Background: an optimization exercise with open tools, aiming at small area, a short achievable clock period and few clock cycles per item. Do not read the settings as production practice. At most, simulation tests tie the RTL to the original design; equivalence was not proved. Not every run is shown, and edits may drop behaviour that the tests do not exercise. Only the layout flow was run in runs 1 to 8, 10 and 12; the RTL was not checked for function there.

Run 1, placement by cell class:
Drawn at 2 px/µm.
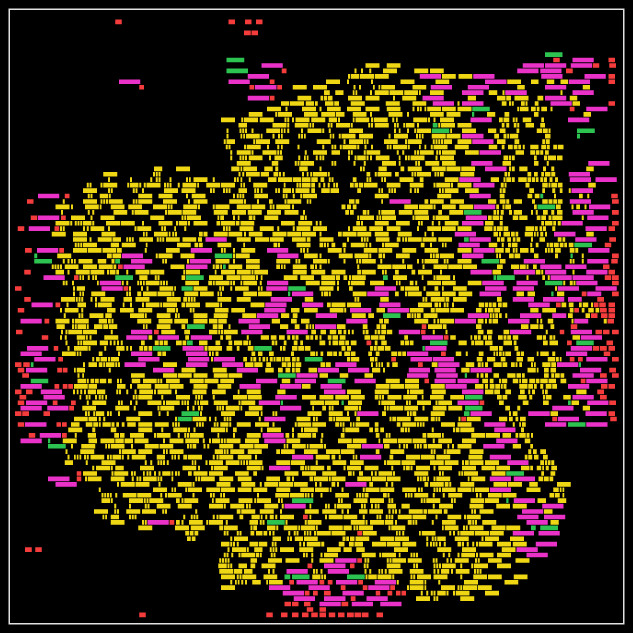
Run 1, cell sizes after repair:
Drawn at 2 px/µm.
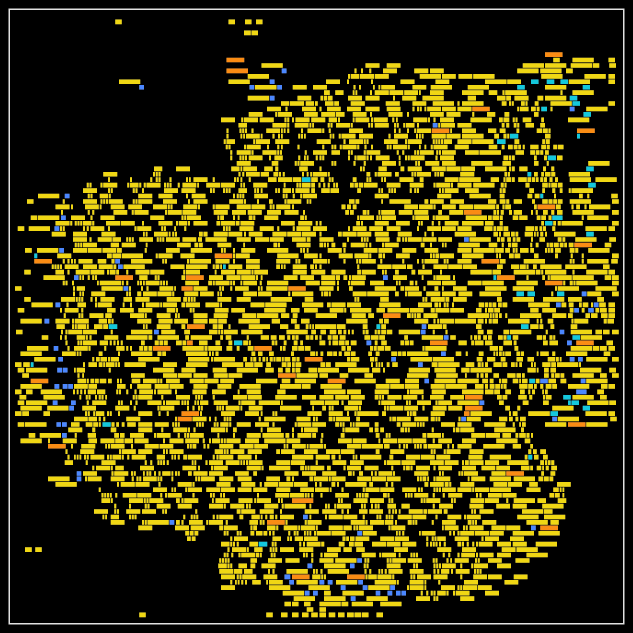
Run 1, top view of the die:
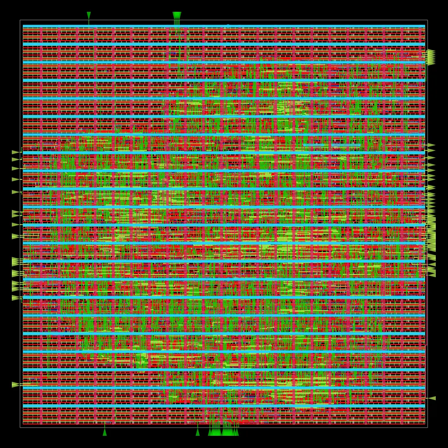
==> flow/run.sh <==
#!/bin/bash
# synth_recipe.tcl (not shown) runs the flow's synth.tcl, then flattens the netlist and writes it again
# the make line also repeats each setting of config.mk as NAME=value (left out here)
make -C /OpenROAD-flow-scripts/flow DESIGN_CONFIG=/design/flow/config.mk WORK_HOME=/design/flow/orfs CLKGATE_MAP_FILE= SYNTH_SCRIPT=/design/flow/synth_recipe.tcl finish
==> flow/config.mk <==
export PLATFORM = sky130hd
export DESIGN_NAME = complex_multiplier
export DESIGN_NICKNAME = complex_multiplier
export VERILOG_FILES = /design/flow/design.v
export SDC_FILE = /design/flow/constraint.sdc
export NUM_CORES = 4
export LEC_CHECK = 0
export CAP_MARGIN = 20
export CORE_MARGIN = 2
export CORE_UTILIZATION = 40
export SETUP_SLACK_MARGIN = 5
export SLEW_MARGIN = 20
export SYNTH_HIERARCHICAL = 1
export SYNTH_MINIMUM_KEEP_SIZE = 0
==> flow/constraint.sdc <==
create_clock -name core_clock -period 10.0 [get_ports {clk}]
set_input_delay 2.0000 -clock core_clock [delete_from_list [all_inputs] [get_ports {clk}]]
set_output_delay 2.0000 -clock core_clock [all_outputs]
set_load 0.01 [all_outputs]
==> flow/design.v <==
`default_nettype none
`timescale 1ns / 1ps
module cm_mul (input wire [15:0] x, input wire [15:0] y,
               output wire [14:0] a, output wire [14:0] b, output wire cl, output wire sgn);
    wire pp0_0;
    wire pp0_1;
    wire pp0_2;
    wire pp0_3;
    wire pp0_4;
    wire pp0_5;
    wire pp0_6;
    wire pp0_7;
    wire pp0_8;
    wire pp0_9;
    wire pp0_10;
    wire pp0_11;
    wire pp0_12;
    wire pp0_13;
    wire pp0_14;
    wire pp0_15;
    wire pp1_0;
    wire pp1_1;
    wire pp1_2;
    wire pp1_3;
    wire pp1_4;
    wire pp1_5;
    wire pp1_6;
    wire pp1_7;
    wire pp1_8;
    wire pp1_9;
    wire pp1_10;
    wire pp1_11;
    wire pp1_12;
    wire pp1_13;
    wire pp1_14;
    wire pp1_15;
    wire pp2_0;
    wire pp2_1;
    wire pp2_2;
    wire pp2_3;
    wire pp2_4;
    wire pp2_5;
    wire pp2_6;
    wire pp2_7;
    wire pp2_8;
    wire pp2_9;
    wire pp2_10;
    wire pp2_11;
    wire pp2_12;
    wire pp2_13;
    wire pp2_14;
    wire pp2_15;
    wire pp3_0;
    wire pp3_1;
    wire pp3_2;
    wire pp3_3;
    wire pp3_4;
    wire pp3_5;
    wire pp3_6;
    wire pp3_7;
    wire pp3_8;
    wire pp3_9;
    wire pp3_10;
    wire pp3_11;
    wire pp3_12;
    wire pp3_13;
    wire pp3_14;
    wire pp3_15;
    wire pp4_0;
    wire pp4_1;
    wire pp4_2;
    wire pp4_3;
    wire pp4_4;
    wire pp4_5;
    wire pp4_6;
    wire pp4_7;
    wire pp4_8;
    wire pp4_9;
    wire pp4_10;
    wire pp4_11;
    wire pp4_12;
    wire pp4_13;
    wire pp4_14;
    wire pp4_15;
    wire pp5_0;
    wire pp5_1;
    wire pp5_2;
    wire pp5_3;
    wire pp5_4;
    wire pp5_5;
    wire pp5_6;
    wire pp5_7;
    wire pp5_8;
    wire pp5_9;
    wire pp5_10;
    wire pp5_11;
    wire pp5_12;
    wire pp5_13;
    wire pp5_14;
    wire pp5_15;
    wire pp6_0;
    wire pp6_1;
    wire pp6_2;
    wire pp6_3;
    wire pp6_4;
    wire pp6_5;
    wire pp6_6;
    wire pp6_7;
    wire pp6_8;
    wire pp6_9;
    wire pp6_10;
    wire pp6_11;
    wire pp6_12;
    wire pp6_13;
    wire pp6_14;
    wire pp6_15;
    wire pp7_0;
    wire pp7_1;
    wire pp7_2;
    wire pp7_3;
    wire pp7_4;
    wire pp7_5;
    wire pp7_6;
    wire pp7_7;
    wire pp7_8;
    wire pp7_9;
    wire pp7_10;
    wire pp7_11;
    wire pp7_12;
    wire pp7_13;
    wire pp7_14;
    wire pp7_15;
    wire pp8_0;
    wire pp8_1;
    wire pp8_2;
    wire pp8_3;
    wire pp8_4;
    wire pp8_5;
    wire pp8_6;
    wire pp8_7;
    wire pp8_8;
    wire pp8_9;
    wire pp8_10;
    wire pp8_11;
    wire pp8_12;
    wire pp8_13;
    wire pp8_14;
    wire pp8_15;
    wire pp9_0;
    wire pp9_1;
    wire pp9_2;
    wire pp9_3;
    wire pp9_4;
    wire pp9_5;
    wire pp9_6;
    wire pp9_7;
    wire pp9_8;
    wire pp9_9;
    wire pp9_10;
    wire pp9_11;
    wire pp9_12;
    wire pp9_13;
    wire pp9_14;
    wire pp9_15;
    wire pp10_0;
    wire pp10_1;
    wire pp10_2;
    wire pp10_3;
    wire pp10_4;
    wire pp10_5;
    wire pp10_6;
    wire pp10_7;
    wire pp10_8;
    wire pp10_9;
    wire pp10_10;
    wire pp10_11;
    wire pp10_12;
    wire pp10_13;
    wire pp10_14;
    wire pp10_15;
    wire pp11_0;
    wire pp11_1;
    wire pp11_2;
    wire pp11_3;
    wire pp11_4;
    wire pp11_5;
    wire pp11_6;
    wire pp11_7;
    wire pp11_8;
    wire pp11_9;
    wire pp11_10;
    wire pp11_11;
    wire pp11_12;
    wire pp11_13;
    wire pp11_14;
    wire pp11_15;
    wire pp12_0;
    wire pp12_1;
    wire pp12_2;
    wire pp12_3;
    wire pp12_4;
    wire pp12_5;
    wire pp12_6;
    wire pp12_7;
    wire pp12_8;
    wire pp12_9;
    wire pp12_10;
    wire pp12_11;
    wire pp12_12;
    wire pp12_13;
    wire pp12_14;
    wire pp12_15;
    wire pp13_0;
    wire pp13_1;
    wire pp13_2;
    wire pp13_3;
    wire pp13_4;
    wire pp13_5;
    wire pp13_6;
    wire pp13_7;
    wire pp13_8;
    wire pp13_9;
    wire pp13_10;
    wire pp13_11;
    wire pp13_12;
    wire pp13_13;
    wire pp13_14;
    wire pp14_0;
    wire pp14_1;
    wire pp14_2;
    wire pp14_3;
    wire pp14_4;
    wire pp14_5;
    wire pp14_6;
    wire pp14_7;
    wire pp14_8;
    wire pp14_9;
    wire pp14_10;
    wire pp14_11;
    wire pp14_12;
    wire pp14_13;
    wire pp15_0;
    wire pp15_1;
    wire pp15_2;
    wire pp15_3;
    wire pp15_4;
    wire pp15_5;
    wire pp15_6;
    wire pp15_7;
    wire pp15_8;
    wire pp15_9;
    wire pp15_10;
    wire pp15_11;
    wire pp15_12;
    wire s1;
    wire c2;
    wire s3;
    wire c4;
    wire s5;
    wire c6;
    wire s7;
    wire c8;
    wire s9;
    wire c10;
    wire s11;
    wire c12;
    wire s13;
    wire c14;
    wire s15;
    wire c16;
    wire s17;
    wire c18;
    wire s19;
    wire c20;
    wire s21;
    wire c22;
    wire s23;
    wire c24;
    wire s25;
    wire c26;
    wire s27;
    wire c28;
    wire s29;
    wire c30;
    wire s31;
    wire c32;
    wire s33;
    wire c34;
    wire s35;
    wire c36;
    wire s37;
    wire c38;
    wire s39;
    wire c40;
    wire s41;
    wire c42;
    wire s43;
    wire c44;
    wire s45;
    wire c46;
    wire s47;
    wire c48;
    wire s49;
    wire c50;
    wire s51;
    wire c52;
    wire s53;
    wire c54;
    wire s55;
    wire c56;
    wire s57;
    wire c58;
    wire s59;
    wire c60;
    wire s61;
    wire c62;
    wire s63;
    wire c64;
    wire s65;
    wire c66;
    wire s67;
    wire c68;
    wire s69;
    wire c70;
    wire s71;
    wire c72;
    wire s73;
    wire c74;
    wire s75;
    wire c76;
    wire s77;
    wire c78;
    wire s79;
    wire c80;
    wire s81;
    wire c82;
    wire s83;
    wire c84;
    wire s85;
    wire c86;
    wire s87;
    wire c88;
    wire s89;
    wire c90;
    wire s91;
    wire c92;
    wire s93;
    wire c94;
    wire s95;
    wire c96;
    wire s97;
    wire c98;
    wire s99;
    wire c100;
    wire s101;
    wire c102;
    wire s103;
    wire c104;
    wire s105;
    wire c106;
    wire s107;
    wire c108;
    wire s109;
    wire c110;
    wire s111;
    wire c112;
    wire s113;
    wire c114;
    wire s115;
    wire c116;
    wire s117;
    wire c118;
    wire s119;
    wire c120;
    wire s121;
    wire c122;
    wire s123;
    wire c124;
    wire s125;
    wire c126;
    wire s127;
    wire c128;
    wire s129;
    wire c130;
    wire s131;
    wire c132;
    wire s133;
    wire c134;
    wire s135;
    wire c136;
    wire s137;
    wire c138;
    wire s139;
    wire c140;
    wire s141;
    wire c142;
    wire s143;
    wire c144;
    wire s145;
    wire c146;
    wire s147;
    wire c148;
    wire s149;
    wire c150;
    wire s151;
    wire c152;
    wire s153;
    wire c154;
    wire s155;
    wire c156;
    wire s157;
    wire c158;
    wire s159;
    wire c160;
    wire s161;
    wire c162;
    wire s163;
    wire c164;
    wire s165;
    wire c166;
    wire s167;
    wire c168;
    wire s169;
    wire c170;
    wire s171;
    wire c172;
    wire s173;
    wire c174;
    wire s175;
    wire c176;
    wire s177;
    wire c178;
    wire s179;
    wire c180;
    wire s181;
    wire c182;
    wire s183;
    wire c184;
    wire s185;
    wire c186;
    wire s187;
    wire c188;
    wire s189;
    wire c190;
    wire s191;
    wire c192;
    wire s193;
    wire c194;
    wire s195;
    wire c196;
    wire s197;
    wire c198;
    wire s199;
    wire c200;
    wire s201;
    wire c202;
    wire s203;
    wire c204;
    wire s205;
    wire c206;
    wire s207;
    wire c208;
    wire s209;
    wire c210;
    wire s211;
    wire c212;
    wire s213;
    wire c214;
    wire s215;
    wire c216;
    wire s217;
    wire c218;
    wire s219;
    wire c220;
    wire s221;
    wire c222;
    wire s223;
    wire c224;
    wire s225;
    wire c226;
    wire s227;
    wire c228;
    wire s229;
    wire c230;
    wire s231;
    wire c232;
    wire s233;
    wire c234;
    wire s235;
    wire c236;
    wire s237;
    wire c238;
    wire s239;
    wire c240;
    wire s241;
    wire c242;
    wire s243;
    wire c244;
    wire s245;
    wire c246;
    wire s247;
    wire c248;
    wire s249;
    wire c250;
    wire s251;
    wire c252;
    wire s253;
    wire c254;
    wire s255;
    wire c256;
    wire s257;
    wire c258;
    wire s259;
    wire c260;
    wire s261;
    wire c262;
    wire s263;
    wire c264;
    wire s265;
    wire c266;
    wire s267;
    wire c268;
    wire s269;
    wire c270;
    wire s271;
    wire c272;
    wire s273;
    wire c274;
    wire s275;
    wire c276;
    wire s277;
    wire c278;
    wire s279;
    wire c280;
    wire s281;
    wire c282;
    wire s283;
    wire c284;
    wire s285;
    wire c286;
    wire s287;
    wire c288;
    wire s289;
    wire c290;
    wire s291;
    wire c292;
    wire s293;
    wire c294;
    wire s295;
    wire c296;
    wire s297;
    wire c298;
    wire s299;
    wire c300;
    wire s301;
    wire c302;
    wire s303;
    wire c304;
    wire s305;
    wire c306;
    wire s307;
    wire c308;
    wire s309;
    wire c310;
    wire s311;
    wire c312;
    wire s313;
    wire c314;
    wire s315;
    wire c316;
    wire s317;
    wire c318;
    wire s319;
    wire c320;
    wire s321;
    wire c322;
    wire s323;
    wire c324;
    wire s325;
    wire c326;
    wire s327;
    wire c328;
    wire s329;
    wire c330;
    wire s331;
    wire c332;
    wire s333;
    wire c334;
    wire s335;
    wire c336;
    wire s337;
    wire c338;
    wire s339;
    wire c340;
    wire s341;
    wire c342;
    wire s343;
    wire c344;
    wire s345;
    wire c346;
    wire s347;
    wire c348;
    wire s349;
    wire c350;
    wire s351;
    wire c352;
    wire s353;
    wire c354;
    wire s355;
    wire c356;
    wire s357;
    wire c358;
    wire s359;
    wire c360;
    wire s361;
    wire c362;
    wire s363;
    wire c364;
    wire s365;
    wire c366;
    wire s367;
    wire c368;
    wire s369;
    wire c370;
    wire s371;
    wire c372;
    wire s373;
    wire c374;
    wire s375;
    wire c376;
    wire s377;
    wire c378;
    wire s379;
    wire c380;
    wire s381;
    wire c382;
    wire s383;
    wire c384;
    wire s385;
    wire c386;
    wire s387;
    wire c388;
    wire s389;
    wire c390;
    wire s391;
    wire c392;
    wire s393;
    wire c394;
    wire s395;
    wire c396;
    wire s397;
    wire c398;
    wire s399;
    wire c400;
    wire s401;
    wire c402;
    wire s403;
    wire c404;
    wire s405;
    wire c406;
    wire s407;
    wire c408;
    wire s409;
    wire c410;
    wire s411;
    wire c412;
    wire s413;
    wire c414;
    assign pp0_0 = ~(x[0] & y[0]);
    assign pp0_1 = ~(x[0] & y[1]);
    assign pp0_2 = ~(x[0] & y[2]);
    assign pp0_3 = ~(x[0] & y[3]);
    assign pp0_4 = ~(x[0] & y[4]);
    assign pp0_5 = ~(x[0] & y[5]);
    assign pp0_6 = ~(x[0] & y[6]);
    assign pp0_7 = ~(x[0] & y[7]);
    assign pp0_8 = ~(x[0] & y[8]);
    assign pp0_9 = ~(x[0] & y[9]);
    assign pp0_10 = ~(x[0] & y[10]);
    assign pp0_11 = ~(x[0] & y[11]);
    assign pp0_12 = ~(x[0] & y[12]);
    assign pp0_13 = ~(x[0] & y[13]);
    assign pp0_14 = ~(x[0] & y[14]);
    assign pp0_15 = x[0] & y[15];
    assign pp1_0 = ~(x[1] & y[0]);
    assign pp1_1 = ~(x[1] & y[1]);
    assign pp1_2 = ~(x[1] & y[2]);
    assign pp1_3 = ~(x[1] & y[3]);
    assign pp1_4 = ~(x[1] & y[4]);
    assign pp1_5 = ~(x[1] & y[5]);
    assign pp1_6 = ~(x[1] & y[6]);
    assign pp1_7 = ~(x[1] & y[7]);
    assign pp1_8 = ~(x[1] & y[8]);
    assign pp1_9 = ~(x[1] & y[9]);
    assign pp1_10 = ~(x[1] & y[10]);
    assign pp1_11 = ~(x[1] & y[11]);
    assign pp1_12 = ~(x[1] & y[12]);
    assign pp1_13 = ~(x[1] & y[13]);
    assign pp1_14 = ~(x[1] & y[14]);
    assign pp1_15 = x[1] & y[15];
    assign pp2_0 = ~(x[2] & y[0]);
    assign pp2_1 = ~(x[2] & y[1]);
    assign pp2_2 = ~(x[2] & y[2]);
    assign pp2_3 = ~(x[2] & y[3]);
    assign pp2_4 = ~(x[2] & y[4]);
    assign pp2_5 = ~(x[2] & y[5]);
    assign pp2_6 = ~(x[2] & y[6]);
    assign pp2_7 = ~(x[2] & y[7]);
    assign pp2_8 = ~(x[2] & y[8]);
    assign pp2_9 = ~(x[2] & y[9]);
    assign pp2_10 = ~(x[2] & y[10]);
    assign pp2_11 = ~(x[2] & y[11]);
    assign pp2_12 = ~(x[2] & y[12]);
    assign pp2_13 = ~(x[2] & y[13]);
    assign pp2_14 = ~(x[2] & y[14]);
    assign pp2_15 = x[2] & y[15];
    assign pp3_0 = ~(x[3] & y[0]);
    assign pp3_1 = ~(x[3] & y[1]);
    assign pp3_2 = ~(x[3] & y[2]);
    assign pp3_3 = ~(x[3] & y[3]);
    assign pp3_4 = ~(x[3] & y[4]);
    assign pp3_5 = ~(x[3] & y[5]);
    assign pp3_6 = ~(x[3] & y[6]);
    assign pp3_7 = ~(x[3] & y[7]);
    assign pp3_8 = ~(x[3] & y[8]);
    assign pp3_9 = ~(x[3] & y[9]);
    assign pp3_10 = ~(x[3] & y[10]);
    assign pp3_11 = ~(x[3] & y[11]);
    assign pp3_12 = ~(x[3] & y[12]);
    assign pp3_13 = ~(x[3] & y[13]);
    assign pp3_14 = ~(x[3] & y[14]);
    assign pp3_15 = x[3] & y[15];
    assign pp4_0 = ~(x[4] & y[0]);
    assign pp4_1 = ~(x[4] & y[1]);
    assign pp4_2 = ~(x[4] & y[2]);
    assign pp4_3 = ~(x[4] & y[3]);
    assign pp4_4 = ~(x[4] & y[4]);
    assign pp4_5 = ~(x[4] & y[5]);
    assign pp4_6 = ~(x[4] & y[6]);
    assign pp4_7 = ~(x[4] & y[7]);
    assign pp4_8 = ~(x[4] & y[8]);
    assign pp4_9 = ~(x[4] & y[9]);
    assign pp4_10 = ~(x[4] & y[10]);
    assign pp4_11 = ~(x[4] & y[11]);
    assign pp4_12 = ~(x[4] & y[12]);
    assign pp4_13 = ~(x[4] & y[13]);
    assign pp4_14 = ~(x[4] & y[14]);
    assign pp4_15 = x[4] & y[15];
    assign pp5_0 = ~(x[5] & y[0]);
    assign pp5_1 = ~(x[5] & y[1]);
    assign pp5_2 = ~(x[5] & y[2]);
    assign pp5_3 = ~(x[5] & y[3]);
    assign pp5_4 = ~(x[5] & y[4]);
    assign pp5_5 = ~(x[5] & y[5]);
    assign pp5_6 = ~(x[5] & y[6]);
    assign pp5_7 = ~(x[5] & y[7]);
    assign pp5_8 = ~(x[5] & y[8]);
    assign pp5_9 = ~(x[5] & y[9]);
    assign pp5_10 = ~(x[5] & y[10]);
    assign pp5_11 = ~(x[5] & y[11]);
    assign pp5_12 = ~(x[5] & y[12]);
    assign pp5_13 = ~(x[5] & y[13]);
    assign pp5_14 = ~(x[5] & y[14]);
    assign pp5_15 = x[5] & y[15];
    assign pp6_0 = ~(x[6] & y[0]);
    assign pp6_1 = ~(x[6] & y[1]);
    assign pp6_2 = ~(x[6] & y[2]);
    assign pp6_3 = ~(x[6] & y[3]);
    assign pp6_4 = ~(x[6] & y[4]);
    assign pp6_5 = ~(x[6] & y[5]);
    assign pp6_6 = ~(x[6] & y[6]);
    assign pp6_7 = ~(x[6] & y[7]);
    assign pp6_8 = ~(x[6] & y[8]);
    assign pp6_9 = ~(x[6] & y[9]);
    assign pp6_10 = ~(x[6] & y[10]);
    assign pp6_11 = ~(x[6] & y[11]);
    assign pp6_12 = ~(x[6] & y[12]);
    assign pp6_13 = ~(x[6] & y[13]);
    assign pp6_14 = ~(x[6] & y[14]);
    assign pp6_15 = x[6] & y[15];
    assign pp7_0 = ~(x[7] & y[0]);
    assign pp7_1 = ~(x[7] & y[1]);
    assign pp7_2 = ~(x[7] & y[2]);
    assign pp7_3 = ~(x[7] & y[3]);
    assign pp7_4 = ~(x[7] & y[4]);
    assign pp7_5 = ~(x[7] & y[5]);
    assign pp7_6 = ~(x[7] & y[6]);
    assign pp7_7 = ~(x[7] & y[7]);
    assign pp7_8 = ~(x[7] & y[8]);
    assign pp7_9 = ~(x[7] & y[9]);
    assign pp7_10 = ~(x[7] & y[10]);
    assign pp7_11 = ~(x[7] & y[11]);
    assign pp7_12 = ~(x[7] & y[12]);
    assign pp7_13 = ~(x[7] & y[13]);
    assign pp7_14 = ~(x[7] & y[14]);
    assign pp7_15 = x[7] & y[15];
    assign pp8_0 = ~(x[8] & y[0]);
    assign pp8_1 = ~(x[8] & y[1]);
    assign pp8_2 = ~(x[8] & y[2]);
    assign pp8_3 = ~(x[8] & y[3]);
    assign pp8_4 = ~(x[8] & y[4]);
    assign pp8_5 = ~(x[8] & y[5]);
    assign pp8_6 = ~(x[8] & y[6]);
    assign pp8_7 = ~(x[8] & y[7]);
    assign pp8_8 = ~(x[8] & y[8]);
    assign pp8_9 = ~(x[8] & y[9]);
    assign pp8_10 = ~(x[8] & y[10]);
    assign pp8_11 = ~(x[8] & y[11]);
    assign pp8_12 = ~(x[8] & y[12]);
    assign pp8_13 = ~(x[8] & y[13]);
    assign pp8_14 = ~(x[8] & y[14]);
    assign pp8_15 = x[8] & y[15];
    assign pp9_0 = ~(x[9] & y[0]);
    assign pp9_1 = ~(x[9] & y[1]);
    assign pp9_2 = ~(x[9] & y[2]);
    assign pp9_3 = ~(x[9] & y[3]);
    assign pp9_4 = ~(x[9] & y[4]);
    assign pp9_5 = ~(x[9] & y[5]);
    assign pp9_6 = ~(x[9] & y[6]);
    assign pp9_7 = ~(x[9] & y[7]);
    assign pp9_8 = ~(x[9] & y[8]);
    assign pp9_9 = ~(x[9] & y[9]);
    assign pp9_10 = ~(x[9] & y[10]);
    assign pp9_11 = ~(x[9] & y[11]);
    assign pp9_12 = ~(x[9] & y[12]);
    assign pp9_13 = ~(x[9] & y[13]);
    assign pp9_14 = ~(x[9] & y[14]);
    assign pp9_15 = x[9] & y[15];
    assign pp10_0 = ~(x[10] & y[0]);
    assign pp10_1 = ~(x[10] & y[1]);
    assign pp10_2 = ~(x[10] & y[2]);
    assign pp10_3 = ~(x[10] & y[3]);
    assign pp10_4 = ~(x[10] & y[4]);
    assign pp10_5 = ~(x[10] & y[5]);
    assign pp10_6 = ~(x[10] & y[6]);
    assign pp10_7 = ~(x[10] & y[7]);
    assign pp10_8 = ~(x[10] & y[8]);
    assign pp10_9 = ~(x[10] & y[9]);
    assign pp10_10 = ~(x[10] & y[10]);
    assign pp10_11 = ~(x[10] & y[11]);
    assign pp10_12 = ~(x[10] & y[12]);
    assign pp10_13 = ~(x[10] & y[13]);
    assign pp10_14 = ~(x[10] & y[14]);
    assign pp10_15 = x[10] & y[15];
    assign pp11_0 = ~(x[11] & y[0]);
    assign pp11_1 = ~(x[11] & y[1]);
    assign pp11_2 = ~(x[11] & y[2]);
    assign pp11_3 = ~(x[11] & y[3]);
    assign pp11_4 = ~(x[11] & y[4]);
    assign pp11_5 = ~(x[11] & y[5]);
    assign pp11_6 = ~(x[11] & y[6]);
    assign pp11_7 = ~(x[11] & y[7]);
    assign pp11_8 = ~(x[11] & y[8]);
    assign pp11_9 = ~(x[11] & y[9]);
    assign pp11_10 = ~(x[11] & y[10]);
    assign pp11_11 = ~(x[11] & y[11]);
    assign pp11_12 = ~(x[11] & y[12]);
    assign pp11_13 = ~(x[11] & y[13]);
    assign pp11_14 = ~(x[11] & y[14]);
    assign pp11_15 = x[11] & y[15];
    assign pp12_0 = ~(x[12] & y[0]);
    assign pp12_1 = ~(x[12] & y[1]);
    assign pp12_2 = ~(x[12] & y[2]);
    assign pp12_3 = ~(x[12] & y[3]);
    assign pp12_4 = ~(x[12] & y[4]);
    assign pp12_5 = ~(x[12] & y[5]);
    assign pp12_6 = ~(x[12] & y[6]);
    assign pp12_7 = ~(x[12] & y[7]);
    assign pp12_8 = ~(x[12] & y[8]);
    assign pp12_9 = ~(x[12] & y[9]);
    assign pp12_10 = ~(x[12] & y[10]);
    assign pp12_11 = ~(x[12] & y[11]);
    assign pp12_12 = ~(x[12] & y[12]);
    assign pp12_13 = ~(x[12] & y[13]);
    assign pp12_14 = ~(x[12] & y[14]);
    assign pp12_15 = x[12] & y[15];
    assign pp13_0 = ~(x[13] & y[0]);
    assign pp13_1 = ~(x[13] & y[1]);
    assign pp13_2 = ~(x[13] & y[2]);
    assign pp13_3 = ~(x[13] & y[3]);
    assign pp13_4 = ~(x[13] & y[4]);
    assign pp13_5 = ~(x[13] & y[5]);
    assign pp13_6 = ~(x[13] & y[6]);
    assign pp13_7 = ~(x[13] & y[7]);
    assign pp13_8 = ~(x[13] & y[8]);
    assign pp13_9 = ~(x[13] & y[9]);
    assign pp13_10 = ~(x[13] & y[10]);
    assign pp13_11 = ~(x[13] & y[11]);
    assign pp13_12 = ~(x[13] & y[12]);
    assign pp13_13 = ~(x[13] & y[13]);
    assign pp13_14 = ~(x[13] & y[14]);
    assign pp14_0 = ~(x[14] & y[0]);
    assign pp14_1 = ~(x[14] & y[1]);
    assign pp14_2 = ~(x[14] & y[2]);
    assign pp14_3 = ~(x[14] & y[3]);
    assign pp14_4 = ~(x[14] & y[4]);
    assign pp14_5 = ~(x[14] & y[5]);
    assign pp14_6 = ~(x[14] & y[6]);
    assign pp14_7 = ~(x[14] & y[7]);
    assign pp14_8 = ~(x[14] & y[8]);
    assign pp14_9 = ~(x[14] & y[9]);
    assign pp14_10 = ~(x[14] & y[10]);
    assign pp14_11 = ~(x[14] & y[11]);
    assign pp14_12 = ~(x[14] & y[12]);
    assign pp14_13 = ~(x[14] & y[13]);
    assign pp15_0 = x[15] & y[0];
    assign pp15_1 = x[15] & y[1];
    assign pp15_2 = x[15] & y[2];
    assign pp15_3 = x[15] & y[3];
    assign pp15_4 = x[15] & y[4];
    assign pp15_5 = x[15] & y[5];
    assign pp15_6 = x[15] & y[6];
    assign pp15_7 = x[15] & y[7];
    assign pp15_8 = x[15] & y[8];
    assign pp15_9 = x[15] & y[9];
    assign pp15_10 = x[15] & y[10];
    assign pp15_11 = x[15] & y[11];
    assign pp15_12 = x[15] & y[12];
    cm_hai u_s1 (.an(pp0_13), .bn(pp1_12), .sn(s1), .con(c2));
    cm_fa u_s3 (.a(pp0_14), .b(pp1_13), .ci(pp2_12), .s(s3), .co(c4));
    cm_hai u_s5 (.an(pp3_11), .bn(pp4_10), .sn(s5), .con(c6));
    cm_fa u_s7 (.a(pp0_15), .b(pp1_14), .ci(pp2_13), .s(s7), .co(c8));
    cm_fa u_s9 (.a(pp3_12), .b(pp4_11), .ci(pp5_10), .s(s9), .co(c10));
    cm_hai u_s11 (.an(pp6_9), .bn(pp7_8), .sn(s11), .con(c12));
    cm_fa u_s13 (.a(pp1_15), .b(pp2_14), .ci(pp3_13), .s(s13), .co(c14));
    cm_fa u_s15 (.a(pp4_12), .b(pp5_11), .ci(pp6_10), .s(s15), .co(c16));
    cm_fa u_s17 (.a(pp7_9), .b(pp8_8), .ci(pp9_7), .s(s17), .co(c18));
    cm_fa u_s19 (.a(pp2_15), .b(pp3_14), .ci(pp4_13), .s(s19), .co(c20));
    cm_fa u_s21 (.a(pp5_12), .b(pp6_11), .ci(pp7_10), .s(s21), .co(c22));
    cm_fa u_s23 (.a(pp3_15), .b(pp4_14), .ci(pp5_13), .s(s23), .co(c24));
    cm_hai u_s25 (.an(pp0_9), .bn(pp1_8), .sn(s25), .con(c26));
    cm_fa u_s27 (.a(pp0_10), .b(pp1_9), .ci(pp2_8), .s(s27), .co(c28));
    cm_hai u_s29 (.an(pp3_7), .bn(pp4_6), .sn(s29), .con(c30));
    cm_fa u_s31 (.a(pp0_11), .b(pp1_10), .ci(pp2_9), .s(s31), .co(c32));
    cm_fa u_s33 (.a(pp3_8), .b(pp4_7), .ci(pp5_6), .s(s33), .co(c34));
    cm_hai u_s35 (.an(pp6_5), .bn(pp7_4), .sn(s35), .con(c36));
    cm_fa u_s37 (.a(pp0_12), .b(pp1_11), .ci(pp2_10), .s(s37), .co(c38));
    cm_fa u_s39 (.a(pp3_9), .b(pp4_8), .ci(pp5_7), .s(s39), .co(c40));
    cm_fa u_s41 (.a(pp6_6), .b(pp7_5), .ci(pp8_4), .s(s41), .co(c42));
    cm_hai u_s43 (.an(pp9_3), .bn(pp10_2), .sn(s43), .con(c44));
    cm_fa u_s45 (.a(s1), .b(pp2_11), .ci(pp3_10), .s(s45), .co(c46));
    cm_fa u_s47 (.a(pp4_9), .b(pp5_8), .ci(pp6_7), .s(s47), .co(c48));
    cm_fa u_s49 (.a(pp7_6), .b(pp8_5), .ci(pp9_4), .s(s49), .co(c50));
    cm_fa u_s51 (.a(pp10_3), .b(pp11_2), .ci(pp12_1), .s(s51), .co(c52));
    cm_fa u_s53 (.a(s3), .b(s5), .ci(pp5_9), .s(s53), .co(c54));
    cm_fa u_s55 (.a(pp6_8), .b(pp7_7), .ci(pp8_6), .s(s55), .co(c56));
    cm_fa u_s57 (.a(pp9_5), .b(pp10_4), .ci(pp11_3), .s(s57), .co(c58));
    cm_fa u_s59 (.a(pp12_2), .b(pp13_1), .ci(pp14_0), .s(s59), .co(c60));
    cm_fa u_s61 (.a(s7), .b(s9), .ci(s11), .s(s61), .co(c62));
    cm_fa u_s63 (.a(pp8_7), .b(pp9_6), .ci(pp10_5), .s(s63), .co(c64));
    cm_fa u_s65 (.a(pp11_4), .b(pp12_3), .ci(pp13_2), .s(s65), .co(c66));
    cm_fa u_s67 (.a(pp14_1), .b(pp15_0), .ci(c4), .s(s67), .co(c68));
    cm_fa u_s69 (.a(s13), .b(s15), .ci(s17), .s(s69), .co(c70));
    cm_fa u_s71 (.a(pp10_6), .b(pp11_5), .ci(pp12_4), .s(s71), .co(c72));
    cm_fa u_s73 (.a(pp13_3), .b(pp14_2), .ci(pp15_1), .s(s73), .co(c74));
    assign s75 = c8 ^ c10;
    assign c76 = c8 & c10;
    cm_fa u_s77 (.a(s19), .b(s21), .ci(pp8_9), .s(s77), .co(c78));
    cm_fa u_s79 (.a(pp9_8), .b(pp10_7), .ci(pp11_6), .s(s79), .co(c80));
    cm_fa u_s81 (.a(pp12_5), .b(pp13_4), .ci(pp14_3), .s(s81), .co(c82));
    cm_fa u_s83 (.a(pp15_2), .b(c14), .ci(c16), .s(s83), .co(c84));
    cm_fa u_s85 (.a(s23), .b(pp6_12), .ci(pp7_11), .s(s85), .co(c86));
    cm_fa u_s87 (.a(pp8_10), .b(pp9_9), .ci(pp10_8), .s(s87), .co(c88));
    cm_fa u_s89 (.a(pp11_7), .b(pp12_6), .ci(pp13_5), .s(s89), .co(c90));
    cm_fa u_s91 (.a(pp14_4), .b(pp15_3), .ci(c20), .s(s91), .co(c92));
    cm_fa u_s93 (.a(pp4_15), .b(pp5_14), .ci(pp6_13), .s(s93), .co(c94));
    cm_fa u_s95 (.a(pp7_12), .b(pp8_11), .ci(pp9_10), .s(s95), .co(c96));
    cm_fa u_s97 (.a(pp10_9), .b(pp11_8), .ci(pp12_7), .s(s97), .co(c98));
    cm_fa u_s99 (.a(pp13_6), .b(pp14_5), .ci(pp15_4), .s(s99), .co(c100));
    cm_fa u_s101 (.a(pp5_15), .b(pp6_14), .ci(pp7_13), .s(s101), .co(c102));
    cm_fa u_s103 (.a(pp8_12), .b(pp9_11), .ci(pp10_10), .s(s103), .co(c104));
    cm_fa u_s105 (.a(pp11_9), .b(pp12_8), .ci(pp13_7), .s(s105), .co(c106));
    cm_fa u_s107 (.a(pp6_15), .b(pp7_14), .ci(pp8_13), .s(s107), .co(c108));
    cm_fa u_s109 (.a(pp9_12), .b(pp10_11), .ci(pp11_10), .s(s109), .co(c110));
    cm_fa u_s111 (.a(pp7_15), .b(pp8_14), .ci(pp9_13), .s(s111), .co(c112));
    cm_hai u_s113 (.an(pp0_6), .bn(pp1_5), .sn(s113), .con(c114));
    cm_fa u_s115 (.a(pp0_7), .b(pp1_6), .ci(pp2_5), .s(s115), .co(c116));
    cm_hai u_s117 (.an(pp3_4), .bn(pp4_3), .sn(s117), .con(c118));
    cm_fa u_s119 (.a(pp0_8), .b(pp1_7), .ci(pp2_6), .s(s119), .co(c120));
    cm_fa u_s121 (.a(pp3_5), .b(pp4_4), .ci(pp5_3), .s(s121), .co(c122));
    cm_hai u_s123 (.an(pp6_2), .bn(pp7_1), .sn(s123), .con(c124));
    cm_fa u_s125 (.a(s25), .b(pp2_7), .ci(pp3_6), .s(s125), .co(c126));
    cm_fa u_s127 (.a(pp4_5), .b(pp5_4), .ci(pp6_3), .s(s127), .co(c128));
    cm_fa u_s129 (.a(pp7_2), .b(pp8_1), .ci(pp9_0), .s(s129), .co(c130));
    cm_fa u_s131 (.a(s27), .b(s29), .ci(pp5_5), .s(s131), .co(c132));
    cm_fa u_s133 (.a(pp6_4), .b(pp7_3), .ci(pp8_2), .s(s133), .co(c134));
    cm_fa u_s135 (.a(pp9_1), .b(pp10_0), .ci(c26), .s(s135), .co(c136));
    cm_fa u_s137 (.a(s31), .b(s33), .ci(s35), .s(s137), .co(c138));
    cm_fa u_s139 (.a(pp8_3), .b(pp9_2), .ci(pp10_1), .s(s139), .co(c140));
    cm_fa u_s141 (.a(pp11_0), .b(c28), .ci(c30), .s(s141), .co(c142));
    cm_fa u_s143 (.a(s37), .b(s39), .ci(s41), .s(s143), .co(c144));
    cm_fa u_s145 (.a(s43), .b(pp11_1), .ci(pp12_0), .s(s145), .co(c146));
    cm_fa u_s147 (.a(c32), .b(c34), .ci(c36), .s(s147), .co(c148));
    cm_fa u_s149 (.a(s45), .b(s47), .ci(s49), .s(s149), .co(c150));
    cm_fa u_s151 (.a(s51), .b(pp13_0), .ci(c38), .s(s151), .co(c152));
    cm_fa u_s153 (.a(c40), .b(c42), .ci(c44), .s(s153), .co(c154));
    cm_fa u_s155 (.a(s53), .b(s55), .ci(s57), .s(s155), .co(c156));
    cm_fa u_s157 (.a(s59), .b(c2), .ci(c46), .s(s157), .co(c158));
    cm_fa u_s159 (.a(c48), .b(c50), .ci(c52), .s(s159), .co(c160));
    cm_fa u_s161 (.a(s61), .b(s63), .ci(s65), .s(s161), .co(c162));
    cm_fa u_s163 (.a(s67), .b(c6), .ci(c54), .s(s163), .co(c164));
    cm_fa u_s165 (.a(c56), .b(c58), .ci(c60), .s(s165), .co(c166));
    cm_fa u_s167 (.a(s69), .b(s71), .ci(s73), .s(s167), .co(c168));
    cm_fa u_s169 (.a(s75), .b(c12), .ci(c62), .s(s169), .co(c170));
    cm_fa u_s171 (.a(c64), .b(c66), .ci(c68), .s(s171), .co(c172));
    cm_fa u_s173 (.a(s77), .b(s79), .ci(s81), .s(s173), .co(c174));
    cm_fa u_s175 (.a(s83), .b(c18), .ci(c70), .s(s175), .co(c176));
    cm_fa u_s177 (.a(c72), .b(c74), .ci(c76), .s(s177), .co(c178));
    cm_fa u_s179 (.a(s85), .b(s87), .ci(s89), .s(s179), .co(c180));
    cm_fa u_s181 (.a(s91), .b(c22), .ci(c78), .s(s181), .co(c182));
    cm_fa u_s183 (.a(c80), .b(c82), .ci(c84), .s(s183), .co(c184));
    cm_fa u_s185 (.a(s93), .b(s95), .ci(s97), .s(s185), .co(c186));
    cm_fa u_s187 (.a(s99), .b(c24), .ci(c86), .s(s187), .co(c188));
    cm_fa u_s189 (.a(c88), .b(c90), .ci(c92), .s(s189), .co(c190));
    cm_fa u_s191 (.a(s101), .b(s103), .ci(s105), .s(s191), .co(c192));
    cm_fa u_s193 (.a(pp14_6), .b(pp15_5), .ci(c94), .s(s193), .co(c194));
    cm_fa u_s195 (.a(c96), .b(c98), .ci(c100), .s(s195), .co(c196));
    cm_fa u_s197 (.a(s107), .b(s109), .ci(pp12_9), .s(s197), .co(c198));
    cm_fa u_s199 (.a(pp13_8), .b(pp14_7), .ci(pp15_6), .s(s199), .co(c200));
    cm_fa u_s201 (.a(c102), .b(c104), .ci(c106), .s(s201), .co(c202));
    cm_fa u_s203 (.a(s111), .b(pp10_12), .ci(pp11_11), .s(s203), .co(c204));
    cm_fa u_s205 (.a(pp12_10), .b(pp13_9), .ci(pp14_8), .s(s205), .co(c206));
    cm_fa u_s207 (.a(pp15_7), .b(c108), .ci(c110), .s(s207), .co(c208));
    cm_fa u_s209 (.a(pp8_15), .b(pp9_14), .ci(pp10_13), .s(s209), .co(c210));
    cm_fa u_s211 (.a(pp11_12), .b(pp12_11), .ci(pp13_10), .s(s211), .co(c212));
    cm_fa u_s213 (.a(pp14_9), .b(pp15_8), .ci(c112), .s(s213), .co(c214));
    cm_fa u_s215 (.a(pp9_15), .b(pp10_14), .ci(pp11_13), .s(s215), .co(c216));
    cm_fa u_s217 (.a(pp12_12), .b(pp13_11), .ci(pp14_10), .s(s217), .co(c218));
    cm_fa u_s219 (.a(pp10_15), .b(pp11_14), .ci(pp12_13), .s(s219), .co(c220));
    cm_hai u_s221 (.an(pp0_4), .bn(pp1_3), .sn(s221), .con(c222));
    cm_fa u_s223 (.a(pp0_5), .b(pp1_4), .ci(pp2_3), .s(s223), .co(c224));
    cm_hai u_s225 (.an(pp3_2), .bn(pp4_1), .sn(s225), .con(c226));
    cm_fa u_s227 (.a(s113), .b(pp2_4), .ci(pp3_3), .s(s227), .co(c228));
    cm_fa u_s229 (.a(pp4_2), .b(pp5_1), .ci(pp6_0), .s(s229), .co(c230));
    cm_fa u_s231 (.a(s115), .b(s117), .ci(pp5_2), .s(s231), .co(c232));
    cm_fa u_s233 (.a(pp6_1), .b(pp7_0), .ci(c114), .s(s233), .co(c234));
    cm_fa u_s235 (.a(s119), .b(s121), .ci(s123), .s(s235), .co(c236));
    cm_fa u_s237 (.a(pp8_0), .b(c116), .ci(c118), .s(s237), .co(c238));
    cm_fa u_s239 (.a(s125), .b(s127), .ci(s129), .s(s239), .co(c240));
    cm_fa u_s241 (.a(c120), .b(c122), .ci(c124), .s(s241), .co(c242));
    cm_fa u_s243 (.a(s131), .b(s133), .ci(s135), .s(s243), .co(c244));
    cm_fa u_s245 (.a(c126), .b(c128), .ci(c130), .s(s245), .co(c246));
    cm_fa u_s247 (.a(s137), .b(s139), .ci(s141), .s(s247), .co(c248));
    cm_fa u_s249 (.a(c132), .b(c134), .ci(c136), .s(s249), .co(c250));
    cm_fa u_s251 (.a(s143), .b(s145), .ci(s147), .s(s251), .co(c252));
    cm_fa u_s253 (.a(c138), .b(c140), .ci(c142), .s(s253), .co(c254));
    cm_fa u_s255 (.a(s149), .b(s151), .ci(s153), .s(s255), .co(c256));
    cm_fa u_s257 (.a(c144), .b(c146), .ci(c148), .s(s257), .co(c258));
    cm_fa u_s259 (.a(s155), .b(s157), .ci(s159), .s(s259), .co(c260));
    cm_fa u_s261 (.a(c150), .b(c152), .ci(c154), .s(s261), .co(c262));
    cm_fa u_s263 (.a(s161), .b(s163), .ci(s165), .s(s263), .co(c264));
    cm_fa u_s265 (.a(c156), .b(c158), .ci(c160), .s(s265), .co(c266));
    cm_fa u_s267 (.a(s167), .b(s169), .ci(s171), .s(s267), .co(c268));
    cm_fa u_s269 (.a(c162), .b(c164), .ci(c166), .s(s269), .co(c270));
    cm_fa u_s271 (.a(s173), .b(s175), .ci(s177), .s(s271), .co(c272));
    cm_fa u_s273 (.a(c168), .b(c170), .ci(c172), .s(s273), .co(c274));
    cm_fa u_s275 (.a(s179), .b(s181), .ci(s183), .s(s275), .co(c276));
    cm_fa u_s277 (.a(c174), .b(c176), .ci(c178), .s(s277), .co(c278));
    cm_fa u_s279 (.a(s185), .b(s187), .ci(s189), .s(s279), .co(c280));
    cm_fa u_s281 (.a(c180), .b(c182), .ci(c184), .s(s281), .co(c282));
    cm_fa u_s283 (.a(s191), .b(s193), .ci(s195), .s(s283), .co(c284));
    cm_fa u_s285 (.a(c186), .b(c188), .ci(c190), .s(s285), .co(c286));
    cm_fa u_s287 (.a(s197), .b(s199), .ci(s201), .s(s287), .co(c288));
    cm_fa u_s289 (.a(c192), .b(c194), .ci(c196), .s(s289), .co(c290));
    cm_fa u_s291 (.a(s203), .b(s205), .ci(s207), .s(s291), .co(c292));
    cm_fa u_s293 (.a(c198), .b(c200), .ci(c202), .s(s293), .co(c294));
    cm_fa u_s295 (.a(s209), .b(s211), .ci(s213), .s(s295), .co(c296));
    cm_fa u_s297 (.a(c204), .b(c206), .ci(c208), .s(s297), .co(c298));
    cm_fa u_s299 (.a(s215), .b(s217), .ci(pp15_9), .s(s299), .co(c300));
    cm_fa u_s301 (.a(c210), .b(c212), .ci(c214), .s(s301), .co(c302));
    cm_fa u_s303 (.a(s219), .b(pp13_12), .ci(pp14_11), .s(s303), .co(c304));
    cm_fa u_s305 (.a(pp15_10), .b(c216), .ci(c218), .s(s305), .co(c306));
    cm_fa u_s307 (.a(pp11_15), .b(pp12_14), .ci(pp13_13), .s(s307), .co(c308));
    cm_fa u_s309 (.a(pp14_12), .b(pp15_11), .ci(c220), .s(s309), .co(c310));
    cm_fa u_s311 (.a(pp12_15), .b(pp13_14), .ci(pp14_13), .s(s311), .co(c312));
    cm_hai u_s313 (.an(pp0_3), .bn(pp1_2), .sn(s313), .con(c314));
    cm_fa u_s315 (.a(s221), .b(pp2_2), .ci(pp3_1), .s(s315), .co(c316));
    cm_fa u_s317 (.a(s223), .b(s225), .ci(pp5_0), .s(s317), .co(c318));
    cm_fa u_s319 (.a(s227), .b(s229), .ci(c224), .s(s319), .co(c320));
    cm_fa u_s321 (.a(s231), .b(s233), .ci(c228), .s(s321), .co(c322));
    cm_fa u_s323 (.a(s235), .b(s237), .ci(c232), .s(s323), .co(c324));
    cm_fa u_s325 (.a(s239), .b(s241), .ci(c236), .s(s325), .co(c326));
    cm_fa u_s327 (.a(s243), .b(s245), .ci(c240), .s(s327), .co(c328));
    cm_fa u_s329 (.a(s247), .b(s249), .ci(c244), .s(s329), .co(c330));
    cm_fa u_s331 (.a(s251), .b(s253), .ci(c248), .s(s331), .co(c332));
    cm_fa u_s333 (.a(s255), .b(s257), .ci(c252), .s(s333), .co(c334));
    cm_fa u_s335 (.a(s259), .b(s261), .ci(c256), .s(s335), .co(c336));
    cm_fa u_s337 (.a(s263), .b(s265), .ci(c260), .s(s337), .co(c338));
    cm_fa u_s339 (.a(s267), .b(s269), .ci(c264), .s(s339), .co(c340));
    cm_fa u_s341 (.a(s271), .b(s273), .ci(c268), .s(s341), .co(c342));
    cm_fa u_s343 (.a(s275), .b(s277), .ci(c272), .s(s343), .co(c344));
    cm_fa u_s345 (.a(s279), .b(s281), .ci(c276), .s(s345), .co(c346));
    cm_fa u_s347 (.a(s283), .b(s285), .ci(c280), .s(s347), .co(c348));
    cm_fa u_s349 (.a(s287), .b(s289), .ci(c284), .s(s349), .co(c350));
    cm_fa u_s351 (.a(s291), .b(s293), .ci(c288), .s(s351), .co(c352));
    cm_fa u_s353 (.a(s295), .b(s297), .ci(c292), .s(s353), .co(c354));
    cm_fa u_s355 (.a(s299), .b(s301), .ci(c296), .s(s355), .co(c356));
    cm_fa u_s357 (.a(s303), .b(s305), .ci(c300), .s(s357), .co(c358));
    cm_fa u_s359 (.a(s307), .b(s309), .ci(c304), .s(s359), .co(c360));
    cm_fa u_s361 (.a(s311), .b(pp15_12), .ci(c308), .s(s361), .co(c362));
    cm_hai u_s363 (.an(pp0_2), .bn(pp1_1), .sn(s363), .con(c364));
    cm_fa u_s365 (.a(s313), .b(pp2_1), .ci(pp3_0), .s(s365), .co(c366));
    cm_fa u_s367 (.a(s315), .b(pp4_0), .ci(c314), .s(s367), .co(c368));
    cm_fa u_s369 (.a(s317), .b(c222), .ci(c316), .s(s369), .co(c370));
    cm_fa u_s371 (.a(s319), .b(c226), .ci(c318), .s(s371), .co(c372));
    cm_fa u_s373 (.a(s321), .b(c230), .ci(c320), .s(s373), .co(c374));
    cm_fa u_s375 (.a(s323), .b(c234), .ci(c322), .s(s375), .co(c376));
    cm_fa u_s377 (.a(s325), .b(c238), .ci(c324), .s(s377), .co(c378));
    cm_fa u_s379 (.a(s327), .b(c242), .ci(c326), .s(s379), .co(c380));
    cm_fa u_s381 (.a(s329), .b(c246), .ci(c328), .s(s381), .co(c382));
    cm_fa u_s383 (.a(s331), .b(c250), .ci(c330), .s(s383), .co(c384));
    cm_fa u_s385 (.a(s333), .b(c254), .ci(c332), .s(s385), .co(c386));
    cm_fa u_s387 (.a(s335), .b(c258), .ci(c334), .s(s387), .co(c388));
    cm_fa u_s389 (.a(s337), .b(c262), .ci(c336), .s(s389), .co(c390));
    cm_fa u_s391 (.a(s339), .b(c266), .ci(c338), .s(s391), .co(c392));
    cm_fa u_s393 (.a(s341), .b(c270), .ci(c340), .s(s393), .co(c394));
    cm_fa u_s395 (.a(s343), .b(c274), .ci(c342), .s(s395), .co(c396));
    cm_fa u_s397 (.a(s345), .b(c278), .ci(c344), .s(s397), .co(c398));
    cm_fa u_s399 (.a(s347), .b(c282), .ci(c346), .s(s399), .co(c400));
    cm_fa u_s401 (.a(s349), .b(c286), .ci(c348), .s(s401), .co(c402));
    cm_fa u_s403 (.a(s351), .b(c290), .ci(c350), .s(s403), .co(c404));
    cm_fa u_s405 (.a(s353), .b(c294), .ci(c352), .s(s405), .co(c406));
    cm_fa u_s407 (.a(s355), .b(c298), .ci(c354), .s(s407), .co(c408));
    cm_fa u_s409 (.a(s357), .b(c302), .ci(c356), .s(s409), .co(c410));
    cm_fa u_s411 (.a(s359), .b(c306), .ci(c358), .s(s411), .co(c412));
    cm_fa u_s413 (.a(s361), .b(c310), .ci(c360), .s(s413), .co(c414));
    wire [27:0] ra = {s413, s411, s409, s407, s405, s403, s401, s399, s397, s395, s393, s391, s389, s387, s385, s383, s381, s379, s377, s375, s373, s371, s369, s367, s365, s363, pp0_1, pp0_0};
    wire [27:0] rb = {c412, c410, c408, c406, c404, c402, c400, c398, c396, c394, c392, c390, c388, c386, c384, c382, c380, c378, c376, c374, c372, c370, c368, c366, c364, pp2_0, pp1_0, 1'b1};
    wire [27:0] nsum = ra + rb + 1'b1;
    wire [27:0] sum = ~nsum;
    wire [13:0] lo = ra[12:0] + rb[12:0] + 1'b1;
    assign cl = lo[13];
    assign a = ra[27:13];
    assign b = rb[27:13];
    assign sgn = (x[15] ^ y[15]) & (|x) & (|y);
endmodule
module cm_fa (input wire a, input wire b, input wire ci, output wire s, output wire co);
    assign s = a ^ b ^ ci;
    assign co = (a & b) | (a & ci) | (b & ci);
endmodule
module cm_ha (input wire a, input wire b, output wire s, output wire co);
    assign s = a ^ b;
    assign co = a & b;
endmodule
module cm_hai (input wire an, input wire bn, output wire sn, output wire con);
    assign sn = ~(an ^ bn);
    assign con = an | bn;
endmodule
`default_nettype none
`timescale 1ns / 1ps
module complex_multiplier
#(
    parameter INTEGER_WIDTH = 3,
    parameter FRACTIONAL_WIDTH = 13
)
(
    input  wire                                          clk,
    input  wire                                          rst_n,
    input  wire                                          input_a_tvalid,
    output wire                                          input_a_tready,
    input  wire [2*(INTEGER_WIDTH+FRACTIONAL_WIDTH)-1:0] input_a_tdata,
    input  wire                                          input_b_tvalid,
    output wire                                          input_b_tready,
    input  wire [2*(INTEGER_WIDTH+FRACTIONAL_WIDTH)-1:0] input_b_tdata,
    output reg                                           output_prod_tvalid,
    input  wire                                          output_prod_tready,
    output wire [2*(INTEGER_WIDTH+FRACTIONAL_WIDTH)-1:0] output_prod_tdata
);
    reg         v0, v1, q1v;
    reg  [15:0] ar, ai, br, bi;
    reg  [31:0] q0, q1;
    wire take = output_prod_tready;                     
    wire en1  = ~v1 | ~q1v | take;                      
    wire en0  = ~v0 | en1;
    wire rdy  = ~(v0 & v1 & q1v);
    assign input_a_tready = rdy;
    assign input_b_tready = rdy;
    assign output_prod_tdata = q0;
    wire fire = input_a_tvalid & input_b_tvalid & rdy;
    wire mv1  = v1 & en1;                               
    always @(posedge clk) begin
        if (!rst_n) begin
            v0 <= 1'b0;
            v1 <= 1'b0;
            output_prod_tvalid <= 1'b0;
            q1v <= 1'b0;
        end else begin
            if (en0) v0 <= fire;
            if (en1) v1 <= v0;
            if (~output_prod_tvalid | take)
                output_prod_tvalid <= q1v | mv1;
            if (q1v) begin
                if (take) q1v <= mv1;
            end else begin
                q1v <= mv1 & output_prod_tvalid & ~take;
            end
        end
    end
    wire [14:0] m_a0, m_a1, m_a2, m_a3;
    wire [14:0] m_b0, m_b1, m_b2, m_b3;
    wire [3:0]  m_c, m_s;
    reg  [14:0] c_a0, c_a1, c_a2, c_a3;
    reg  [14:0] c_b0, c_b1, c_b2, c_b3;
    reg  [3:0]  c_c, c_s;
    cm_mul mul_rr1 (.x(ar), .y(br), .a(m_a0), .b(m_b0), .cl(m_c[0]), .sgn(m_s[0]));
    cm_mul mul_rr2 (.x(ai), .y(bi), .a(m_a1), .b(m_b1), .cl(m_c[1]), .sgn(m_s[1]));
    cm_mul mul_ri1 (.x(ar), .y(bi), .a(m_a2), .b(m_b2), .cl(m_c[2]), .sgn(m_s[2]));
    cm_mul mul_ri2 (.x(ai), .y(br), .a(m_a3), .b(m_b3), .cl(m_c[3]), .sgn(m_s[3]));
    wire [14:0] g0 = c_a0 + c_b0 + c_c[0];
    wire [14:0] g1 = c_a1 + c_b1 + c_c[1];
    wire [14:0] g2 = c_a2 + c_b2 + c_c[2];
    wire [14:0] g3 = c_a3 + c_b3 + c_c[3];
    wire [15:0] d_re = {1'b0, g1} - {1'b0, g0};
    wire [15:0] s_im = {1'b0, g2} + {1'b0, g3} + 16'd1;
    wire [15:0] prod_real = {d_re[15] ^ c_s[0] ^ c_s[1], d_re[14:0]};
    wire [15:0] prod_imag = {~s_im[15] ^ c_s[2] ^ c_s[3], ~s_im[14:0]};
    always @(posedge clk) begin
        if (en0) begin
            ar <= input_a_tdata[15:0];
            ai <= input_a_tdata[31:16];
            br <= input_b_tdata[15:0];
            bi <= input_b_tdata[31:16];
        end
        if (en1) begin
            c_a0 <= m_a0;
            c_a1 <= m_a1;
            c_a2 <= m_a2;
            c_a3 <= m_a3;
            c_b0 <= m_b0;
            c_b1 <= m_b1;
            c_b2 <= m_b2;
            c_b3 <= m_b3;
            c_c <= m_c;
            c_s <= m_s;
        end
        if (~output_prod_tvalid | take)
            q0 <= q1v ? q1 : {prod_imag, prod_real};
        if (~q1v | take)
            q1 <= {prod_imag, prod_real};
    end
endmodule
==> impl_metrics.csv, run 1 <==
group,metric,value,unit
global_routing,grt_max_degree,67,
clocking,cts_resized,0,
layout,insertedDiodeCount,2,
sta,fin_skew,19.5,ps
floorplanning,die_x,307,µm
sta,grt_setup_unrepaired,"false",
layout,design.seq.count,260,
worst_setup_path,max_stage_delay,530,ps
synthesis,synth-seq-area-share,0.212,
synthesis,synth-compound-area-share,0.0500,
layout,fill_cells,8421,
clocking,cts_tree,"yes",
worst_setup_path,r2r_slack,5330,ps
layout,multi_input_area_share,0.667,
worst_setup_path,start_kind,"register",
synthesis,ys_top_cells_by_area,"fa_1 43%, edfxtp_1 21%, nand2_1 9.4%",
synthesis,synth_xor_area_frac,0.0158,
min_path,min_path_cells,2,
synthesis,synth-simple-area-share,0.148,
placement,placed_area,37800,µm²
synthesis,ys.flop_type,"edfxtp_1",
detailed_routing,wl_met1,42300,µm
worst_setup_path,crit_path_frequent_cell,"fa_1",
synthesis,syn-instance-count,3470,
sta,holdWs,474,ps
clocking,cts_buffers,36,
floorplanning,ios,104,
sta,max_freq,214,MHz
global_routing,grt_pass1_vias,27000,
worst_setup_path,cp_slowest_cell,"fa_1",
worst_setup_path,crit_path_max_fanout,34,
run_status,status,"timing/DRC/antenna clean",
sta,slew_headroom,0.337,
-- 'placement by cell class' (at the start) --
- combinational and other logic: yellow (cells 2841; share of their area 72%)
- other buffers and delay cells: red (cells 175; share of their area 4.2%)
- flops: magenta (cells 260; share of their area 21%)
- clock drivers and dummy loads: green (cells 66; share of their area 3.0%)
final core utilization: 0.431
final instance area: 38900 µm²
sequential share of cell area: 0.200

-- 'cell sizes after repair' (at the start) --
- _0 and _1 cells: yellow (cells 3176; share 95%; most used nand2_1)
- _2 cells: cyan (cells 43; share 1.3%; most used mux2_2)
- _6 and larger: orange (cells 42; share 1.3%; most used clkbuf_16)
- _3 and _4 cells: blue (cells 81; share 2.4%; most used buf_4)
Buffers excl. clock: 175
final worst slack: 5330 ps
Area Overhead vs Synth: 6.35%

-- 'top view of the die' (at the start) --
num rows: 110
overall die height: 307 µm
die footprint: 94000 µm²

run 1: cell families after synthesis:
family                   after synthesis
AO/OA/AOI/OAI                        269
XOR/XNOR                              66
adder cells (fa/ha/maj)              964
buffers and inverters                635
flip-flops                           260
multiplexers                          23
AND/OR/NAND/NOR                     1253
run 1: worst min-delay path: stages (launching register included):
cell	delay [ps]
dfxtp_1	310
inv_1	40
a21boi_0	70
run 1: per-layer routing:
layer	vias up	global-route usage
met5	-	0
met4	4	0.0633
met3	189	0.0463
met2	1114	0.354
met1	12900	0.306
li1	10600	-
run 1: sequential cells by signal (all words and copies together) (netlist names), 4 cells and up:
| register | count |
|---|---|
| ai | 16 |
| ar | 16 |
| bi | 16 |
| br | 16 |
| c_a0 | 15 |
| c_a1 | 15 |
| c_a2 | 15 |
| c_a3 | 15 |
| c_b0 | 15 |
| c_b1 | 15 |
| c_b2 | 15 |
| c_b3 | 15 |
| c_c | 4 |
| c_s | 4 |
| q0 | 32 |
| q1 | 32 |
run 1: modules after synthesis, one instance, submodules excluded:
module / flip-flops and latches / cells inside / cell area (µm²)
cm_mul: 0 / 374 / 1770
cm_hai: 0 / 5 / 27.5
cm_fa: 0 / 1 / 20.0
complex_multiplier: 260 / 926 / 12600
==> run 2: changes to the inputs <==
--- a/flow/config.mk
+++ b/flow/config.mk
@@ -7,7 +7,7 @@
 export LEC_CHECK = 0
 export CAP_MARGIN = 20
 export CORE_MARGIN = 2
-export CORE_UTILIZATION = 40
+export CORE_UTILIZATION = 25
 export SETUP_SLACK_MARGIN = 5
 export SLEW_MARGIN = 20
 export SYNTH_HIERARCHICAL = 1
Run 2, placement by cell class:
Drawn at 1.5 px/µm.
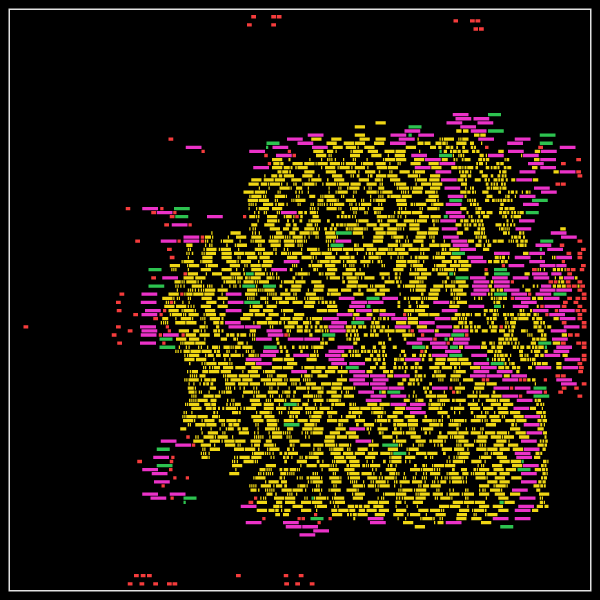
- clock drivers and dummy loads: green (cells 69; share of their area 3.9%)
- flops: magenta (cells 260; share of their area 21%)
- other buffers and delay cells: red (cells 173; share of their area 4.1%)
- combinational and other logic: yellow (cells 2841; share of their area 71%)

Run 2, wire density map:
Drawn at 1 px/µm. 39 x 39 tiles, from dark blue (low) to red (high), scaled to the fullest tile. Values are wire area over tile area, all layers added.
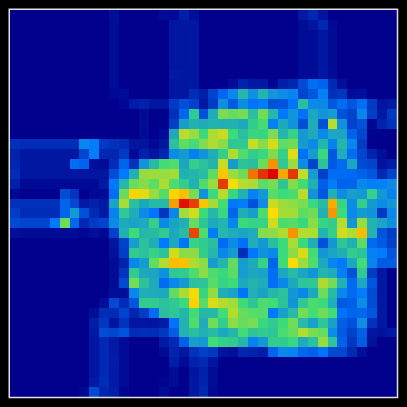
- mean over tiles: 0.12
- densest ninth of the die: middle
- fullest tile: 0.62
DR WL/cell: 19.8 µm
gr usage total: 0.141
routed wire length: 104000 µm

==> impl_metrics.csv, run 2 <==
group,metric,value,unit
layout,fill_cells,15000,
synthesis,syn-instance-count,3470,
synthesis,ys.flop_type,"edfxtp_1",
sta,slew_headroom,0.303,
global_routing,grt_busiest_layer,"met2",
worst_setup_path,start_kind,"register",
worst_setup_path,r2r_start,"bi[10]$_DFFE_PP_",
detailed_routing,dr_total_vias,25000,
synthesis,synth.distinct_cells,70,
worst_setup_path,crit_path_max_fanout,34,
synthesis,synth_edf_count,256,
worst_setup_path,crit_path_end,"c_c[2]$_DFFE_PP_",
min_path,min_path_cells,2,
sta,holdWs,475,ps
worst_setup_path,r2r_slack,5280,ps
synthesis,synth_top_area_frac,0.425,
synthesis,synth-seq-area-share,0.212,
global_routing,overflow,0,
global_routing,use_met1,0.197,
synthesis,ys_top_cells_by_area,"fa_1 43%, edfxtp_1 21%, nand2_1 9.4%",
worst_setup_path,required,10320,ps
sta,max_freq,212,MHz
global_routing,grt_max_degree,73,
clocking,cts_buffers,38,
sta,fin_skew,21.8,ps
min_path,hold_path_end,"v1$_SDFFE_PN0P_",
floorplanning,die_y,387,µm
run_status,status,"timing/DRC/antenna clean",
layout,utilization,0.276,
sta,grt_setup_unrepaired,"false",
layout,reg_top3,"q0: 32 flops, q1: 32 flops",
floorplanning,ios,104,
layout,design_area,40200,µm²
sta,fin_ws,5280,ps
detailed_routing,wl_met1,45100,µm
placement,placed_area,38700,µm²
clocking,htree_levels,2,
clocking,cts_resized,0,
global_routing,grt_pass1_vias,27200,
global_routing,grt.met3_usage,0.0308,
floorplanning,die_area,150000,µm²
global_routing,use_met2,0.221,
floorplanning,die_x,387,µm
layout,area_growth,9.76,%
clocking,cts_tree,"yes",
floorplanning,rows,140,
detailed_routing,top_layer,"met5",
placement,io_buffers,103,
run 2: cell counts after synthesis:
Identical to the previous run, type by type.
run 2: worst max-delay path, cell delays in order, from the launching register on:
cell	delay (ps)
edfxtp_1	320
buf_4	410
nand2_1	150
fa_1	530
fa_1	540
fa_1	550
fa_1	530
fa_1	490
ha_1	300
a21o_1	180
a21o_1	170
a21oi_1	150
o21ai_1	120
run 2: kinds of logic after synthesis:
family / Yosys count / share of synthesized area
multiplexers: 23 / 0.00714
flip-flops: 260 / 0.212
XOR/XNOR: 66 / 0.0158
buffers and inverters: 635 / 0.0782
AND/OR/NAND/NOR: 1253 / 0.148
adder cells (fa/ha/maj): 964 / 0.489
AO/OA/AOI/OAI: 269 / 0.0500
run 2: cell type report:
class	instances	area, µm²	area share
multi-input cells	2575	26000	0.647
repair buffers	173	1560	0.0387
inverters	266	998	0.0248
clock inverters	28	503	0.0125
well taps	1917	2400	0.0597
flip-flops and latches	260	7770	0.193
diodes	1	2.50	0.0000623
clock buffers	41	972	0.0242
run 2: per-module statistics from Yosys (local to each module, per instance):
module | cells | copies in the design
cm_hai | 5 | 56
complex_multiplier | 926 | 1
cm_fa | 1 | 768
cm_mul | 374 | 4
==> run 3: changes to the inputs <==
--- a/flow/config.mk
+++ b/flow/config.mk
@@ -7,7 +7,7 @@
 export LEC_CHECK = 0
 export CAP_MARGIN = 20
 export CORE_MARGIN = 2
-export CORE_UTILIZATION = 25
+export CORE_UTILIZATION = 60
 export SETUP_SLACK_MARGIN = 5
 export SLEW_MARGIN = 20
 export SYNTH_HIERARCHICAL = 1
Run 3, register map, names as in the netlist:
Drawn at 2 px/µm.
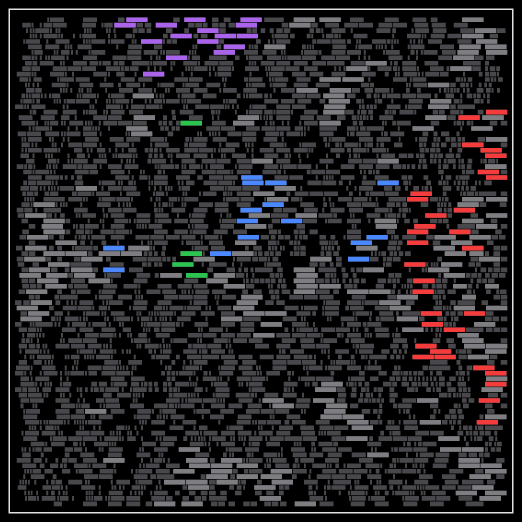
- c_s: green (placed flops 4)
- c_b0: blue (placed flops 15; where middle)
- q1: red (placed flops 32; where right middle)
- br: purple (placed flops 16)
- not colored: 193
sequential share of cell area: 0.202
FF+latch area: 7770 µm²

Run 3, cell sizes after repair:
Drawn at 2 px/µm.
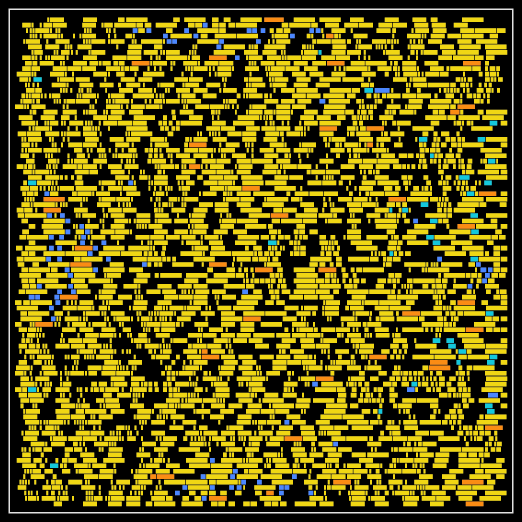
- _3 and _4 cells: blue (cells 85; share 2.5%; most used buf_4)
- _6 and larger: orange (cells 46; share 1.4%; most used clkbuf_16)
- _0 and _1 cells: yellow (cells 3174; share 95%; most used nand2_1)
- _2 cells: cyan (cells 37; share 1.1%; most used mux2_2)
final instance area: 38500 µm²
Area Overhead vs Synth: 5.17%

==> impl_metrics.csv, run 3 <==
group,metric,value,unit
run_status,status,"timing/DRC/antenna clean",
clocking,cts_resized,0,
worst_setup_path,start_kind,"register",
placement,io_buffers,103,
layout,insertedDiodeCount,1,
sta,holdWs,470,ps
layout,multi_input_area,26000,µm²
floorplanning,ios,104,
floorplanning,die_y,251,µm
synthesis,synth_top_area_frac,0.425,
global_routing,grtUsageTotal,0.340,
clocking,cts_tree,"yes",
synthesis,ys.flop_type,"edfxtp_1",
layout,multi_input_area_share,0.675,
clocking,cts_buffers,34,
synthesis,ys_top_cells_by_area,"fa_1 43%, edfxtp_1 21%, nand2_1 9.4%",
global_routing,use_met2,0.512,
detailed_routing,dr_total_vias,25400,
layout,reg_top3,"q0: 32 flops, q1: 32 flops",
worst_setup_path,crit_path_end,"c_c[1]$_DFFE_PP_",
layout,multi_input_cells,2575,
layout,final-clk-cell-share,0.0291,
layout,utilization,0.638,
global_routing,use_met1,0.478,
synthesis,synth_edf_count,256,
layout,design.seq.count,260,
synthesis,synth-seq-area-share,0.212,
sta,fin_ws,5130,ps
layout,num-nonclk-buffers,181,
detailed_routing,post_drt_wl_per_cell,24.6,µm
synthesis,syn-instance-count,3470,
sta,slew_headroom,0.256,
floorplanning,rows,90,
global_routing,grt.met3_usage,0.0970,
worst_setup_path,required,10300,ps
global_routing,grt_busiest_layer,"met2",
layout,fill_cells,4782,
detailed_routing,top_layer,"met4",
sta,max_freq,205,MHz
global_routing,grt_max_degree,72,
sta,grt_setup_unrepaired,"false",
global_routing,grt_pass1_vias,28100,
layout,biggestCellCategory,"multi-input gates",
detailed_routing,wl,102000,µm
==> run 3: cell counts after synthesis <==
Identical to the previous run, type by type.
==> run 3: worst min-delay path by stage <==
stage / end / slack, ps / cells after the start
after floorplan: v1$_SDFFE_PN0P_ / 440 / 2
after global placement: v1$_SDFFE_PN0P_ / 450 / 2
after detailed placement: v1$_SDFFE_PN0P_ / 460 / 2
after CTS: v1$_SDFFE_PN0P_ / 470 / 2
after global routing: v1$_SDFFE_PN0P_ / 510 / 2
final: v1$_SDFFE_PN0P_ / 470 / 2
==> run 3: cells by family after synthesis <==
kind of cell	after synthesis	synth area share
AO/OA/AOI/OAI	269	0.0500
XOR/XNOR	66	0.0158
adder cells (fa/ha/maj)	964	0.489
buffers and inverters	635	0.0782
flip-flops	260	0.212
multiplexers	23	0.00714
AND/OR/NAND/NOR	1253	0.148
==> run 3: critical path, cell delays in order (launching register included) <==
cell      delay, ps
edfxtp_1        330
buf_4           530
nand2_1         190
fa_1            550
fa_1            530
fa_1            560
fa_1            540
fa_1            500
ha_1            300
a21o_1          180
a21o_1          170
a21oi_1         120
o21ai_1          90
## Run 4: files that changed since run 3, shown whole
==> flow/design.v <==
`default_nettype none
`timescale 1ns / 1ps
module cm_mul (input wire [15:0] x, input wire [15:0] y, output wire [15:0] p);
    wire one0, two0, neg0;
    wire pp0_0;
    wire pp0_1;
    wire pp0_2;
    wire pp0_3;
    wire pp0_4;
    wire pp0_5;
    wire pp0_6;
    wire pp0_7;
    wire pp0_8;
    wire pp0_9;
    wire pp0_10;
    wire pp0_11;
    wire pp0_12;
    wire pp0_13;
    wire pp0_14;
    wire pp0_15;
    wire pp0_16;
    wire one1, two1, neg1;
    wire pp1_0;
    wire pp1_1;
    wire pp1_2;
    wire pp1_3;
    wire pp1_4;
    wire pp1_5;
    wire pp1_6;
    wire pp1_7;
    wire pp1_8;
    wire pp1_9;
    wire pp1_10;
    wire pp1_11;
    wire pp1_12;
    wire pp1_13;
    wire pp1_14;
    wire pp1_15;
    wire pp1_16;
    wire one2, two2, neg2;
    wire pp2_0;
    wire pp2_1;
    wire pp2_2;
    wire pp2_3;
    wire pp2_4;
    wire pp2_5;
    wire pp2_6;
    wire pp2_7;
    wire pp2_8;
    wire pp2_9;
    wire pp2_10;
    wire pp2_11;
    wire pp2_12;
    wire pp2_13;
    wire pp2_14;
    wire pp2_15;
    wire pp2_16;
    wire one3, two3, neg3;
    wire pp3_0;
    wire pp3_1;
    wire pp3_2;
    wire pp3_3;
    wire pp3_4;
    wire pp3_5;
    wire pp3_6;
    wire pp3_7;
    wire pp3_8;
    wire pp3_9;
    wire pp3_10;
    wire pp3_11;
    wire pp3_12;
    wire pp3_13;
    wire pp3_14;
    wire pp3_15;
    wire pp3_16;
    wire one4, two4, neg4;
    wire pp4_0;
    wire pp4_1;
    wire pp4_2;
    wire pp4_3;
    wire pp4_4;
    wire pp4_5;
    wire pp4_6;
    wire pp4_7;
    wire pp4_8;
    wire pp4_9;
    wire pp4_10;
    wire pp4_11;
    wire pp4_12;
    wire pp4_13;
    wire pp4_14;
    wire pp4_15;
    wire pp4_16;
    wire one5, two5, neg5;
    wire pp5_0;
    wire pp5_1;
    wire pp5_2;
    wire pp5_3;
    wire pp5_4;
    wire pp5_5;
    wire pp5_6;
    wire pp5_7;
    wire pp5_8;
    wire pp5_9;
    wire pp5_10;
    wire pp5_11;
    wire pp5_12;
    wire pp5_13;
    wire pp5_14;
    wire pp5_15;
    wire pp5_16;
    wire one6, two6, neg6;
    wire pp6_0;
    wire pp6_1;
    wire pp6_2;
    wire pp6_3;
    wire pp6_4;
    wire pp6_5;
    wire pp6_6;
    wire pp6_7;
    wire pp6_8;
    wire pp6_9;
    wire pp6_10;
    wire pp6_11;
    wire pp6_12;
    wire pp6_13;
    wire pp6_14;
    wire pp6_15;
    wire one7, two7, neg7;
    wire pp7_0;
    wire pp7_1;
    wire pp7_2;
    wire pp7_3;
    wire pp7_4;
    wire pp7_5;
    wire pp7_6;
    wire pp7_7;
    wire pp7_8;
    wire pp7_9;
    wire pp7_10;
    wire pp7_11;
    wire pp7_12;
    wire pp7_13;
    wire s1;
    wire c2;
    wire s3;
    wire c4;
    wire s5;
    wire c6;
    wire s7;
    wire c8;
    wire s9;
    wire c10;
    wire s11;
    wire c12;
    wire s13;
    wire c14;
    wire s15;
    wire c16;
    wire s17;
    wire c18;
    wire s19;
    wire c20;
    wire s21;
    wire c22;
    wire s23;
    wire c24;
    wire s25;
    wire c26;
    wire s27;
    wire c28;
    wire s29;
    wire c30;
    wire s31;
    wire c32;
    wire s33;
    wire c34;
    wire s35;
    wire c36;
    wire s37;
    wire c38;
    wire s39;
    wire c40;
    wire s41;
    wire c42;
    wire s43;
    wire c44;
    wire s45;
    wire c46;
    wire s47;
    wire c48;
    wire s49;
    wire c50;
    wire s51;
    wire c52;
    wire s53;
    wire c54;
    wire s55;
    wire c56;
    wire s57;
    wire c58;
    wire s59;
    wire c60;
    wire s61;
    wire c62;
    wire s63;
    wire c64;
    wire s65;
    wire c66;
    wire s67;
    wire c68;
    wire s69;
    wire c70;
    wire s71;
    wire c72;
    wire s73;
    wire c74;
    wire s75;
    wire c76;
    wire s77;
    wire c78;
    wire s79;
    wire c80;
    wire s81;
    wire c82;
    wire s83;
    wire c84;
    wire s85;
    wire c86;
    wire s87;
    wire c88;
    wire s89;
    wire c90;
    wire s91;
    wire c92;
    wire s93;
    wire c94;
    wire s95;
    wire c96;
    wire s97;
    wire c98;
    wire s99;
    wire c100;
    wire s101;
    wire c102;
    wire s103;
    wire c104;
    wire s105;
    wire c106;
    wire s107;
    wire c108;
    wire s109;
    wire c110;
    wire s111;
    wire c112;
    wire s113;
    wire c114;
    wire s115;
    wire c116;
    wire s117;
    wire c118;
    wire s119;
    wire c120;
    wire s121;
    wire c122;
    wire s123;
    wire c124;
    wire s125;
    wire c126;
    wire s127;
    wire c128;
    wire s129;
    wire c130;
    wire s131;
    wire c132;
    wire s133;
    wire c134;
    wire s135;
    wire c136;
    wire s137;
    wire c138;
    wire s139;
    wire c140;
    wire s141;
    wire c142;
    wire s143;
    wire c144;
    wire s145;
    wire c146;
    wire s147;
    wire c148;
    wire s149;
    wire c150;
    wire s151;
    wire c152;
    wire s153;
    wire c154;
    wire s155;
    wire c156;
    wire s157;
    wire c158;
    wire s159;
    wire c160;
    wire s161;
    wire c162;
    wire s163;
    wire c164;
    wire s165;
    wire c166;
    wire s167;
    wire c168;
    wire s169;
    wire c170;
    wire s171;
    wire c172;
    wire s173;
    wire c174;
    wire s175;
    wire c176;
    wire s177;
    wire c178;
    wire s179;
    wire c180;
    wire s181;
    wire c182;
    wire s183;
    wire c184;
    wire s185;
    wire c186;
    wire s187;
    wire c188;
    wire s189;
    wire c190;
    wire s191;
    wire c192;
    wire s193;
    wire c194;
    wire s195;
    wire c196;
    wire s197;
    wire c198;
    wire s199;
    wire c200;
    wire s201;
    wire c202;
    wire s203;
    wire c204;
    wire s205;
    wire c206;
    wire s207;
    wire c208;
    wire s209;
    wire c210;
    wire s211;
    wire c212;
    wire s213;
    wire c214;
    wire s215;
    wire c216;
    wire s217;
    wire c218;
    wire s219;
    wire c220;
    assign one0 = y[0] ^ 1'b0;
    assign two0 = (y[1] & ~y[0] & ~1'b0) | (~y[1] & y[0] & 1'b0);
    assign neg0 = y[1];
    assign pp0_0 = ((one0 & x[0])) ^ neg0;
    assign pp0_1 = ((one0 & x[1]) | (two0 & x[0])) ^ neg0;
    assign pp0_2 = ((one0 & x[2]) | (two0 & x[1])) ^ neg0;
    assign pp0_3 = ((one0 & x[3]) | (two0 & x[2])) ^ neg0;
    assign pp0_4 = ((one0 & x[4]) | (two0 & x[3])) ^ neg0;
    assign pp0_5 = ((one0 & x[5]) | (two0 & x[4])) ^ neg0;
    assign pp0_6 = ((one0 & x[6]) | (two0 & x[5])) ^ neg0;
    assign pp0_7 = ((one0 & x[7]) | (two0 & x[6])) ^ neg0;
    assign pp0_8 = ((one0 & x[8]) | (two0 & x[7])) ^ neg0;
    assign pp0_9 = ((one0 & x[9]) | (two0 & x[8])) ^ neg0;
    assign pp0_10 = ((one0 & x[10]) | (two0 & x[9])) ^ neg0;
    assign pp0_11 = ((one0 & x[11]) | (two0 & x[10])) ^ neg0;
    assign pp0_12 = ((one0 & x[12]) | (two0 & x[11])) ^ neg0;
    assign pp0_13 = ((one0 & x[13]) | (two0 & x[12])) ^ neg0;
    assign pp0_14 = ((one0 & x[14]) | (two0 & x[13])) ^ neg0;
    assign pp0_15 = ((one0 & x[15]) | (two0 & x[14])) ^ neg0;
    assign pp0_16 = ~(((one0 & x[15]) | (two0 & x[15])) ^ neg0);
    assign one1 = y[2] ^ y[1];
    assign two1 = (y[3] & ~y[2] & ~y[1]) | (~y[3] & y[2] & y[1]);
    assign neg1 = y[3];
    assign pp1_0 = ((one1 & x[0])) ^ neg1;
    assign pp1_1 = ((one1 & x[1]) | (two1 & x[0])) ^ neg1;
    assign pp1_2 = ((one1 & x[2]) | (two1 & x[1])) ^ neg1;
    assign pp1_3 = ((one1 & x[3]) | (two1 & x[2])) ^ neg1;
    assign pp1_4 = ((one1 & x[4]) | (two1 & x[3])) ^ neg1;
    assign pp1_5 = ((one1 & x[5]) | (two1 & x[4])) ^ neg1;
    assign pp1_6 = ((one1 & x[6]) | (two1 & x[5])) ^ neg1;
    assign pp1_7 = ((one1 & x[7]) | (two1 & x[6])) ^ neg1;
    assign pp1_8 = ((one1 & x[8]) | (two1 & x[7])) ^ neg1;
    assign pp1_9 = ((one1 & x[9]) | (two1 & x[8])) ^ neg1;
    assign pp1_10 = ((one1 & x[10]) | (two1 & x[9])) ^ neg1;
    assign pp1_11 = ((one1 & x[11]) | (two1 & x[10])) ^ neg1;
    assign pp1_12 = ((one1 & x[12]) | (two1 & x[11])) ^ neg1;
    assign pp1_13 = ((one1 & x[13]) | (two1 & x[12])) ^ neg1;
    assign pp1_14 = ((one1 & x[14]) | (two1 & x[13])) ^ neg1;
    assign pp1_15 = ((one1 & x[15]) | (two1 & x[14])) ^ neg1;
    assign pp1_16 = ~(((one1 & x[15]) | (two1 & x[15])) ^ neg1);
    assign one2 = y[4] ^ y[3];
    assign two2 = (y[5] & ~y[4] & ~y[3]) | (~y[5] & y[4] & y[3]);
    assign neg2 = y[5];
    assign pp2_0 = ((one2 & x[0])) ^ neg2;
    assign pp2_1 = ((one2 & x[1]) | (two2 & x[0])) ^ neg2;
    assign pp2_2 = ((one2 & x[2]) | (two2 & x[1])) ^ neg2;
    assign pp2_3 = ((one2 & x[3]) | (two2 & x[2])) ^ neg2;
    assign pp2_4 = ((one2 & x[4]) | (two2 & x[3])) ^ neg2;
    assign pp2_5 = ((one2 & x[5]) | (two2 & x[4])) ^ neg2;
    assign pp2_6 = ((one2 & x[6]) | (two2 & x[5])) ^ neg2;
    assign pp2_7 = ((one2 & x[7]) | (two2 & x[6])) ^ neg2;
    assign pp2_8 = ((one2 & x[8]) | (two2 & x[7])) ^ neg2;
    assign pp2_9 = ((one2 & x[9]) | (two2 & x[8])) ^ neg2;
    assign pp2_10 = ((one2 & x[10]) | (two2 & x[9])) ^ neg2;
    assign pp2_11 = ((one2 & x[11]) | (two2 & x[10])) ^ neg2;
    assign pp2_12 = ((one2 & x[12]) | (two2 & x[11])) ^ neg2;
    assign pp2_13 = ((one2 & x[13]) | (two2 & x[12])) ^ neg2;
    assign pp2_14 = ((one2 & x[14]) | (two2 & x[13])) ^ neg2;
    assign pp2_15 = ((one2 & x[15]) | (two2 & x[14])) ^ neg2;
    assign pp2_16 = ~(((one2 & x[15]) | (two2 & x[15])) ^ neg2);
    assign one3 = y[6] ^ y[5];
    assign two3 = (y[7] & ~y[6] & ~y[5]) | (~y[7] & y[6] & y[5]);
    assign neg3 = y[7];
    assign pp3_0 = ((one3 & x[0])) ^ neg3;
    assign pp3_1 = ((one3 & x[1]) | (two3 & x[0])) ^ neg3;
    assign pp3_2 = ((one3 & x[2]) | (two3 & x[1])) ^ neg3;
    assign pp3_3 = ((one3 & x[3]) | (two3 & x[2])) ^ neg3;
    assign pp3_4 = ((one3 & x[4]) | (two3 & x[3])) ^ neg3;
    assign pp3_5 = ((one3 & x[5]) | (two3 & x[4])) ^ neg3;
    assign pp3_6 = ((one3 & x[6]) | (two3 & x[5])) ^ neg3;
    assign pp3_7 = ((one3 & x[7]) | (two3 & x[6])) ^ neg3;
    assign pp3_8 = ((one3 & x[8]) | (two3 & x[7])) ^ neg3;
    assign pp3_9 = ((one3 & x[9]) | (two3 & x[8])) ^ neg3;
    assign pp3_10 = ((one3 & x[10]) | (two3 & x[9])) ^ neg3;
    assign pp3_11 = ((one3 & x[11]) | (two3 & x[10])) ^ neg3;
    assign pp3_12 = ((one3 & x[12]) | (two3 & x[11])) ^ neg3;
    assign pp3_13 = ((one3 & x[13]) | (two3 & x[12])) ^ neg3;
    assign pp3_14 = ((one3 & x[14]) | (two3 & x[13])) ^ neg3;
    assign pp3_15 = ((one3 & x[15]) | (two3 & x[14])) ^ neg3;
    assign pp3_16 = ~(((one3 & x[15]) | (two3 & x[15])) ^ neg3);
    assign one4 = y[8] ^ y[7];
    assign two4 = (y[9] & ~y[8] & ~y[7]) | (~y[9] & y[8] & y[7]);
    assign neg4 = y[9];
    assign pp4_0 = ((one4 & x[0])) ^ neg4;
    assign pp4_1 = ((one4 & x[1]) | (two4 & x[0])) ^ neg4;
    assign pp4_2 = ((one4 & x[2]) | (two4 & x[1])) ^ neg4;
    assign pp4_3 = ((one4 & x[3]) | (two4 & x[2])) ^ neg4;
    assign pp4_4 = ((one4 & x[4]) | (two4 & x[3])) ^ neg4;
    assign pp4_5 = ((one4 & x[5]) | (two4 & x[4])) ^ neg4;
    assign pp4_6 = ((one4 & x[6]) | (two4 & x[5])) ^ neg4;
    assign pp4_7 = ((one4 & x[7]) | (two4 & x[6])) ^ neg4;
    assign pp4_8 = ((one4 & x[8]) | (two4 & x[7])) ^ neg4;
    assign pp4_9 = ((one4 & x[9]) | (two4 & x[8])) ^ neg4;
    assign pp4_10 = ((one4 & x[10]) | (two4 & x[9])) ^ neg4;
    assign pp4_11 = ((one4 & x[11]) | (two4 & x[10])) ^ neg4;
    assign pp4_12 = ((one4 & x[12]) | (two4 & x[11])) ^ neg4;
    assign pp4_13 = ((one4 & x[13]) | (two4 & x[12])) ^ neg4;
    assign pp4_14 = ((one4 & x[14]) | (two4 & x[13])) ^ neg4;
    assign pp4_15 = ((one4 & x[15]) | (two4 & x[14])) ^ neg4;
    assign pp4_16 = ~(((one4 & x[15]) | (two4 & x[15])) ^ neg4);
    assign one5 = y[10] ^ y[9];
    assign two5 = (y[11] & ~y[10] & ~y[9]) | (~y[11] & y[10] & y[9]);
    assign neg5 = y[11];
    assign pp5_0 = ((one5 & x[0])) ^ neg5;
    assign pp5_1 = ((one5 & x[1]) | (two5 & x[0])) ^ neg5;
    assign pp5_2 = ((one5 & x[2]) | (two5 & x[1])) ^ neg5;
    assign pp5_3 = ((one5 & x[3]) | (two5 & x[2])) ^ neg5;
    assign pp5_4 = ((one5 & x[4]) | (two5 & x[3])) ^ neg5;
    assign pp5_5 = ((one5 & x[5]) | (two5 & x[4])) ^ neg5;
    assign pp5_6 = ((one5 & x[6]) | (two5 & x[5])) ^ neg5;
    assign pp5_7 = ((one5 & x[7]) | (two5 & x[6])) ^ neg5;
    assign pp5_8 = ((one5 & x[8]) | (two5 & x[7])) ^ neg5;
    assign pp5_9 = ((one5 & x[9]) | (two5 & x[8])) ^ neg5;
    assign pp5_10 = ((one5 & x[10]) | (two5 & x[9])) ^ neg5;
    assign pp5_11 = ((one5 & x[11]) | (two5 & x[10])) ^ neg5;
    assign pp5_12 = ((one5 & x[12]) | (two5 & x[11])) ^ neg5;
    assign pp5_13 = ((one5 & x[13]) | (two5 & x[12])) ^ neg5;
    assign pp5_14 = ((one5 & x[14]) | (two5 & x[13])) ^ neg5;
    assign pp5_15 = ((one5 & x[15]) | (two5 & x[14])) ^ neg5;
    assign pp5_16 = ~(((one5 & x[15]) | (two5 & x[15])) ^ neg5);
    assign one6 = y[12] ^ y[11];
    assign two6 = (y[13] & ~y[12] & ~y[11]) | (~y[13] & y[12] & y[11]);
    assign neg6 = y[13];
    assign pp6_0 = ((one6 & x[0])) ^ neg6;
    assign pp6_1 = ((one6 & x[1]) | (two6 & x[0])) ^ neg6;
    assign pp6_2 = ((one6 & x[2]) | (two6 & x[1])) ^ neg6;
    assign pp6_3 = ((one6 & x[3]) | (two6 & x[2])) ^ neg6;
    assign pp6_4 = ((one6 & x[4]) | (two6 & x[3])) ^ neg6;
    assign pp6_5 = ((one6 & x[5]) | (two6 & x[4])) ^ neg6;
    assign pp6_6 = ((one6 & x[6]) | (two6 & x[5])) ^ neg6;
    assign pp6_7 = ((one6 & x[7]) | (two6 & x[6])) ^ neg6;
    assign pp6_8 = ((one6 & x[8]) | (two6 & x[7])) ^ neg6;
    assign pp6_9 = ((one6 & x[9]) | (two6 & x[8])) ^ neg6;
    assign pp6_10 = ((one6 & x[10]) | (two6 & x[9])) ^ neg6;
    assign pp6_11 = ((one6 & x[11]) | (two6 & x[10])) ^ neg6;
    assign pp6_12 = ((one6 & x[12]) | (two6 & x[11])) ^ neg6;
    assign pp6_13 = ((one6 & x[13]) | (two6 & x[12])) ^ neg6;
    assign pp6_14 = ((one6 & x[14]) | (two6 & x[13])) ^ neg6;
    assign pp6_15 = ((one6 & x[15]) | (two6 & x[14])) ^ neg6;
    assign one7 = y[14] ^ y[13];
    assign two7 = (y[15] & ~y[14] & ~y[13]) | (~y[15] & y[14] & y[13]);
    assign neg7 = y[15];
    assign pp7_0 = ((one7 & x[0])) ^ neg7;
    assign pp7_1 = ((one7 & x[1]) | (two7 & x[0])) ^ neg7;
    assign pp7_2 = ((one7 & x[2]) | (two7 & x[1])) ^ neg7;
    assign pp7_3 = ((one7 & x[3]) | (two7 & x[2])) ^ neg7;
    assign pp7_4 = ((one7 & x[4]) | (two7 & x[3])) ^ neg7;
    assign pp7_5 = ((one7 & x[5]) | (two7 & x[4])) ^ neg7;
    assign pp7_6 = ((one7 & x[6]) | (two7 & x[5])) ^ neg7;
    assign pp7_7 = ((one7 & x[7]) | (two7 & x[6])) ^ neg7;
    assign pp7_8 = ((one7 & x[8]) | (two7 & x[7])) ^ neg7;
    assign pp7_9 = ((one7 & x[9]) | (two7 & x[8])) ^ neg7;
    assign pp7_10 = ((one7 & x[10]) | (two7 & x[9])) ^ neg7;
    assign pp7_11 = ((one7 & x[11]) | (two7 & x[10])) ^ neg7;
    assign pp7_12 = ((one7 & x[12]) | (two7 & x[11])) ^ neg7;
    assign pp7_13 = ((one7 & x[13]) | (two7 & x[12])) ^ neg7;
    cm_ha u_s1 (.a(pp0_10), .b(pp1_8), .s(s1), .co(c2));
    cm_ha u_s3 (.a(pp0_11), .b(pp1_9), .s(s3), .co(c4));
    cm_fa u_s5 (.a(pp0_12), .b(pp1_10), .ci(pp2_8), .s(s5), .co(c6));
    cm_ha u_s7 (.a(pp3_6), .b(pp4_4), .s(s7), .co(c8));
    cm_fa u_s9 (.a(pp0_13), .b(pp1_11), .ci(pp2_9), .s(s9), .co(c10));
    cm_ha u_s11 (.a(pp3_7), .b(pp4_5), .s(s11), .co(c12));
    cm_fa u_s13 (.a(pp0_14), .b(pp1_12), .ci(pp2_10), .s(s13), .co(c14));
    cm_fa u_s15 (.a(pp3_8), .b(pp4_6), .ci(pp5_4), .s(s15), .co(c16));
    cm_ha u_s17 (.a(pp6_2), .b(pp7_0), .s(s17), .co(c18));
    cm_fa u_s19 (.a(pp0_15), .b(pp1_13), .ci(pp2_11), .s(s19), .co(c20));
    cm_fa u_s21 (.a(pp3_9), .b(pp4_7), .ci(pp5_5), .s(s21), .co(c22));
    cm_ha u_s23 (.a(pp6_3), .b(pp7_1), .s(s23), .co(c24));
    cm_fa u_s25 (.a(pp0_16), .b(pp1_14), .ci(pp2_12), .s(s25), .co(c26));
    cm_fa u_s27 (.a(pp3_10), .b(pp4_8), .ci(pp5_6), .s(s27), .co(c28));
    assign s29 = ~(pp6_4 ^ pp7_2);
    assign c30 = pp6_4 | pp7_2;
    cm_fa u_s31 (.a(pp1_15), .b(pp2_13), .ci(pp3_11), .s(s31), .co(c32));
    cm_fa u_s33 (.a(pp4_9), .b(pp5_7), .ci(pp6_5), .s(s33), .co(c34));
    assign s35 = ~pp7_3;
    assign c36 = pp7_3;
    cm_fa u_s37 (.a(pp1_16), .b(pp2_14), .ci(pp3_12), .s(s37), .co(c38));
    cm_fa u_s39 (.a(pp4_10), .b(pp5_8), .ci(pp6_6), .s(s39), .co(c40));
    cm_fa u_s41 (.a(pp2_15), .b(pp3_13), .ci(pp4_11), .s(s41), .co(c42));
    cm_ha u_s43 (.a(pp5_9), .b(pp6_7), .s(s43), .co(c44));
    cm_fa u_s45 (.a(pp2_16), .b(pp3_14), .ci(pp4_12), .s(s45), .co(c46));
    cm_ha u_s47 (.a(pp3_15), .b(pp4_13), .s(s47), .co(c48));
    cm_ha u_s49 (.a(pp0_6), .b(pp1_4), .s(s49), .co(c50));
    cm_ha u_s51 (.a(pp0_7), .b(pp1_5), .s(s51), .co(c52));
    cm_fa u_s53 (.a(pp0_8), .b(pp1_6), .ci(pp2_4), .s(s53), .co(c54));
    cm_ha u_s55 (.a(pp3_2), .b(pp4_0), .s(s55), .co(c56));
    cm_fa u_s57 (.a(pp0_9), .b(pp1_7), .ci(pp2_5), .s(s57), .co(c58));
    cm_ha u_s59 (.a(pp3_3), .b(pp4_1), .s(s59), .co(c60));
    cm_fa u_s61 (.a(s1), .b(pp2_6), .ci(pp3_4), .s(s61), .co(c62));
    cm_fa u_s63 (.a(pp4_2), .b(pp5_0), .ci(neg5), .s(s63), .co(c64));
    cm_fa u_s65 (.a(s3), .b(pp2_7), .ci(pp3_5), .s(s65), .co(c66));
    cm_fa u_s67 (.a(pp4_3), .b(pp5_1), .ci(c2), .s(s67), .co(c68));
    cm_fa u_s69 (.a(s5), .b(s7), .ci(pp5_2), .s(s69), .co(c70));
    cm_fa u_s71 (.a(pp6_0), .b(neg6), .ci(c4), .s(s71), .co(c72));
    cm_fa u_s73 (.a(s9), .b(s11), .ci(pp5_3), .s(s73), .co(c74));
    cm_fa u_s75 (.a(pp6_1), .b(c6), .ci(c8), .s(s75), .co(c76));
    cm_fa u_s77 (.a(s13), .b(s15), .ci(s17), .s(s77), .co(c78));
    cm_fa u_s79 (.a(neg7), .b(c10), .ci(c12), .s(s79), .co(c80));
    cm_fa u_s81 (.a(s19), .b(s21), .ci(s23), .s(s81), .co(c82));
    cm_fa u_s83 (.a(c14), .b(c16), .ci(c18), .s(s83), .co(c84));
    cm_fa u_s85 (.a(s25), .b(s27), .ci(s29), .s(s85), .co(c86));
    cm_fa u_s87 (.a(c20), .b(c22), .ci(c24), .s(s87), .co(c88));
    cm_fa u_s89 (.a(s31), .b(s33), .ci(s35), .s(s89), .co(c90));
    cm_fa u_s91 (.a(c26), .b(c28), .ci(c30), .s(s91), .co(c92));
    cm_fa u_s93 (.a(s37), .b(s39), .ci(pp7_4), .s(s93), .co(c94));
    cm_fa u_s95 (.a(c32), .b(c34), .ci(c36), .s(s95), .co(c96));
    cm_fa u_s97 (.a(s41), .b(s43), .ci(pp7_5), .s(s97), .co(c98));
    assign s99 = ~(c38 ^ c40);
    assign c100 = c38 | c40;
    cm_fa u_s101 (.a(s45), .b(pp5_10), .ci(pp6_8), .s(s101), .co(c102));
    cm_fa u_s103 (.a(pp7_6), .b(c42), .ci(c44), .s(s103), .co(c104));
    cm_fa u_s105 (.a(s47), .b(pp5_11), .ci(pp6_9), .s(s105), .co(c106));
    assign s107 = ~(pp7_7 ^ c46);
    assign c108 = pp7_7 | c46;
    cm_fa u_s109 (.a(pp3_16), .b(pp4_14), .ci(pp5_12), .s(s109), .co(c110));
    cm_fa u_s111 (.a(pp6_10), .b(pp7_8), .ci(c48), .s(s111), .co(c112));
    cm_fa u_s113 (.a(pp4_15), .b(pp5_13), .ci(pp6_11), .s(s113), .co(c114));
    assign s115 = ~pp7_9;
    assign c116 = pp7_9;
    cm_fa u_s117 (.a(pp4_16), .b(pp5_14), .ci(pp6_12), .s(s117), .co(c118));
    cm_ha u_s119 (.a(pp5_15), .b(pp6_13), .s(s119), .co(c120));
    cm_ha u_s121 (.a(pp0_4), .b(pp1_2), .s(s121), .co(c122));
    cm_ha u_s123 (.a(pp0_5), .b(pp1_3), .s(s123), .co(c124));
    cm_fa u_s125 (.a(s49), .b(pp2_2), .ci(pp3_0), .s(s125), .co(c126));
    cm_fa u_s127 (.a(s51), .b(pp2_3), .ci(pp3_1), .s(s127), .co(c128));
    cm_fa u_s129 (.a(s53), .b(s55), .ci(neg4), .s(s129), .co(c130));
    cm_fa u_s131 (.a(s57), .b(s59), .ci(c54), .s(s131), .co(c132));
    cm_fa u_s133 (.a(s61), .b(s63), .ci(c58), .s(s133), .co(c134));
    cm_fa u_s135 (.a(s65), .b(s67), .ci(c62), .s(s135), .co(c136));
    cm_fa u_s137 (.a(s69), .b(s71), .ci(c66), .s(s137), .co(c138));
    cm_fa u_s139 (.a(s73), .b(s75), .ci(c70), .s(s139), .co(c140));
    cm_fa u_s141 (.a(s77), .b(s79), .ci(c74), .s(s141), .co(c142));
    cm_fa u_s143 (.a(s81), .b(s83), .ci(c78), .s(s143), .co(c144));
    cm_fa u_s145 (.a(s85), .b(s87), .ci(c82), .s(s145), .co(c146));
    cm_fa u_s147 (.a(s89), .b(s91), .ci(c86), .s(s147), .co(c148));
    cm_fa u_s149 (.a(s93), .b(s95), .ci(c90), .s(s149), .co(c150));
    cm_fa u_s151 (.a(s97), .b(s99), .ci(c94), .s(s151), .co(c152));
    cm_fa u_s153 (.a(s101), .b(s103), .ci(c98), .s(s153), .co(c154));
    cm_fa u_s155 (.a(s105), .b(s107), .ci(c102), .s(s155), .co(c156));
    cm_fa u_s157 (.a(s109), .b(s111), .ci(c106), .s(s157), .co(c158));
    cm_fa u_s159 (.a(s113), .b(s115), .ci(c110), .s(s159), .co(c160));
    cm_fa u_s161 (.a(s117), .b(pp7_10), .ci(c114), .s(s161), .co(c162));
    assign s163 = ~(s119 ^ pp7_11);
    assign c164 = s119 | pp7_11;
    cm_fa u_s165 (.a(pp5_16), .b(pp6_14), .ci(pp7_12), .s(s165), .co(c166));
    cm_ha u_s167 (.a(pp6_15), .b(pp7_13), .s(s167), .co(c168));
    cm_ha u_s169 (.a(pp0_2), .b(pp1_0), .s(s169), .co(c170));
    cm_ha u_s171 (.a(pp0_3), .b(pp1_1), .s(s171), .co(c172));
    cm_fa u_s173 (.a(s121), .b(pp2_0), .ci(neg2), .s(s173), .co(c174));
    cm_fa u_s175 (.a(s123), .b(pp2_1), .ci(c122), .s(s175), .co(c176));
    cm_fa u_s177 (.a(s125), .b(neg3), .ci(c124), .s(s177), .co(c178));
    cm_fa u_s179 (.a(s127), .b(c50), .ci(c126), .s(s179), .co(c180));
    cm_fa u_s181 (.a(s129), .b(c52), .ci(c128), .s(s181), .co(c182));
    cm_fa u_s183 (.a(s131), .b(c56), .ci(c130), .s(s183), .co(c184));
    cm_fa u_s185 (.a(s133), .b(c60), .ci(c132), .s(s185), .co(c186));
    cm_fa u_s187 (.a(s135), .b(c64), .ci(c134), .s(s187), .co(c188));
    cm_fa u_s189 (.a(s137), .b(c68), .ci(c136), .s(s189), .co(c190));
    cm_fa u_s191 (.a(s139), .b(c72), .ci(c138), .s(s191), .co(c192));
    cm_fa u_s193 (.a(s141), .b(c76), .ci(c140), .s(s193), .co(c194));
    cm_fa u_s195 (.a(s143), .b(c80), .ci(c142), .s(s195), .co(c196));
    cm_fa u_s197 (.a(s145), .b(c84), .ci(c144), .s(s197), .co(c198));
    cm_fa u_s199 (.a(s147), .b(c88), .ci(c146), .s(s199), .co(c200));
    cm_fa u_s201 (.a(s149), .b(c92), .ci(c148), .s(s201), .co(c202));
    cm_fa u_s203 (.a(s151), .b(c96), .ci(c150), .s(s203), .co(c204));
    cm_fa u_s205 (.a(s153), .b(c100), .ci(c152), .s(s205), .co(c206));
    cm_fa u_s207 (.a(s155), .b(c104), .ci(c154), .s(s207), .co(c208));
    cm_fa u_s209 (.a(s157), .b(c108), .ci(c156), .s(s209), .co(c210));
    cm_fa u_s211 (.a(s159), .b(c112), .ci(c158), .s(s211), .co(c212));
    cm_fa u_s213 (.a(s161), .b(c116), .ci(c160), .s(s213), .co(c214));
    cm_fa u_s215 (.a(s163), .b(c118), .ci(c162), .s(s215), .co(c216));
    cm_fa u_s217 (.a(s165), .b(c120), .ci(c164), .s(s217), .co(c218));
    assign s219 = ~(s167 ^ c166);
    assign c220 = s167 | c166;
    wire [27:0] ra = {s219, s217, s215, s213, s211, s209, s207, s205, s203, s201, s199, s197, s195, s193, s191, s189, s187, s185, s183, s181, s179, s177, s175, s173, s171, s169, pp0_1, pp0_0};
    wire [27:0] rb = {c218, c216, c214, c212, c210, c208, c206, c204, c202, c200, c198, c196, c194, c192, c190, c188, c186, c184, c182, c180, c178, c176, c174, c172, c170, neg1, 1'b0, neg0};
    wire [27:0] sum = ra + rb;
    wire sgn = (x[15] ^ y[15]) & (|x) & (|y);
    assign p = {sgn, sum[27:13]};
endmodule
module cm_fa (input wire a, input wire b, input wire ci, output wire s, output wire co);
    assign s = a ^ b ^ ci;
    assign co = (a & b) | (a & ci) | (b & ci);
endmodule
module cm_ha (input wire a, input wire b, output wire s, output wire co);
    assign s = a ^ b;
    assign co = a & b;
endmodule
`default_nettype none
`timescale 1ns / 1ps
module complex_multiplier
#(
    parameter INTEGER_WIDTH = 3,
    parameter FRACTIONAL_WIDTH = 13
)
(
    input  wire                                          clk,
    input  wire                                          rst_n,
    input  wire                                          input_a_tvalid,
    output wire                                          input_a_tready,
    input  wire [2*(INTEGER_WIDTH+FRACTIONAL_WIDTH)-1:0] input_a_tdata,
    input  wire                                          input_b_tvalid,
    output wire                                          input_b_tready,
    input  wire [2*(INTEGER_WIDTH+FRACTIONAL_WIDTH)-1:0] input_b_tdata,
    output reg                                           output_prod_tvalid,
    input  wire                                          output_prod_tready,
    output wire [2*(INTEGER_WIDTH+FRACTIONAL_WIDTH)-1:0] output_prod_tdata
);
    reg         v0, v1;
    reg  [15:0] ar, ai, br, bi;
    reg  [15:0] prod_real, prod_imag;
    wire en2 = ~output_prod_tvalid | output_prod_tready;
    wire en1 = ~v1 | en2;
    wire en0 = ~v0 | en1;
    assign input_a_tready = en0;
    assign input_b_tready = en0;
    assign output_prod_tdata = {prod_imag, prod_real};
    always @(posedge clk) begin
        if (!rst_n) begin
            v0 <= 1'b0;
            v1 <= 1'b0;
            output_prod_tvalid <= 1'b0;
        end else begin
            if (en0) v0 <= input_a_tvalid & input_b_tvalid;
            if (en1) v1 <= v0;
            if (en2) output_prod_tvalid <= v1;
        end
    end
    always @(posedge clk) begin
        if (en0) begin
            ar <= input_a_tdata[15:0];
            ai <= input_a_tdata[31:16];
            br <= input_b_tdata[15:0];
            bi <= input_b_tdata[31:16];
        end
    end
    wire [15:0] m_rr1, m_rr2, m_ri1, m_ri2;
    reg  [15:0] rr1, rr2, ri1, ri2;
    cm_mul mul_rr1 (.x(ar), .y(br), .p(m_rr1));
    cm_mul mul_rr2 (.x(ai), .y(bi), .p(m_rr2));
    cm_mul mul_ri1 (.x(ar), .y(bi), .p(m_ri1));
    cm_mul mul_ri2 (.x(ai), .y(br), .p(m_ri2));
    always @(posedge clk) begin
        if (en1) begin
            rr1 <= m_rr1;
            rr2 <= m_rr2;
            ri1 <= m_ri1;
            ri2 <= m_ri2;
        end
        if (en2) begin
            prod_real <= rr1 - rr2;
            prod_imag <= ri1 + ri2;
        end
    end
endmodule
==> flow/config.mk <==
export PLATFORM = sky130hd
export DESIGN_NAME = complex_multiplier
export DESIGN_NICKNAME = complex_multiplier
export VERILOG_FILES = /design/flow/design.v
export SDC_FILE = /design/flow/constraint.sdc
export NUM_CORES = 4
export LEC_CHECK = 0
export ABC_CLOCK_PERIOD_IN_PS = 4000
export CAP_MARGIN = 20
export CORE_MARGIN = 2
export CORE_UTILIZATION = 40
export SETUP_SLACK_MARGIN = 5
export SLEW_MARGIN = 20
export SYNTH_HIERARCHICAL = 1
export SYNTH_MINIMUM_KEEP_SIZE = 0
Run 4, cell sizes after repair:
Drawn at 2 px/µm.
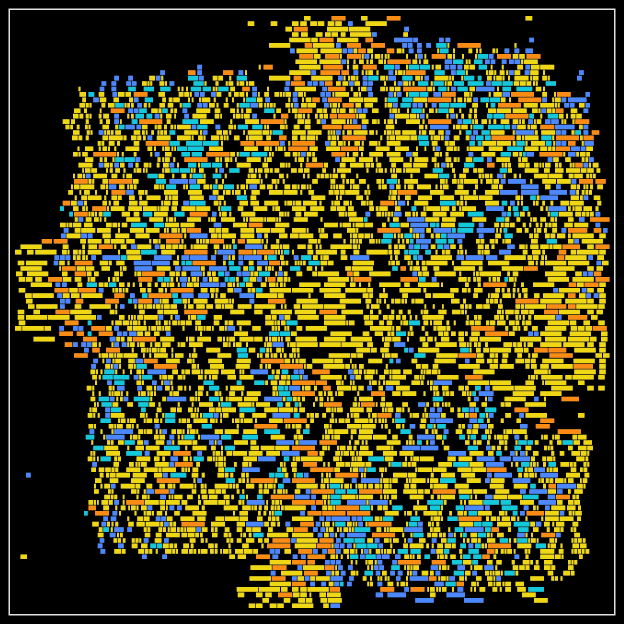
- _6 and larger: orange (cells 250; share 5.4%; most used buf_12)
- _0 and _1 cells: yellow (cells 3466; share 74%; most used nor2_1)
- _3 and _4 cells: blue (cells 577; share 12%; most used buf_4)
- _2 cells: cyan (cells 367; share 7.9%; most used a221oi_2)

Run 4, floorplan with the power grid:
Drawn at 1 px/µm. Pins as bars on the die edge.
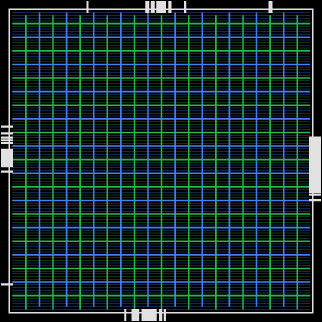
- VSS: green
- VDD: blue
- met1 rails: 110
- met5 straps: 21
- met4 straps: 21
- rows: 109
overall die height: 302 µm
die width: 302 µm
area of the core: 88200 µm²

==> impl_metrics.csv, run 4 <==
group,metric,value,unit
global_routing,grtUsageTotal,0.343,
layout,insertedDiodeCount,0,
detailed_routing,post_drt_wl_per_cell,28.4,µm
worst_setup_path,cp_slowest_cell,"fa_2",
layout,design_area,47900,µm²
worst_setup_path,cp_cell_sequence,"buf_12 > buf_4 > maj3_1 > o22ai_1 > a21oi_2 > fa_1 > fa_1 > fa_1 > fa_2 > ha_4 > a21o_1 > a21o_1 > a21oi_2 > or4b_1 > and3_1",
worst_setup_path,required,10260,ps
run_status,status,"timing/DRC/antenna clean",
floorplanning,die_area,91200,µm²
detailed_routing,wl,165000,µm
synthesis,synth.distinct_cells,65,
worst_setup_path,crit_path_frequent_cell,"fa_1",
sta,fin_skew,15.1,ps
worst_setup_path,crit_path_end,"rr2[7]$_DFFE_PP_",
sta,holdWs,553,ps
layout,regArea,4860,µm²
sta,slew_headroom,0.395,
placement,io_buffers,103,
detailed_routing,first_iter_violations,5874,
layout,multi_input_area,31800,µm²
layout,area_growth,35.0,%
sta,fin_ws,4660,ps
floorplanning,rows,109,
synthesis,synth_edf_count,160,
min_path,hold_path_end,"v1$_SDFFE_PN0P_",
global_routing,grt_max_degree,75,
synthesis,syn-instance-count,4459,
layout,utilization,0.543,
synthesis,ys_top_cells_by_area,"fa_1 19%, edfxtp_1 14%, a221oi_1 8.4%",
layout,fill_cells,7724,
worst_setup_path,path_buf_inv,2,
clocking,cts_tree,"yes",
global_routing,overflow,0,
detailed_routing,dr_total_vias,39200,
worst_setup_path,crit_path_max_fanout,7,
synthesis,ys.flop_type,"edfxtp_1",
sta,grt_setup_unrepaired,"true",
synthesis,synth_top_area_frac,0.193,
clocking,cts_resized,617,
worst_setup_path,start_kind,"register",
sta,max_freq,187,MHz
global_routing,grt_pass1_vias,36300,
clocking,cts_buffers,17,
sta,tns,0,ps
placement,placed_area,37800,µm²
run 4: cell types whose count changed after synthesis, moves of 55 or more:
cell      delta
o21ai_0    +105
edfxtp_1    -96
nor2_1     +728
buf_4      -117
fa_1       -436
maj3_1      +72
a211oi_1   +317
a21oi_1    +268
inv_1       -62
a221oi_1   +337
clkbuf_1   +227
nand2_1    -677
o22ai_1     +55
xnor2_1     +91
run 4: per-module statistics from Yosys, one instance, submodules excluded:
module	flops+latches	cell area [µm²]	copies in the design	cells inside
cm_fa	0	20.0	340	1
cm_ha	0	12.5	72	1
complex_multiplier	163	6520	1	399
cm_mul	0	5320	4	912
run 4: cell families after synthesis:
logic type / share of synthesized area
muxes: 0.00902
buffers and inverters: 0.0766
AOI/OAI and AO/OA: 0.290
and+or+nand+nor: 0.153
DFF: 0.137
adders and majority gates: 0.290
xor gates and xnor gates: 0.0444
run 4: cell type report:
type,count,area share
sequential,163,0.102
clock inverter,15,0.00350
inverter,204,0.0193
timing repair buffer,662,0.173
clock buffer,17,0.00888
tap,1165,0.0304
multi-input combinational,3599,0.663
run 4: per-layer routing:
layer	part of all wire	GRT usage
met1	0.38	0.459
met2	0.42	0.511
met3	0.13	0.0867
met4	0.067	0.181
met5	0.00021	0
==> run 5: a larger rewrite; changed files in full <==
==> flow/design.v <==
`default_nettype none
`timescale 1ns / 1ps
module cm_mul (input wire [15:0] x, input wire [15:0] y, output wire [15:0] p);
    wire one0, two0, neg0;
    wire pp0_0;
    wire pp0_1;
    wire pp0_2;
    wire pp0_3;
    wire pp0_4;
    wire pp0_5;
    wire pp0_6;
    wire pp0_7;
    wire pp0_8;
    wire pp0_9;
    wire pp0_10;
    wire pp0_11;
    wire pp0_12;
    wire pp0_13;
    wire pp0_14;
    wire pp0_15;
    wire pp0_16;
    wire pp0_16_n;
    wire one1, two1, neg1;
    wire pp1_0;
    wire pp1_1;
    wire pp1_2;
    wire pp1_3;
    wire pp1_4;
    wire pp1_5;
    wire pp1_6;
    wire pp1_7;
    wire pp1_8;
    wire pp1_9;
    wire pp1_10;
    wire pp1_11;
    wire pp1_12;
    wire pp1_13;
    wire pp1_14;
    wire pp1_15;
    wire pp1_16;
    wire pp1_16_n;
    wire one2, two2, neg2;
    wire pp2_0;
    wire pp2_1;
    wire pp2_2;
    wire pp2_3;
    wire pp2_4;
    wire pp2_5;
    wire pp2_6;
    wire pp2_7;
    wire pp2_8;
    wire pp2_9;
    wire pp2_10;
    wire pp2_11;
    wire pp2_12;
    wire pp2_13;
    wire pp2_14;
    wire pp2_15;
    wire pp2_16;
    wire pp2_16_n;
    wire one3, two3, neg3;
    wire pp3_0;
    wire pp3_1;
    wire pp3_2;
    wire pp3_3;
    wire pp3_4;
    wire pp3_5;
    wire pp3_6;
    wire pp3_7;
    wire pp3_8;
    wire pp3_9;
    wire pp3_10;
    wire pp3_11;
    wire pp3_12;
    wire pp3_13;
    wire pp3_14;
    wire pp3_15;
    wire pp3_16;
    wire pp3_16_n;
    wire one4, two4, neg4;
    wire pp4_0;
    wire pp4_1;
    wire pp4_2;
    wire pp4_3;
    wire pp4_4;
    wire pp4_5;
    wire pp4_6;
    wire pp4_7;
    wire pp4_8;
    wire pp4_9;
    wire pp4_10;
    wire pp4_11;
    wire pp4_12;
    wire pp4_13;
    wire pp4_14;
    wire pp4_15;
    wire pp4_16;
    wire pp4_16_n;
    wire one5, two5, neg5;
    wire pp5_0;
    wire pp5_1;
    wire pp5_2;
    wire pp5_3;
    wire pp5_4;
    wire pp5_5;
    wire pp5_6;
    wire pp5_7;
    wire pp5_8;
    wire pp5_9;
    wire pp5_10;
    wire pp5_11;
    wire pp5_12;
    wire pp5_13;
    wire pp5_14;
    wire pp5_15;
    wire pp5_16;
    wire pp5_16_n;
    wire one6, two6, neg6;
    wire pp6_0;
    wire pp6_1;
    wire pp6_2;
    wire pp6_3;
    wire pp6_4;
    wire pp6_5;
    wire pp6_6;
    wire pp6_7;
    wire pp6_8;
    wire pp6_9;
    wire pp6_10;
    wire pp6_11;
    wire pp6_12;
    wire pp6_13;
    wire pp6_14;
    wire pp6_15;
    wire one7, two7, neg7;
    wire pp7_0;
    wire pp7_1;
    wire pp7_2;
    wire pp7_3;
    wire pp7_4;
    wire pp7_5;
    wire pp7_6;
    wire pp7_7;
    wire pp7_8;
    wire pp7_9;
    wire pp7_10;
    wire pp7_11;
    wire pp7_12;
    wire pp7_13;
    wire s1;
    wire c2;
    wire s3;
    wire c4;
    wire s5;
    wire c6;
    wire s7;
    wire c8;
    wire s9;
    wire c10;
    wire s11;
    wire c12;
    wire s13;
    wire c14;
    wire s15;
    wire c16;
    wire s17;
    wire c18;
    wire s19;
    wire c20;
    wire s21;
    wire c22;
    wire s23;
    wire c24;
    wire s25;
    wire c26;
    wire s27;
    wire c28;
    wire s29;
    wire c30;
    wire s31;
    wire c32;
    wire s33;
    wire c34;
    wire s35;
    wire c36;
    wire s37;
    wire c38;
    wire s39;
    wire c40;
    wire s41;
    wire c42;
    wire s43;
    wire c44;
    wire s45;
    wire c46;
    wire s47;
    wire c48;
    wire s49;
    wire c50;
    wire s51;
    wire c52;
    wire s53;
    wire c54;
    wire s55;
    wire c56;
    wire s57;
    wire c58;
    wire s59;
    wire c60;
    wire s61;
    wire c62;
    wire s63;
    wire c64;
    wire s65;
    wire c66;
    wire s67;
    wire c68;
    wire s69;
    wire c70;
    wire s71;
    wire c72;
    wire s73;
    wire c74;
    wire s75;
    wire c76;
    wire s77;
    wire c78;
    wire s79;
    wire c80;
    wire s81;
    wire c82;
    wire s83;
    wire c84;
    wire s85;
    wire c86;
    wire s87;
    wire c88;
    wire s89;
    wire c90;
    wire s91;
    wire c92;
    wire s93;
    wire c94;
    wire s95;
    wire c96;
    wire s97;
    wire c98;
    wire s99;
    wire c100;
    wire s101;
    wire c102;
    wire s103;
    wire c104;
    wire s105;
    wire c106;
    wire s107;
    wire c108;
    wire s109;
    wire c110;
    wire s111;
    wire c112;
    wire s113;
    wire c114;
    wire s115;
    wire c116;
    wire s117;
    wire c118;
    wire s119;
    wire c120;
    wire s121;
    wire c122;
    wire s123;
    wire c124;
    wire s125;
    wire c126;
    wire s127;
    wire c128;
    wire s129;
    wire c130;
    wire s131;
    wire c132;
    wire s133;
    wire c134;
    wire s135;
    wire c136;
    wire s137;
    wire c138;
    wire s139;
    wire c140;
    wire s141;
    wire c142;
    wire s143;
    wire c144;
    wire s145;
    wire c146;
    wire s147;
    wire c148;
    wire s149;
    wire c150;
    wire s151;
    wire c152;
    wire s153;
    wire c154;
    wire s155;
    wire c156;
    wire s157;
    wire c158;
    wire s159;
    wire c160;
    wire s161;
    wire c162;
    wire s163;
    wire c164;
    wire s165;
    wire c166;
    wire s167;
    wire c168;
    wire s169;
    wire c170;
    wire s171;
    wire c172;
    wire s173;
    wire c174;
    wire s175;
    wire c176;
    wire s177;
    wire c178;
    wire s179;
    wire c180;
    wire s181;
    wire c182;
    wire s183;
    wire c184;
    wire s185;
    wire c186;
    wire s187;
    wire c188;
    wire s189;
    wire c190;
    wire s191;
    wire c192;
    wire s193;
    wire c194;
    wire s195;
    wire c196;
    wire s197;
    wire c198;
    wire s199;
    wire c200;
    wire s201;
    wire c202;
    wire s203;
    wire c204;
    wire s205;
    wire c206;
    wire s207;
    wire c208;
    wire s209;
    wire c210;
    wire s211;
    wire c212;
    wire s213;
    wire c214;
    wire s215;
    wire c216;
    wire s217;
    wire c218;
    wire s219;
    wire c220;
    assign one0 = y[0] ^ 1'b0;
    assign two0 = (y[1] & ~y[0] & ~1'b0) | (~y[1] & y[0] & 1'b0);
    assign neg0 = y[1];
    cm_bsel u_pp0_0 (.one(one0), .two(two0), .neg(neg0), .xj(x[0]), .xjm(1'b0), .pp(pp0_0));
    cm_bsel u_pp0_1 (.one(one0), .two(two0), .neg(neg0), .xj(x[1]), .xjm(x[0]), .pp(pp0_1));
    cm_bsel u_pp0_2 (.one(one0), .two(two0), .neg(neg0), .xj(x[2]), .xjm(x[1]), .pp(pp0_2));
    cm_bsel u_pp0_3 (.one(one0), .two(two0), .neg(neg0), .xj(x[3]), .xjm(x[2]), .pp(pp0_3));
    cm_bsel u_pp0_4 (.one(one0), .two(two0), .neg(neg0), .xj(x[4]), .xjm(x[3]), .pp(pp0_4));
    cm_bsel u_pp0_5 (.one(one0), .two(two0), .neg(neg0), .xj(x[5]), .xjm(x[4]), .pp(pp0_5));
    cm_bsel u_pp0_6 (.one(one0), .two(two0), .neg(neg0), .xj(x[6]), .xjm(x[5]), .pp(pp0_6));
    cm_bsel u_pp0_7 (.one(one0), .two(two0), .neg(neg0), .xj(x[7]), .xjm(x[6]), .pp(pp0_7));
    cm_bsel u_pp0_8 (.one(one0), .two(two0), .neg(neg0), .xj(x[8]), .xjm(x[7]), .pp(pp0_8));
    cm_bsel u_pp0_9 (.one(one0), .two(two0), .neg(neg0), .xj(x[9]), .xjm(x[8]), .pp(pp0_9));
    cm_bsel u_pp0_10 (.one(one0), .two(two0), .neg(neg0), .xj(x[10]), .xjm(x[9]), .pp(pp0_10));
    cm_bsel u_pp0_11 (.one(one0), .two(two0), .neg(neg0), .xj(x[11]), .xjm(x[10]), .pp(pp0_11));
    cm_bsel u_pp0_12 (.one(one0), .two(two0), .neg(neg0), .xj(x[12]), .xjm(x[11]), .pp(pp0_12));
    cm_bsel u_pp0_13 (.one(one0), .two(two0), .neg(neg0), .xj(x[13]), .xjm(x[12]), .pp(pp0_13));
    cm_bsel u_pp0_14 (.one(one0), .two(two0), .neg(neg0), .xj(x[14]), .xjm(x[13]), .pp(pp0_14));
    cm_bsel u_pp0_15 (.one(one0), .two(two0), .neg(neg0), .xj(x[15]), .xjm(x[14]), .pp(pp0_15));
    cm_bsel u_pp0_16 (.one(one0), .two(two0), .neg(neg0), .xj(x[15]), .xjm(x[15]), .pp(pp0_16_n));
    assign pp0_16 = ~pp0_16_n;
    assign one1 = y[2] ^ y[1];
    assign two1 = (y[3] & ~y[2] & ~y[1]) | (~y[3] & y[2] & y[1]);
    assign neg1 = y[3];
    cm_bsel u_pp1_0 (.one(one1), .two(two1), .neg(neg1), .xj(x[0]), .xjm(1'b0), .pp(pp1_0));
    cm_bsel u_pp1_1 (.one(one1), .two(two1), .neg(neg1), .xj(x[1]), .xjm(x[0]), .pp(pp1_1));
    cm_bsel u_pp1_2 (.one(one1), .two(two1), .neg(neg1), .xj(x[2]), .xjm(x[1]), .pp(pp1_2));
    cm_bsel u_pp1_3 (.one(one1), .two(two1), .neg(neg1), .xj(x[3]), .xjm(x[2]), .pp(pp1_3));
    cm_bsel u_pp1_4 (.one(one1), .two(two1), .neg(neg1), .xj(x[4]), .xjm(x[3]), .pp(pp1_4));
    cm_bsel u_pp1_5 (.one(one1), .two(two1), .neg(neg1), .xj(x[5]), .xjm(x[4]), .pp(pp1_5));
    cm_bsel u_pp1_6 (.one(one1), .two(two1), .neg(neg1), .xj(x[6]), .xjm(x[5]), .pp(pp1_6));
    cm_bsel u_pp1_7 (.one(one1), .two(two1), .neg(neg1), .xj(x[7]), .xjm(x[6]), .pp(pp1_7));
    cm_bsel u_pp1_8 (.one(one1), .two(two1), .neg(neg1), .xj(x[8]), .xjm(x[7]), .pp(pp1_8));
    cm_bsel u_pp1_9 (.one(one1), .two(two1), .neg(neg1), .xj(x[9]), .xjm(x[8]), .pp(pp1_9));
    cm_bsel u_pp1_10 (.one(one1), .two(two1), .neg(neg1), .xj(x[10]), .xjm(x[9]), .pp(pp1_10));
    cm_bsel u_pp1_11 (.one(one1), .two(two1), .neg(neg1), .xj(x[11]), .xjm(x[10]), .pp(pp1_11));
    cm_bsel u_pp1_12 (.one(one1), .two(two1), .neg(neg1), .xj(x[12]), .xjm(x[11]), .pp(pp1_12));
    cm_bsel u_pp1_13 (.one(one1), .two(two1), .neg(neg1), .xj(x[13]), .xjm(x[12]), .pp(pp1_13));
    cm_bsel u_pp1_14 (.one(one1), .two(two1), .neg(neg1), .xj(x[14]), .xjm(x[13]), .pp(pp1_14));
    cm_bsel u_pp1_15 (.one(one1), .two(two1), .neg(neg1), .xj(x[15]), .xjm(x[14]), .pp(pp1_15));
    cm_bsel u_pp1_16 (.one(one1), .two(two1), .neg(neg1), .xj(x[15]), .xjm(x[15]), .pp(pp1_16_n));
    assign pp1_16 = ~pp1_16_n;
    assign one2 = y[4] ^ y[3];
    assign two2 = (y[5] & ~y[4] & ~y[3]) | (~y[5] & y[4] & y[3]);
    assign neg2 = y[5];
    cm_bsel u_pp2_0 (.one(one2), .two(two2), .neg(neg2), .xj(x[0]), .xjm(1'b0), .pp(pp2_0));
    cm_bsel u_pp2_1 (.one(one2), .two(two2), .neg(neg2), .xj(x[1]), .xjm(x[0]), .pp(pp2_1));
    cm_bsel u_pp2_2 (.one(one2), .two(two2), .neg(neg2), .xj(x[2]), .xjm(x[1]), .pp(pp2_2));
    cm_bsel u_pp2_3 (.one(one2), .two(two2), .neg(neg2), .xj(x[3]), .xjm(x[2]), .pp(pp2_3));
    cm_bsel u_pp2_4 (.one(one2), .two(two2), .neg(neg2), .xj(x[4]), .xjm(x[3]), .pp(pp2_4));
    cm_bsel u_pp2_5 (.one(one2), .two(two2), .neg(neg2), .xj(x[5]), .xjm(x[4]), .pp(pp2_5));
    cm_bsel u_pp2_6 (.one(one2), .two(two2), .neg(neg2), .xj(x[6]), .xjm(x[5]), .pp(pp2_6));
    cm_bsel u_pp2_7 (.one(one2), .two(two2), .neg(neg2), .xj(x[7]), .xjm(x[6]), .pp(pp2_7));
    cm_bsel u_pp2_8 (.one(one2), .two(two2), .neg(neg2), .xj(x[8]), .xjm(x[7]), .pp(pp2_8));
    cm_bsel u_pp2_9 (.one(one2), .two(two2), .neg(neg2), .xj(x[9]), .xjm(x[8]), .pp(pp2_9));
    cm_bsel u_pp2_10 (.one(one2), .two(two2), .neg(neg2), .xj(x[10]), .xjm(x[9]), .pp(pp2_10));
    cm_bsel u_pp2_11 (.one(one2), .two(two2), .neg(neg2), .xj(x[11]), .xjm(x[10]), .pp(pp2_11));
    cm_bsel u_pp2_12 (.one(one2), .two(two2), .neg(neg2), .xj(x[12]), .xjm(x[11]), .pp(pp2_12));
    cm_bsel u_pp2_13 (.one(one2), .two(two2), .neg(neg2), .xj(x[13]), .xjm(x[12]), .pp(pp2_13));
    cm_bsel u_pp2_14 (.one(one2), .two(two2), .neg(neg2), .xj(x[14]), .xjm(x[13]), .pp(pp2_14));
    cm_bsel u_pp2_15 (.one(one2), .two(two2), .neg(neg2), .xj(x[15]), .xjm(x[14]), .pp(pp2_15));
    cm_bsel u_pp2_16 (.one(one2), .two(two2), .neg(neg2), .xj(x[15]), .xjm(x[15]), .pp(pp2_16_n));
    assign pp2_16 = ~pp2_16_n;
    assign one3 = y[6] ^ y[5];
    assign two3 = (y[7] & ~y[6] & ~y[5]) | (~y[7] & y[6] & y[5]);
    assign neg3 = y[7];
    cm_bsel u_pp3_0 (.one(one3), .two(two3), .neg(neg3), .xj(x[0]), .xjm(1'b0), .pp(pp3_0));
    cm_bsel u_pp3_1 (.one(one3), .two(two3), .neg(neg3), .xj(x[1]), .xjm(x[0]), .pp(pp3_1));
    cm_bsel u_pp3_2 (.one(one3), .two(two3), .neg(neg3), .xj(x[2]), .xjm(x[1]), .pp(pp3_2));
    cm_bsel u_pp3_3 (.one(one3), .two(two3), .neg(neg3), .xj(x[3]), .xjm(x[2]), .pp(pp3_3));
    cm_bsel u_pp3_4 (.one(one3), .two(two3), .neg(neg3), .xj(x[4]), .xjm(x[3]), .pp(pp3_4));
    cm_bsel u_pp3_5 (.one(one3), .two(two3), .neg(neg3), .xj(x[5]), .xjm(x[4]), .pp(pp3_5));
    cm_bsel u_pp3_6 (.one(one3), .two(two3), .neg(neg3), .xj(x[6]), .xjm(x[5]), .pp(pp3_6));
    cm_bsel u_pp3_7 (.one(one3), .two(two3), .neg(neg3), .xj(x[7]), .xjm(x[6]), .pp(pp3_7));
    cm_bsel u_pp3_8 (.one(one3), .two(two3), .neg(neg3), .xj(x[8]), .xjm(x[7]), .pp(pp3_8));
    cm_bsel u_pp3_9 (.one(one3), .two(two3), .neg(neg3), .xj(x[9]), .xjm(x[8]), .pp(pp3_9));
    cm_bsel u_pp3_10 (.one(one3), .two(two3), .neg(neg3), .xj(x[10]), .xjm(x[9]), .pp(pp3_10));
    cm_bsel u_pp3_11 (.one(one3), .two(two3), .neg(neg3), .xj(x[11]), .xjm(x[10]), .pp(pp3_11));
    cm_bsel u_pp3_12 (.one(one3), .two(two3), .neg(neg3), .xj(x[12]), .xjm(x[11]), .pp(pp3_12));
    cm_bsel u_pp3_13 (.one(one3), .two(two3), .neg(neg3), .xj(x[13]), .xjm(x[12]), .pp(pp3_13));
    cm_bsel u_pp3_14 (.one(one3), .two(two3), .neg(neg3), .xj(x[14]), .xjm(x[13]), .pp(pp3_14));
    cm_bsel u_pp3_15 (.one(one3), .two(two3), .neg(neg3), .xj(x[15]), .xjm(x[14]), .pp(pp3_15));
    cm_bsel u_pp3_16 (.one(one3), .two(two3), .neg(neg3), .xj(x[15]), .xjm(x[15]), .pp(pp3_16_n));
    assign pp3_16 = ~pp3_16_n;
    assign one4 = y[8] ^ y[7];
    assign two4 = (y[9] & ~y[8] & ~y[7]) | (~y[9] & y[8] & y[7]);
    assign neg4 = y[9];
    cm_bsel u_pp4_0 (.one(one4), .two(two4), .neg(neg4), .xj(x[0]), .xjm(1'b0), .pp(pp4_0));
    cm_bsel u_pp4_1 (.one(one4), .two(two4), .neg(neg4), .xj(x[1]), .xjm(x[0]), .pp(pp4_1));
    cm_bsel u_pp4_2 (.one(one4), .two(two4), .neg(neg4), .xj(x[2]), .xjm(x[1]), .pp(pp4_2));
    cm_bsel u_pp4_3 (.one(one4), .two(two4), .neg(neg4), .xj(x[3]), .xjm(x[2]), .pp(pp4_3));
    cm_bsel u_pp4_4 (.one(one4), .two(two4), .neg(neg4), .xj(x[4]), .xjm(x[3]), .pp(pp4_4));
    cm_bsel u_pp4_5 (.one(one4), .two(two4), .neg(neg4), .xj(x[5]), .xjm(x[4]), .pp(pp4_5));
    cm_bsel u_pp4_6 (.one(one4), .two(two4), .neg(neg4), .xj(x[6]), .xjm(x[5]), .pp(pp4_6));
    cm_bsel u_pp4_7 (.one(one4), .two(two4), .neg(neg4), .xj(x[7]), .xjm(x[6]), .pp(pp4_7));
    cm_bsel u_pp4_8 (.one(one4), .two(two4), .neg(neg4), .xj(x[8]), .xjm(x[7]), .pp(pp4_8));
    cm_bsel u_pp4_9 (.one(one4), .two(two4), .neg(neg4), .xj(x[9]), .xjm(x[8]), .pp(pp4_9));
    cm_bsel u_pp4_10 (.one(one4), .two(two4), .neg(neg4), .xj(x[10]), .xjm(x[9]), .pp(pp4_10));
    cm_bsel u_pp4_11 (.one(one4), .two(two4), .neg(neg4), .xj(x[11]), .xjm(x[10]), .pp(pp4_11));
    cm_bsel u_pp4_12 (.one(one4), .two(two4), .neg(neg4), .xj(x[12]), .xjm(x[11]), .pp(pp4_12));
    cm_bsel u_pp4_13 (.one(one4), .two(two4), .neg(neg4), .xj(x[13]), .xjm(x[12]), .pp(pp4_13));
    cm_bsel u_pp4_14 (.one(one4), .two(two4), .neg(neg4), .xj(x[14]), .xjm(x[13]), .pp(pp4_14));
    cm_bsel u_pp4_15 (.one(one4), .two(two4), .neg(neg4), .xj(x[15]), .xjm(x[14]), .pp(pp4_15));
    cm_bsel u_pp4_16 (.one(one4), .two(two4), .neg(neg4), .xj(x[15]), .xjm(x[15]), .pp(pp4_16_n));
    assign pp4_16 = ~pp4_16_n;
    assign one5 = y[10] ^ y[9];
    assign two5 = (y[11] & ~y[10] & ~y[9]) | (~y[11] & y[10] & y[9]);
    assign neg5 = y[11];
    cm_bsel u_pp5_0 (.one(one5), .two(two5), .neg(neg5), .xj(x[0]), .xjm(1'b0), .pp(pp5_0));
    cm_bsel u_pp5_1 (.one(one5), .two(two5), .neg(neg5), .xj(x[1]), .xjm(x[0]), .pp(pp5_1));
    cm_bsel u_pp5_2 (.one(one5), .two(two5), .neg(neg5), .xj(x[2]), .xjm(x[1]), .pp(pp5_2));
    cm_bsel u_pp5_3 (.one(one5), .two(two5), .neg(neg5), .xj(x[3]), .xjm(x[2]), .pp(pp5_3));
    cm_bsel u_pp5_4 (.one(one5), .two(two5), .neg(neg5), .xj(x[4]), .xjm(x[3]), .pp(pp5_4));
    cm_bsel u_pp5_5 (.one(one5), .two(two5), .neg(neg5), .xj(x[5]), .xjm(x[4]), .pp(pp5_5));
    cm_bsel u_pp5_6 (.one(one5), .two(two5), .neg(neg5), .xj(x[6]), .xjm(x[5]), .pp(pp5_6));
    cm_bsel u_pp5_7 (.one(one5), .two(two5), .neg(neg5), .xj(x[7]), .xjm(x[6]), .pp(pp5_7));
    cm_bsel u_pp5_8 (.one(one5), .two(two5), .neg(neg5), .xj(x[8]), .xjm(x[7]), .pp(pp5_8));
    cm_bsel u_pp5_9 (.one(one5), .two(two5), .neg(neg5), .xj(x[9]), .xjm(x[8]), .pp(pp5_9));
    cm_bsel u_pp5_10 (.one(one5), .two(two5), .neg(neg5), .xj(x[10]), .xjm(x[9]), .pp(pp5_10));
    cm_bsel u_pp5_11 (.one(one5), .two(two5), .neg(neg5), .xj(x[11]), .xjm(x[10]), .pp(pp5_11));
    cm_bsel u_pp5_12 (.one(one5), .two(two5), .neg(neg5), .xj(x[12]), .xjm(x[11]), .pp(pp5_12));
    cm_bsel u_pp5_13 (.one(one5), .two(two5), .neg(neg5), .xj(x[13]), .xjm(x[12]), .pp(pp5_13));
    cm_bsel u_pp5_14 (.one(one5), .two(two5), .neg(neg5), .xj(x[14]), .xjm(x[13]), .pp(pp5_14));
    cm_bsel u_pp5_15 (.one(one5), .two(two5), .neg(neg5), .xj(x[15]), .xjm(x[14]), .pp(pp5_15));
    cm_bsel u_pp5_16 (.one(one5), .two(two5), .neg(neg5), .xj(x[15]), .xjm(x[15]), .pp(pp5_16_n));
    assign pp5_16 = ~pp5_16_n;
    assign one6 = y[12] ^ y[11];
    assign two6 = (y[13] & ~y[12] & ~y[11]) | (~y[13] & y[12] & y[11]);
    assign neg6 = y[13];
    cm_bsel u_pp6_0 (.one(one6), .two(two6), .neg(neg6), .xj(x[0]), .xjm(1'b0), .pp(pp6_0));
    cm_bsel u_pp6_1 (.one(one6), .two(two6), .neg(neg6), .xj(x[1]), .xjm(x[0]), .pp(pp6_1));
    cm_bsel u_pp6_2 (.one(one6), .two(two6), .neg(neg6), .xj(x[2]), .xjm(x[1]), .pp(pp6_2));
    cm_bsel u_pp6_3 (.one(one6), .two(two6), .neg(neg6), .xj(x[3]), .xjm(x[2]), .pp(pp6_3));
    cm_bsel u_pp6_4 (.one(one6), .two(two6), .neg(neg6), .xj(x[4]), .xjm(x[3]), .pp(pp6_4));
    cm_bsel u_pp6_5 (.one(one6), .two(two6), .neg(neg6), .xj(x[5]), .xjm(x[4]), .pp(pp6_5));
    cm_bsel u_pp6_6 (.one(one6), .two(two6), .neg(neg6), .xj(x[6]), .xjm(x[5]), .pp(pp6_6));
    cm_bsel u_pp6_7 (.one(one6), .two(two6), .neg(neg6), .xj(x[7]), .xjm(x[6]), .pp(pp6_7));
    cm_bsel u_pp6_8 (.one(one6), .two(two6), .neg(neg6), .xj(x[8]), .xjm(x[7]), .pp(pp6_8));
    cm_bsel u_pp6_9 (.one(one6), .two(two6), .neg(neg6), .xj(x[9]), .xjm(x[8]), .pp(pp6_9));
    cm_bsel u_pp6_10 (.one(one6), .two(two6), .neg(neg6), .xj(x[10]), .xjm(x[9]), .pp(pp6_10));
    cm_bsel u_pp6_11 (.one(one6), .two(two6), .neg(neg6), .xj(x[11]), .xjm(x[10]), .pp(pp6_11));
    cm_bsel u_pp6_12 (.one(one6), .two(two6), .neg(neg6), .xj(x[12]), .xjm(x[11]), .pp(pp6_12));
    cm_bsel u_pp6_13 (.one(one6), .two(two6), .neg(neg6), .xj(x[13]), .xjm(x[12]), .pp(pp6_13));
    cm_bsel u_pp6_14 (.one(one6), .two(two6), .neg(neg6), .xj(x[14]), .xjm(x[13]), .pp(pp6_14));
    cm_bsel u_pp6_15 (.one(one6), .two(two6), .neg(neg6), .xj(x[15]), .xjm(x[14]), .pp(pp6_15));
    assign one7 = y[14] ^ y[13];
    assign two7 = (y[15] & ~y[14] & ~y[13]) | (~y[15] & y[14] & y[13]);
    assign neg7 = y[15];
    cm_bsel u_pp7_0 (.one(one7), .two(two7), .neg(neg7), .xj(x[0]), .xjm(1'b0), .pp(pp7_0));
    cm_bsel u_pp7_1 (.one(one7), .two(two7), .neg(neg7), .xj(x[1]), .xjm(x[0]), .pp(pp7_1));
    cm_bsel u_pp7_2 (.one(one7), .two(two7), .neg(neg7), .xj(x[2]), .xjm(x[1]), .pp(pp7_2));
    cm_bsel u_pp7_3 (.one(one7), .two(two7), .neg(neg7), .xj(x[3]), .xjm(x[2]), .pp(pp7_3));
    cm_bsel u_pp7_4 (.one(one7), .two(two7), .neg(neg7), .xj(x[4]), .xjm(x[3]), .pp(pp7_4));
    cm_bsel u_pp7_5 (.one(one7), .two(two7), .neg(neg7), .xj(x[5]), .xjm(x[4]), .pp(pp7_5));
    cm_bsel u_pp7_6 (.one(one7), .two(two7), .neg(neg7), .xj(x[6]), .xjm(x[5]), .pp(pp7_6));
    cm_bsel u_pp7_7 (.one(one7), .two(two7), .neg(neg7), .xj(x[7]), .xjm(x[6]), .pp(pp7_7));
    cm_bsel u_pp7_8 (.one(one7), .two(two7), .neg(neg7), .xj(x[8]), .xjm(x[7]), .pp(pp7_8));
    cm_bsel u_pp7_9 (.one(one7), .two(two7), .neg(neg7), .xj(x[9]), .xjm(x[8]), .pp(pp7_9));
    cm_bsel u_pp7_10 (.one(one7), .two(two7), .neg(neg7), .xj(x[10]), .xjm(x[9]), .pp(pp7_10));
    cm_bsel u_pp7_11 (.one(one7), .two(two7), .neg(neg7), .xj(x[11]), .xjm(x[10]), .pp(pp7_11));
    cm_bsel u_pp7_12 (.one(one7), .two(two7), .neg(neg7), .xj(x[12]), .xjm(x[11]), .pp(pp7_12));
    cm_bsel u_pp7_13 (.one(one7), .two(two7), .neg(neg7), .xj(x[13]), .xjm(x[12]), .pp(pp7_13));
    cm_ha u_s1 (.a(pp0_10), .b(pp1_8), .s(s1), .co(c2));
    cm_ha u_s3 (.a(pp0_11), .b(pp1_9), .s(s3), .co(c4));
    cm_fa u_s5 (.a(pp0_12), .b(pp1_10), .ci(pp2_8), .s(s5), .co(c6));
    cm_ha u_s7 (.a(pp3_6), .b(pp4_4), .s(s7), .co(c8));
    cm_fa u_s9 (.a(pp0_13), .b(pp1_11), .ci(pp2_9), .s(s9), .co(c10));
    cm_ha u_s11 (.a(pp3_7), .b(pp4_5), .s(s11), .co(c12));
    cm_fa u_s13 (.a(pp0_14), .b(pp1_12), .ci(pp2_10), .s(s13), .co(c14));
    cm_fa u_s15 (.a(pp3_8), .b(pp4_6), .ci(pp5_4), .s(s15), .co(c16));
    cm_ha u_s17 (.a(pp6_2), .b(pp7_0), .s(s17), .co(c18));
    cm_fa u_s19 (.a(pp0_15), .b(pp1_13), .ci(pp2_11), .s(s19), .co(c20));
    cm_fa u_s21 (.a(pp3_9), .b(pp4_7), .ci(pp5_5), .s(s21), .co(c22));
    cm_ha u_s23 (.a(pp6_3), .b(pp7_1), .s(s23), .co(c24));
    cm_fa u_s25 (.a(pp0_16), .b(pp1_14), .ci(pp2_12), .s(s25), .co(c26));
    cm_fa u_s27 (.a(pp3_10), .b(pp4_8), .ci(pp5_6), .s(s27), .co(c28));
    assign s29 = ~(pp6_4 ^ pp7_2);
    assign c30 = pp6_4 | pp7_2;
    cm_fa u_s31 (.a(pp1_15), .b(pp2_13), .ci(pp3_11), .s(s31), .co(c32));
    cm_fa u_s33 (.a(pp4_9), .b(pp5_7), .ci(pp6_5), .s(s33), .co(c34));
    assign s35 = ~pp7_3;
    assign c36 = pp7_3;
    cm_fa u_s37 (.a(pp1_16), .b(pp2_14), .ci(pp3_12), .s(s37), .co(c38));
    cm_fa u_s39 (.a(pp4_10), .b(pp5_8), .ci(pp6_6), .s(s39), .co(c40));
    cm_fa u_s41 (.a(pp2_15), .b(pp3_13), .ci(pp4_11), .s(s41), .co(c42));
    cm_ha u_s43 (.a(pp5_9), .b(pp6_7), .s(s43), .co(c44));
    cm_fa u_s45 (.a(pp2_16), .b(pp3_14), .ci(pp4_12), .s(s45), .co(c46));
    cm_ha u_s47 (.a(pp3_15), .b(pp4_13), .s(s47), .co(c48));
    cm_ha u_s49 (.a(pp0_6), .b(pp1_4), .s(s49), .co(c50));
    cm_ha u_s51 (.a(pp0_7), .b(pp1_5), .s(s51), .co(c52));
    cm_fa u_s53 (.a(pp0_8), .b(pp1_6), .ci(pp2_4), .s(s53), .co(c54));
    cm_ha u_s55 (.a(pp3_2), .b(pp4_0), .s(s55), .co(c56));
    cm_fa u_s57 (.a(pp0_9), .b(pp1_7), .ci(pp2_5), .s(s57), .co(c58));
    cm_ha u_s59 (.a(pp3_3), .b(pp4_1), .s(s59), .co(c60));
    cm_fa u_s61 (.a(s1), .b(pp2_6), .ci(pp3_4), .s(s61), .co(c62));
    cm_fa u_s63 (.a(pp4_2), .b(pp5_0), .ci(neg5), .s(s63), .co(c64));
    cm_fa u_s65 (.a(s3), .b(pp2_7), .ci(pp3_5), .s(s65), .co(c66));
    cm_fa u_s67 (.a(pp4_3), .b(pp5_1), .ci(c2), .s(s67), .co(c68));
    cm_fa u_s69 (.a(s5), .b(s7), .ci(pp5_2), .s(s69), .co(c70));
    cm_fa u_s71 (.a(pp6_0), .b(neg6), .ci(c4), .s(s71), .co(c72));
    cm_fa u_s73 (.a(s9), .b(s11), .ci(pp5_3), .s(s73), .co(c74));
    cm_fa u_s75 (.a(pp6_1), .b(c6), .ci(c8), .s(s75), .co(c76));
    cm_fa u_s77 (.a(s13), .b(s15), .ci(s17), .s(s77), .co(c78));
    cm_fa u_s79 (.a(neg7), .b(c10), .ci(c12), .s(s79), .co(c80));
    cm_fa u_s81 (.a(s19), .b(s21), .ci(s23), .s(s81), .co(c82));
    cm_fa u_s83 (.a(c14), .b(c16), .ci(c18), .s(s83), .co(c84));
    cm_fa u_s85 (.a(s25), .b(s27), .ci(s29), .s(s85), .co(c86));
    cm_fa u_s87 (.a(c20), .b(c22), .ci(c24), .s(s87), .co(c88));
    cm_fa u_s89 (.a(s31), .b(s33), .ci(s35), .s(s89), .co(c90));
    cm_fa u_s91 (.a(c26), .b(c28), .ci(c30), .s(s91), .co(c92));
    cm_fa u_s93 (.a(s37), .b(s39), .ci(pp7_4), .s(s93), .co(c94));
    cm_fa u_s95 (.a(c32), .b(c34), .ci(c36), .s(s95), .co(c96));
    cm_fa u_s97 (.a(s41), .b(s43), .ci(pp7_5), .s(s97), .co(c98));
    assign s99 = ~(c38 ^ c40);
    assign c100 = c38 | c40;
    cm_fa u_s101 (.a(s45), .b(pp5_10), .ci(pp6_8), .s(s101), .co(c102));
    cm_fa u_s103 (.a(pp7_6), .b(c42), .ci(c44), .s(s103), .co(c104));
    cm_fa u_s105 (.a(s47), .b(pp5_11), .ci(pp6_9), .s(s105), .co(c106));
    assign s107 = ~(pp7_7 ^ c46);
    assign c108 = pp7_7 | c46;
    cm_fa u_s109 (.a(pp3_16), .b(pp4_14), .ci(pp5_12), .s(s109), .co(c110));
    cm_fa u_s111 (.a(pp6_10), .b(pp7_8), .ci(c48), .s(s111), .co(c112));
    cm_fa u_s113 (.a(pp4_15), .b(pp5_13), .ci(pp6_11), .s(s113), .co(c114));
    assign s115 = ~pp7_9;
    assign c116 = pp7_9;
    cm_fa u_s117 (.a(pp4_16), .b(pp5_14), .ci(pp6_12), .s(s117), .co(c118));
    cm_ha u_s119 (.a(pp5_15), .b(pp6_13), .s(s119), .co(c120));
    cm_ha u_s121 (.a(pp0_4), .b(pp1_2), .s(s121), .co(c122));
    cm_ha u_s123 (.a(pp0_5), .b(pp1_3), .s(s123), .co(c124));
    cm_fa u_s125 (.a(s49), .b(pp2_2), .ci(pp3_0), .s(s125), .co(c126));
    cm_fa u_s127 (.a(s51), .b(pp2_3), .ci(pp3_1), .s(s127), .co(c128));
    cm_fa u_s129 (.a(s53), .b(s55), .ci(neg4), .s(s129), .co(c130));
    cm_fa u_s131 (.a(s57), .b(s59), .ci(c54), .s(s131), .co(c132));
    cm_fa u_s133 (.a(s61), .b(s63), .ci(c58), .s(s133), .co(c134));
    cm_fa u_s135 (.a(s65), .b(s67), .ci(c62), .s(s135), .co(c136));
    cm_fa u_s137 (.a(s69), .b(s71), .ci(c66), .s(s137), .co(c138));
    cm_fa u_s139 (.a(s73), .b(s75), .ci(c70), .s(s139), .co(c140));
    cm_fa u_s141 (.a(s77), .b(s79), .ci(c74), .s(s141), .co(c142));
    cm_fa u_s143 (.a(s81), .b(s83), .ci(c78), .s(s143), .co(c144));
    cm_fa u_s145 (.a(s85), .b(s87), .ci(c82), .s(s145), .co(c146));
    cm_fa u_s147 (.a(s89), .b(s91), .ci(c86), .s(s147), .co(c148));
    cm_fa u_s149 (.a(s93), .b(s95), .ci(c90), .s(s149), .co(c150));
    cm_fa u_s151 (.a(s97), .b(s99), .ci(c94), .s(s151), .co(c152));
    cm_fa u_s153 (.a(s101), .b(s103), .ci(c98), .s(s153), .co(c154));
    cm_fa u_s155 (.a(s105), .b(s107), .ci(c102), .s(s155), .co(c156));
    cm_fa u_s157 (.a(s109), .b(s111), .ci(c106), .s(s157), .co(c158));
    cm_fa u_s159 (.a(s113), .b(s115), .ci(c110), .s(s159), .co(c160));
    cm_fa u_s161 (.a(s117), .b(pp7_10), .ci(c114), .s(s161), .co(c162));
    assign s163 = ~(s119 ^ pp7_11);
    assign c164 = s119 | pp7_11;
    cm_fa u_s165 (.a(pp5_16), .b(pp6_14), .ci(pp7_12), .s(s165), .co(c166));
    cm_ha u_s167 (.a(pp6_15), .b(pp7_13), .s(s167), .co(c168));
    cm_ha u_s169 (.a(pp0_2), .b(pp1_0), .s(s169), .co(c170));
    cm_ha u_s171 (.a(pp0_3), .b(pp1_1), .s(s171), .co(c172));
    cm_fa u_s173 (.a(s121), .b(pp2_0), .ci(neg2), .s(s173), .co(c174));
    cm_fa u_s175 (.a(s123), .b(pp2_1), .ci(c122), .s(s175), .co(c176));
    cm_fa u_s177 (.a(s125), .b(neg3), .ci(c124), .s(s177), .co(c178));
    cm_fa u_s179 (.a(s127), .b(c50), .ci(c126), .s(s179), .co(c180));
    cm_fa u_s181 (.a(s129), .b(c52), .ci(c128), .s(s181), .co(c182));
    cm_fa u_s183 (.a(s131), .b(c56), .ci(c130), .s(s183), .co(c184));
    cm_fa u_s185 (.a(s133), .b(c60), .ci(c132), .s(s185), .co(c186));
    cm_fa u_s187 (.a(s135), .b(c64), .ci(c134), .s(s187), .co(c188));
    cm_fa u_s189 (.a(s137), .b(c68), .ci(c136), .s(s189), .co(c190));
    cm_fa u_s191 (.a(s139), .b(c72), .ci(c138), .s(s191), .co(c192));
    cm_fa u_s193 (.a(s141), .b(c76), .ci(c140), .s(s193), .co(c194));
    cm_fa u_s195 (.a(s143), .b(c80), .ci(c142), .s(s195), .co(c196));
    cm_fa u_s197 (.a(s145), .b(c84), .ci(c144), .s(s197), .co(c198));
    cm_fa u_s199 (.a(s147), .b(c88), .ci(c146), .s(s199), .co(c200));
    cm_fa u_s201 (.a(s149), .b(c92), .ci(c148), .s(s201), .co(c202));
    cm_fa u_s203 (.a(s151), .b(c96), .ci(c150), .s(s203), .co(c204));
    cm_fa u_s205 (.a(s153), .b(c100), .ci(c152), .s(s205), .co(c206));
    cm_fa u_s207 (.a(s155), .b(c104), .ci(c154), .s(s207), .co(c208));
    cm_fa u_s209 (.a(s157), .b(c108), .ci(c156), .s(s209), .co(c210));
    cm_fa u_s211 (.a(s159), .b(c112), .ci(c158), .s(s211), .co(c212));
    cm_fa u_s213 (.a(s161), .b(c116), .ci(c160), .s(s213), .co(c214));
    cm_fa u_s215 (.a(s163), .b(c118), .ci(c162), .s(s215), .co(c216));
    cm_fa u_s217 (.a(s165), .b(c120), .ci(c164), .s(s217), .co(c218));
    assign s219 = ~(s167 ^ c166);
    assign c220 = s167 | c166;
    wire [27:0] ra = {s219, s217, s215, s213, s211, s209, s207, s205, s203, s201, s199, s197, s195, s193, s191, s189, s187, s185, s183, s181, s179, s177, s175, s173, s171, s169, pp0_1, pp0_0};
    wire [27:0] rb = {c218, c216, c214, c212, c210, c208, c206, c204, c202, c200, c198, c196, c194, c192, c190, c188, c186, c184, c182, c180, c178, c176, c174, c172, c170, neg1, 1'b0, neg0};
    wire [27:0] sum = ra + rb;
    wire sgn = (x[15] ^ y[15]) & (|x) & (|y);
    assign p = {sgn, sum[27:13]};
endmodule
module cm_fa (input wire a, input wire b, input wire ci, output wire s, output wire co);
    assign s = a ^ b ^ ci;
    assign co = (a & b) | (a & ci) | (b & ci);
endmodule
module cm_ha (input wire a, input wire b, output wire s, output wire co);
    assign s = a ^ b;
    assign co = a & b;
endmodule
module cm_bsel (input wire one, input wire two, input wire neg, input wire xj, input wire xjm, output wire pp);
    assign pp = ((one & xj) | (two & xjm)) ^ neg;
endmodule
`default_nettype none
`timescale 1ns / 1ps
module complex_multiplier
#(
    parameter INTEGER_WIDTH = 3,
    parameter FRACTIONAL_WIDTH = 13
)
(
    input  wire                                          clk,
    input  wire                                          rst_n,
    input  wire                                          input_a_tvalid,
    output wire                                          input_a_tready,
    input  wire [2*(INTEGER_WIDTH+FRACTIONAL_WIDTH)-1:0] input_a_tdata,
    input  wire                                          input_b_tvalid,
    output wire                                          input_b_tready,
    input  wire [2*(INTEGER_WIDTH+FRACTIONAL_WIDTH)-1:0] input_b_tdata,
    output reg                                           output_prod_tvalid,
    input  wire                                          output_prod_tready,
    output wire [2*(INTEGER_WIDTH+FRACTIONAL_WIDTH)-1:0] output_prod_tdata
);
    reg         v0;
    reg  [15:0] ar, ai, br, bi;
    reg  [15:0] rr1, rr2, ri1, ri2;
    wire en1 = ~output_prod_tvalid | output_prod_tready;
    wire en0 = ~v0 | en1;
    assign input_a_tready = en0;
    assign input_b_tready = en0;
    always @(posedge clk) begin
        if (!rst_n) begin
            v0 <= 1'b0;
            output_prod_tvalid <= 1'b0;
        end else begin
            if (en0) v0 <= input_a_tvalid & input_b_tvalid;
            if (en1) output_prod_tvalid <= v0;
        end
    end
    wire [15:0] m_rr1, m_rr2, m_ri1, m_ri2;
    cm_mul mul_rr1 (.x(ar), .y(br), .p(m_rr1));
    cm_mul mul_rr2 (.x(ai), .y(bi), .p(m_rr2));
    cm_mul mul_ri1 (.x(ar), .y(bi), .p(m_ri1));
    cm_mul mul_ri2 (.x(ai), .y(br), .p(m_ri2));
    always @(posedge clk) begin
        if (en0) begin
            ar <= input_a_tdata[15:0];
            ai <= input_a_tdata[31:16];
            br <= input_b_tdata[15:0];
            bi <= input_b_tdata[31:16];
        end
        if (en1) begin
            rr1 <= m_rr1;
            rr2 <= m_rr2;
            ri1 <= m_ri1;
            ri2 <= m_ri2;
        end
    end
    wire [15:0] prod_real = rr1 - rr2;
    wire [15:0] prod_imag = ri1 + ri2;
    assign output_prod_tdata = {prod_imag, prod_real};
endmodule
==> flow/config.mk <==
export PLATFORM = sky130hd
export DESIGN_NAME = complex_multiplier
export DESIGN_NICKNAME = complex_multiplier
export VERILOG_FILES = /design/flow/design.v
export SDC_FILE = /design/flow/constraint.sdc
export NUM_CORES = 4
export LEC_CHECK = 0
export CAP_MARGIN = 20
export CORE_MARGIN = 2
export CORE_UTILIZATION = 40
export SLEW_MARGIN = 20
export SYNTH_HIERARCHICAL = 1
export SYNTH_MINIMUM_KEEP_SIZE = 0
Run 5, floorplan with the power grid:
Drawn at 1.5 px/µm. Pins as bars on the die edge.
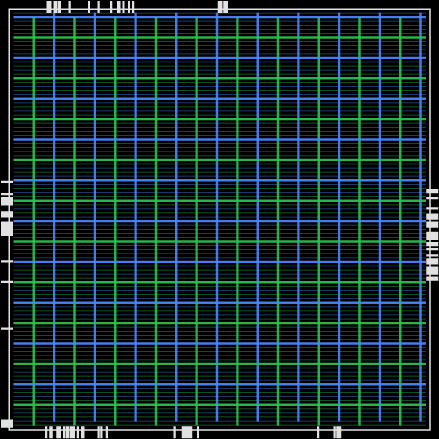
die width: 279 µm
overall die height: 279 µm
area of the core: 75600 µm²

Run 5, wire density map:
Drawn at 1.5 px/µm. 28 x 28 tiles, from dark blue (low) to red (high), scaled to the fullest tile. Values are wire area over tile area, all layers added.
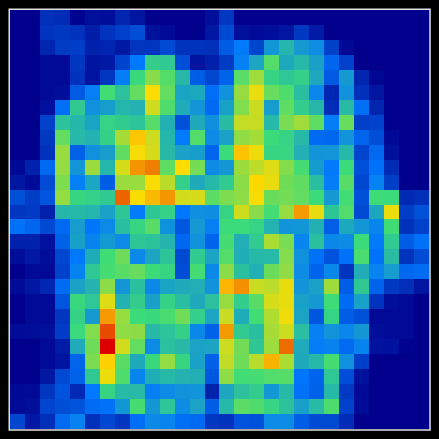
routed wire length: 93900 µm
gr usage total: 0.242
DR vias: 23500
DR WL/cell: 23.9 µm

==> impl_metrics.csv, run 5 <==
group,metric,value,unit
layout,area_growth,13.4,%
sta,tns,0,ps
clocking,cts_buffers,17,
clocking,cts_tree,"yes",
global_routing,grt_busiest_layer,"met2",
sta,holdWs,536,ps
synthesis,synth_xor_area_frac,0.186,
synthesis,ys.flop_type,"edfxtp_1",
global_routing,grt_max_degree,65,
layout,utilization,0.456,
global_routing,grt_pass1_vias,24800,
clocking,htree_levels,4,
detailed_routing,met3_length,6680,µm
global_routing,grt.met3_usage,0.0408,
worst_setup_path,crit_path_frequent_cell,"fa_1",
detailed_routing,top_layer,"met5",
detailed_routing,wl_met1,40900,µm
worst_setup_path,path_buf_inv,1,
worst_setup_path,r2r_start,"br[3]$_DFFE_PP_",
sta,max_freq,144,MHz
synthesis,synth.distinct_cells,63,
sta,grt_setup_unrepaired,"false",
synthesis,synthAdderAreaFrac,0.315,
worst_setup_path,required,10350,ps
synthesis,synth_edf_count,128,
worst_setup_path,r2r_slack,3050,ps
global_routing,use_met1,0.326,
layout,insertedDiodeCount,0,
sta,slew_headroom,0.251,
placement,placed_area,33700,µm²
worst_setup_path,start_kind,"register",
worst_setup_path,crit_path_max_fanout,32,
worst_setup_path,crit_cells,16,
run_status,status,"timing/DRC/antenna clean",
global_routing,overflow,0,
layout,fill_cells,6938,
synthesis,synth-simple-area-share,0.0580,
synthesis,synth_top_family_by_area,"adder cells",
worst_setup_path,cp_cell_sequence,"buf_4 > xor2_4 > a22oi_2 > xnor2_1 > fa_1 > fa_1 > fa_1 > fa_1 > ha_1 > a21oi_1 > nand2_1 > a221oi_2 > a31oi_2 > a211o_1 > or4b_1 > nand3_1",
floorplanning,ios,104,
global_routing,use_met2,0.393,
## run 5: how the worst min path moves through the flow
stage | startpoint | depth (start not counted) | to | slack, ps
floorplan | v0$_SDFFE_PN0P_ | 1 | output_prod_tvalid$_SDFFE_PN0P_ | 440
global placement | v0$_SDFFE_PN0P_ | 1 | output_prod_tvalid$_SDFFE_PN0P_ | 510
detailed placement | v0$_SDFFE_PN0P_ | 1 | output_prod_tvalid$_SDFFE_PN0P_ | 520
CTS | v0$_SDFFE_PN0P_ | 1 | output_prod_tvalid$_SDFFE_PN0P_ | 540
global route | v0$_SDFFE_PN0P_ | 1 | output_prod_tvalid$_SDFFE_PN0P_ | 560
finish | v0$_SDFFE_PN0P_ | 1 | output_prod_tvalid$_SDFFE_PN0P_ | 540
## run 5: cell type report
| class | count | area [µm²] | area share |
|---|---|---|---|
| clock inverters | 14 | 180 | 0.00523 |
| clock buffers | 18 | 429 | 0.0125 |
| repair buffers | 202 | 1770 | 0.0515 |
| inverters | 143 | 537 | 0.0156 |
| multi-input cells | 2443 | 26400 | 0.767 |
| well taps | 978 | 1220 | 0.0355 |
| flip-flops and latches | 130 | 3880 | 0.113 |
==> run 6: changes to the inputs <==
--- a/flow/config.mk
+++ b/flow/config.mk
@@ -5,9 +5,11 @@
 export SDC_FILE = /design/flow/constraint.sdc
 export NUM_CORES = 4
 export LEC_CHECK = 0
+export ABC_CLOCK_PERIOD_IN_PS = 4000
 export CAP_MARGIN = 20
 export CORE_MARGIN = 2
 export CORE_UTILIZATION = 40
+export SETUP_SLACK_MARGIN = 5
 export SLEW_MARGIN = 20
 export SYNTH_HIERARCHICAL = 1
 export SYNTH_MINIMUM_KEEP_SIZE = 0
Run 6, placement by cell class:
Drawn at 2 px/µm.
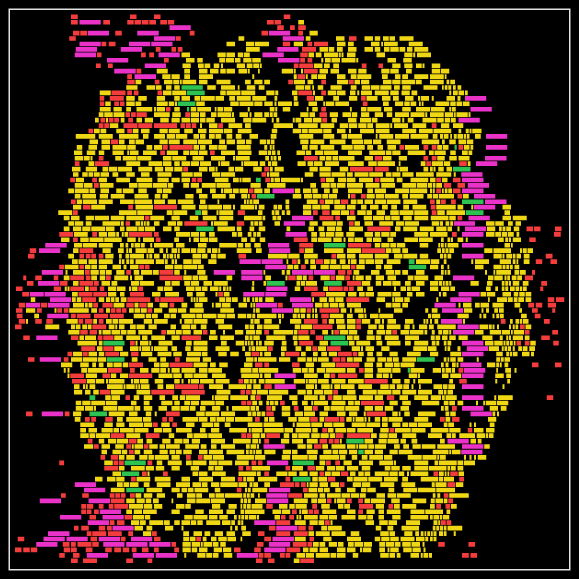
- other buffers and delay cells: red (cells 557; share of their area 15%)
- clock drivers and dummy loads: green (cells 32; share of their area 1.7%)
- combinational and other logic: yellow (cells 2587; share of their area 73%)
- flops: magenta (cells 130; share of their area 9.7%)
final instance area: 41200 µm²
num rows: 101
sequential share of cell area: 0.0942
final core utilization: 0.546

Run 6, cell sizes after repair:
Drawn at 2 px/µm.
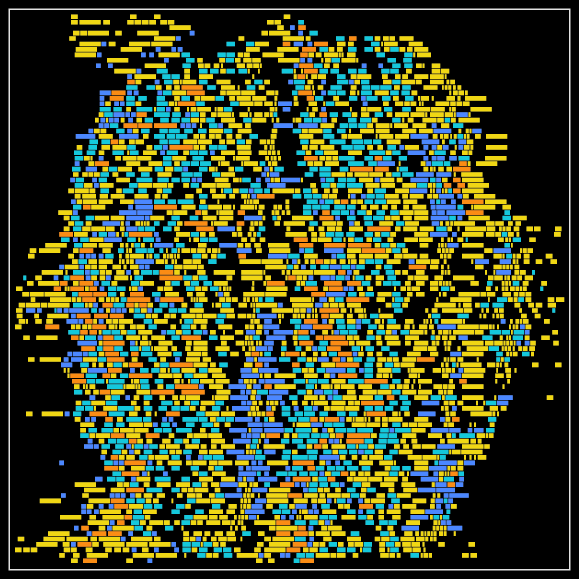
- _6 and larger: orange (cells 186; share 5.6%; most used buf_12)
- _2 cells: cyan (cells 744; share 23%; most used a22oi_2)
- _3 and _4 cells: blue (cells 447; share 14%; most used buf_4)
- _0 and _1 cells: yellow (cells 1929; share 58%; most used xnor2_1)
final worst slack: 4460 ps
Buffers excl. clock: 557
Area Overhead vs Synth: 35.9%

==> impl_metrics.csv, run 6 <==
group,metric,value,unit
global_routing,overflow,0,
detailed_routing,first_iter_violations,1961,
run_status,status,"timing/DRC/antenna clean",
synthesis,synth-compound-area-share,0.291,
worst_setup_path,crit_path_end,"rr2[11]$_DFFE_PP_",
sta,fin_skew,19.6,ps
synthesis,synth_top_area_frac,0.226,
worst_setup_path,crit_cells,18,
worst_setup_path,required,10350,ps
clocking,cts_tree,"yes",
floorplanning,die_y,279,µm
worst_setup_path,r2r_slack,4460,ps
worst_setup_path,r2r_start,"bi[5]$_DFFE_PP_",
placement,io_buffers,103,
synthesis,synth_xor_area_frac,0.186,
synthesis,synth_top_family_by_area,"adder cells",
global_routing,grt_pass1_vias,27000,
sta,max_freq,181,MHz
worst_setup_path,path_buf_inv,2,
sta,slew_headroom,0.397,
worst_setup_path,crit_path_frequent_cell,"fa_1",
floorplanning,die_x,279,µm
floorplanning,ios,104,
global_routing,grtUsageTotal,0.278,
worst_setup_path,max_stage_delay,570,ps
min_path,min_path_cells,1,
synthesis,muxShareOfSynthArea,0.00169,
detailed_routing,post_drt_wl_per_cell,25.7,µm
detailed_routing,dr_total_vias,26000,
worst_setup_path,cp_slowest_cell,"fa_1",
sta,grt_setup_unrepaired,"true",
clocking,cts_resized,352,
clocking,cts_buffers,17,
worst_setup_path,start_kind,"register",
layout,multi_input_area,28700,µm²
synthesis,ys.flop_type,"edfxtp_1",
detailed_routing,wl,110000,µm
synthesis,synth-simple-area-share,0.0580,
min_path,hold_path_end,"output_prod_tvalid$_SDFFE_PN0P_",
global_routing,grt_max_degree,65,
synthesis,synth-seq-area-share,0.128,
worst_setup_path,crit_path_max_fanout,6,
worst_setup_path,critPathTopFamily,"adder cells",
sta,tns,0,ps
synthesis,synth.distinct_cells,63,
-- run 6: cell count changes in the layout (fill, tap and decap cells not counted), moves of 26 or more --
cell     previous run  this run
nand2_1            95        69
ha_4                0        44
ha_1              218       167
xnor2_1           572       506
xnor2_2             0        61
buf_12              0        65
a21oi_1           106        75
buf_4              99       294
buf_6               0        62
-- run 6: metal layers --
layer  GRT usage  part of all wire  wire (µm)  up-vias
li1            -                 -          -    11200
met1       0.349              0.40      43600    13200
met2       0.465              0.47      52200     1190
met3      0.0500             0.077       8460      306
met4       0.127             0.052       5760        8
met5           0           0.00073         80        -
-- run 6: final cells by class --
class | instances | share of cell area
clock inverters | 13 | 0.00622
flip-flops and latches | 130 | 0.0942
inverters | 143 | 0.0130
repair buffers | 557 | 0.149
diodes | 1 | 0.0000607
multi-input cells | 2444 | 0.697
clock buffers | 19 | 0.0105
well taps | 978 | 0.0297
-- run 6: through the flow --
stage               cells  hold slack [ps]  instance area, µm²  utilization
floorplan            2727              499               31000            -
global placement     3898              509               34200        0.453
detailed placement   3899              524               34300        0.454
CTS                  4202              748               39700        0.525
global route         4284              743               41200        0.546
finish               4285              727               41200        0.546
==> run 7: changes to the inputs <==
--- a/flow/config.mk
+++ b/flow/config.mk
@@ -9,7 +9,7 @@
 export CAP_MARGIN = 20
 export CORE_MARGIN = 2
 export CORE_UTILIZATION = 40
-export SETUP_SLACK_MARGIN = 5
+export SETUP_SLACK_MARGIN = 3
 export SLEW_MARGIN = 20
 export SYNTH_HIERARCHICAL = 1
 export SYNTH_MINIMUM_KEEP_SIZE = 0
Run 7, cell sizes after repair:
Drawn at 2 px/µm.
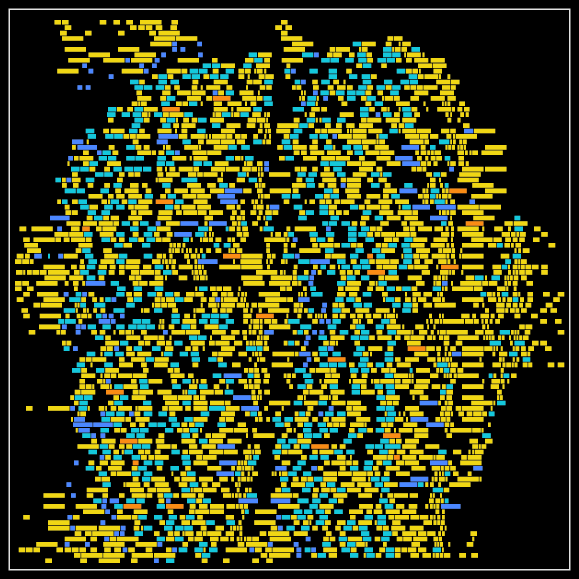
- _2 cells: cyan (cells 631; share 21%; most used a22oi_2)
- _6 and larger: orange (cells 21; share 0.71%; most used clkbuf_16)
- _3 and _4 cells: blue (cells 161; share 5.5%; most used buf_4)
- _0 and _1 cells: yellow (cells 2140; share 72%; most used xnor2_1)
Buffers excl. clock: 205
final instance area: 34900 µm²
final worst slack: 3390 ps
Area Overhead vs Synth: 15.0%

Run 7, top view of the die:
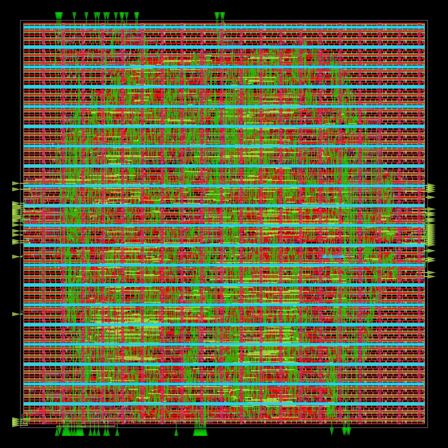
IO Count: 104
die footprint: 78100 µm²

==> impl_metrics.csv, run 7 <==
group,metric,value,unit
run_status,status,"timing/DRC/antenna clean",
min_path,hold_path_end,"output_prod_tvalid$_SDFFE_PN0P_",
layout,buf_share,0.0516,
clocking,cts_tree,"yes",
synthesis,ys_top_cells_by_area,"fa_1 23%, a22oi_2 22%, xnor2_1 17%",
global_routing,use_met2,0.402,
detailed_routing,top_layer,"met5",
clocking,htree_levels,4,
global_routing,grt.met3_usage,0.0328,
global_routing,grt_pass1_vias,24800,
worst_setup_path,cp_slowest_cell,"o21ai_4",
worst_setup_path,path_buf_inv,1,
synthesis,synth.distinct_cells,63,
detailed_routing,first_iter_violations,1655,
synthesis,synth_top_area_frac,0.226,
layout,inv_count,143,
sta,grt_setup_unrepaired,"false",
global_routing,grt_max_degree,65,
worst_setup_path,critPathTopFamily,"adder cells",
floorplanning,coreArea,75600,µm²
layout,multi_input_area_share,0.771,
sta,holdWs,531,ps
detailed_routing,dr_total_vias,23700,
synthesis,synth_edf_count,128,
global_routing,overflow,0,
synthesis,syn-instance-count,2699,
layout,utilization,0.462,
synthesis,ys.flop_type,"edfxtp_1",
detailed_routing,post_drt_wl_per_cell,24.2,µm
worst_setup_path,crit_path_max_fanout,48,
worst_setup_path,start_kind,"register",
layout,design.seq.count,130,
detailed_routing,met3_length,6330,µm
placement,placed_cells,3893,
detailed_routing,wl,95300,µm
floorplanning,die_x,279,µm
layout,seq_share,0.111,
worst_setup_path,max_stage_delay,710,ps
layout,biggestCellCategory,"multi-input gates",
worst_setup_path,crit_cells,17,
layout,multi_input_area,26900,µm²
global_routing,grtUsageTotal,0.246,
layout,fin_cells,3933,
==> run 7: cell types whose count changed in the layout (fill, tap and decap cells not counted), sizes merged, moves of 4 or more <==
| cell | delta |
|---|---|
| bufinv | -7 |
| buf | -330 |
| clkinvlp | +4 |
| clkbuf | -5 |
| clkdlybuf4s50 | +19 |
| dlymetal6s2s | -4 |
| bufbuf | -22 |
| dlygate4sd2 | -10 |
==> run 7: logic make-up (layout without fill, tap and decap cells) <==
| kind of cell | after synthesis | count (layout) | synth area share |
|---|---|---|---|
| compound gates | 864 | 864 | 0.291 |
| xor+xnor | 643 | 643 | 0.186 |
| fa+ha+maj | 560 | 560 | 0.315 |
| buf+inv | 154 | 380 | 0.0199 |
| flops | 130 | 130 | 0.128 |
| mux | 5 | 5 | 0.00169 |
| other cells | 4 | 34 | 0.000495 |
| simple gates | 339 | 339 | 0.0580 |
==> run 7: what timing repair did <==
action                                  in CTS  in global routing
endpoints found under the setup margin       2                 11
pin swaps                                    0                  0
buffers inserted                             1                  5
resized for setup                            0                  0
==> run 8: changes to the inputs <==
--- a/flow/design.v
+++ b/flow/design.v
@@ -1,6 +1,7 @@
 `default_nettype none
 `timescale 1ns / 1ps
-module cm_mul (input wire [15:0] x, input wire [15:0] y, output wire [15:0] p);
+module cm_mul (input wire [15:0] x, input wire [15:0] y,
+               output wire [14:0] a, output wire [14:0] b, output wire cl, output wire sgn);
     wire one0, two0, neg0;
     wire pp0_0;
     wire pp0_1;
@@ -648,9 +649,11 @@
     assign c220 = s167 | c166;
     wire [27:0] ra = {s219, s217, s215, s213, s211, s209, s207, s205, s203, s201, s199, s197, s195, s193, s191, s189, s187, s185, s183, s181, s179, s177, s175, s173, s171, s169, pp0_1, pp0_0};
     wire [27:0] rb = {c218, c216, c214, c212, c210, c208, c206, c204, c202, c200, c198, c196, c194, c192, c190, c188, c186, c184, c182, c180, c178, c176, c174, c172, c170, neg1, 1'b0, neg0};
-    wire [27:0] sum = ra + rb;
-    wire sgn = (x[15] ^ y[15]) & (|x) & (|y);
-    assign p = {sgn, sum[27:13]};
+    wire [13:0] lo = ra[12:0] + rb[12:0];
+    assign cl = lo[13];
+    assign a = ra[27:13];
+    assign b = rb[27:13];
+    assign sgn = (x[15] ^ y[15]) & (|x) & (|y);
 endmodule
 module cm_fa (input wire a, input wire b, input wire ci, output wire s, output wire co);
     assign s = a ^ b ^ ci;
@@ -683,27 +686,52 @@
     input  wire                                          output_prod_tready,
     output wire [2*(INTEGER_WIDTH+FRACTIONAL_WIDTH)-1:0] output_prod_tdata
 );
-    reg         v0;
+    reg         v0, v1, q1v;
     reg  [15:0] ar, ai, br, bi;
-    reg  [15:0] rr1, rr2, ri1, ri2;
-    wire en1 = ~output_prod_tvalid | output_prod_tready;
-    wire en0 = ~v0 | en1;
-    assign input_a_tready = en0;
-    assign input_b_tready = en0;
+    reg  [31:0] q0, q1;
+    wire take = output_prod_tready;                     
+    wire en1  = ~v1 | ~q1v | take;                      
+    wire en0  = ~v0 | en1;
+    wire rdy  = ~(v0 & v1 & q1v);
+    assign input_a_tready = rdy;
+    assign input_b_tready = rdy;
+    assign output_prod_tdata = q0;
+    wire fire = input_a_tvalid & input_b_tvalid & rdy;
+    wire mv1  = v1 & en1;                               
     always @(posedge clk) begin
         if (!rst_n) begin
             v0 <= 1'b0;
+            v1 <= 1'b0;
             output_prod_tvalid <= 1'b0;
+            q1v <= 1'b0;
         end else begin
-            if (en0) v0 <= input_a_tvalid & input_b_tvalid;
-            if (en1) output_prod_tvalid <= v0;
+            if (en0) v0 <= fire;
+            if (en1) v1 <= v0;
+            if (~output_prod_tvalid | take)
+                output_prod_tvalid <= q1v | mv1;
+            if (q1v) begin
+                if (take) q1v <= mv1;
+            end else begin
+                q1v <= mv1 & output_prod_tvalid & ~take;
+            end
         end
     end
-    wire [15:0] m_rr1, m_rr2, m_ri1, m_ri2;
-    cm_mul mul_rr1 (.x(ar), .y(br), .p(m_rr1));
-    cm_mul mul_rr2 (.x(ai), .y(bi), .p(m_rr2));
-    cm_mul mul_ri1 (.x(ar), .y(bi), .p(m_ri1));
-    cm_mul mul_ri2 (.x(ai), .y(br), .p(m_ri2));
+    wire [14:0] m_a0, m_a1, m_a2, m_a3;
+    wire [14:0] m_b0, m_b1, m_b2, m_b3;
+    wire [3:0]  m_c, m_s;
+    reg  [14:0] c_a0, c_a1, c_a2, c_a3;
+    reg  [14:0] c_b0, c_b1, c_b2, c_b3;
+    reg  [3:0]  c_c, c_s;
+    cm_mul mul_rr1 (.x(ar), .y(br), .a(m_a0), .b(m_b0), .cl(m_c[0]), .sgn(m_s[0]));
+    cm_mul mul_rr2 (.x(ai), .y(bi), .a(m_a1), .b(m_b1), .cl(m_c[1]), .sgn(m_s[1]));
+    cm_mul mul_ri1 (.x(ar), .y(bi), .a(m_a2), .b(m_b2), .cl(m_c[2]), .sgn(m_s[2]));
+    cm_mul mul_ri2 (.x(ai), .y(br), .a(m_a3), .b(m_b3), .cl(m_c[3]), .sgn(m_s[3]));
+    wire [14:0] h0 = c_a0 + c_b0 + c_c[0];
+    wire [14:0] h1 = c_a1 + c_b1 + c_c[1];
+    wire [14:0] h2 = c_a2 + c_b2 + c_c[2];
+    wire [14:0] h3 = c_a3 + c_b3 + c_c[3];
+    wire [15:0] prod_real = {c_s[0], h0} - {c_s[1], h1};
+    wire [15:0] prod_imag = {c_s[2], h2} + {c_s[3], h3};
     always @(posedge clk) begin
         if (en0) begin
             ar <= input_a_tdata[15:0];
@@ -712,13 +740,20 @@
             bi <= input_b_tdata[31:16];
         end
         if (en1) begin
-            rr1 <= m_rr1;
-            rr2 <= m_rr2;
-            ri1 <= m_ri1;
-            ri2 <= m_ri2;
+            c_a0 <= m_a0;
+            c_a1 <= m_a1;
+            c_a2 <= m_a2;
+            c_a3 <= m_a3;
+            c_b0 <= m_b0;
+            c_b1 <= m_b1;
+            c_b2 <= m_b2;
+            c_b3 <= m_b3;
+            c_c <= m_c;
+            c_s <= m_s;
         end
+        if (~output_prod_tvalid | take)
+            q0 <= q1v ? q1 : {prod_imag, prod_real};
+        if (~q1v | take)
+            q1 <= {prod_imag, prod_real};
     end
-    wire [15:0] prod_real = rr1 - rr2;
-    wire [15:0] prod_imag = ri1 + ri2;
-    assign output_prod_tdata = {prod_imag, prod_real};
 endmodule
--- a/flow/config.mk
+++ b/flow/config.mk
@@ -5,11 +5,10 @@
 export SDC_FILE = /design/flow/constraint.sdc
 export NUM_CORES = 4
 export LEC_CHECK = 0
-export ABC_CLOCK_PERIOD_IN_PS = 4000
 export CAP_MARGIN = 20
 export CORE_MARGIN = 2
 export CORE_UTILIZATION = 40
-export SETUP_SLACK_MARGIN = 3
+export SETUP_SLACK_MARGIN = 5
 export SLEW_MARGIN = 20
 export SYNTH_HIERARCHICAL = 1
 export SYNTH_MINIMUM_KEEP_SIZE = 0
Run 8, placement by cell class:
Drawn at 2 px/µm.
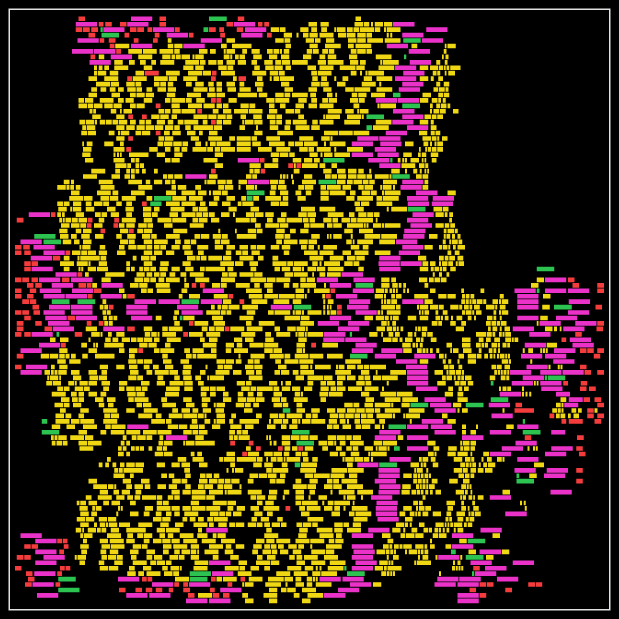
- clock drivers and dummy loads: green (cells 62; share of their area 3.0%)
- flops: magenta (cells 260; share of their area 20%)
- other buffers and delay cells: red (cells 208; share of their area 5.0%)
- combinational and other logic: yellow (cells 2517; share of their area 72%)
num rows: 108
final core utilization: 0.455

Run 8, top view of the die:
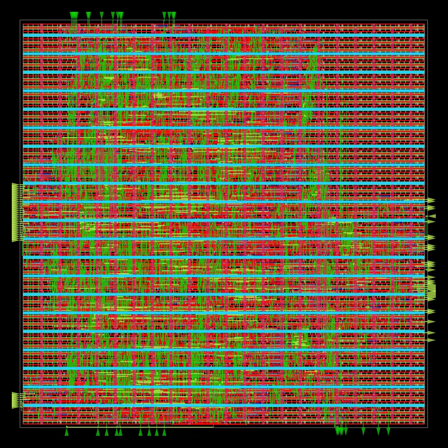
die width: 300 µm
die footprint: 89700 µm²
final instance area: 39400 µm²
routed wire length: 97900 µm

==> impl_metrics.csv, run 8 <==
group,metric,value,unit
worst_setup_path,crit_path_end,"c_c[0]$_DFFE_PP_",
synthesis,synth.distinct_cells,80,
sta,holdWs,479,ps
synthesis,syn-instance-count,2885,
worst_setup_path,required,10330,ps
synthesis,ys.flop_type,"edfxtp_1",
layout,area_growth,12.9,%
floorplanning,coreArea,86600,µm²
layout,fill_cells,7815,
global_routing,use_met1,0.319,
global_routing,grt_max_degree,130,
sta,max_freq,208,MHz
worst_setup_path,critPathTopFamily,"adder cells",
worst_setup_path,start_kind,"register",
placement,placed_cells,4118,
layout,reg_top3,"q0: 32 flops, q1: 32 flops",
detailed_routing,first_iter_violations,1799,
sta,slew_headroom,0.342,
detailed_routing,top_layer,"met4",
detailed_routing,wl_met2,43300,µm
worst_setup_path,cp_slowest_cell,"o21ai_4",
placement,placed_area,37700,µm²
sta,grt_setup_unrepaired,"false",
worst_setup_path,cp_cell_sequence,"buf_6 > nand2_1 > o21ai_4 > a22oi_2 > xnor2_1 > ha_1 > fa_1 > fa_1 > fa_1 > ha_1 > a31oi_1 > o2bb2ai_1 > a31oi_1",
run_status,status,"timing/DRC/antenna clean",
worst_setup_path,crit_cells,13,
detailed_routing,post_drt_wl_per_cell,23.3,µm
global_routing,overflow,0,
layout,fin_cells,4202,
detailed_routing,dr_total_vias,24000,
worst_setup_path,r2r_slack,5180,ps
worst_setup_path,r2r_start,"br[1]$_DFFE_PP_",
min_path,hold_start,"v0$_SDFFE_PN0P_",
global_routing,grt.met3_usage,0.0341,
global_routing,grtUsageTotal,0.218,
layout,insertedDiodeCount,0,
global_routing,grt_pass1_vias,24600,
floorplanning,ios,104,
worst_setup_path,max_stage_delay,610,ps
layout,regArea,7770,µm²
==> run 8: cell count changes after synthesis, sizes merged, moves of 10 or more <==
| cell | change |
|---|---|
| a21oi | -50 |
| buf | +122 |
| edfxtp | +128 |
| mux2 | +17 |
| nand2 | -15 |
| nand3 | -22 |
| nor4 | +10 |
| o21ai | -10 |
| xor2 | -15 |
==> run 8: modules after synthesis (local to each module, per instance) <==
| module | cells inside | cell area (µm²) |
|---|---|---|
| cm_mul | 129 | 881 |
| cm_ha | 1 | 12.5 |
| cm_fa | 1 | 20.0 |
| complex_multiplier | 901 | 12500 |
| cm_bsel | 2 | 21.3 |
==> run 8: kinds of logic after synthesis <==
group,Yosys count,synth area share
buf+inv,277,0.0437
other cells,4,0.000430
compound gates,813,0.243
xor+xnor,637,0.160
mux,21,0.00688
fa+ha+maj,564,0.277
flops,260,0.222
simple gates,309,0.0463
==> run 8: cell type report <==
type | count | area share
clock buffer | 42 | 0.0229
clock inverter | 20 | 0.00625
inverter | 141 | 0.0134
multi-input combinational | 2376 | 0.676
sequential | 260 | 0.197
tap | 1155 | 0.0367
timing repair buffer | 208 | 0.0482
==> run 9: a larger rewrite; changed files in full <==
==> flow/design.v <==
`default_nettype none
`timescale 1ns / 1ps
module cm_mul (input wire [15:0] x, input wire [7:0] one, input wire [7:0] two, input wire [7:0] neg,
               output wire [14:0] a, output wire [14:0] b, output wire cl, output wire sgn);
    wire pp0_0;
    wire pp0_1;
    wire pp0_2;
    wire pp0_3;
    wire pp0_4;
    wire pp0_5;
    wire pp0_6;
    wire pp0_7;
    wire pp0_8;
    wire pp0_9;
    wire pp0_10;
    wire pp0_11;
    wire pp0_12;
    wire pp0_13;
    wire pp0_14;
    wire pp0_15;
    wire pp0_16;
    wire pp0_16_n;
    wire pp1_0;
    wire pp1_1;
    wire pp1_2;
    wire pp1_3;
    wire pp1_4;
    wire pp1_5;
    wire pp1_6;
    wire pp1_7;
    wire pp1_8;
    wire pp1_9;
    wire pp1_10;
    wire pp1_11;
    wire pp1_12;
    wire pp1_13;
    wire pp1_14;
    wire pp1_15;
    wire pp1_16;
    wire pp1_16_n;
    wire pp2_0;
    wire pp2_1;
    wire pp2_2;
    wire pp2_3;
    wire pp2_4;
    wire pp2_5;
    wire pp2_6;
    wire pp2_7;
    wire pp2_8;
    wire pp2_9;
    wire pp2_10;
    wire pp2_11;
    wire pp2_12;
    wire pp2_13;
    wire pp2_14;
    wire pp2_15;
    wire pp2_16;
    wire pp2_16_n;
    wire pp3_0;
    wire pp3_1;
    wire pp3_2;
    wire pp3_3;
    wire pp3_4;
    wire pp3_5;
    wire pp3_6;
    wire pp3_7;
    wire pp3_8;
    wire pp3_9;
    wire pp3_10;
    wire pp3_11;
    wire pp3_12;
    wire pp3_13;
    wire pp3_14;
    wire pp3_15;
    wire pp3_16;
    wire pp3_16_n;
    wire pp4_0;
    wire pp4_1;
    wire pp4_2;
    wire pp4_3;
    wire pp4_4;
    wire pp4_5;
    wire pp4_6;
    wire pp4_7;
    wire pp4_8;
    wire pp4_9;
    wire pp4_10;
    wire pp4_11;
    wire pp4_12;
    wire pp4_13;
    wire pp4_14;
    wire pp4_15;
    wire pp4_16;
    wire pp4_16_n;
    wire pp5_0;
    wire pp5_1;
    wire pp5_2;
    wire pp5_3;
    wire pp5_4;
    wire pp5_5;
    wire pp5_6;
    wire pp5_7;
    wire pp5_8;
    wire pp5_9;
    wire pp5_10;
    wire pp5_11;
    wire pp5_12;
    wire pp5_13;
    wire pp5_14;
    wire pp5_15;
    wire pp5_16;
    wire pp5_16_n;
    wire pp6_0;
    wire pp6_1;
    wire pp6_2;
    wire pp6_3;
    wire pp6_4;
    wire pp6_5;
    wire pp6_6;
    wire pp6_7;
    wire pp6_8;
    wire pp6_9;
    wire pp6_10;
    wire pp6_11;
    wire pp6_12;
    wire pp6_13;
    wire pp6_14;
    wire pp6_15;
    wire pp7_0;
    wire pp7_1;
    wire pp7_2;
    wire pp7_3;
    wire pp7_4;
    wire pp7_5;
    wire pp7_6;
    wire pp7_7;
    wire pp7_8;
    wire pp7_9;
    wire pp7_10;
    wire pp7_11;
    wire pp7_12;
    wire pp7_13;
    wire s1;
    wire c2;
    wire s3;
    wire c4;
    wire s5;
    wire c6;
    wire s7;
    wire c8;
    wire s9;
    wire c10;
    wire s11;
    wire c12;
    wire s13;
    wire c14;
    wire s15;
    wire c16;
    wire s17;
    wire c18;
    wire s19;
    wire c20;
    wire s21;
    wire c22;
    wire s23;
    wire c24;
    wire s25;
    wire c26;
    wire s27;
    wire c28;
    wire s29;
    wire c30;
    wire s31;
    wire c32;
    wire s33;
    wire c34;
    wire s35;
    wire c36;
    wire s37;
    wire c38;
    wire s39;
    wire c40;
    wire s41;
    wire c42;
    wire s43;
    wire c44;
    wire s45;
    wire c46;
    wire s47;
    wire c48;
    wire s49;
    wire c50;
    wire s51;
    wire c52;
    wire s53;
    wire c54;
    wire s55;
    wire c56;
    wire s57;
    wire c58;
    wire s59;
    wire c60;
    wire s61;
    wire c62;
    wire s63;
    wire c64;
    wire s65;
    wire c66;
    wire s67;
    wire c68;
    wire s69;
    wire c70;
    wire s71;
    wire c72;
    wire s73;
    wire c74;
    wire s75;
    wire c76;
    wire s77;
    wire c78;
    wire s79;
    wire c80;
    wire s81;
    wire c82;
    wire s83;
    wire c84;
    wire s85;
    wire c86;
    wire s87;
    wire c88;
    wire s89;
    wire c90;
    wire s91;
    wire c92;
    wire s93;
    wire c94;
    wire s95;
    wire c96;
    wire s97;
    wire c98;
    wire s99;
    wire c100;
    wire s101;
    wire c102;
    wire s103;
    wire c104;
    wire s105;
    wire c106;
    wire s107;
    wire c108;
    wire s109;
    wire c110;
    wire s111;
    wire c112;
    wire s113;
    wire c114;
    wire s115;
    wire c116;
    wire s117;
    wire c118;
    wire s119;
    wire c120;
    wire s121;
    wire c122;
    wire s123;
    wire c124;
    wire s125;
    wire c126;
    wire s127;
    wire c128;
    wire s129;
    wire c130;
    wire s131;
    wire c132;
    wire s133;
    wire c134;
    wire s135;
    wire c136;
    wire s137;
    wire c138;
    wire s139;
    wire c140;
    wire s141;
    wire c142;
    wire s143;
    wire c144;
    wire s145;
    wire c146;
    wire s147;
    wire c148;
    wire s149;
    wire c150;
    wire s151;
    wire c152;
    wire s153;
    wire c154;
    wire s155;
    wire c156;
    wire s157;
    wire c158;
    wire s159;
    wire c160;
    wire s161;
    wire c162;
    wire s163;
    wire c164;
    wire s165;
    wire c166;
    wire s167;
    wire c168;
    wire s169;
    wire c170;
    wire s171;
    wire c172;
    wire s173;
    wire c174;
    wire s175;
    wire c176;
    wire s177;
    wire c178;
    wire s179;
    wire c180;
    wire s181;
    wire c182;
    wire s183;
    wire c184;
    wire s185;
    wire c186;
    wire s187;
    wire c188;
    wire s189;
    wire c190;
    wire s191;
    wire c192;
    wire s193;
    wire c194;
    wire s195;
    wire c196;
    wire s197;
    wire c198;
    wire s199;
    wire c200;
    wire s201;
    wire c202;
    wire s203;
    wire c204;
    wire s205;
    wire c206;
    wire s207;
    wire c208;
    wire s209;
    wire c210;
    wire s211;
    wire c212;
    wire s213;
    wire c214;
    wire s215;
    wire c216;
    wire s217;
    wire c218;
    wire s219;
    wire c220;
    cm_bsel u_pp0_0 (.one(one[0]), .two(two[0]), .neg(neg[0]), .xj(x[0]), .xjm(1'b0), .pp(pp0_0));
    cm_bsel u_pp0_1 (.one(one[0]), .two(two[0]), .neg(neg[0]), .xj(x[1]), .xjm(x[0]), .pp(pp0_1));
    cm_bsel u_pp0_2 (.one(one[0]), .two(two[0]), .neg(neg[0]), .xj(x[2]), .xjm(x[1]), .pp(pp0_2));
    cm_bsel u_pp0_3 (.one(one[0]), .two(two[0]), .neg(neg[0]), .xj(x[3]), .xjm(x[2]), .pp(pp0_3));
    cm_bsel u_pp0_4 (.one(one[0]), .two(two[0]), .neg(neg[0]), .xj(x[4]), .xjm(x[3]), .pp(pp0_4));
    cm_bsel u_pp0_5 (.one(one[0]), .two(two[0]), .neg(neg[0]), .xj(x[5]), .xjm(x[4]), .pp(pp0_5));
    cm_bsel u_pp0_6 (.one(one[0]), .two(two[0]), .neg(neg[0]), .xj(x[6]), .xjm(x[5]), .pp(pp0_6));
    cm_bsel u_pp0_7 (.one(one[0]), .two(two[0]), .neg(neg[0]), .xj(x[7]), .xjm(x[6]), .pp(pp0_7));
    cm_bsel u_pp0_8 (.one(one[0]), .two(two[0]), .neg(neg[0]), .xj(x[8]), .xjm(x[7]), .pp(pp0_8));
    cm_bsel u_pp0_9 (.one(one[0]), .two(two[0]), .neg(neg[0]), .xj(x[9]), .xjm(x[8]), .pp(pp0_9));
    cm_bsel u_pp0_10 (.one(one[0]), .two(two[0]), .neg(neg[0]), .xj(x[10]), .xjm(x[9]), .pp(pp0_10));
    cm_bsel u_pp0_11 (.one(one[0]), .two(two[0]), .neg(neg[0]), .xj(x[11]), .xjm(x[10]), .pp(pp0_11));
    cm_bsel u_pp0_12 (.one(one[0]), .two(two[0]), .neg(neg[0]), .xj(x[12]), .xjm(x[11]), .pp(pp0_12));
    cm_bsel u_pp0_13 (.one(one[0]), .two(two[0]), .neg(neg[0]), .xj(x[13]), .xjm(x[12]), .pp(pp0_13));
    cm_bsel u_pp0_14 (.one(one[0]), .two(two[0]), .neg(neg[0]), .xj(x[14]), .xjm(x[13]), .pp(pp0_14));
    cm_bsel u_pp0_15 (.one(one[0]), .two(two[0]), .neg(neg[0]), .xj(x[15]), .xjm(x[14]), .pp(pp0_15));
    cm_bsel u_pp0_16 (.one(one[0]), .two(two[0]), .neg(neg[0]), .xj(x[15]), .xjm(x[15]), .pp(pp0_16_n));
    assign pp0_16 = ~pp0_16_n;
    cm_bsel u_pp1_0 (.one(one[1]), .two(two[1]), .neg(neg[1]), .xj(x[0]), .xjm(1'b0), .pp(pp1_0));
    cm_bsel u_pp1_1 (.one(one[1]), .two(two[1]), .neg(neg[1]), .xj(x[1]), .xjm(x[0]), .pp(pp1_1));
    cm_bsel u_pp1_2 (.one(one[1]), .two(two[1]), .neg(neg[1]), .xj(x[2]), .xjm(x[1]), .pp(pp1_2));
    cm_bsel u_pp1_3 (.one(one[1]), .two(two[1]), .neg(neg[1]), .xj(x[3]), .xjm(x[2]), .pp(pp1_3));
    cm_bsel u_pp1_4 (.one(one[1]), .two(two[1]), .neg(neg[1]), .xj(x[4]), .xjm(x[3]), .pp(pp1_4));
    cm_bsel u_pp1_5 (.one(one[1]), .two(two[1]), .neg(neg[1]), .xj(x[5]), .xjm(x[4]), .pp(pp1_5));
    cm_bsel u_pp1_6 (.one(one[1]), .two(two[1]), .neg(neg[1]), .xj(x[6]), .xjm(x[5]), .pp(pp1_6));
    cm_bsel u_pp1_7 (.one(one[1]), .two(two[1]), .neg(neg[1]), .xj(x[7]), .xjm(x[6]), .pp(pp1_7));
    cm_bsel u_pp1_8 (.one(one[1]), .two(two[1]), .neg(neg[1]), .xj(x[8]), .xjm(x[7]), .pp(pp1_8));
    cm_bsel u_pp1_9 (.one(one[1]), .two(two[1]), .neg(neg[1]), .xj(x[9]), .xjm(x[8]), .pp(pp1_9));
    cm_bsel u_pp1_10 (.one(one[1]), .two(two[1]), .neg(neg[1]), .xj(x[10]), .xjm(x[9]), .pp(pp1_10));
    cm_bsel u_pp1_11 (.one(one[1]), .two(two[1]), .neg(neg[1]), .xj(x[11]), .xjm(x[10]), .pp(pp1_11));
    cm_bsel u_pp1_12 (.one(one[1]), .two(two[1]), .neg(neg[1]), .xj(x[12]), .xjm(x[11]), .pp(pp1_12));
    cm_bsel u_pp1_13 (.one(one[1]), .two(two[1]), .neg(neg[1]), .xj(x[13]), .xjm(x[12]), .pp(pp1_13));
    cm_bsel u_pp1_14 (.one(one[1]), .two(two[1]), .neg(neg[1]), .xj(x[14]), .xjm(x[13]), .pp(pp1_14));
    cm_bsel u_pp1_15 (.one(one[1]), .two(two[1]), .neg(neg[1]), .xj(x[15]), .xjm(x[14]), .pp(pp1_15));
    cm_bsel u_pp1_16 (.one(one[1]), .two(two[1]), .neg(neg[1]), .xj(x[15]), .xjm(x[15]), .pp(pp1_16_n));
    assign pp1_16 = ~pp1_16_n;
    cm_bsel u_pp2_0 (.one(one[2]), .two(two[2]), .neg(neg[2]), .xj(x[0]), .xjm(1'b0), .pp(pp2_0));
    cm_bsel u_pp2_1 (.one(one[2]), .two(two[2]), .neg(neg[2]), .xj(x[1]), .xjm(x[0]), .pp(pp2_1));
    cm_bsel u_pp2_2 (.one(one[2]), .two(two[2]), .neg(neg[2]), .xj(x[2]), .xjm(x[1]), .pp(pp2_2));
    cm_bsel u_pp2_3 (.one(one[2]), .two(two[2]), .neg(neg[2]), .xj(x[3]), .xjm(x[2]), .pp(pp2_3));
    cm_bsel u_pp2_4 (.one(one[2]), .two(two[2]), .neg(neg[2]), .xj(x[4]), .xjm(x[3]), .pp(pp2_4));
    cm_bsel u_pp2_5 (.one(one[2]), .two(two[2]), .neg(neg[2]), .xj(x[5]), .xjm(x[4]), .pp(pp2_5));
    cm_bsel u_pp2_6 (.one(one[2]), .two(two[2]), .neg(neg[2]), .xj(x[6]), .xjm(x[5]), .pp(pp2_6));
    cm_bsel u_pp2_7 (.one(one[2]), .two(two[2]), .neg(neg[2]), .xj(x[7]), .xjm(x[6]), .pp(pp2_7));
    cm_bsel u_pp2_8 (.one(one[2]), .two(two[2]), .neg(neg[2]), .xj(x[8]), .xjm(x[7]), .pp(pp2_8));
    cm_bsel u_pp2_9 (.one(one[2]), .two(two[2]), .neg(neg[2]), .xj(x[9]), .xjm(x[8]), .pp(pp2_9));
    cm_bsel u_pp2_10 (.one(one[2]), .two(two[2]), .neg(neg[2]), .xj(x[10]), .xjm(x[9]), .pp(pp2_10));
    cm_bsel u_pp2_11 (.one(one[2]), .two(two[2]), .neg(neg[2]), .xj(x[11]), .xjm(x[10]), .pp(pp2_11));
    cm_bsel u_pp2_12 (.one(one[2]), .two(two[2]), .neg(neg[2]), .xj(x[12]), .xjm(x[11]), .pp(pp2_12));
    cm_bsel u_pp2_13 (.one(one[2]), .two(two[2]), .neg(neg[2]), .xj(x[13]), .xjm(x[12]), .pp(pp2_13));
    cm_bsel u_pp2_14 (.one(one[2]), .two(two[2]), .neg(neg[2]), .xj(x[14]), .xjm(x[13]), .pp(pp2_14));
    cm_bsel u_pp2_15 (.one(one[2]), .two(two[2]), .neg(neg[2]), .xj(x[15]), .xjm(x[14]), .pp(pp2_15));
    cm_bsel u_pp2_16 (.one(one[2]), .two(two[2]), .neg(neg[2]), .xj(x[15]), .xjm(x[15]), .pp(pp2_16_n));
    assign pp2_16 = ~pp2_16_n;
    cm_bsel u_pp3_0 (.one(one[3]), .two(two[3]), .neg(neg[3]), .xj(x[0]), .xjm(1'b0), .pp(pp3_0));
    cm_bsel u_pp3_1 (.one(one[3]), .two(two[3]), .neg(neg[3]), .xj(x[1]), .xjm(x[0]), .pp(pp3_1));
    cm_bsel u_pp3_2 (.one(one[3]), .two(two[3]), .neg(neg[3]), .xj(x[2]), .xjm(x[1]), .pp(pp3_2));
    cm_bsel u_pp3_3 (.one(one[3]), .two(two[3]), .neg(neg[3]), .xj(x[3]), .xjm(x[2]), .pp(pp3_3));
    cm_bsel u_pp3_4 (.one(one[3]), .two(two[3]), .neg(neg[3]), .xj(x[4]), .xjm(x[3]), .pp(pp3_4));
    cm_bsel u_pp3_5 (.one(one[3]), .two(two[3]), .neg(neg[3]), .xj(x[5]), .xjm(x[4]), .pp(pp3_5));
    cm_bsel u_pp3_6 (.one(one[3]), .two(two[3]), .neg(neg[3]), .xj(x[6]), .xjm(x[5]), .pp(pp3_6));
    cm_bsel u_pp3_7 (.one(one[3]), .two(two[3]), .neg(neg[3]), .xj(x[7]), .xjm(x[6]), .pp(pp3_7));
    cm_bsel u_pp3_8 (.one(one[3]), .two(two[3]), .neg(neg[3]), .xj(x[8]), .xjm(x[7]), .pp(pp3_8));
    cm_bsel u_pp3_9 (.one(one[3]), .two(two[3]), .neg(neg[3]), .xj(x[9]), .xjm(x[8]), .pp(pp3_9));
    cm_bsel u_pp3_10 (.one(one[3]), .two(two[3]), .neg(neg[3]), .xj(x[10]), .xjm(x[9]), .pp(pp3_10));
    cm_bsel u_pp3_11 (.one(one[3]), .two(two[3]), .neg(neg[3]), .xj(x[11]), .xjm(x[10]), .pp(pp3_11));
    cm_bsel u_pp3_12 (.one(one[3]), .two(two[3]), .neg(neg[3]), .xj(x[12]), .xjm(x[11]), .pp(pp3_12));
    cm_bsel u_pp3_13 (.one(one[3]), .two(two[3]), .neg(neg[3]), .xj(x[13]), .xjm(x[12]), .pp(pp3_13));
    cm_bsel u_pp3_14 (.one(one[3]), .two(two[3]), .neg(neg[3]), .xj(x[14]), .xjm(x[13]), .pp(pp3_14));
    cm_bsel u_pp3_15 (.one(one[3]), .two(two[3]), .neg(neg[3]), .xj(x[15]), .xjm(x[14]), .pp(pp3_15));
    cm_bsel u_pp3_16 (.one(one[3]), .two(two[3]), .neg(neg[3]), .xj(x[15]), .xjm(x[15]), .pp(pp3_16_n));
    assign pp3_16 = ~pp3_16_n;
    cm_bsel u_pp4_0 (.one(one[4]), .two(two[4]), .neg(neg[4]), .xj(x[0]), .xjm(1'b0), .pp(pp4_0));
    cm_bsel u_pp4_1 (.one(one[4]), .two(two[4]), .neg(neg[4]), .xj(x[1]), .xjm(x[0]), .pp(pp4_1));
    cm_bsel u_pp4_2 (.one(one[4]), .two(two[4]), .neg(neg[4]), .xj(x[2]), .xjm(x[1]), .pp(pp4_2));
    cm_bsel u_pp4_3 (.one(one[4]), .two(two[4]), .neg(neg[4]), .xj(x[3]), .xjm(x[2]), .pp(pp4_3));
    cm_bsel u_pp4_4 (.one(one[4]), .two(two[4]), .neg(neg[4]), .xj(x[4]), .xjm(x[3]), .pp(pp4_4));
    cm_bsel u_pp4_5 (.one(one[4]), .two(two[4]), .neg(neg[4]), .xj(x[5]), .xjm(x[4]), .pp(pp4_5));
    cm_bsel u_pp4_6 (.one(one[4]), .two(two[4]), .neg(neg[4]), .xj(x[6]), .xjm(x[5]), .pp(pp4_6));
    cm_bsel u_pp4_7 (.one(one[4]), .two(two[4]), .neg(neg[4]), .xj(x[7]), .xjm(x[6]), .pp(pp4_7));
    cm_bsel u_pp4_8 (.one(one[4]), .two(two[4]), .neg(neg[4]), .xj(x[8]), .xjm(x[7]), .pp(pp4_8));
    cm_bsel u_pp4_9 (.one(one[4]), .two(two[4]), .neg(neg[4]), .xj(x[9]), .xjm(x[8]), .pp(pp4_9));
    cm_bsel u_pp4_10 (.one(one[4]), .two(two[4]), .neg(neg[4]), .xj(x[10]), .xjm(x[9]), .pp(pp4_10));
    cm_bsel u_pp4_11 (.one(one[4]), .two(two[4]), .neg(neg[4]), .xj(x[11]), .xjm(x[10]), .pp(pp4_11));
    cm_bsel u_pp4_12 (.one(one[4]), .two(two[4]), .neg(neg[4]), .xj(x[12]), .xjm(x[11]), .pp(pp4_12));
    cm_bsel u_pp4_13 (.one(one[4]), .two(two[4]), .neg(neg[4]), .xj(x[13]), .xjm(x[12]), .pp(pp4_13));
    cm_bsel u_pp4_14 (.one(one[4]), .two(two[4]), .neg(neg[4]), .xj(x[14]), .xjm(x[13]), .pp(pp4_14));
    cm_bsel u_pp4_15 (.one(one[4]), .two(two[4]), .neg(neg[4]), .xj(x[15]), .xjm(x[14]), .pp(pp4_15));
    cm_bsel u_pp4_16 (.one(one[4]), .two(two[4]), .neg(neg[4]), .xj(x[15]), .xjm(x[15]), .pp(pp4_16_n));
    assign pp4_16 = ~pp4_16_n;
    cm_bsel u_pp5_0 (.one(one[5]), .two(two[5]), .neg(neg[5]), .xj(x[0]), .xjm(1'b0), .pp(pp5_0));
    cm_bsel u_pp5_1 (.one(one[5]), .two(two[5]), .neg(neg[5]), .xj(x[1]), .xjm(x[0]), .pp(pp5_1));
    cm_bsel u_pp5_2 (.one(one[5]), .two(two[5]), .neg(neg[5]), .xj(x[2]), .xjm(x[1]), .pp(pp5_2));
    cm_bsel u_pp5_3 (.one(one[5]), .two(two[5]), .neg(neg[5]), .xj(x[3]), .xjm(x[2]), .pp(pp5_3));
    cm_bsel u_pp5_4 (.one(one[5]), .two(two[5]), .neg(neg[5]), .xj(x[4]), .xjm(x[3]), .pp(pp5_4));
    cm_bsel u_pp5_5 (.one(one[5]), .two(two[5]), .neg(neg[5]), .xj(x[5]), .xjm(x[4]), .pp(pp5_5));
    cm_bsel u_pp5_6 (.one(one[5]), .two(two[5]), .neg(neg[5]), .xj(x[6]), .xjm(x[5]), .pp(pp5_6));
    cm_bsel u_pp5_7 (.one(one[5]), .two(two[5]), .neg(neg[5]), .xj(x[7]), .xjm(x[6]), .pp(pp5_7));
    cm_bsel u_pp5_8 (.one(one[5]), .two(two[5]), .neg(neg[5]), .xj(x[8]), .xjm(x[7]), .pp(pp5_8));
    cm_bsel u_pp5_9 (.one(one[5]), .two(two[5]), .neg(neg[5]), .xj(x[9]), .xjm(x[8]), .pp(pp5_9));
    cm_bsel u_pp5_10 (.one(one[5]), .two(two[5]), .neg(neg[5]), .xj(x[10]), .xjm(x[9]), .pp(pp5_10));
    cm_bsel u_pp5_11 (.one(one[5]), .two(two[5]), .neg(neg[5]), .xj(x[11]), .xjm(x[10]), .pp(pp5_11));
    cm_bsel u_pp5_12 (.one(one[5]), .two(two[5]), .neg(neg[5]), .xj(x[12]), .xjm(x[11]), .pp(pp5_12));
    cm_bsel u_pp5_13 (.one(one[5]), .two(two[5]), .neg(neg[5]), .xj(x[13]), .xjm(x[12]), .pp(pp5_13));
    cm_bsel u_pp5_14 (.one(one[5]), .two(two[5]), .neg(neg[5]), .xj(x[14]), .xjm(x[13]), .pp(pp5_14));
    cm_bsel u_pp5_15 (.one(one[5]), .two(two[5]), .neg(neg[5]), .xj(x[15]), .xjm(x[14]), .pp(pp5_15));
    cm_bsel u_pp5_16 (.one(one[5]), .two(two[5]), .neg(neg[5]), .xj(x[15]), .xjm(x[15]), .pp(pp5_16_n));
    assign pp5_16 = ~pp5_16_n;
    cm_bsel u_pp6_0 (.one(one[6]), .two(two[6]), .neg(neg[6]), .xj(x[0]), .xjm(1'b0), .pp(pp6_0));
    cm_bsel u_pp6_1 (.one(one[6]), .two(two[6]), .neg(neg[6]), .xj(x[1]), .xjm(x[0]), .pp(pp6_1));
    cm_bsel u_pp6_2 (.one(one[6]), .two(two[6]), .neg(neg[6]), .xj(x[2]), .xjm(x[1]), .pp(pp6_2));
    cm_bsel u_pp6_3 (.one(one[6]), .two(two[6]), .neg(neg[6]), .xj(x[3]), .xjm(x[2]), .pp(pp6_3));
    cm_bsel u_pp6_4 (.one(one[6]), .two(two[6]), .neg(neg[6]), .xj(x[4]), .xjm(x[3]), .pp(pp6_4));
    cm_bsel u_pp6_5 (.one(one[6]), .two(two[6]), .neg(neg[6]), .xj(x[5]), .xjm(x[4]), .pp(pp6_5));
    cm_bsel u_pp6_6 (.one(one[6]), .two(two[6]), .neg(neg[6]), .xj(x[6]), .xjm(x[5]), .pp(pp6_6));
    cm_bsel u_pp6_7 (.one(one[6]), .two(two[6]), .neg(neg[6]), .xj(x[7]), .xjm(x[6]), .pp(pp6_7));
    cm_bsel u_pp6_8 (.one(one[6]), .two(two[6]), .neg(neg[6]), .xj(x[8]), .xjm(x[7]), .pp(pp6_8));
    cm_bsel u_pp6_9 (.one(one[6]), .two(two[6]), .neg(neg[6]), .xj(x[9]), .xjm(x[8]), .pp(pp6_9));
    cm_bsel u_pp6_10 (.one(one[6]), .two(two[6]), .neg(neg[6]), .xj(x[10]), .xjm(x[9]), .pp(pp6_10));
    cm_bsel u_pp6_11 (.one(one[6]), .two(two[6]), .neg(neg[6]), .xj(x[11]), .xjm(x[10]), .pp(pp6_11));
    cm_bsel u_pp6_12 (.one(one[6]), .two(two[6]), .neg(neg[6]), .xj(x[12]), .xjm(x[11]), .pp(pp6_12));
    cm_bsel u_pp6_13 (.one(one[6]), .two(two[6]), .neg(neg[6]), .xj(x[13]), .xjm(x[12]), .pp(pp6_13));
    cm_bsel u_pp6_14 (.one(one[6]), .two(two[6]), .neg(neg[6]), .xj(x[14]), .xjm(x[13]), .pp(pp6_14));
    cm_bsel u_pp6_15 (.one(one[6]), .two(two[6]), .neg(neg[6]), .xj(x[15]), .xjm(x[14]), .pp(pp6_15));
    cm_bsel u_pp7_0 (.one(one[7]), .two(two[7]), .neg(neg[7]), .xj(x[0]), .xjm(1'b0), .pp(pp7_0));
    cm_bsel u_pp7_1 (.one(one[7]), .two(two[7]), .neg(neg[7]), .xj(x[1]), .xjm(x[0]), .pp(pp7_1));
    cm_bsel u_pp7_2 (.one(one[7]), .two(two[7]), .neg(neg[7]), .xj(x[2]), .xjm(x[1]), .pp(pp7_2));
    cm_bsel u_pp7_3 (.one(one[7]), .two(two[7]), .neg(neg[7]), .xj(x[3]), .xjm(x[2]), .pp(pp7_3));
    cm_bsel u_pp7_4 (.one(one[7]), .two(two[7]), .neg(neg[7]), .xj(x[4]), .xjm(x[3]), .pp(pp7_4));
    cm_bsel u_pp7_5 (.one(one[7]), .two(two[7]), .neg(neg[7]), .xj(x[5]), .xjm(x[4]), .pp(pp7_5));
    cm_bsel u_pp7_6 (.one(one[7]), .two(two[7]), .neg(neg[7]), .xj(x[6]), .xjm(x[5]), .pp(pp7_6));
    cm_bsel u_pp7_7 (.one(one[7]), .two(two[7]), .neg(neg[7]), .xj(x[7]), .xjm(x[6]), .pp(pp7_7));
    cm_bsel u_pp7_8 (.one(one[7]), .two(two[7]), .neg(neg[7]), .xj(x[8]), .xjm(x[7]), .pp(pp7_8));
    cm_bsel u_pp7_9 (.one(one[7]), .two(two[7]), .neg(neg[7]), .xj(x[9]), .xjm(x[8]), .pp(pp7_9));
    cm_bsel u_pp7_10 (.one(one[7]), .two(two[7]), .neg(neg[7]), .xj(x[10]), .xjm(x[9]), .pp(pp7_10));
    cm_bsel u_pp7_11 (.one(one[7]), .two(two[7]), .neg(neg[7]), .xj(x[11]), .xjm(x[10]), .pp(pp7_11));
    cm_bsel u_pp7_12 (.one(one[7]), .two(two[7]), .neg(neg[7]), .xj(x[12]), .xjm(x[11]), .pp(pp7_12));
    cm_bsel u_pp7_13 (.one(one[7]), .two(two[7]), .neg(neg[7]), .xj(x[13]), .xjm(x[12]), .pp(pp7_13));
    cm_ha u_s1 (.a(pp0_10), .b(pp1_8), .s(s1), .co(c2));
    cm_ha u_s3 (.a(pp0_11), .b(pp1_9), .s(s3), .co(c4));
    cm_fa u_s5 (.a(pp0_12), .b(pp1_10), .ci(pp2_8), .s(s5), .co(c6));
    cm_ha u_s7 (.a(pp3_6), .b(pp4_4), .s(s7), .co(c8));
    cm_fa u_s9 (.a(pp0_13), .b(pp1_11), .ci(pp2_9), .s(s9), .co(c10));
    cm_ha u_s11 (.a(pp3_7), .b(pp4_5), .s(s11), .co(c12));
    cm_fa u_s13 (.a(pp0_14), .b(pp1_12), .ci(pp2_10), .s(s13), .co(c14));
    cm_fa u_s15 (.a(pp3_8), .b(pp4_6), .ci(pp5_4), .s(s15), .co(c16));
    cm_ha u_s17 (.a(pp6_2), .b(pp7_0), .s(s17), .co(c18));
    cm_fa u_s19 (.a(pp0_15), .b(pp1_13), .ci(pp2_11), .s(s19), .co(c20));
    cm_fa u_s21 (.a(pp3_9), .b(pp4_7), .ci(pp5_5), .s(s21), .co(c22));
    cm_ha u_s23 (.a(pp6_3), .b(pp7_1), .s(s23), .co(c24));
    cm_fa u_s25 (.a(pp0_16), .b(pp1_14), .ci(pp2_12), .s(s25), .co(c26));
    cm_fa u_s27 (.a(pp3_10), .b(pp4_8), .ci(pp5_6), .s(s27), .co(c28));
    assign s29 = ~(pp6_4 ^ pp7_2);
    assign c30 = pp6_4 | pp7_2;
    cm_fa u_s31 (.a(pp1_15), .b(pp2_13), .ci(pp3_11), .s(s31), .co(c32));
    cm_fa u_s33 (.a(pp4_9), .b(pp5_7), .ci(pp6_5), .s(s33), .co(c34));
    assign s35 = ~pp7_3;
    assign c36 = pp7_3;
    cm_fa u_s37 (.a(pp1_16), .b(pp2_14), .ci(pp3_12), .s(s37), .co(c38));
    cm_fa u_s39 (.a(pp4_10), .b(pp5_8), .ci(pp6_6), .s(s39), .co(c40));
    cm_fa u_s41 (.a(pp2_15), .b(pp3_13), .ci(pp4_11), .s(s41), .co(c42));
    cm_ha u_s43 (.a(pp5_9), .b(pp6_7), .s(s43), .co(c44));
    cm_fa u_s45 (.a(pp2_16), .b(pp3_14), .ci(pp4_12), .s(s45), .co(c46));
    cm_ha u_s47 (.a(pp3_15), .b(pp4_13), .s(s47), .co(c48));
    cm_ha u_s49 (.a(pp0_6), .b(pp1_4), .s(s49), .co(c50));
    cm_ha u_s51 (.a(pp0_7), .b(pp1_5), .s(s51), .co(c52));
    cm_fa u_s53 (.a(pp0_8), .b(pp1_6), .ci(pp2_4), .s(s53), .co(c54));
    cm_ha u_s55 (.a(pp3_2), .b(pp4_0), .s(s55), .co(c56));
    cm_fa u_s57 (.a(pp0_9), .b(pp1_7), .ci(pp2_5), .s(s57), .co(c58));
    cm_ha u_s59 (.a(pp3_3), .b(pp4_1), .s(s59), .co(c60));
    cm_fa u_s61 (.a(s1), .b(pp2_6), .ci(pp3_4), .s(s61), .co(c62));
    cm_fa u_s63 (.a(pp4_2), .b(pp5_0), .ci(neg[5]), .s(s63), .co(c64));
    cm_fa u_s65 (.a(s3), .b(pp2_7), .ci(pp3_5), .s(s65), .co(c66));
    cm_fa u_s67 (.a(pp4_3), .b(pp5_1), .ci(c2), .s(s67), .co(c68));
    cm_fa u_s69 (.a(s5), .b(s7), .ci(pp5_2), .s(s69), .co(c70));
    cm_fa u_s71 (.a(pp6_0), .b(neg[6]), .ci(c4), .s(s71), .co(c72));
    cm_fa u_s73 (.a(s9), .b(s11), .ci(pp5_3), .s(s73), .co(c74));
    cm_fa u_s75 (.a(pp6_1), .b(c6), .ci(c8), .s(s75), .co(c76));
    cm_fa u_s77 (.a(s13), .b(s15), .ci(s17), .s(s77), .co(c78));
    cm_fa u_s79 (.a(neg[7]), .b(c10), .ci(c12), .s(s79), .co(c80));
    cm_fa u_s81 (.a(s19), .b(s21), .ci(s23), .s(s81), .co(c82));
    cm_fa u_s83 (.a(c14), .b(c16), .ci(c18), .s(s83), .co(c84));
    cm_fa u_s85 (.a(s25), .b(s27), .ci(s29), .s(s85), .co(c86));
    cm_fa u_s87 (.a(c20), .b(c22), .ci(c24), .s(s87), .co(c88));
    cm_fa u_s89 (.a(s31), .b(s33), .ci(s35), .s(s89), .co(c90));
    cm_fa u_s91 (.a(c26), .b(c28), .ci(c30), .s(s91), .co(c92));
    cm_fa u_s93 (.a(s37), .b(s39), .ci(pp7_4), .s(s93), .co(c94));
    cm_fa u_s95 (.a(c32), .b(c34), .ci(c36), .s(s95), .co(c96));
    cm_fa u_s97 (.a(s41), .b(s43), .ci(pp7_5), .s(s97), .co(c98));
    assign s99 = ~(c38 ^ c40);
    assign c100 = c38 | c40;
    cm_fa u_s101 (.a(s45), .b(pp5_10), .ci(pp6_8), .s(s101), .co(c102));
    cm_fa u_s103 (.a(pp7_6), .b(c42), .ci(c44), .s(s103), .co(c104));
    cm_fa u_s105 (.a(s47), .b(pp5_11), .ci(pp6_9), .s(s105), .co(c106));
    assign s107 = ~(pp7_7 ^ c46);
    assign c108 = pp7_7 | c46;
    cm_fa u_s109 (.a(pp3_16), .b(pp4_14), .ci(pp5_12), .s(s109), .co(c110));
    cm_fa u_s111 (.a(pp6_10), .b(pp7_8), .ci(c48), .s(s111), .co(c112));
    cm_fa u_s113 (.a(pp4_15), .b(pp5_13), .ci(pp6_11), .s(s113), .co(c114));
    assign s115 = ~pp7_9;
    assign c116 = pp7_9;
    cm_fa u_s117 (.a(pp4_16), .b(pp5_14), .ci(pp6_12), .s(s117), .co(c118));
    cm_ha u_s119 (.a(pp5_15), .b(pp6_13), .s(s119), .co(c120));
    cm_ha u_s121 (.a(pp0_4), .b(pp1_2), .s(s121), .co(c122));
    cm_ha u_s123 (.a(pp0_5), .b(pp1_3), .s(s123), .co(c124));
    cm_fa u_s125 (.a(s49), .b(pp2_2), .ci(pp3_0), .s(s125), .co(c126));
    cm_fa u_s127 (.a(s51), .b(pp2_3), .ci(pp3_1), .s(s127), .co(c128));
    cm_fa u_s129 (.a(s53), .b(s55), .ci(neg[4]), .s(s129), .co(c130));
    cm_fa u_s131 (.a(s57), .b(s59), .ci(c54), .s(s131), .co(c132));
    cm_fa u_s133 (.a(s61), .b(s63), .ci(c58), .s(s133), .co(c134));
    cm_fa u_s135 (.a(s65), .b(s67), .ci(c62), .s(s135), .co(c136));
    cm_fa u_s137 (.a(s69), .b(s71), .ci(c66), .s(s137), .co(c138));
    cm_fa u_s139 (.a(s73), .b(s75), .ci(c70), .s(s139), .co(c140));
    cm_fa u_s141 (.a(s77), .b(s79), .ci(c74), .s(s141), .co(c142));
    cm_fa u_s143 (.a(s81), .b(s83), .ci(c78), .s(s143), .co(c144));
    cm_fa u_s145 (.a(s85), .b(s87), .ci(c82), .s(s145), .co(c146));
    cm_fa u_s147 (.a(s89), .b(s91), .ci(c86), .s(s147), .co(c148));
    cm_fa u_s149 (.a(s93), .b(s95), .ci(c90), .s(s149), .co(c150));
    cm_fa u_s151 (.a(s97), .b(s99), .ci(c94), .s(s151), .co(c152));
    cm_fa u_s153 (.a(s101), .b(s103), .ci(c98), .s(s153), .co(c154));
    cm_fa u_s155 (.a(s105), .b(s107), .ci(c102), .s(s155), .co(c156));
    cm_fa u_s157 (.a(s109), .b(s111), .ci(c106), .s(s157), .co(c158));
    cm_fa u_s159 (.a(s113), .b(s115), .ci(c110), .s(s159), .co(c160));
    cm_fa u_s161 (.a(s117), .b(pp7_10), .ci(c114), .s(s161), .co(c162));
    assign s163 = ~(s119 ^ pp7_11);
    assign c164 = s119 | pp7_11;
    cm_fa u_s165 (.a(pp5_16), .b(pp6_14), .ci(pp7_12), .s(s165), .co(c166));
    cm_ha u_s167 (.a(pp6_15), .b(pp7_13), .s(s167), .co(c168));
    cm_ha u_s169 (.a(pp0_2), .b(pp1_0), .s(s169), .co(c170));
    cm_ha u_s171 (.a(pp0_3), .b(pp1_1), .s(s171), .co(c172));
    cm_fa u_s173 (.a(s121), .b(pp2_0), .ci(neg[2]), .s(s173), .co(c174));
    cm_fa u_s175 (.a(s123), .b(pp2_1), .ci(c122), .s(s175), .co(c176));
    cm_fa u_s177 (.a(s125), .b(neg[3]), .ci(c124), .s(s177), .co(c178));
    cm_fa u_s179 (.a(s127), .b(c50), .ci(c126), .s(s179), .co(c180));
    cm_fa u_s181 (.a(s129), .b(c52), .ci(c128), .s(s181), .co(c182));
    cm_fa u_s183 (.a(s131), .b(c56), .ci(c130), .s(s183), .co(c184));
    cm_fa u_s185 (.a(s133), .b(c60), .ci(c132), .s(s185), .co(c186));
    cm_fa u_s187 (.a(s135), .b(c64), .ci(c134), .s(s187), .co(c188));
    cm_fa u_s189 (.a(s137), .b(c68), .ci(c136), .s(s189), .co(c190));
    cm_fa u_s191 (.a(s139), .b(c72), .ci(c138), .s(s191), .co(c192));
    cm_fa u_s193 (.a(s141), .b(c76), .ci(c140), .s(s193), .co(c194));
    cm_fa u_s195 (.a(s143), .b(c80), .ci(c142), .s(s195), .co(c196));
    cm_fa u_s197 (.a(s145), .b(c84), .ci(c144), .s(s197), .co(c198));
    cm_fa u_s199 (.a(s147), .b(c88), .ci(c146), .s(s199), .co(c200));
    cm_fa u_s201 (.a(s149), .b(c92), .ci(c148), .s(s201), .co(c202));
    cm_fa u_s203 (.a(s151), .b(c96), .ci(c150), .s(s203), .co(c204));
    cm_fa u_s205 (.a(s153), .b(c100), .ci(c152), .s(s205), .co(c206));
    cm_fa u_s207 (.a(s155), .b(c104), .ci(c154), .s(s207), .co(c208));
    cm_fa u_s209 (.a(s157), .b(c108), .ci(c156), .s(s209), .co(c210));
    cm_fa u_s211 (.a(s159), .b(c112), .ci(c158), .s(s211), .co(c212));
    cm_fa u_s213 (.a(s161), .b(c116), .ci(c160), .s(s213), .co(c214));
    cm_fa u_s215 (.a(s163), .b(c118), .ci(c162), .s(s215), .co(c216));
    cm_fa u_s217 (.a(s165), .b(c120), .ci(c164), .s(s217), .co(c218));
    assign s219 = ~(s167 ^ c166);
    assign c220 = s167 | c166;
    wire [27:0] ra = {s219, s217, s215, s213, s211, s209, s207, s205, s203, s201, s199, s197, s195, s193, s191, s189, s187, s185, s183, s181, s179, s177, s175, s173, s171, s169, pp0_1, pp0_0};
    wire [27:0] rb = {c218, c216, c214, c212, c210, c208, c206, c204, c202, c200, c198, c196, c194, c192, c190, c188, c186, c184, c182, c180, c178, c176, c174, c172, c170, neg[1], 1'b0, neg[0]};
    wire [13:0] lo = ra[12:0] + rb[12:0];
    assign cl = lo[13];
    assign a = ra[27:13];
    assign b = rb[27:13];
    assign sgn = (x[15] ^ neg[7]) & (|x) & (|(one | two));
endmodule
module cm_fa (input wire a, input wire b, input wire ci, output wire s, output wire co);
    assign s = a ^ b ^ ci;
    assign co = (a & b) | (a & ci) | (b & ci);
endmodule
module cm_ha (input wire a, input wire b, output wire s, output wire co);
    assign s = a ^ b;
    assign co = a & b;
endmodule
module cm_bsel (input wire one, input wire two, input wire neg, input wire xj, input wire xjm, output wire pp);
    assign pp = ((one & xj) | (two & xjm)) ^ neg;
endmodule
`default_nettype none
`timescale 1ns / 1ps
module complex_multiplier
#(
    parameter INTEGER_WIDTH = 3,
    parameter FRACTIONAL_WIDTH = 13
)
(
    input  wire                                          clk,
    input  wire                                          rst_n,
    input  wire                                          input_a_tvalid,
    output wire                                          input_a_tready,
    input  wire [2*(INTEGER_WIDTH+FRACTIONAL_WIDTH)-1:0] input_a_tdata,
    input  wire                                          input_b_tvalid,
    output wire                                          input_b_tready,
    input  wire [2*(INTEGER_WIDTH+FRACTIONAL_WIDTH)-1:0] input_b_tdata,
    output reg                                           output_prod_tvalid,
    input  wire                                          output_prod_tready,
    output wire [2*(INTEGER_WIDTH+FRACTIONAL_WIDTH)-1:0] output_prod_tdata
);
    reg         v0, v1, q1v;
    reg  [15:0] ar, ai;
    reg  [23:0] br, bi;     
    function [23:0] booth_enc;
        input [15:0] y;
        integer k;
        reg y2, y1, y0;
        begin
            for (k = 0; k < 8; k = k + 1) begin
                y2 = y[2*k+1];
                y1 = y[2*k];
                y0 = (k == 0) ? 1'b0 : y[2*k-1];
                booth_enc[k]      = y1 ^ y0;                                    
                booth_enc[8 + k]  = (y2 & ~y1 & ~y0) | (~y2 & y1 & y0);         
                booth_enc[16 + k] = y2;                                         
            end
        end
    endfunction
    reg  [31:0] q0, q1;
    wire take = output_prod_tready;                     
    wire en1  = ~v1 | ~q1v | take;                      
    wire en0  = ~v0 | en1;
    wire rdy  = ~(v0 & v1 & q1v);
    assign input_a_tready = rdy;
    assign input_b_tready = rdy;
    assign output_prod_tdata = q0;
    wire fire = input_a_tvalid & input_b_tvalid & rdy;
    wire mv1  = v1 & en1;                               
    always @(posedge clk) begin
        if (!rst_n) begin
            v0 <= 1'b0;
            v1 <= 1'b0;
            output_prod_tvalid <= 1'b0;
            q1v <= 1'b0;
        end else begin
            if (en0) v0 <= fire;
            if (en1) v1 <= v0;
            if (~output_prod_tvalid | take)
                output_prod_tvalid <= q1v | mv1;
            if (q1v) begin
                if (take) q1v <= mv1;
            end else begin
                q1v <= mv1 & output_prod_tvalid & ~take;
            end
        end
    end
    wire [14:0] m_a0, m_a1, m_a2, m_a3;
    wire [14:0] m_b0, m_b1, m_b2, m_b3;
    wire [3:0]  m_c, m_s;
    reg  [14:0] c_a0, c_a1, c_a2, c_a3;
    reg  [14:0] c_b0, c_b1, c_b2, c_b3;
    reg  [3:0]  c_c, c_s;
    cm_mul mul_rr1 (.x(ar), .one(br[7:0]), .two(br[15:8]), .neg(br[23:16]), .a(m_a0), .b(m_b0), .cl(m_c[0]), .sgn(m_s[0]));
    cm_mul mul_rr2 (.x(ai), .one(bi[7:0]), .two(bi[15:8]), .neg(bi[23:16]), .a(m_a1), .b(m_b1), .cl(m_c[1]), .sgn(m_s[1]));
    cm_mul mul_ri1 (.x(ar), .one(bi[7:0]), .two(bi[15:8]), .neg(bi[23:16]), .a(m_a2), .b(m_b2), .cl(m_c[2]), .sgn(m_s[2]));
    cm_mul mul_ri2 (.x(ai), .one(br[7:0]), .two(br[15:8]), .neg(br[23:16]), .a(m_a3), .b(m_b3), .cl(m_c[3]), .sgn(m_s[3]));
    wire [14:0] h0 = c_a0 + c_b0 + c_c[0];
    wire [14:0] h1 = c_a1 + c_b1 + c_c[1];
    wire [14:0] h2 = c_a2 + c_b2 + c_c[2];
    wire [14:0] h3 = c_a3 + c_b3 + c_c[3];
    wire [15:0] prod_real = {c_s[0], h0} - {c_s[1], h1};
    wire [15:0] prod_imag = {c_s[2], h2} + {c_s[3], h3};
    always @(posedge clk) begin
        if (en0) begin
            ar <= input_a_tdata[15:0];
            ai <= input_a_tdata[31:16];
            br <= booth_enc(input_b_tdata[15:0]);
            bi <= booth_enc(input_b_tdata[31:16]);
        end
        if (en1) begin
            c_a0 <= m_a0;
            c_a1 <= m_a1;
            c_a2 <= m_a2;
            c_a3 <= m_a3;
            c_b0 <= m_b0;
            c_b1 <= m_b1;
            c_b2 <= m_b2;
            c_b3 <= m_b3;
            c_c <= m_c;
            c_s <= m_s;
        end
        if (~output_prod_tvalid | take)
            q0 <= q1v ? q1 : {prod_imag, prod_real};
        if (~q1v | take)
            q1 <= {prod_imag, prod_real};
    end
endmodule
Run 9, register map, names as in the netlist:
Drawn at 1.5 px/µm.
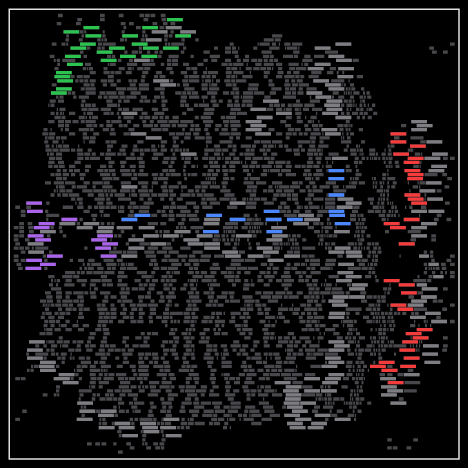
- q1: red (placed flops 32)
- ar: purple (placed flops 16; where left middle)
- c_b0: blue (placed flops 15)
- br: green (placed flops 24; where top left)
sequential share of cell area: 0.216
final core utilization: 0.442
FF+latch area: 8250 µm²

Run 9, top view of the die:
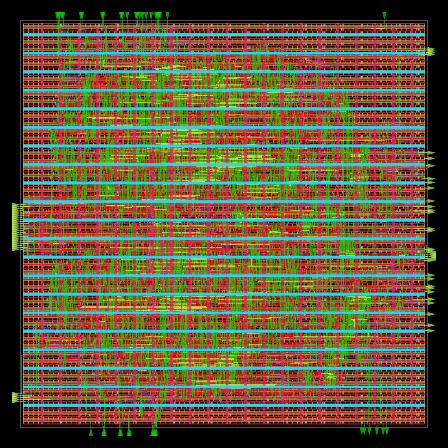
overall die height: 299 µm
die footprint: 89300 µm²
Layout Cells excl Fill: 4101

==> impl_metrics.csv, run 9 <==
group,metric,value,unit
run_status,status,"timing/DRC/antenna clean",
layout,reg_top3,"q0: 32 flops, q1: 32 flops",
global_routing,grt_busiest_layer,"met2",
sta,tns,0,ps
placement,placed_area,37000,µm²
synthesis,synth-seq-area-share,0.237,
detailed_routing,dr_total_vias,23800,
synthesis,synth-simple-area-share,0.0384,
sta,max_freq,224,MHz
worst_setup_path,cp_cell_sequence,"buf_4 > a22oi_2 > xnor2_1 > fa_1 > fa_1 > fa_1 > fa_1 > ha_1 > a31oi_1 > o2bb2ai_1 > a31oi_1",
detailed_routing,post_drt_wl_per_cell,23.8,µm
synthesis,synth-compound-area-share,0.240,
floorplanning,coreArea,86500,µm²
global_routing,grt_max_degree,84,
floorplanning,ios,104,
worst_setup_path,max_stage_delay,550,ps
synthesis,synth_xor_area_frac,0.158,
worst_setup_path,path_buf_inv,1,
global_routing,use_met1,0.305,
synthesis,synth.distinct_cells,54,
clocking,cts_setup_buffers,0,
synthesis,ys.flop_type,"edfxtp_1",
worst_setup_path,cp_slowest_cell,"fa_1",
clocking,htree_levels,2,
clocking,cts_tree,"yes",
detailed_routing,met3_length,6050,µm
layout,insertedDiodeCount,0,
clocking,cts_buffers,37,
synthesis,ys_top_cells_by_area,"edfxtp_1 23%, fa_1 20%, a22oi_2 19%",
placement,placed_cells,4038,
floorplanning,rows,108,
placement,io_buffers,103,
global_routing,grt_pass1_vias,25400,
sta,grt_setup_unrepaired,"false",
clocking,cts_resized,0,
global_routing,grt.met3_usage,0.0318,
detailed_routing,top_layer,"met4",
global_routing,overflow,0,
sta,slew_headroom,0.347,
Testbench counts for the RTL of run 9, summed over its fixed seeds: cycles 12,024, items 12,000.
-- run 9: per-stage QoR --
step	hold slack, ps	util
5_1_grt	513	0.442
3_5_place_dp	464	0.428
3_3_place_gp	449	0.428
4_1_cts	484	0.441
6_report	482	0.442
2_1_floorplan	435	-
-- run 9: final cells by class --
class                      instances  area, µm²
fill                            8025      48300
inverter                         130        488
tap                             1155       1450
multi-input combinational       2288      25200
sequential                       276       8250
clock inverter                    25        223
timing repair buffer             189       1680
clock buffer                      38        930
-- run 9: path summary, 6_finish.rpt --
| check | from | end | slack [ps] | depth (start not counted) |
|---|---|---|---|---|
| max reg2reg | ai[12]$_DFFE_PP_ | c_c[1]$_DFFE_PP_ | 5540 | 11 |
| min reg2reg | v0$_SDFFE_PN0P_ | v1$_SDFFE_PN0P_ | 480 | 2 |
| min | v0$_SDFFE_PN0P_ | v1$_SDFFE_PN0P_ | 480 | 2 |
| max | ai[12]$_DFFE_PP_ | c_c[1]$_DFFE_PP_ | 5540 | 11 |
-- run 9: worst min-delay path, stage by stage, from the launching register on --
cell and delay (ps):
dfxtp_1 310, inv_1 50, a21boi_0 70
--- run 10: outline of the changes from run 9 ---
flow/design.v: 743 -> 1004 lines; modules unchanged: 2
  cm_mul: edited, 623 -> 875 lines
  cm_xor2: new, 3 lines
  cm_ao22: new, 3 lines
  complex_multiplier: edited, 105 -> 111 lines
  removed: cm_bsel
==> module cm_ao22 as of run 10 <==
module cm_ao22 (input wire a1, input wire a2, input wire b1, input wire b2, output wire y);
    assign y = (a1 & a2) | (b1 & b2);
endmodule
==> module cm_xor2 as of run 10 <==
module cm_xor2 (input wire a, input wire b, output wire y);
    assign y = a ^ b;
endmodule
==> module complex_multiplier as of run 10 <==
module complex_multiplier
#(
    parameter INTEGER_WIDTH = 3,
    parameter FRACTIONAL_WIDTH = 13
)
(
    input  wire                                          clk,
    input  wire                                          rst_n,
    input  wire                                          input_a_tvalid,
    output wire                                          input_a_tready,
    input  wire [2*(INTEGER_WIDTH+FRACTIONAL_WIDTH)-1:0] input_a_tdata,
    input  wire                                          input_b_tvalid,
    output wire                                          input_b_tready,
    input  wire [2*(INTEGER_WIDTH+FRACTIONAL_WIDTH)-1:0] input_b_tdata,
    output reg                                           output_prod_tvalid,
    input  wire                                          output_prod_tready,
    output wire [2*(INTEGER_WIDTH+FRACTIONAL_WIDTH)-1:0] output_prod_tdata
);
    reg         v0, v1, q1v;
    reg  [15:0] ar, ai;
    reg  [24:0] br, bi;     
    function [24:0] booth_enc;
        input [15:0] y;
        integer k;
        reg y2, y1, y0;
        begin
            for (k = 0; k < 8; k = k + 1) begin
                y2 = y[2*k+1];
                y1 = y[2*k];
                y0 = (k == 0) ? 1'b0 : y[2*k-1];
                booth_enc[k]      = y1 ^ y0;                                    
                booth_enc[8 + k]  = (y2 & ~y1 & ~y0) | (~y2 & y1 & y0);         
                booth_enc[16 + k] = y2 & ~(y1 & y0);                            
            end
            booth_enc[24] = y[15];
        end
    endfunction
    reg  [31:0] q0, q1;
    reg         wp, rp;
    wire take = output_prod_tready;                     
    wire en1  = ~v1 | ~q1v | take;                      
    wire en0  = ~v0 | en1;
    wire rdy  = ~(v0 & v1 & q1v);
    assign input_a_tready = rdy;
    assign input_b_tready = rdy;
    assign output_prod_tdata = rp ? q1 : q0;
    wire fire = input_a_tvalid & input_b_tvalid & rdy;
    wire mv1  = v1 & en1;                               
    always @(posedge clk) begin
        if (!rst_n) begin
            v0 <= 1'b0;
            v1 <= 1'b0;
            output_prod_tvalid <= 1'b0;
            q1v <= 1'b0;
            wp <= 1'b0;
            rp <= 1'b0;
        end else begin
            if (mv1) wp <= ~wp;
            if (output_prod_tvalid & take) rp <= ~rp;
            if (en0) v0 <= fire;
            if (en1) v1 <= v0;
            if (~output_prod_tvalid | take)
                output_prod_tvalid <= q1v | mv1;
            if (q1v) begin
                if (take) q1v <= mv1;
            end else begin
                q1v <= mv1 & output_prod_tvalid & ~take;
            end
        end
    end
    wire [14:0] m_a0, m_a1, m_a2, m_a3;
    wire [14:0] m_b0, m_b1, m_b2, m_b3;
    wire [3:0]  m_c, m_s;
    reg  [14:0] c_a0, c_a1, c_a2, c_a3;
    reg  [14:0] c_b0, c_b1, c_b2, c_b3;
    reg  [3:0]  c_c, c_s;
    cm_mul mul_rr1 (.x(ar), .one(br[7:0]), .two(br[15:8]), .neg(br[23:16]), .ys(br[24]), .a(m_a0), .b(m_b0), .cl(m_c[0]), .sgn(m_s[0]));
    cm_mul mul_rr2 (.x(ai), .one(bi[7:0]), .two(bi[15:8]), .neg(bi[23:16]), .ys(bi[24]), .a(m_a1), .b(m_b1), .cl(m_c[1]), .sgn(m_s[1]));
    cm_mul mul_ri1 (.x(ar), .one(bi[7:0]), .two(bi[15:8]), .neg(bi[23:16]), .ys(bi[24]), .a(m_a2), .b(m_b2), .cl(m_c[2]), .sgn(m_s[2]));
    cm_mul mul_ri2 (.x(ai), .one(br[7:0]), .two(br[15:8]), .neg(br[23:16]), .ys(br[24]), .a(m_a3), .b(m_b3), .cl(m_c[3]), .sgn(m_s[3]));
    wire [14:0] h0 = c_a0 + c_b0 + c_c[0];
    wire [14:0] h1 = c_a1 + c_b1 + c_c[1];
    wire [14:0] h2 = c_a2 + c_b2 + c_c[2];
    wire [14:0] h3 = c_a3 + c_b3 + c_c[3];
    wire [15:0] prod_real = {c_s[0], h0} - {c_s[1], h1};
    wire [15:0] prod_imag = {c_s[2], h2} + {c_s[3], h3};
    always @(posedge clk) begin
        if (en0) begin
            ar <= input_a_tdata[15:0];
            ai <= input_a_tdata[31:16];
            br <= booth_enc(input_b_tdata[15:0]);
            bi <= booth_enc(input_b_tdata[31:16]);
        end
        if (en1) begin
            c_a0 <= m_a0;
            c_a1 <= m_a1;
            c_a2 <= m_a2;
            c_a3 <= m_a3;
            c_b0 <= m_b0;
            c_b1 <= m_b1;
            c_b2 <= m_b2;
            c_b3 <= m_b3;
            c_c <= m_c;
            c_s <= m_s;
        end
        if (mv1 & ~wp)
            q0 <= {prod_imag, prod_real};
        if (mv1 & wp)
            q1 <= {prod_imag, prod_real};
    end
endmodule
Run 10, cell sizes after repair:
Drawn at 2 px/µm.
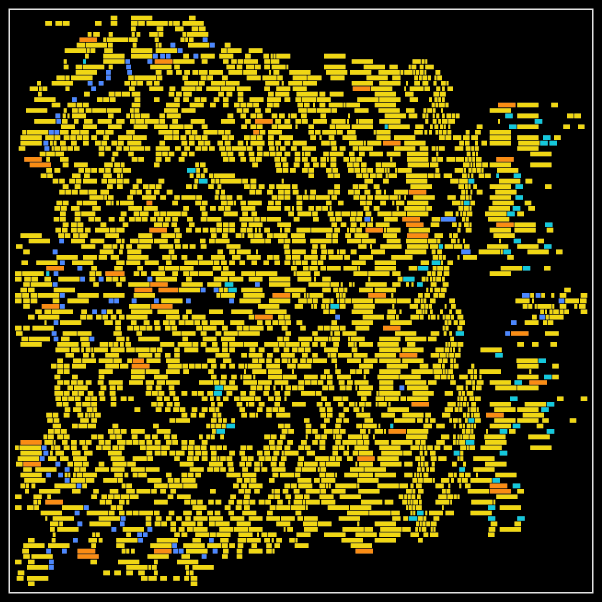
- _2 cells: cyan (cells 60; share 2.1%; most used mux2_2)
- _3 and _4 cells: blue (cells 91; share 3.1%; most used buf_4)
- _0 and _1 cells: yellow (cells 2709; share 93%; most used xor2_1)
- _6 and larger: orange (cells 47; share 1.6%; most used clkbuf_16)
Buffers excl. clock: 187
final instance area: 36300 µm²

Run 10, placement by cell class:
Drawn at 2 px/µm.
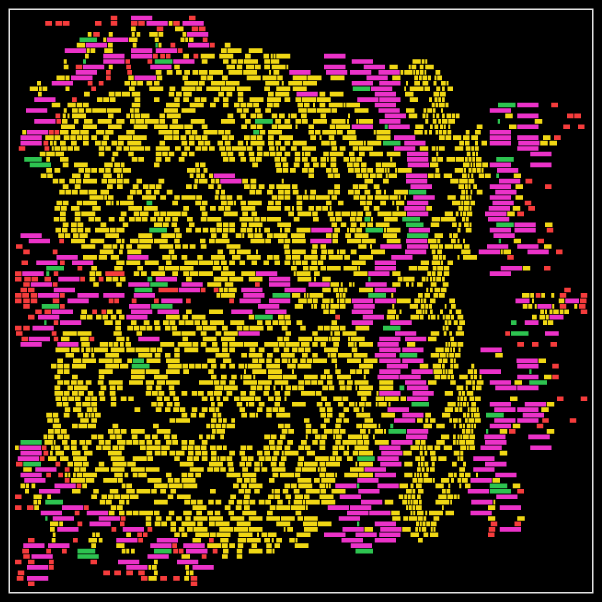
- combinational and other logic: yellow (cells 2376; share of their area 68%)
- clock drivers and dummy loads: green (cells 64; share of their area 3.5%)
- other buffers and delay cells: red (cells 187; share of their area 4.9%)
- flops: magenta (cells 280; share of their area 24%)
num rows: 105
final core utilization: 0.443
area of the core: 81800 µm²

==> impl_metrics.csv, run 10 <==
group,metric,value,unit
global_routing,overflow,0,
clocking,cts_resized,0,
clocking,cts_tree,"yes",
floorplanning,ios,104,
detailed_routing,top_layer,"met5",
global_routing,grt_busiest_layer,"met2",
sta,grt_setup_unrepaired,"false",
worst_setup_path,cp-startpoint,"rp$_SDFFE_PN0P_",
min_path,min_path_cells,2,
worst_setup_path,cp_cell_sequence,"buf_4 > mux2_2 > clkdlybuf4s50_1",
sta,fin_ws,5320,ps
worst_setup_path,crit_cells,3,
layout,area_growth,10.1,%
placement,placed_area,35100,µm²
sta,slew_headroom,0.298,
worst_setup_path,crit_path_end,"output_prod_tdata[29]",
synthesis,syn-instance-count,2782,
synthesis,synth_xor_area_frac,0.157,
sta,tns,0,ps
run_status,status,"timing/DRC/antenna clean",
synthesis,synth-seq-area-share,0.253,
synthesis,synth_edf_count,274,
global_routing,grt_pass1_vias,23700,
worst_setup_path,start_kind,"register",
layout,reg_top3,"q0: 32 flops, q1: 32 flops",
sta,fin_skew,31.5,ps
sta,holdWs,493,ps
synthesis,synth-compound-area-share,0.192,
worst_setup_path,max_stage_delay,830,ps
global_routing,use_met2,0.330,
worst_setup_path,r2r_slack,5500,ps
synthesis,ys.flop_type,"edfxtp_1",
detailed_routing,wl_met1,42700,µm
clocking,cts_setup_buffers,0,
clocking,htree_levels,2,
floorplanning,die_y,291,µm
detailed_routing,wl,91200,µm
detailed_routing,wl_met2,39900,µm
worst_setup_path,required,8000,ps
synthesis,synth.distinct_cells,64,
floorplanning,die_x,291,µm
worst_setup_path,r2r_start,"ai[11]$_DFFE_PP_",
synthesis,muxShareOfSynthArea,0.0112,
synthesis,synth-simple-area-share,0.0438,
synthesis,synth_top_family_by_area,"adder cells",
placement,placed_cells,3913,
detailed_routing,post_drt_wl_per_cell,22.9,µm
global_routing,use_met1,0.317,
detailed_routing,dr_total_vias,23300,
floorplanning,die_area,84700,µm²
placement,io_buffers,103,
worst_setup_path,critPathTopFamily,"buffers and inverters",
worst_setup_path,worst_r2r_path_depth,10,
worst_setup_path,r2r-end,"c_c[1]$_DFFE_PN_",
[run 10: cell types whose count changed in the layout (fill, tap and decap cells not counted), moves of 7 or more]
cell     previous run  this run
o21ai_1             6        13
xnor2_1           576        54
nor2_1             37        46
a22o_1              0       529
ha_1              214       228
conb_1             32         0
nor2b_1            11        27
xor2_1             50       535
a22oi_2           528         0
o21ai_0            65        47
nand2_1            62        36
mux2_2             18        32
[run 10: layout make-up]
cell class | count | area [µm²]
flip-flops and latches | 280 | 8350
clock buffers | 40 | 916
fillers | 7587 | 45600
well taps | 1070 | 1340
repair buffers | 187 | 1700
inverters | 133 | 499
multi-input cells | 2243 | 23200
clock inverters | 24 | 294
diodes | 1 | 2.50
==> run 11: changes to the inputs <==
--- a/flow/design.v
+++ b/flow/design.v
@@ -929,14 +929,13 @@
         end
     endfunction
     reg  [31:0] q0, q1;
-    reg         wp, rp;
     wire take = output_prod_tready;                     
     wire en1  = ~v1 | ~q1v | take;                      
     wire en0  = ~v0 | en1;
     wire rdy  = ~(v0 & v1 & q1v);
     assign input_a_tready = rdy;
     assign input_b_tready = rdy;
-    assign output_prod_tdata = rp ? q1 : q0;
+    assign output_prod_tdata = q0;
     wire fire = input_a_tvalid & input_b_tvalid & rdy;
     wire mv1  = v1 & en1;                               
     always @(posedge clk) begin
@@ -945,11 +944,7 @@
             v1 <= 1'b0;
             output_prod_tvalid <= 1'b0;
             q1v <= 1'b0;
-            wp <= 1'b0;
-            rp <= 1'b0;
         end else begin
-            if (mv1) wp <= ~wp;
-            if (output_prod_tvalid & take) rp <= ~rp;
             if (en0) v0 <= fire;
             if (en1) v1 <= v0;
             if (~output_prod_tvalid | take)
@@ -996,9 +991,9 @@
             c_c <= m_c;
             c_s <= m_s;
         end
-        if (mv1 & ~wp)
-            q0 <= {prod_imag, prod_real};
-        if (mv1 & wp)
+        if (~output_prod_tvalid | take)
+            q0 <= q1v ? q1 : {prod_imag, prod_real};
+        if (~q1v | take)
             q1 <= {prod_imag, prod_real};
     end
 endmodule
Run 11, cell sizes after repair:
Drawn at 2 px/µm.
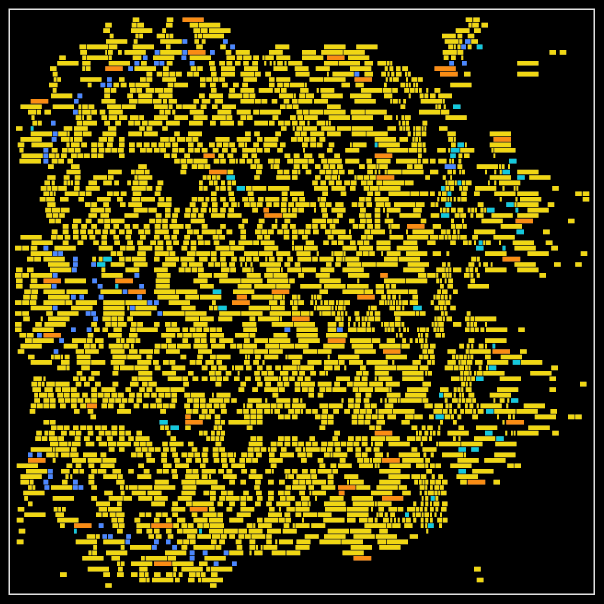
- _2 cells: cyan (cells 50; share 1.7%; most used mux2_2)
- _3 and _4 cells: blue (cells 88; share 3.0%; most used buf_4)
- _0 and _1 cells: yellow (cells 2797; share 94%; most used xor2_1)
- _6 and larger: orange (cells 47; share 1.6%; most used clkbuf_16)
Area Overhead vs Synth: 9.77%
Buffers excl. clock: 188
final worst slack: 5530 ps
final instance area: 36400 µm²

Run 11, top view of the die:
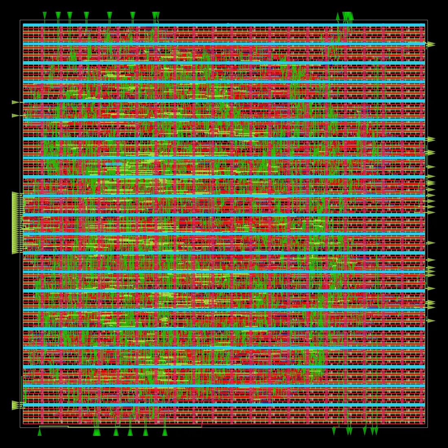
die footprint: 85200 µm²
routed wire length: 89200 µm
overall die height: 292 µm
die width: 292 µm

==> impl_metrics.csv, run 11 <==
group,metric,value,unit
worst_setup_path,crit_path_max_fanout,36,
worst_setup_path,crit_path_end,"c_c[0]$_DFFE_PP_",
synthesis,ys_top_cells_by_area,"edfxtp_1 25%, fa_1 21%, xor2_1 14%",
detailed_routing,wl_met1,41100,µm
placement,placed_area,35200,µm²
floorplanning,ios,104,
detailed_routing,first_iter_violations,2260,
global_routing,grt_busiest_layer,"met2",
worst_setup_path,cp-startpoint,"br[17]$_DFFE_PP_",
synthesis,synth-seq-area-share,0.251,
worst_setup_path,required,10290,ps
layout,fin_cells,4052,
run_status,status,"timing/DRC/antenna clean",
synthesis,synth_top_area_frac,0.248,
worst_setup_path,r2r_slack,5530,ps
clocking,cts_buffers,36,
clocking,htree_levels,2,
global_routing,grt_pass1_vias,24200,
clocking,cts_tree,"yes",
worst_setup_path,worst_r2r_path_depth,11,
sta,tns,0,ps
clocking,cts_setup_buffers,0,
sta,grt_setup_unrepaired,"false",
detailed_routing,dr_total_vias,23700,
sta,max_freq,223,MHz
worst_setup_path,start_kind,"register",
synthesis,ys.flop_type,"edfxtp_1",
placement,placed_cells,3986,
sta,slew_headroom,0.334,
floorplanning,rows,105,
layout,reg_top3,"q0: 32 flops, q1: 32 flops",
clocking,cts_resized,0,
sta,fin_skew,16.0,ps
synthesis,syn-instance-count,2864,
synthesis,synth_edf_count,274,
worst_setup_path,r2r-end,"c_c[0]$_DFFE_PP_",
global_routing,use_met1,0.303,
placement,io_buffers,103,
detailed_routing,top_layer,"met5",
layout,utilization,0.443,
floorplanning,coreArea,82100,µm²
min_path,min_path_cells,2,
detailed_routing,met3_length,5520,µm
detailed_routing,post_drt_wl_per_cell,22.0,µm
detailed_routing,wl_met2,39900,µm
worst_setup_path,r2r_start,"br[17]$_DFFE_PP_",
min_path,hold_path_end,"v1$_SDFFE_PN0P_",
min_path,hold_start,"v0$_SDFFE_PN0P_",
Testbench counts for the RTL of run 11, summed over its fixed seeds: cycles 12,024, items 12,000.
-- run 11: cell types whose count changed after synthesis, sizes merged, moves of 8 or more --
cell	previous run	this run
nand2	36	56
o21ai	60	72
nor3	16	24
inv	133	141
nor2	47	73
mux2	32	13
xnor2	54	40
-- run 11: final cells by class --
type | count | area, µm²
Multi-Input combinational cell | 2310 | 23300
Clock inverter | 25 | 254
Clock buffer | 40 | 916
Tap cell | 1070 | 1340
Inverter | 141 | 529
Sequential cell | 278 | 8310
Fill cell | 7582 | 45700
Timing Repair Buffer | 188 | 1690
-- run 11: kinds of logic after synthesis --
kind of cell / synth area share
AOI/OAI and AO/OA: 0.198
xor gates and xnor gates: 0.151
adders and majority gates: 0.298
buffers and inverters: 0.0450
DFF: 0.251
muxes: 0.00442
and+or+nand+nor: 0.0533
-- run 11: critical path: stages, from the launching register on --
cell       delay (ps)
edfxtp_1          320
buf_4             480
xor2_1            180
a22o_1            260
fa_1              500
fa_1              530
fa_1              540
fa_1              590
ha_1              210
a31oi_1            60
o2bb2ai_1         120
a31oi_1           390
==> run 12: changes to the inputs <==
--- a/flow/design.v
+++ b/flow/design.v
@@ -966,10 +966,14 @@
     cm_mul mul_rr2 (.x(ai), .one(bi[7:0]), .two(bi[15:8]), .neg(bi[23:16]), .ys(bi[24]), .a(m_a1), .b(m_b1), .cl(m_c[1]), .sgn(m_s[1]));
     cm_mul mul_ri1 (.x(ar), .one(bi[7:0]), .two(bi[15:8]), .neg(bi[23:16]), .ys(bi[24]), .a(m_a2), .b(m_b2), .cl(m_c[2]), .sgn(m_s[2]));
     cm_mul mul_ri2 (.x(ai), .one(br[7:0]), .two(br[15:8]), .neg(br[23:16]), .ys(br[24]), .a(m_a3), .b(m_b3), .cl(m_c[3]), .sgn(m_s[3]));
-    wire [14:0] h0 = c_a0 + c_b0 + c_c[0];
-    wire [14:0] h1 = c_a1 + c_b1 + c_c[1];
-    wire [14:0] h2 = c_a2 + c_b2 + c_c[2];
-    wire [14:0] h3 = c_a3 + c_b3 + c_c[3];
+    wire [15:0] u0 = {c_a0, 1'b1} + {c_b0, c_c[0]};
+    wire [14:0] h0 = u0[15:1];    
+    wire [15:0] u1 = {c_a1, 1'b1} + {c_b1, c_c[1]};
+    wire [14:0] h1 = u1[15:1];    
+    wire [15:0] u2 = {c_a2, 1'b1} + {c_b2, c_c[2]};
+    wire [14:0] h2 = u2[15:1];    
+    wire [15:0] u3 = {c_a3, 1'b1} + {c_b3, c_c[3]};
+    wire [14:0] h3 = u3[15:1];    
     wire [15:0] prod_real = {c_s[0], h0} - {c_s[1], h1};
     wire [15:0] prod_imag = {c_s[2], h2} + {c_s[3], h3};
     always @(posedge clk) begin
Run 12, top view of the die:
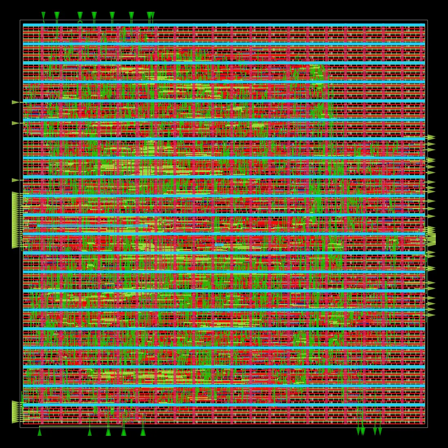
final instance area: 36400 µm²
routed wire length: 92600 µm
Layout Cells excl Fill: 4033
final core utilization: 0.444

Run 12, placement by cell class:
Drawn at 2 px/µm.
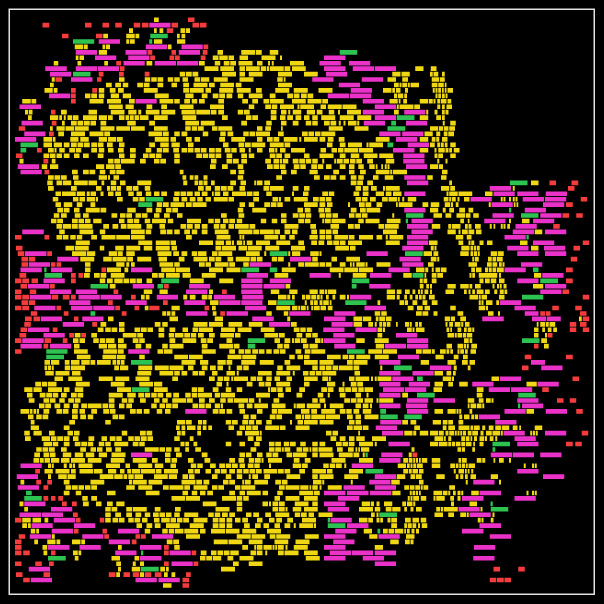
sequential share of cell area: 0.228
area of the core: 82100 µm²

==> impl_metrics.csv, run 12 <==
group,metric,value,unit
run_status,status,"timing/DRC/antenna clean",
detailed_routing,wl_met2,40000,µm
worst_setup_path,path_buf_inv,1,
global_routing,grt_max_degree,73,
global_routing,overflow,0,
synthesis,synth_edf_count,274,
layout,reg_top3,"q0: 32 flops, q1: 32 flops",
min_path,hold_start,"v0$_SDFFE_PN0P_",
placement,io_buffers,103,
detailed_routing,top_layer,"met5",
min_path,min_path_cells,2,
global_routing,grt_pass1_vias,24200,
floorplanning,die_area,85200,µm²
detailed_routing,dr_total_vias,23800,
floorplanning,rows,105,
sta,fin_ws,5500,ps
worst_setup_path,worst_r2r_path_depth,11,
detailed_routing,met3_length,6640,µm
placement,placed_area,35200,µm²
sta,grt_setup_unrepaired,"false",
floorplanning,die_x,292,µm
detailed_routing,first_iter_violations,2015,
clocking,cts_setup_buffers,0,
detailed_routing,post_drt_wl_per_cell,23.0,µm
worst_setup_path,r2r_start,"ar[12]$_DFFE_PP_",
sta,slew_headroom,0.313,
synthesis,synth-seq-area-share,0.251,
synthesis,syn-instance-count,2846,
worst_setup_path,required,10320,ps
clocking,cts_resized,0,
synthesis,ys.flop_type,"edfxtp_1",
placement,placed_cells,3963,
detailed_routing,wl_met1,42900,µm
worst_setup_path,r2r_slack,5500,ps
synthesis,muxShareOfSynthArea,0.00751,
clocking,cts_buffers,37,
synthesis,synth_top_family_by_area,"adder cells",
synthesis,synth_xor_area_frac,0.156,
clocking,cts_tree,"yes",
sta,holdWs,478,ps
worst_setup_path,r2r-end,"c_c[2]$_DFFE_PP_",
synthesis,synth.distinct_cells,69,
worst_setup_path,crit_path_max_fanout,10,
sta,fin_skew,30.8,ps
worst_setup_path,cp_slowest_cell,"edfxtp_1",
min_path,hold_path_end,"v1$_SDFFE_PN0P_",
synthesis,synth-compound-area-share,0.199,
worst_setup_path,max_stage_delay,720,ps
==> run 12: worst max path at each step <==
stage / start / endpoint
global placement: output_prod_tready / c_a3[3]$_DFFE_PP_
global route: c_c[1]$_DFFE_PP_ / q0[12]$_DFFE_PP_
CTS: ar[12]$_DFFE_PP_ / c_c[2]$_DFFE_PP_
floorplan: output_prod_tready / c_a0[0]$_DFFE_PP_
finish: ar[12]$_DFFE_PP_ / c_c[2]$_DFFE_PP_
detailed placement: output_prod_tready / c_a3[5]$_DFFE_PP_
==> run 12: routing by layer <==
metal / up-vias / global-route usage
met1: 12000 / 0.318
met4: 4 / 0.0710
met3: 142 / 0.0415
met5: - / 0.00681
li1: 10700 / -
met2: 963 / 0.323
==> run 12: area by class of cell <==
cell class	count	area [µm²]
fill	7551	45700
tap	1070	1340
antenna	2	5.00
sequential	278	8310
clock buffer	41	941
inverter	127	477
multi-input combinational	2299	23400
timing repair buffer	189	1680
clock inverter	27	327
==> run 13: changes to the inputs <==
--- a/flow/design.v
+++ b/flow/design.v
@@ -930,7 +930,7 @@
     endfunction
     reg  [31:0] q0, q1;
     wire take = output_prod_tready;                     
-    wire en1  = ~v1 | ~q1v | take;                      
+    wire en1  = ~v1 | ~q1v;                             
     wire en0  = ~v0 | en1;
     wire rdy  = ~(v0 & v1 & q1v);
     assign input_a_tready = rdy;
Run 13, cell sizes after repair:
Drawn at 2 px/µm.
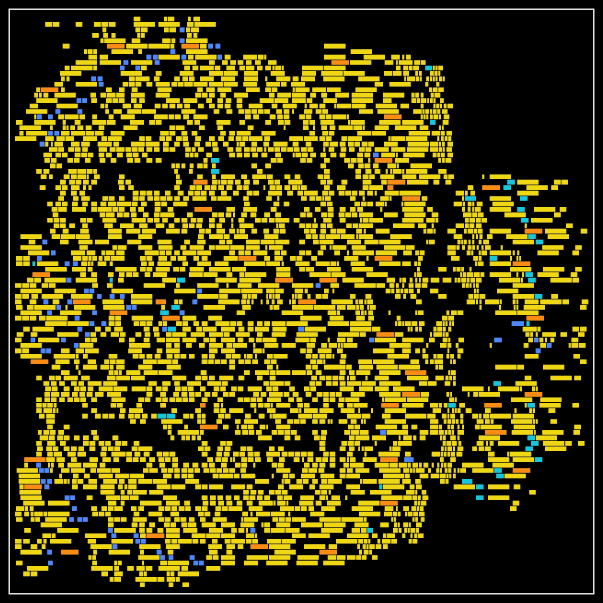
- _6 and larger: orange (cells 44; share 1.5%; most used clkbuf_16)
- _3 and _4 cells: blue (cells 95; share 3.2%; most used buf_4)
- _2 cells: cyan (cells 39; share 1.3%; most used mux2_2)
- _0 and _1 cells: yellow (cells 2783; share 94%; most used xor2_1)

Run 13, register map, names as in the netlist:
Drawn at 1.5 px/µm.
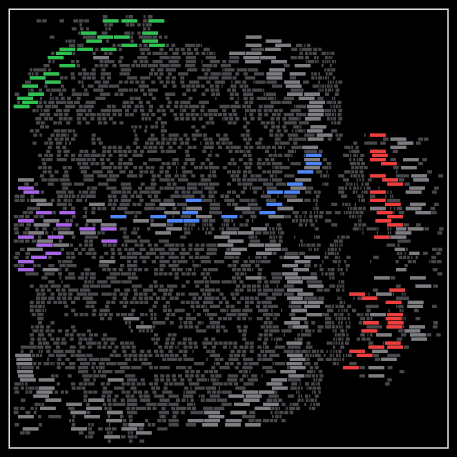
- q1: red (placed flops 32)
- c_b0: blue (placed flops 15)
- br: green (placed flops 25; where top left)
- ar: purple (placed flops 16; where left middle)
final core utilization: 0.443
FF+latch area: 8310 µm²

==> impl_metrics.csv, run 13 <==
group,metric,value,unit
synthesis,muxShareOfSynthArea,0.00780,
floorplanning,ios,104,
sta,holdWs,513,ps
worst_setup_path,path_buf_inv,1,
global_routing,grt_busiest_layer,"met2",
run_status,status,"timing/DRC/antenna clean",
global_routing,overflow,0,
layout,fin_cells,4031,
floorplanning,rows,105,
detailed_routing,wl,91200,µm
synthesis,synth_edf_count,274,
synthesis,synth_xor_area_frac,0.157,
detailed_routing,first_iter_violations,1779,
synthesis,ys_top_cells_by_area,"edfxtp_1 25%, fa_1 21%, xor2_1 14%",
synthesis,synth.distinct_cells,59,
global_routing,use_met1,0.309,
global_routing,grt.met3_usage,0.0363,
clocking,cts_resized,0,
layout,area_growth,9.79,%
sta,tns,0,ps
worst_setup_path,critPathTopFamily,"adder cells",
detailed_routing,met3_length,6210,µm
clocking,htree_levels,2,
floorplanning,die_y,291,µm
worst_setup_path,crit_path_frequent_cell,"fa_1",
synthesis,synth-seq-area-share,0.251,
synthesis,synth-compound-area-share,0.194,
worst_setup_path,cp_cell_sequence,"buf_4 > xor2_1 > a22o_1 > fa_1 > fa_1 > fa_1 > fa_1 > ha_1 > a31oi_1 > o2bb2ai_1 > a31oi_1",
synthesis,ys.flop_type,"edfxtp_1",
synthesis,synth_top_family_by_area,"adder cells",
floorplanning,die_x,291,µm
placement,placed_cells,3966,
Testbench counts for the RTL of run 13, summed over its fixed seeds: cycles 12,024, items 12,000.
[run 13: changes by cell type after synthesis, sizes merged, moves of 7 or more]
cell   previous run  this run
nor2             50        65
nand3            14        23
a21oi            77        69
nor3              9        16
[run 13: final timing paths]
kind	startpoint	endpoint	slack [ps]	cells after the start
max	ar[12]$_DFFE_PP_	c_c[0]$_DFFE_PP_	5540	11
min	q1[18]$_DFFE_PP_	q0[18]$_DFFE_PP_	510	2
max reg2reg	ar[12]$_DFFE_PP_	c_c[0]$_DFFE_PP_	5540	11
min reg2reg	q1[18]$_DFFE_PP_	q0[18]$_DFFE_PP_	510	2
[run 13: per-stage QoR]
| step | instance area [µm²] | util |
|---|---|---|
| 2_1_floorplan | 33100 | - |
| 3_3_place_gp | 35100 | 0.428 |
| 3_5_place_dp | 35100 | 0.428 |
| 4_1_cts | 36300 | 0.443 |
| 5_1_grt | 36300 | 0.443 |
| 6_report | 36300 | 0.443 |
[run 13: layout make-up]
type | count | share of cell area
inverters | 129 | 0.0133
multi-input cells | 2301 | 0.642
flip-flops and latches | 278 | 0.229
clock buffers | 40 | 0.0258
repair buffers | 188 | 0.0462
well taps | 1070 | 0.0369
clock inverters | 25 | 0.00655
==> run 14: changes to the inputs <==
==> flow/flow/run.sh (new file) <==
#!/bin/bash
# The standard layout (standard.sh), with the port buffers made as sky130_fd_sc_hd__buf_2
# cells instead of buffer_ports' default, and timing repair aiming at 5 ns of setup slack.
set -euo pipefail
export BUFFER_PORTS_ARGS="-buffer_cell sky130_fd_sc_hd__buf_2"
export SETUP_SLACK_MARGIN=5
bash standard.sh > standard.log 2>&1
==> flow/standard.sh (new file) <==
#!/bin/bash
# synth_recipe.tcl (not shown) runs the flow's synth.tcl, then flattens the netlist and writes it again
# the make line also repeats each setting of config.mk as NAME=value (left out here)
make -C /OpenROAD-flow-scripts/flow DESIGN_CONFIG=/design/flow/config.mk WORK_HOME=/design/flow/orfs CLKGATE_MAP_FILE= SYNTH_SCRIPT=/design/flow/synth_recipe.tcl "${@:-finish}"
--- a/flow/config.mk
+++ b/flow/config.mk
@@ -8,7 +8,6 @@
 export CAP_MARGIN = 20
 export CORE_MARGIN = 2
 export CORE_UTILIZATION = 40
-export SETUP_SLACK_MARGIN = 5
 export SLEW_MARGIN = 20
 export SYNTH_HIERARCHICAL = 1
 export SYNTH_MINIMUM_KEEP_SIZE = 0
removed: flow/run.sh
Run 14, cell sizes after repair:
Drawn at 2 px/µm.
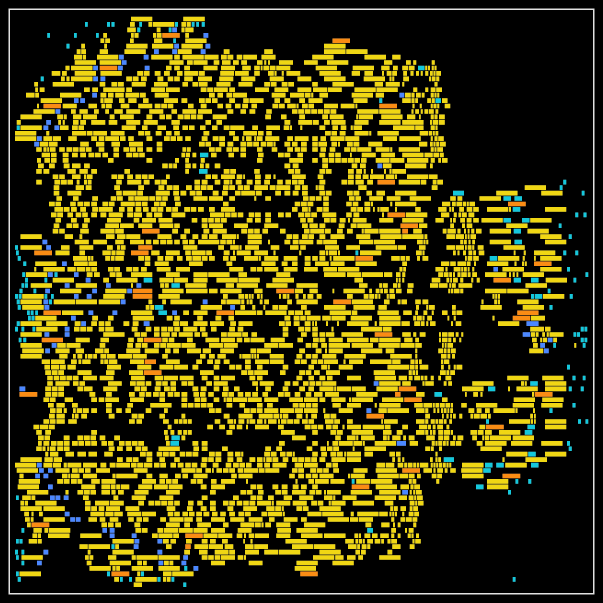
- _0 and _1 cells: yellow (cells 2680; share 90%; most used xor2_1)
- _3 and _4 cells: blue (cells 93; share 3.1%; most used buf_4)
- _2 cells: cyan (cells 144; share 4.9%; most used buf_2)
- _6 and larger: orange (cells 45; share 1.5%; most used clkbuf_16)

Run 14, register map, names as in the netlist:
Drawn at 1.5 px/µm.
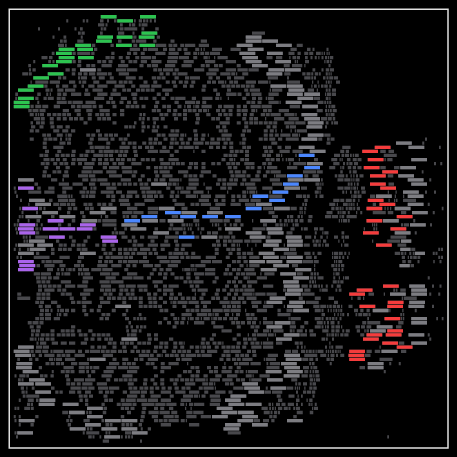
- ar: purple (placed flops 16; where left middle)
- br: green (placed flops 25; where top left)
- c_b0: blue (placed flops 15; where middle)
- q1: red (placed flops 32)
- not colored: 190

==> impl_metrics.csv, run 14 <==
group,metric,value,unit
run_status,status,"timing/DRC/antenna clean",
worst_setup_path,path_buf_inv,1,
floorplanning,coreArea,82000,µm²
worst_setup_path,crit_path_max_fanout,10,
worst_setup_path,cp_cell_sequence,"buf_4 > xor2_1 > a22o_1 > fa_1 > fa_1 > fa_1 > fa_1 > ha_1 > a31oi_1 > o2bb2ai_1 > a31oi_1",
worst_setup_path,max_stage_delay,770,ps
floorplanning,rows,105,
min_path,hold_path_end,"q0[20]$_DFFE_PP_",
placement,io_buffers,103,
floorplanning,ios,104,
worst_setup_path,required,10300,ps
detailed_routing,wl_met1,41500,µm
clocking,cts_buffers,36,
synthesis,synth_top_area_frac,0.249,
synthesis,ys.flop_type,"edfxtp_1",
sta,fin_skew,50.7,ps
layout,design_area,35800,µm²
global_routing,grt.met3_usage,0.0353,
detailed_routing,wl_met2,38600,µm
sta,grt_setup_unrepaired,"false",
min_path,hold_start,"q1[20]$_DFFE_PP_",
global_routing,grt_busiest_layer,"met2",
sta,slew_headroom,0.340,
worst_setup_path,cp-startpoint,"ar[12]$_DFFE_PP_",
layout,utilization,0.436,
synthesis,synth-seq-area-share,0.251,
placement,placed_cells,3967,
global_routing,use_met1,0.310,
clocking,cts_setup_buffers,0,
floorplanning,die_x,291,µm
sta,fin_ws,5520,ps
worst_setup_path,r2r_slack,5520,ps
layout,insertedDiodeCount,0,
detailed_routing,first_iter_violations,1938,
clocking,cts_tree,"yes",
layout,fin_cells,4032,
min_path,min_path_cells,2,
global_routing,grt_pass1_vias,24000,
detailed_routing,top_layer,"met5",
placement,placed_area,34600,µm²
global_routing,use_met2,0.316,
detailed_routing,dr_total_vias,23600,
clocking,cts_resized,0,
sta,holdWs,516,ps
sta,max_freq,223,MHz
detailed_routing,wl,90400,µm
## run 14: cell counts after synthesis
Identical to the previous run, type by type.
## run 14: area by class of cell
type	count	area [µm²]
repair buffers	189	1200
multi-input cells	2301	23300
inverters	129	484
flip-flops and latches	278	8310
clock inverters	24	220
clock buffers	41	920
fillers	7716	46200
well taps	1070	1340
## run 14: per-module statistics from Yosys, one instance, submodules excluded
module	copies in the design	flops+latches	cells inside
cm_ha	72	0	1
cm_xor2	504	0	1
complex_multiplier	1	278	1014
cm_ao22	528	0	1
cm_fa	340	0	1
cm_mul	4	0	97
## run 14: cells by family after synthesis
group / share of synthesized area
DFF: 0.251
adders and majority gates: 0.297
xor gates and xnor gates: 0.157
and+or+nand+nor: 0.0491
buffers and inverters: 0.0441
muxes: 0.00780
AOI/OAI and AO/OA: 0.194

==> screenshots <==
Register map, names as in the netlist.
Plate I
Drawn at 1.5 px/µm.
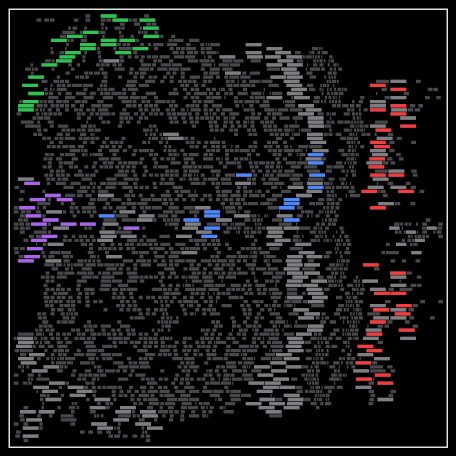
Plate II
Drawn at 1.5 px/µm.
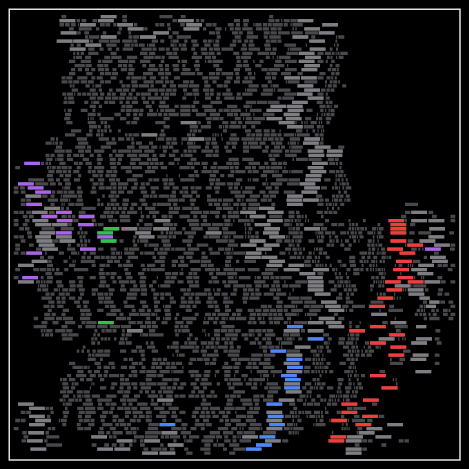
Plate III
Drawn at 1.5 px/µm.
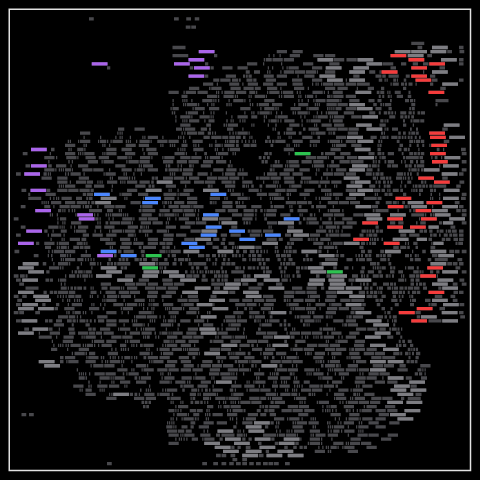
Plate IV
Drawn at 1.5 px/µm.
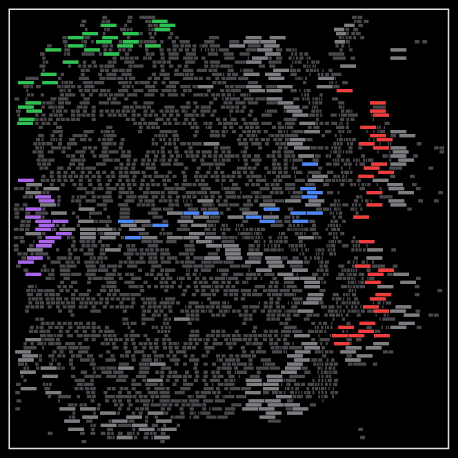
Plate V
Drawn at 1 px/µm.
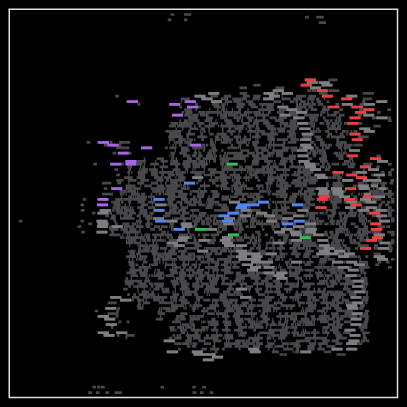
| picture | from |
|---|---|
| Plate IV | run 11 |
| Plate V | run 2 |
| Plate III | run 1 |
| Plate I | run 10 |
| Plate II | run 8 |
The one with the most cells is Plate V.


==> layout pictures side by side <==
Cell sizes after repair.
image #1
Drawn at 1.5 px/µm.
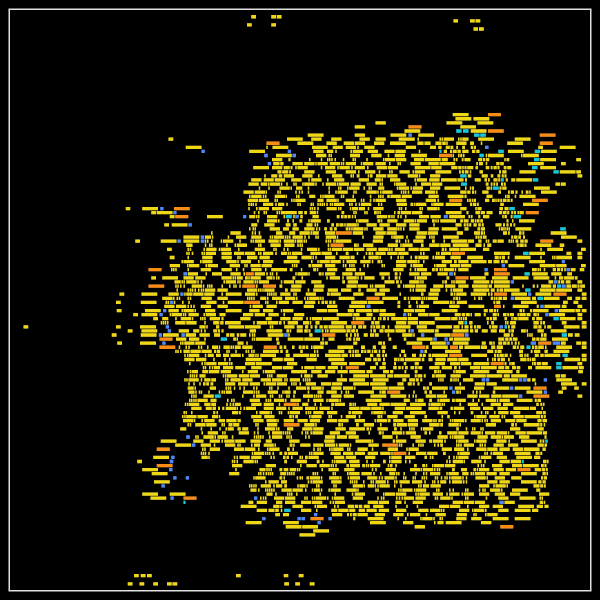
image #2
Drawn at 2 px/µm.
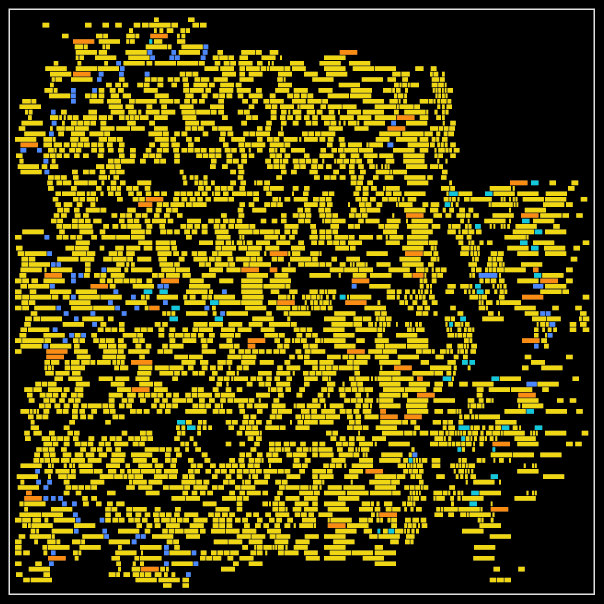
image #3
Drawn at 2 px/µm.
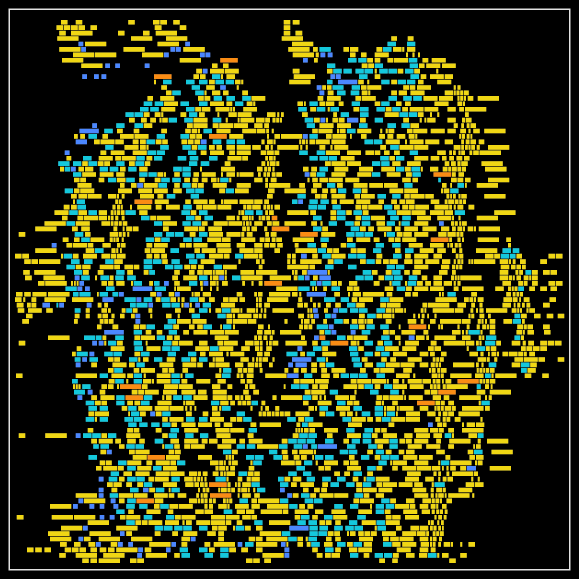
image #4
Drawn at 2 px/µm.
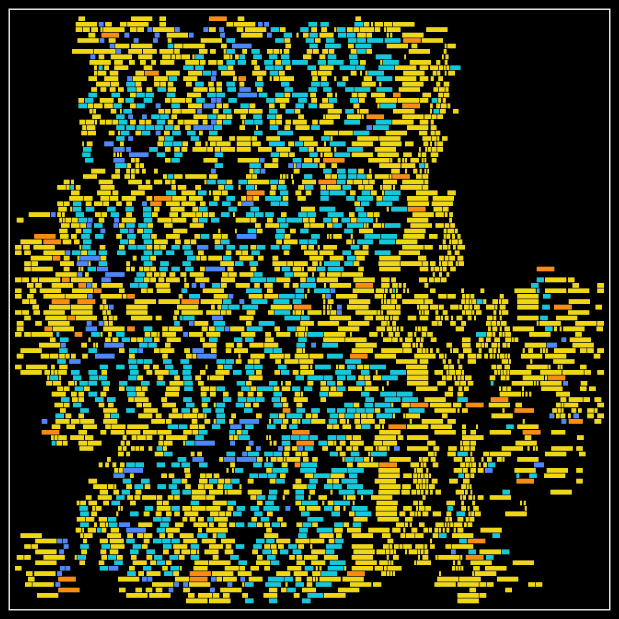
| from | picture |
|---|---|
| run 2 | image #1 |
| run 5 | image #3 |
| run 8 | image #4 |
| run 12 | image #2 |
The one with the most cells is image #1.
The one with the largest die is image #1.

Key to image #3:
- _2 cells: cyan (cells 603; share 20%; most used a22oi_2)
- _0 and _1 cells: yellow (cells 2201; share 75%; most used xnor2_1)
- _3 and _4 cells: blue (cells 124; share 4.2%; most used buf_4)
- _6 and larger: orange (cells 22; share 0.75%; most used clkbuf_16)

-- port drivers added, routing unchanged --
The results above use ideal ports. As a check the final layouts listed here were re-extracted and re-timed, cells and wires unchanged.
Step 1: set_driving_cell puts a clkbuf_16 on clk and a buf_2 on each other input, an assumption about the parent block.
Step 2 moves the port delays by t, midway between the first and last clock arrival at a register: inputs arrive t later, outputs are due t later. That takes back most of the time a late clock gives input paths.
a / b / c = ideal ports / drivers / drivers and shift; a / b = the first two.
run	t (ns)	slack for setup (ns)	worst setup path after step 2	worst slew at a driven data input, ns	cell pins on the clock port's net
run 1	0.631	5.325 / 5.325 / 5.325	register to register	0.04	1
run 2	0.641	5.278 / 5.278 / 5.278	register to register	0.09	1
run 3	0.614	5.129 / 5.129 / 5.129	register to register	0.05	1
run 4	0.557	4.663 / 4.663 / 4.663	register to register	0.05	1
run 5	0.546	3.051 / 3.051 / 3.051	register to register	0.04	1
run 6	0.548	4.464 / 4.464 / 4.464	register to register	0.05	1
run 7	0.551	3.390 / 3.390 / 3.390	register to register	0.04	1
run 8	0.627	5.183 / 5.183 / 5.183	register to register	0.04	1
run 9	0.626	5.541 / 5.541 / 5.541	register to register	0.05	1
run 10	0.616	5.316 / 5.253 / 5.399	input to register	0.05	1
run 11	0.621	5.525 / 5.525 / 5.525	register to register	0.05	1
run 12	0.641	5.501 / 5.501 / 5.343	input to register	0.05	1
run 13	0.635	5.540 / 5.540 / 5.540	register to register	0.04	1
run 14	0.625	5.522 / 5.522 / 5.522	register to register	0.04	1
After both steps every run listed still meets setup and hold. The setup slack of run 12, which loses most, moves by 0.000 ns with the drivers and by -0.158 ns with both steps.
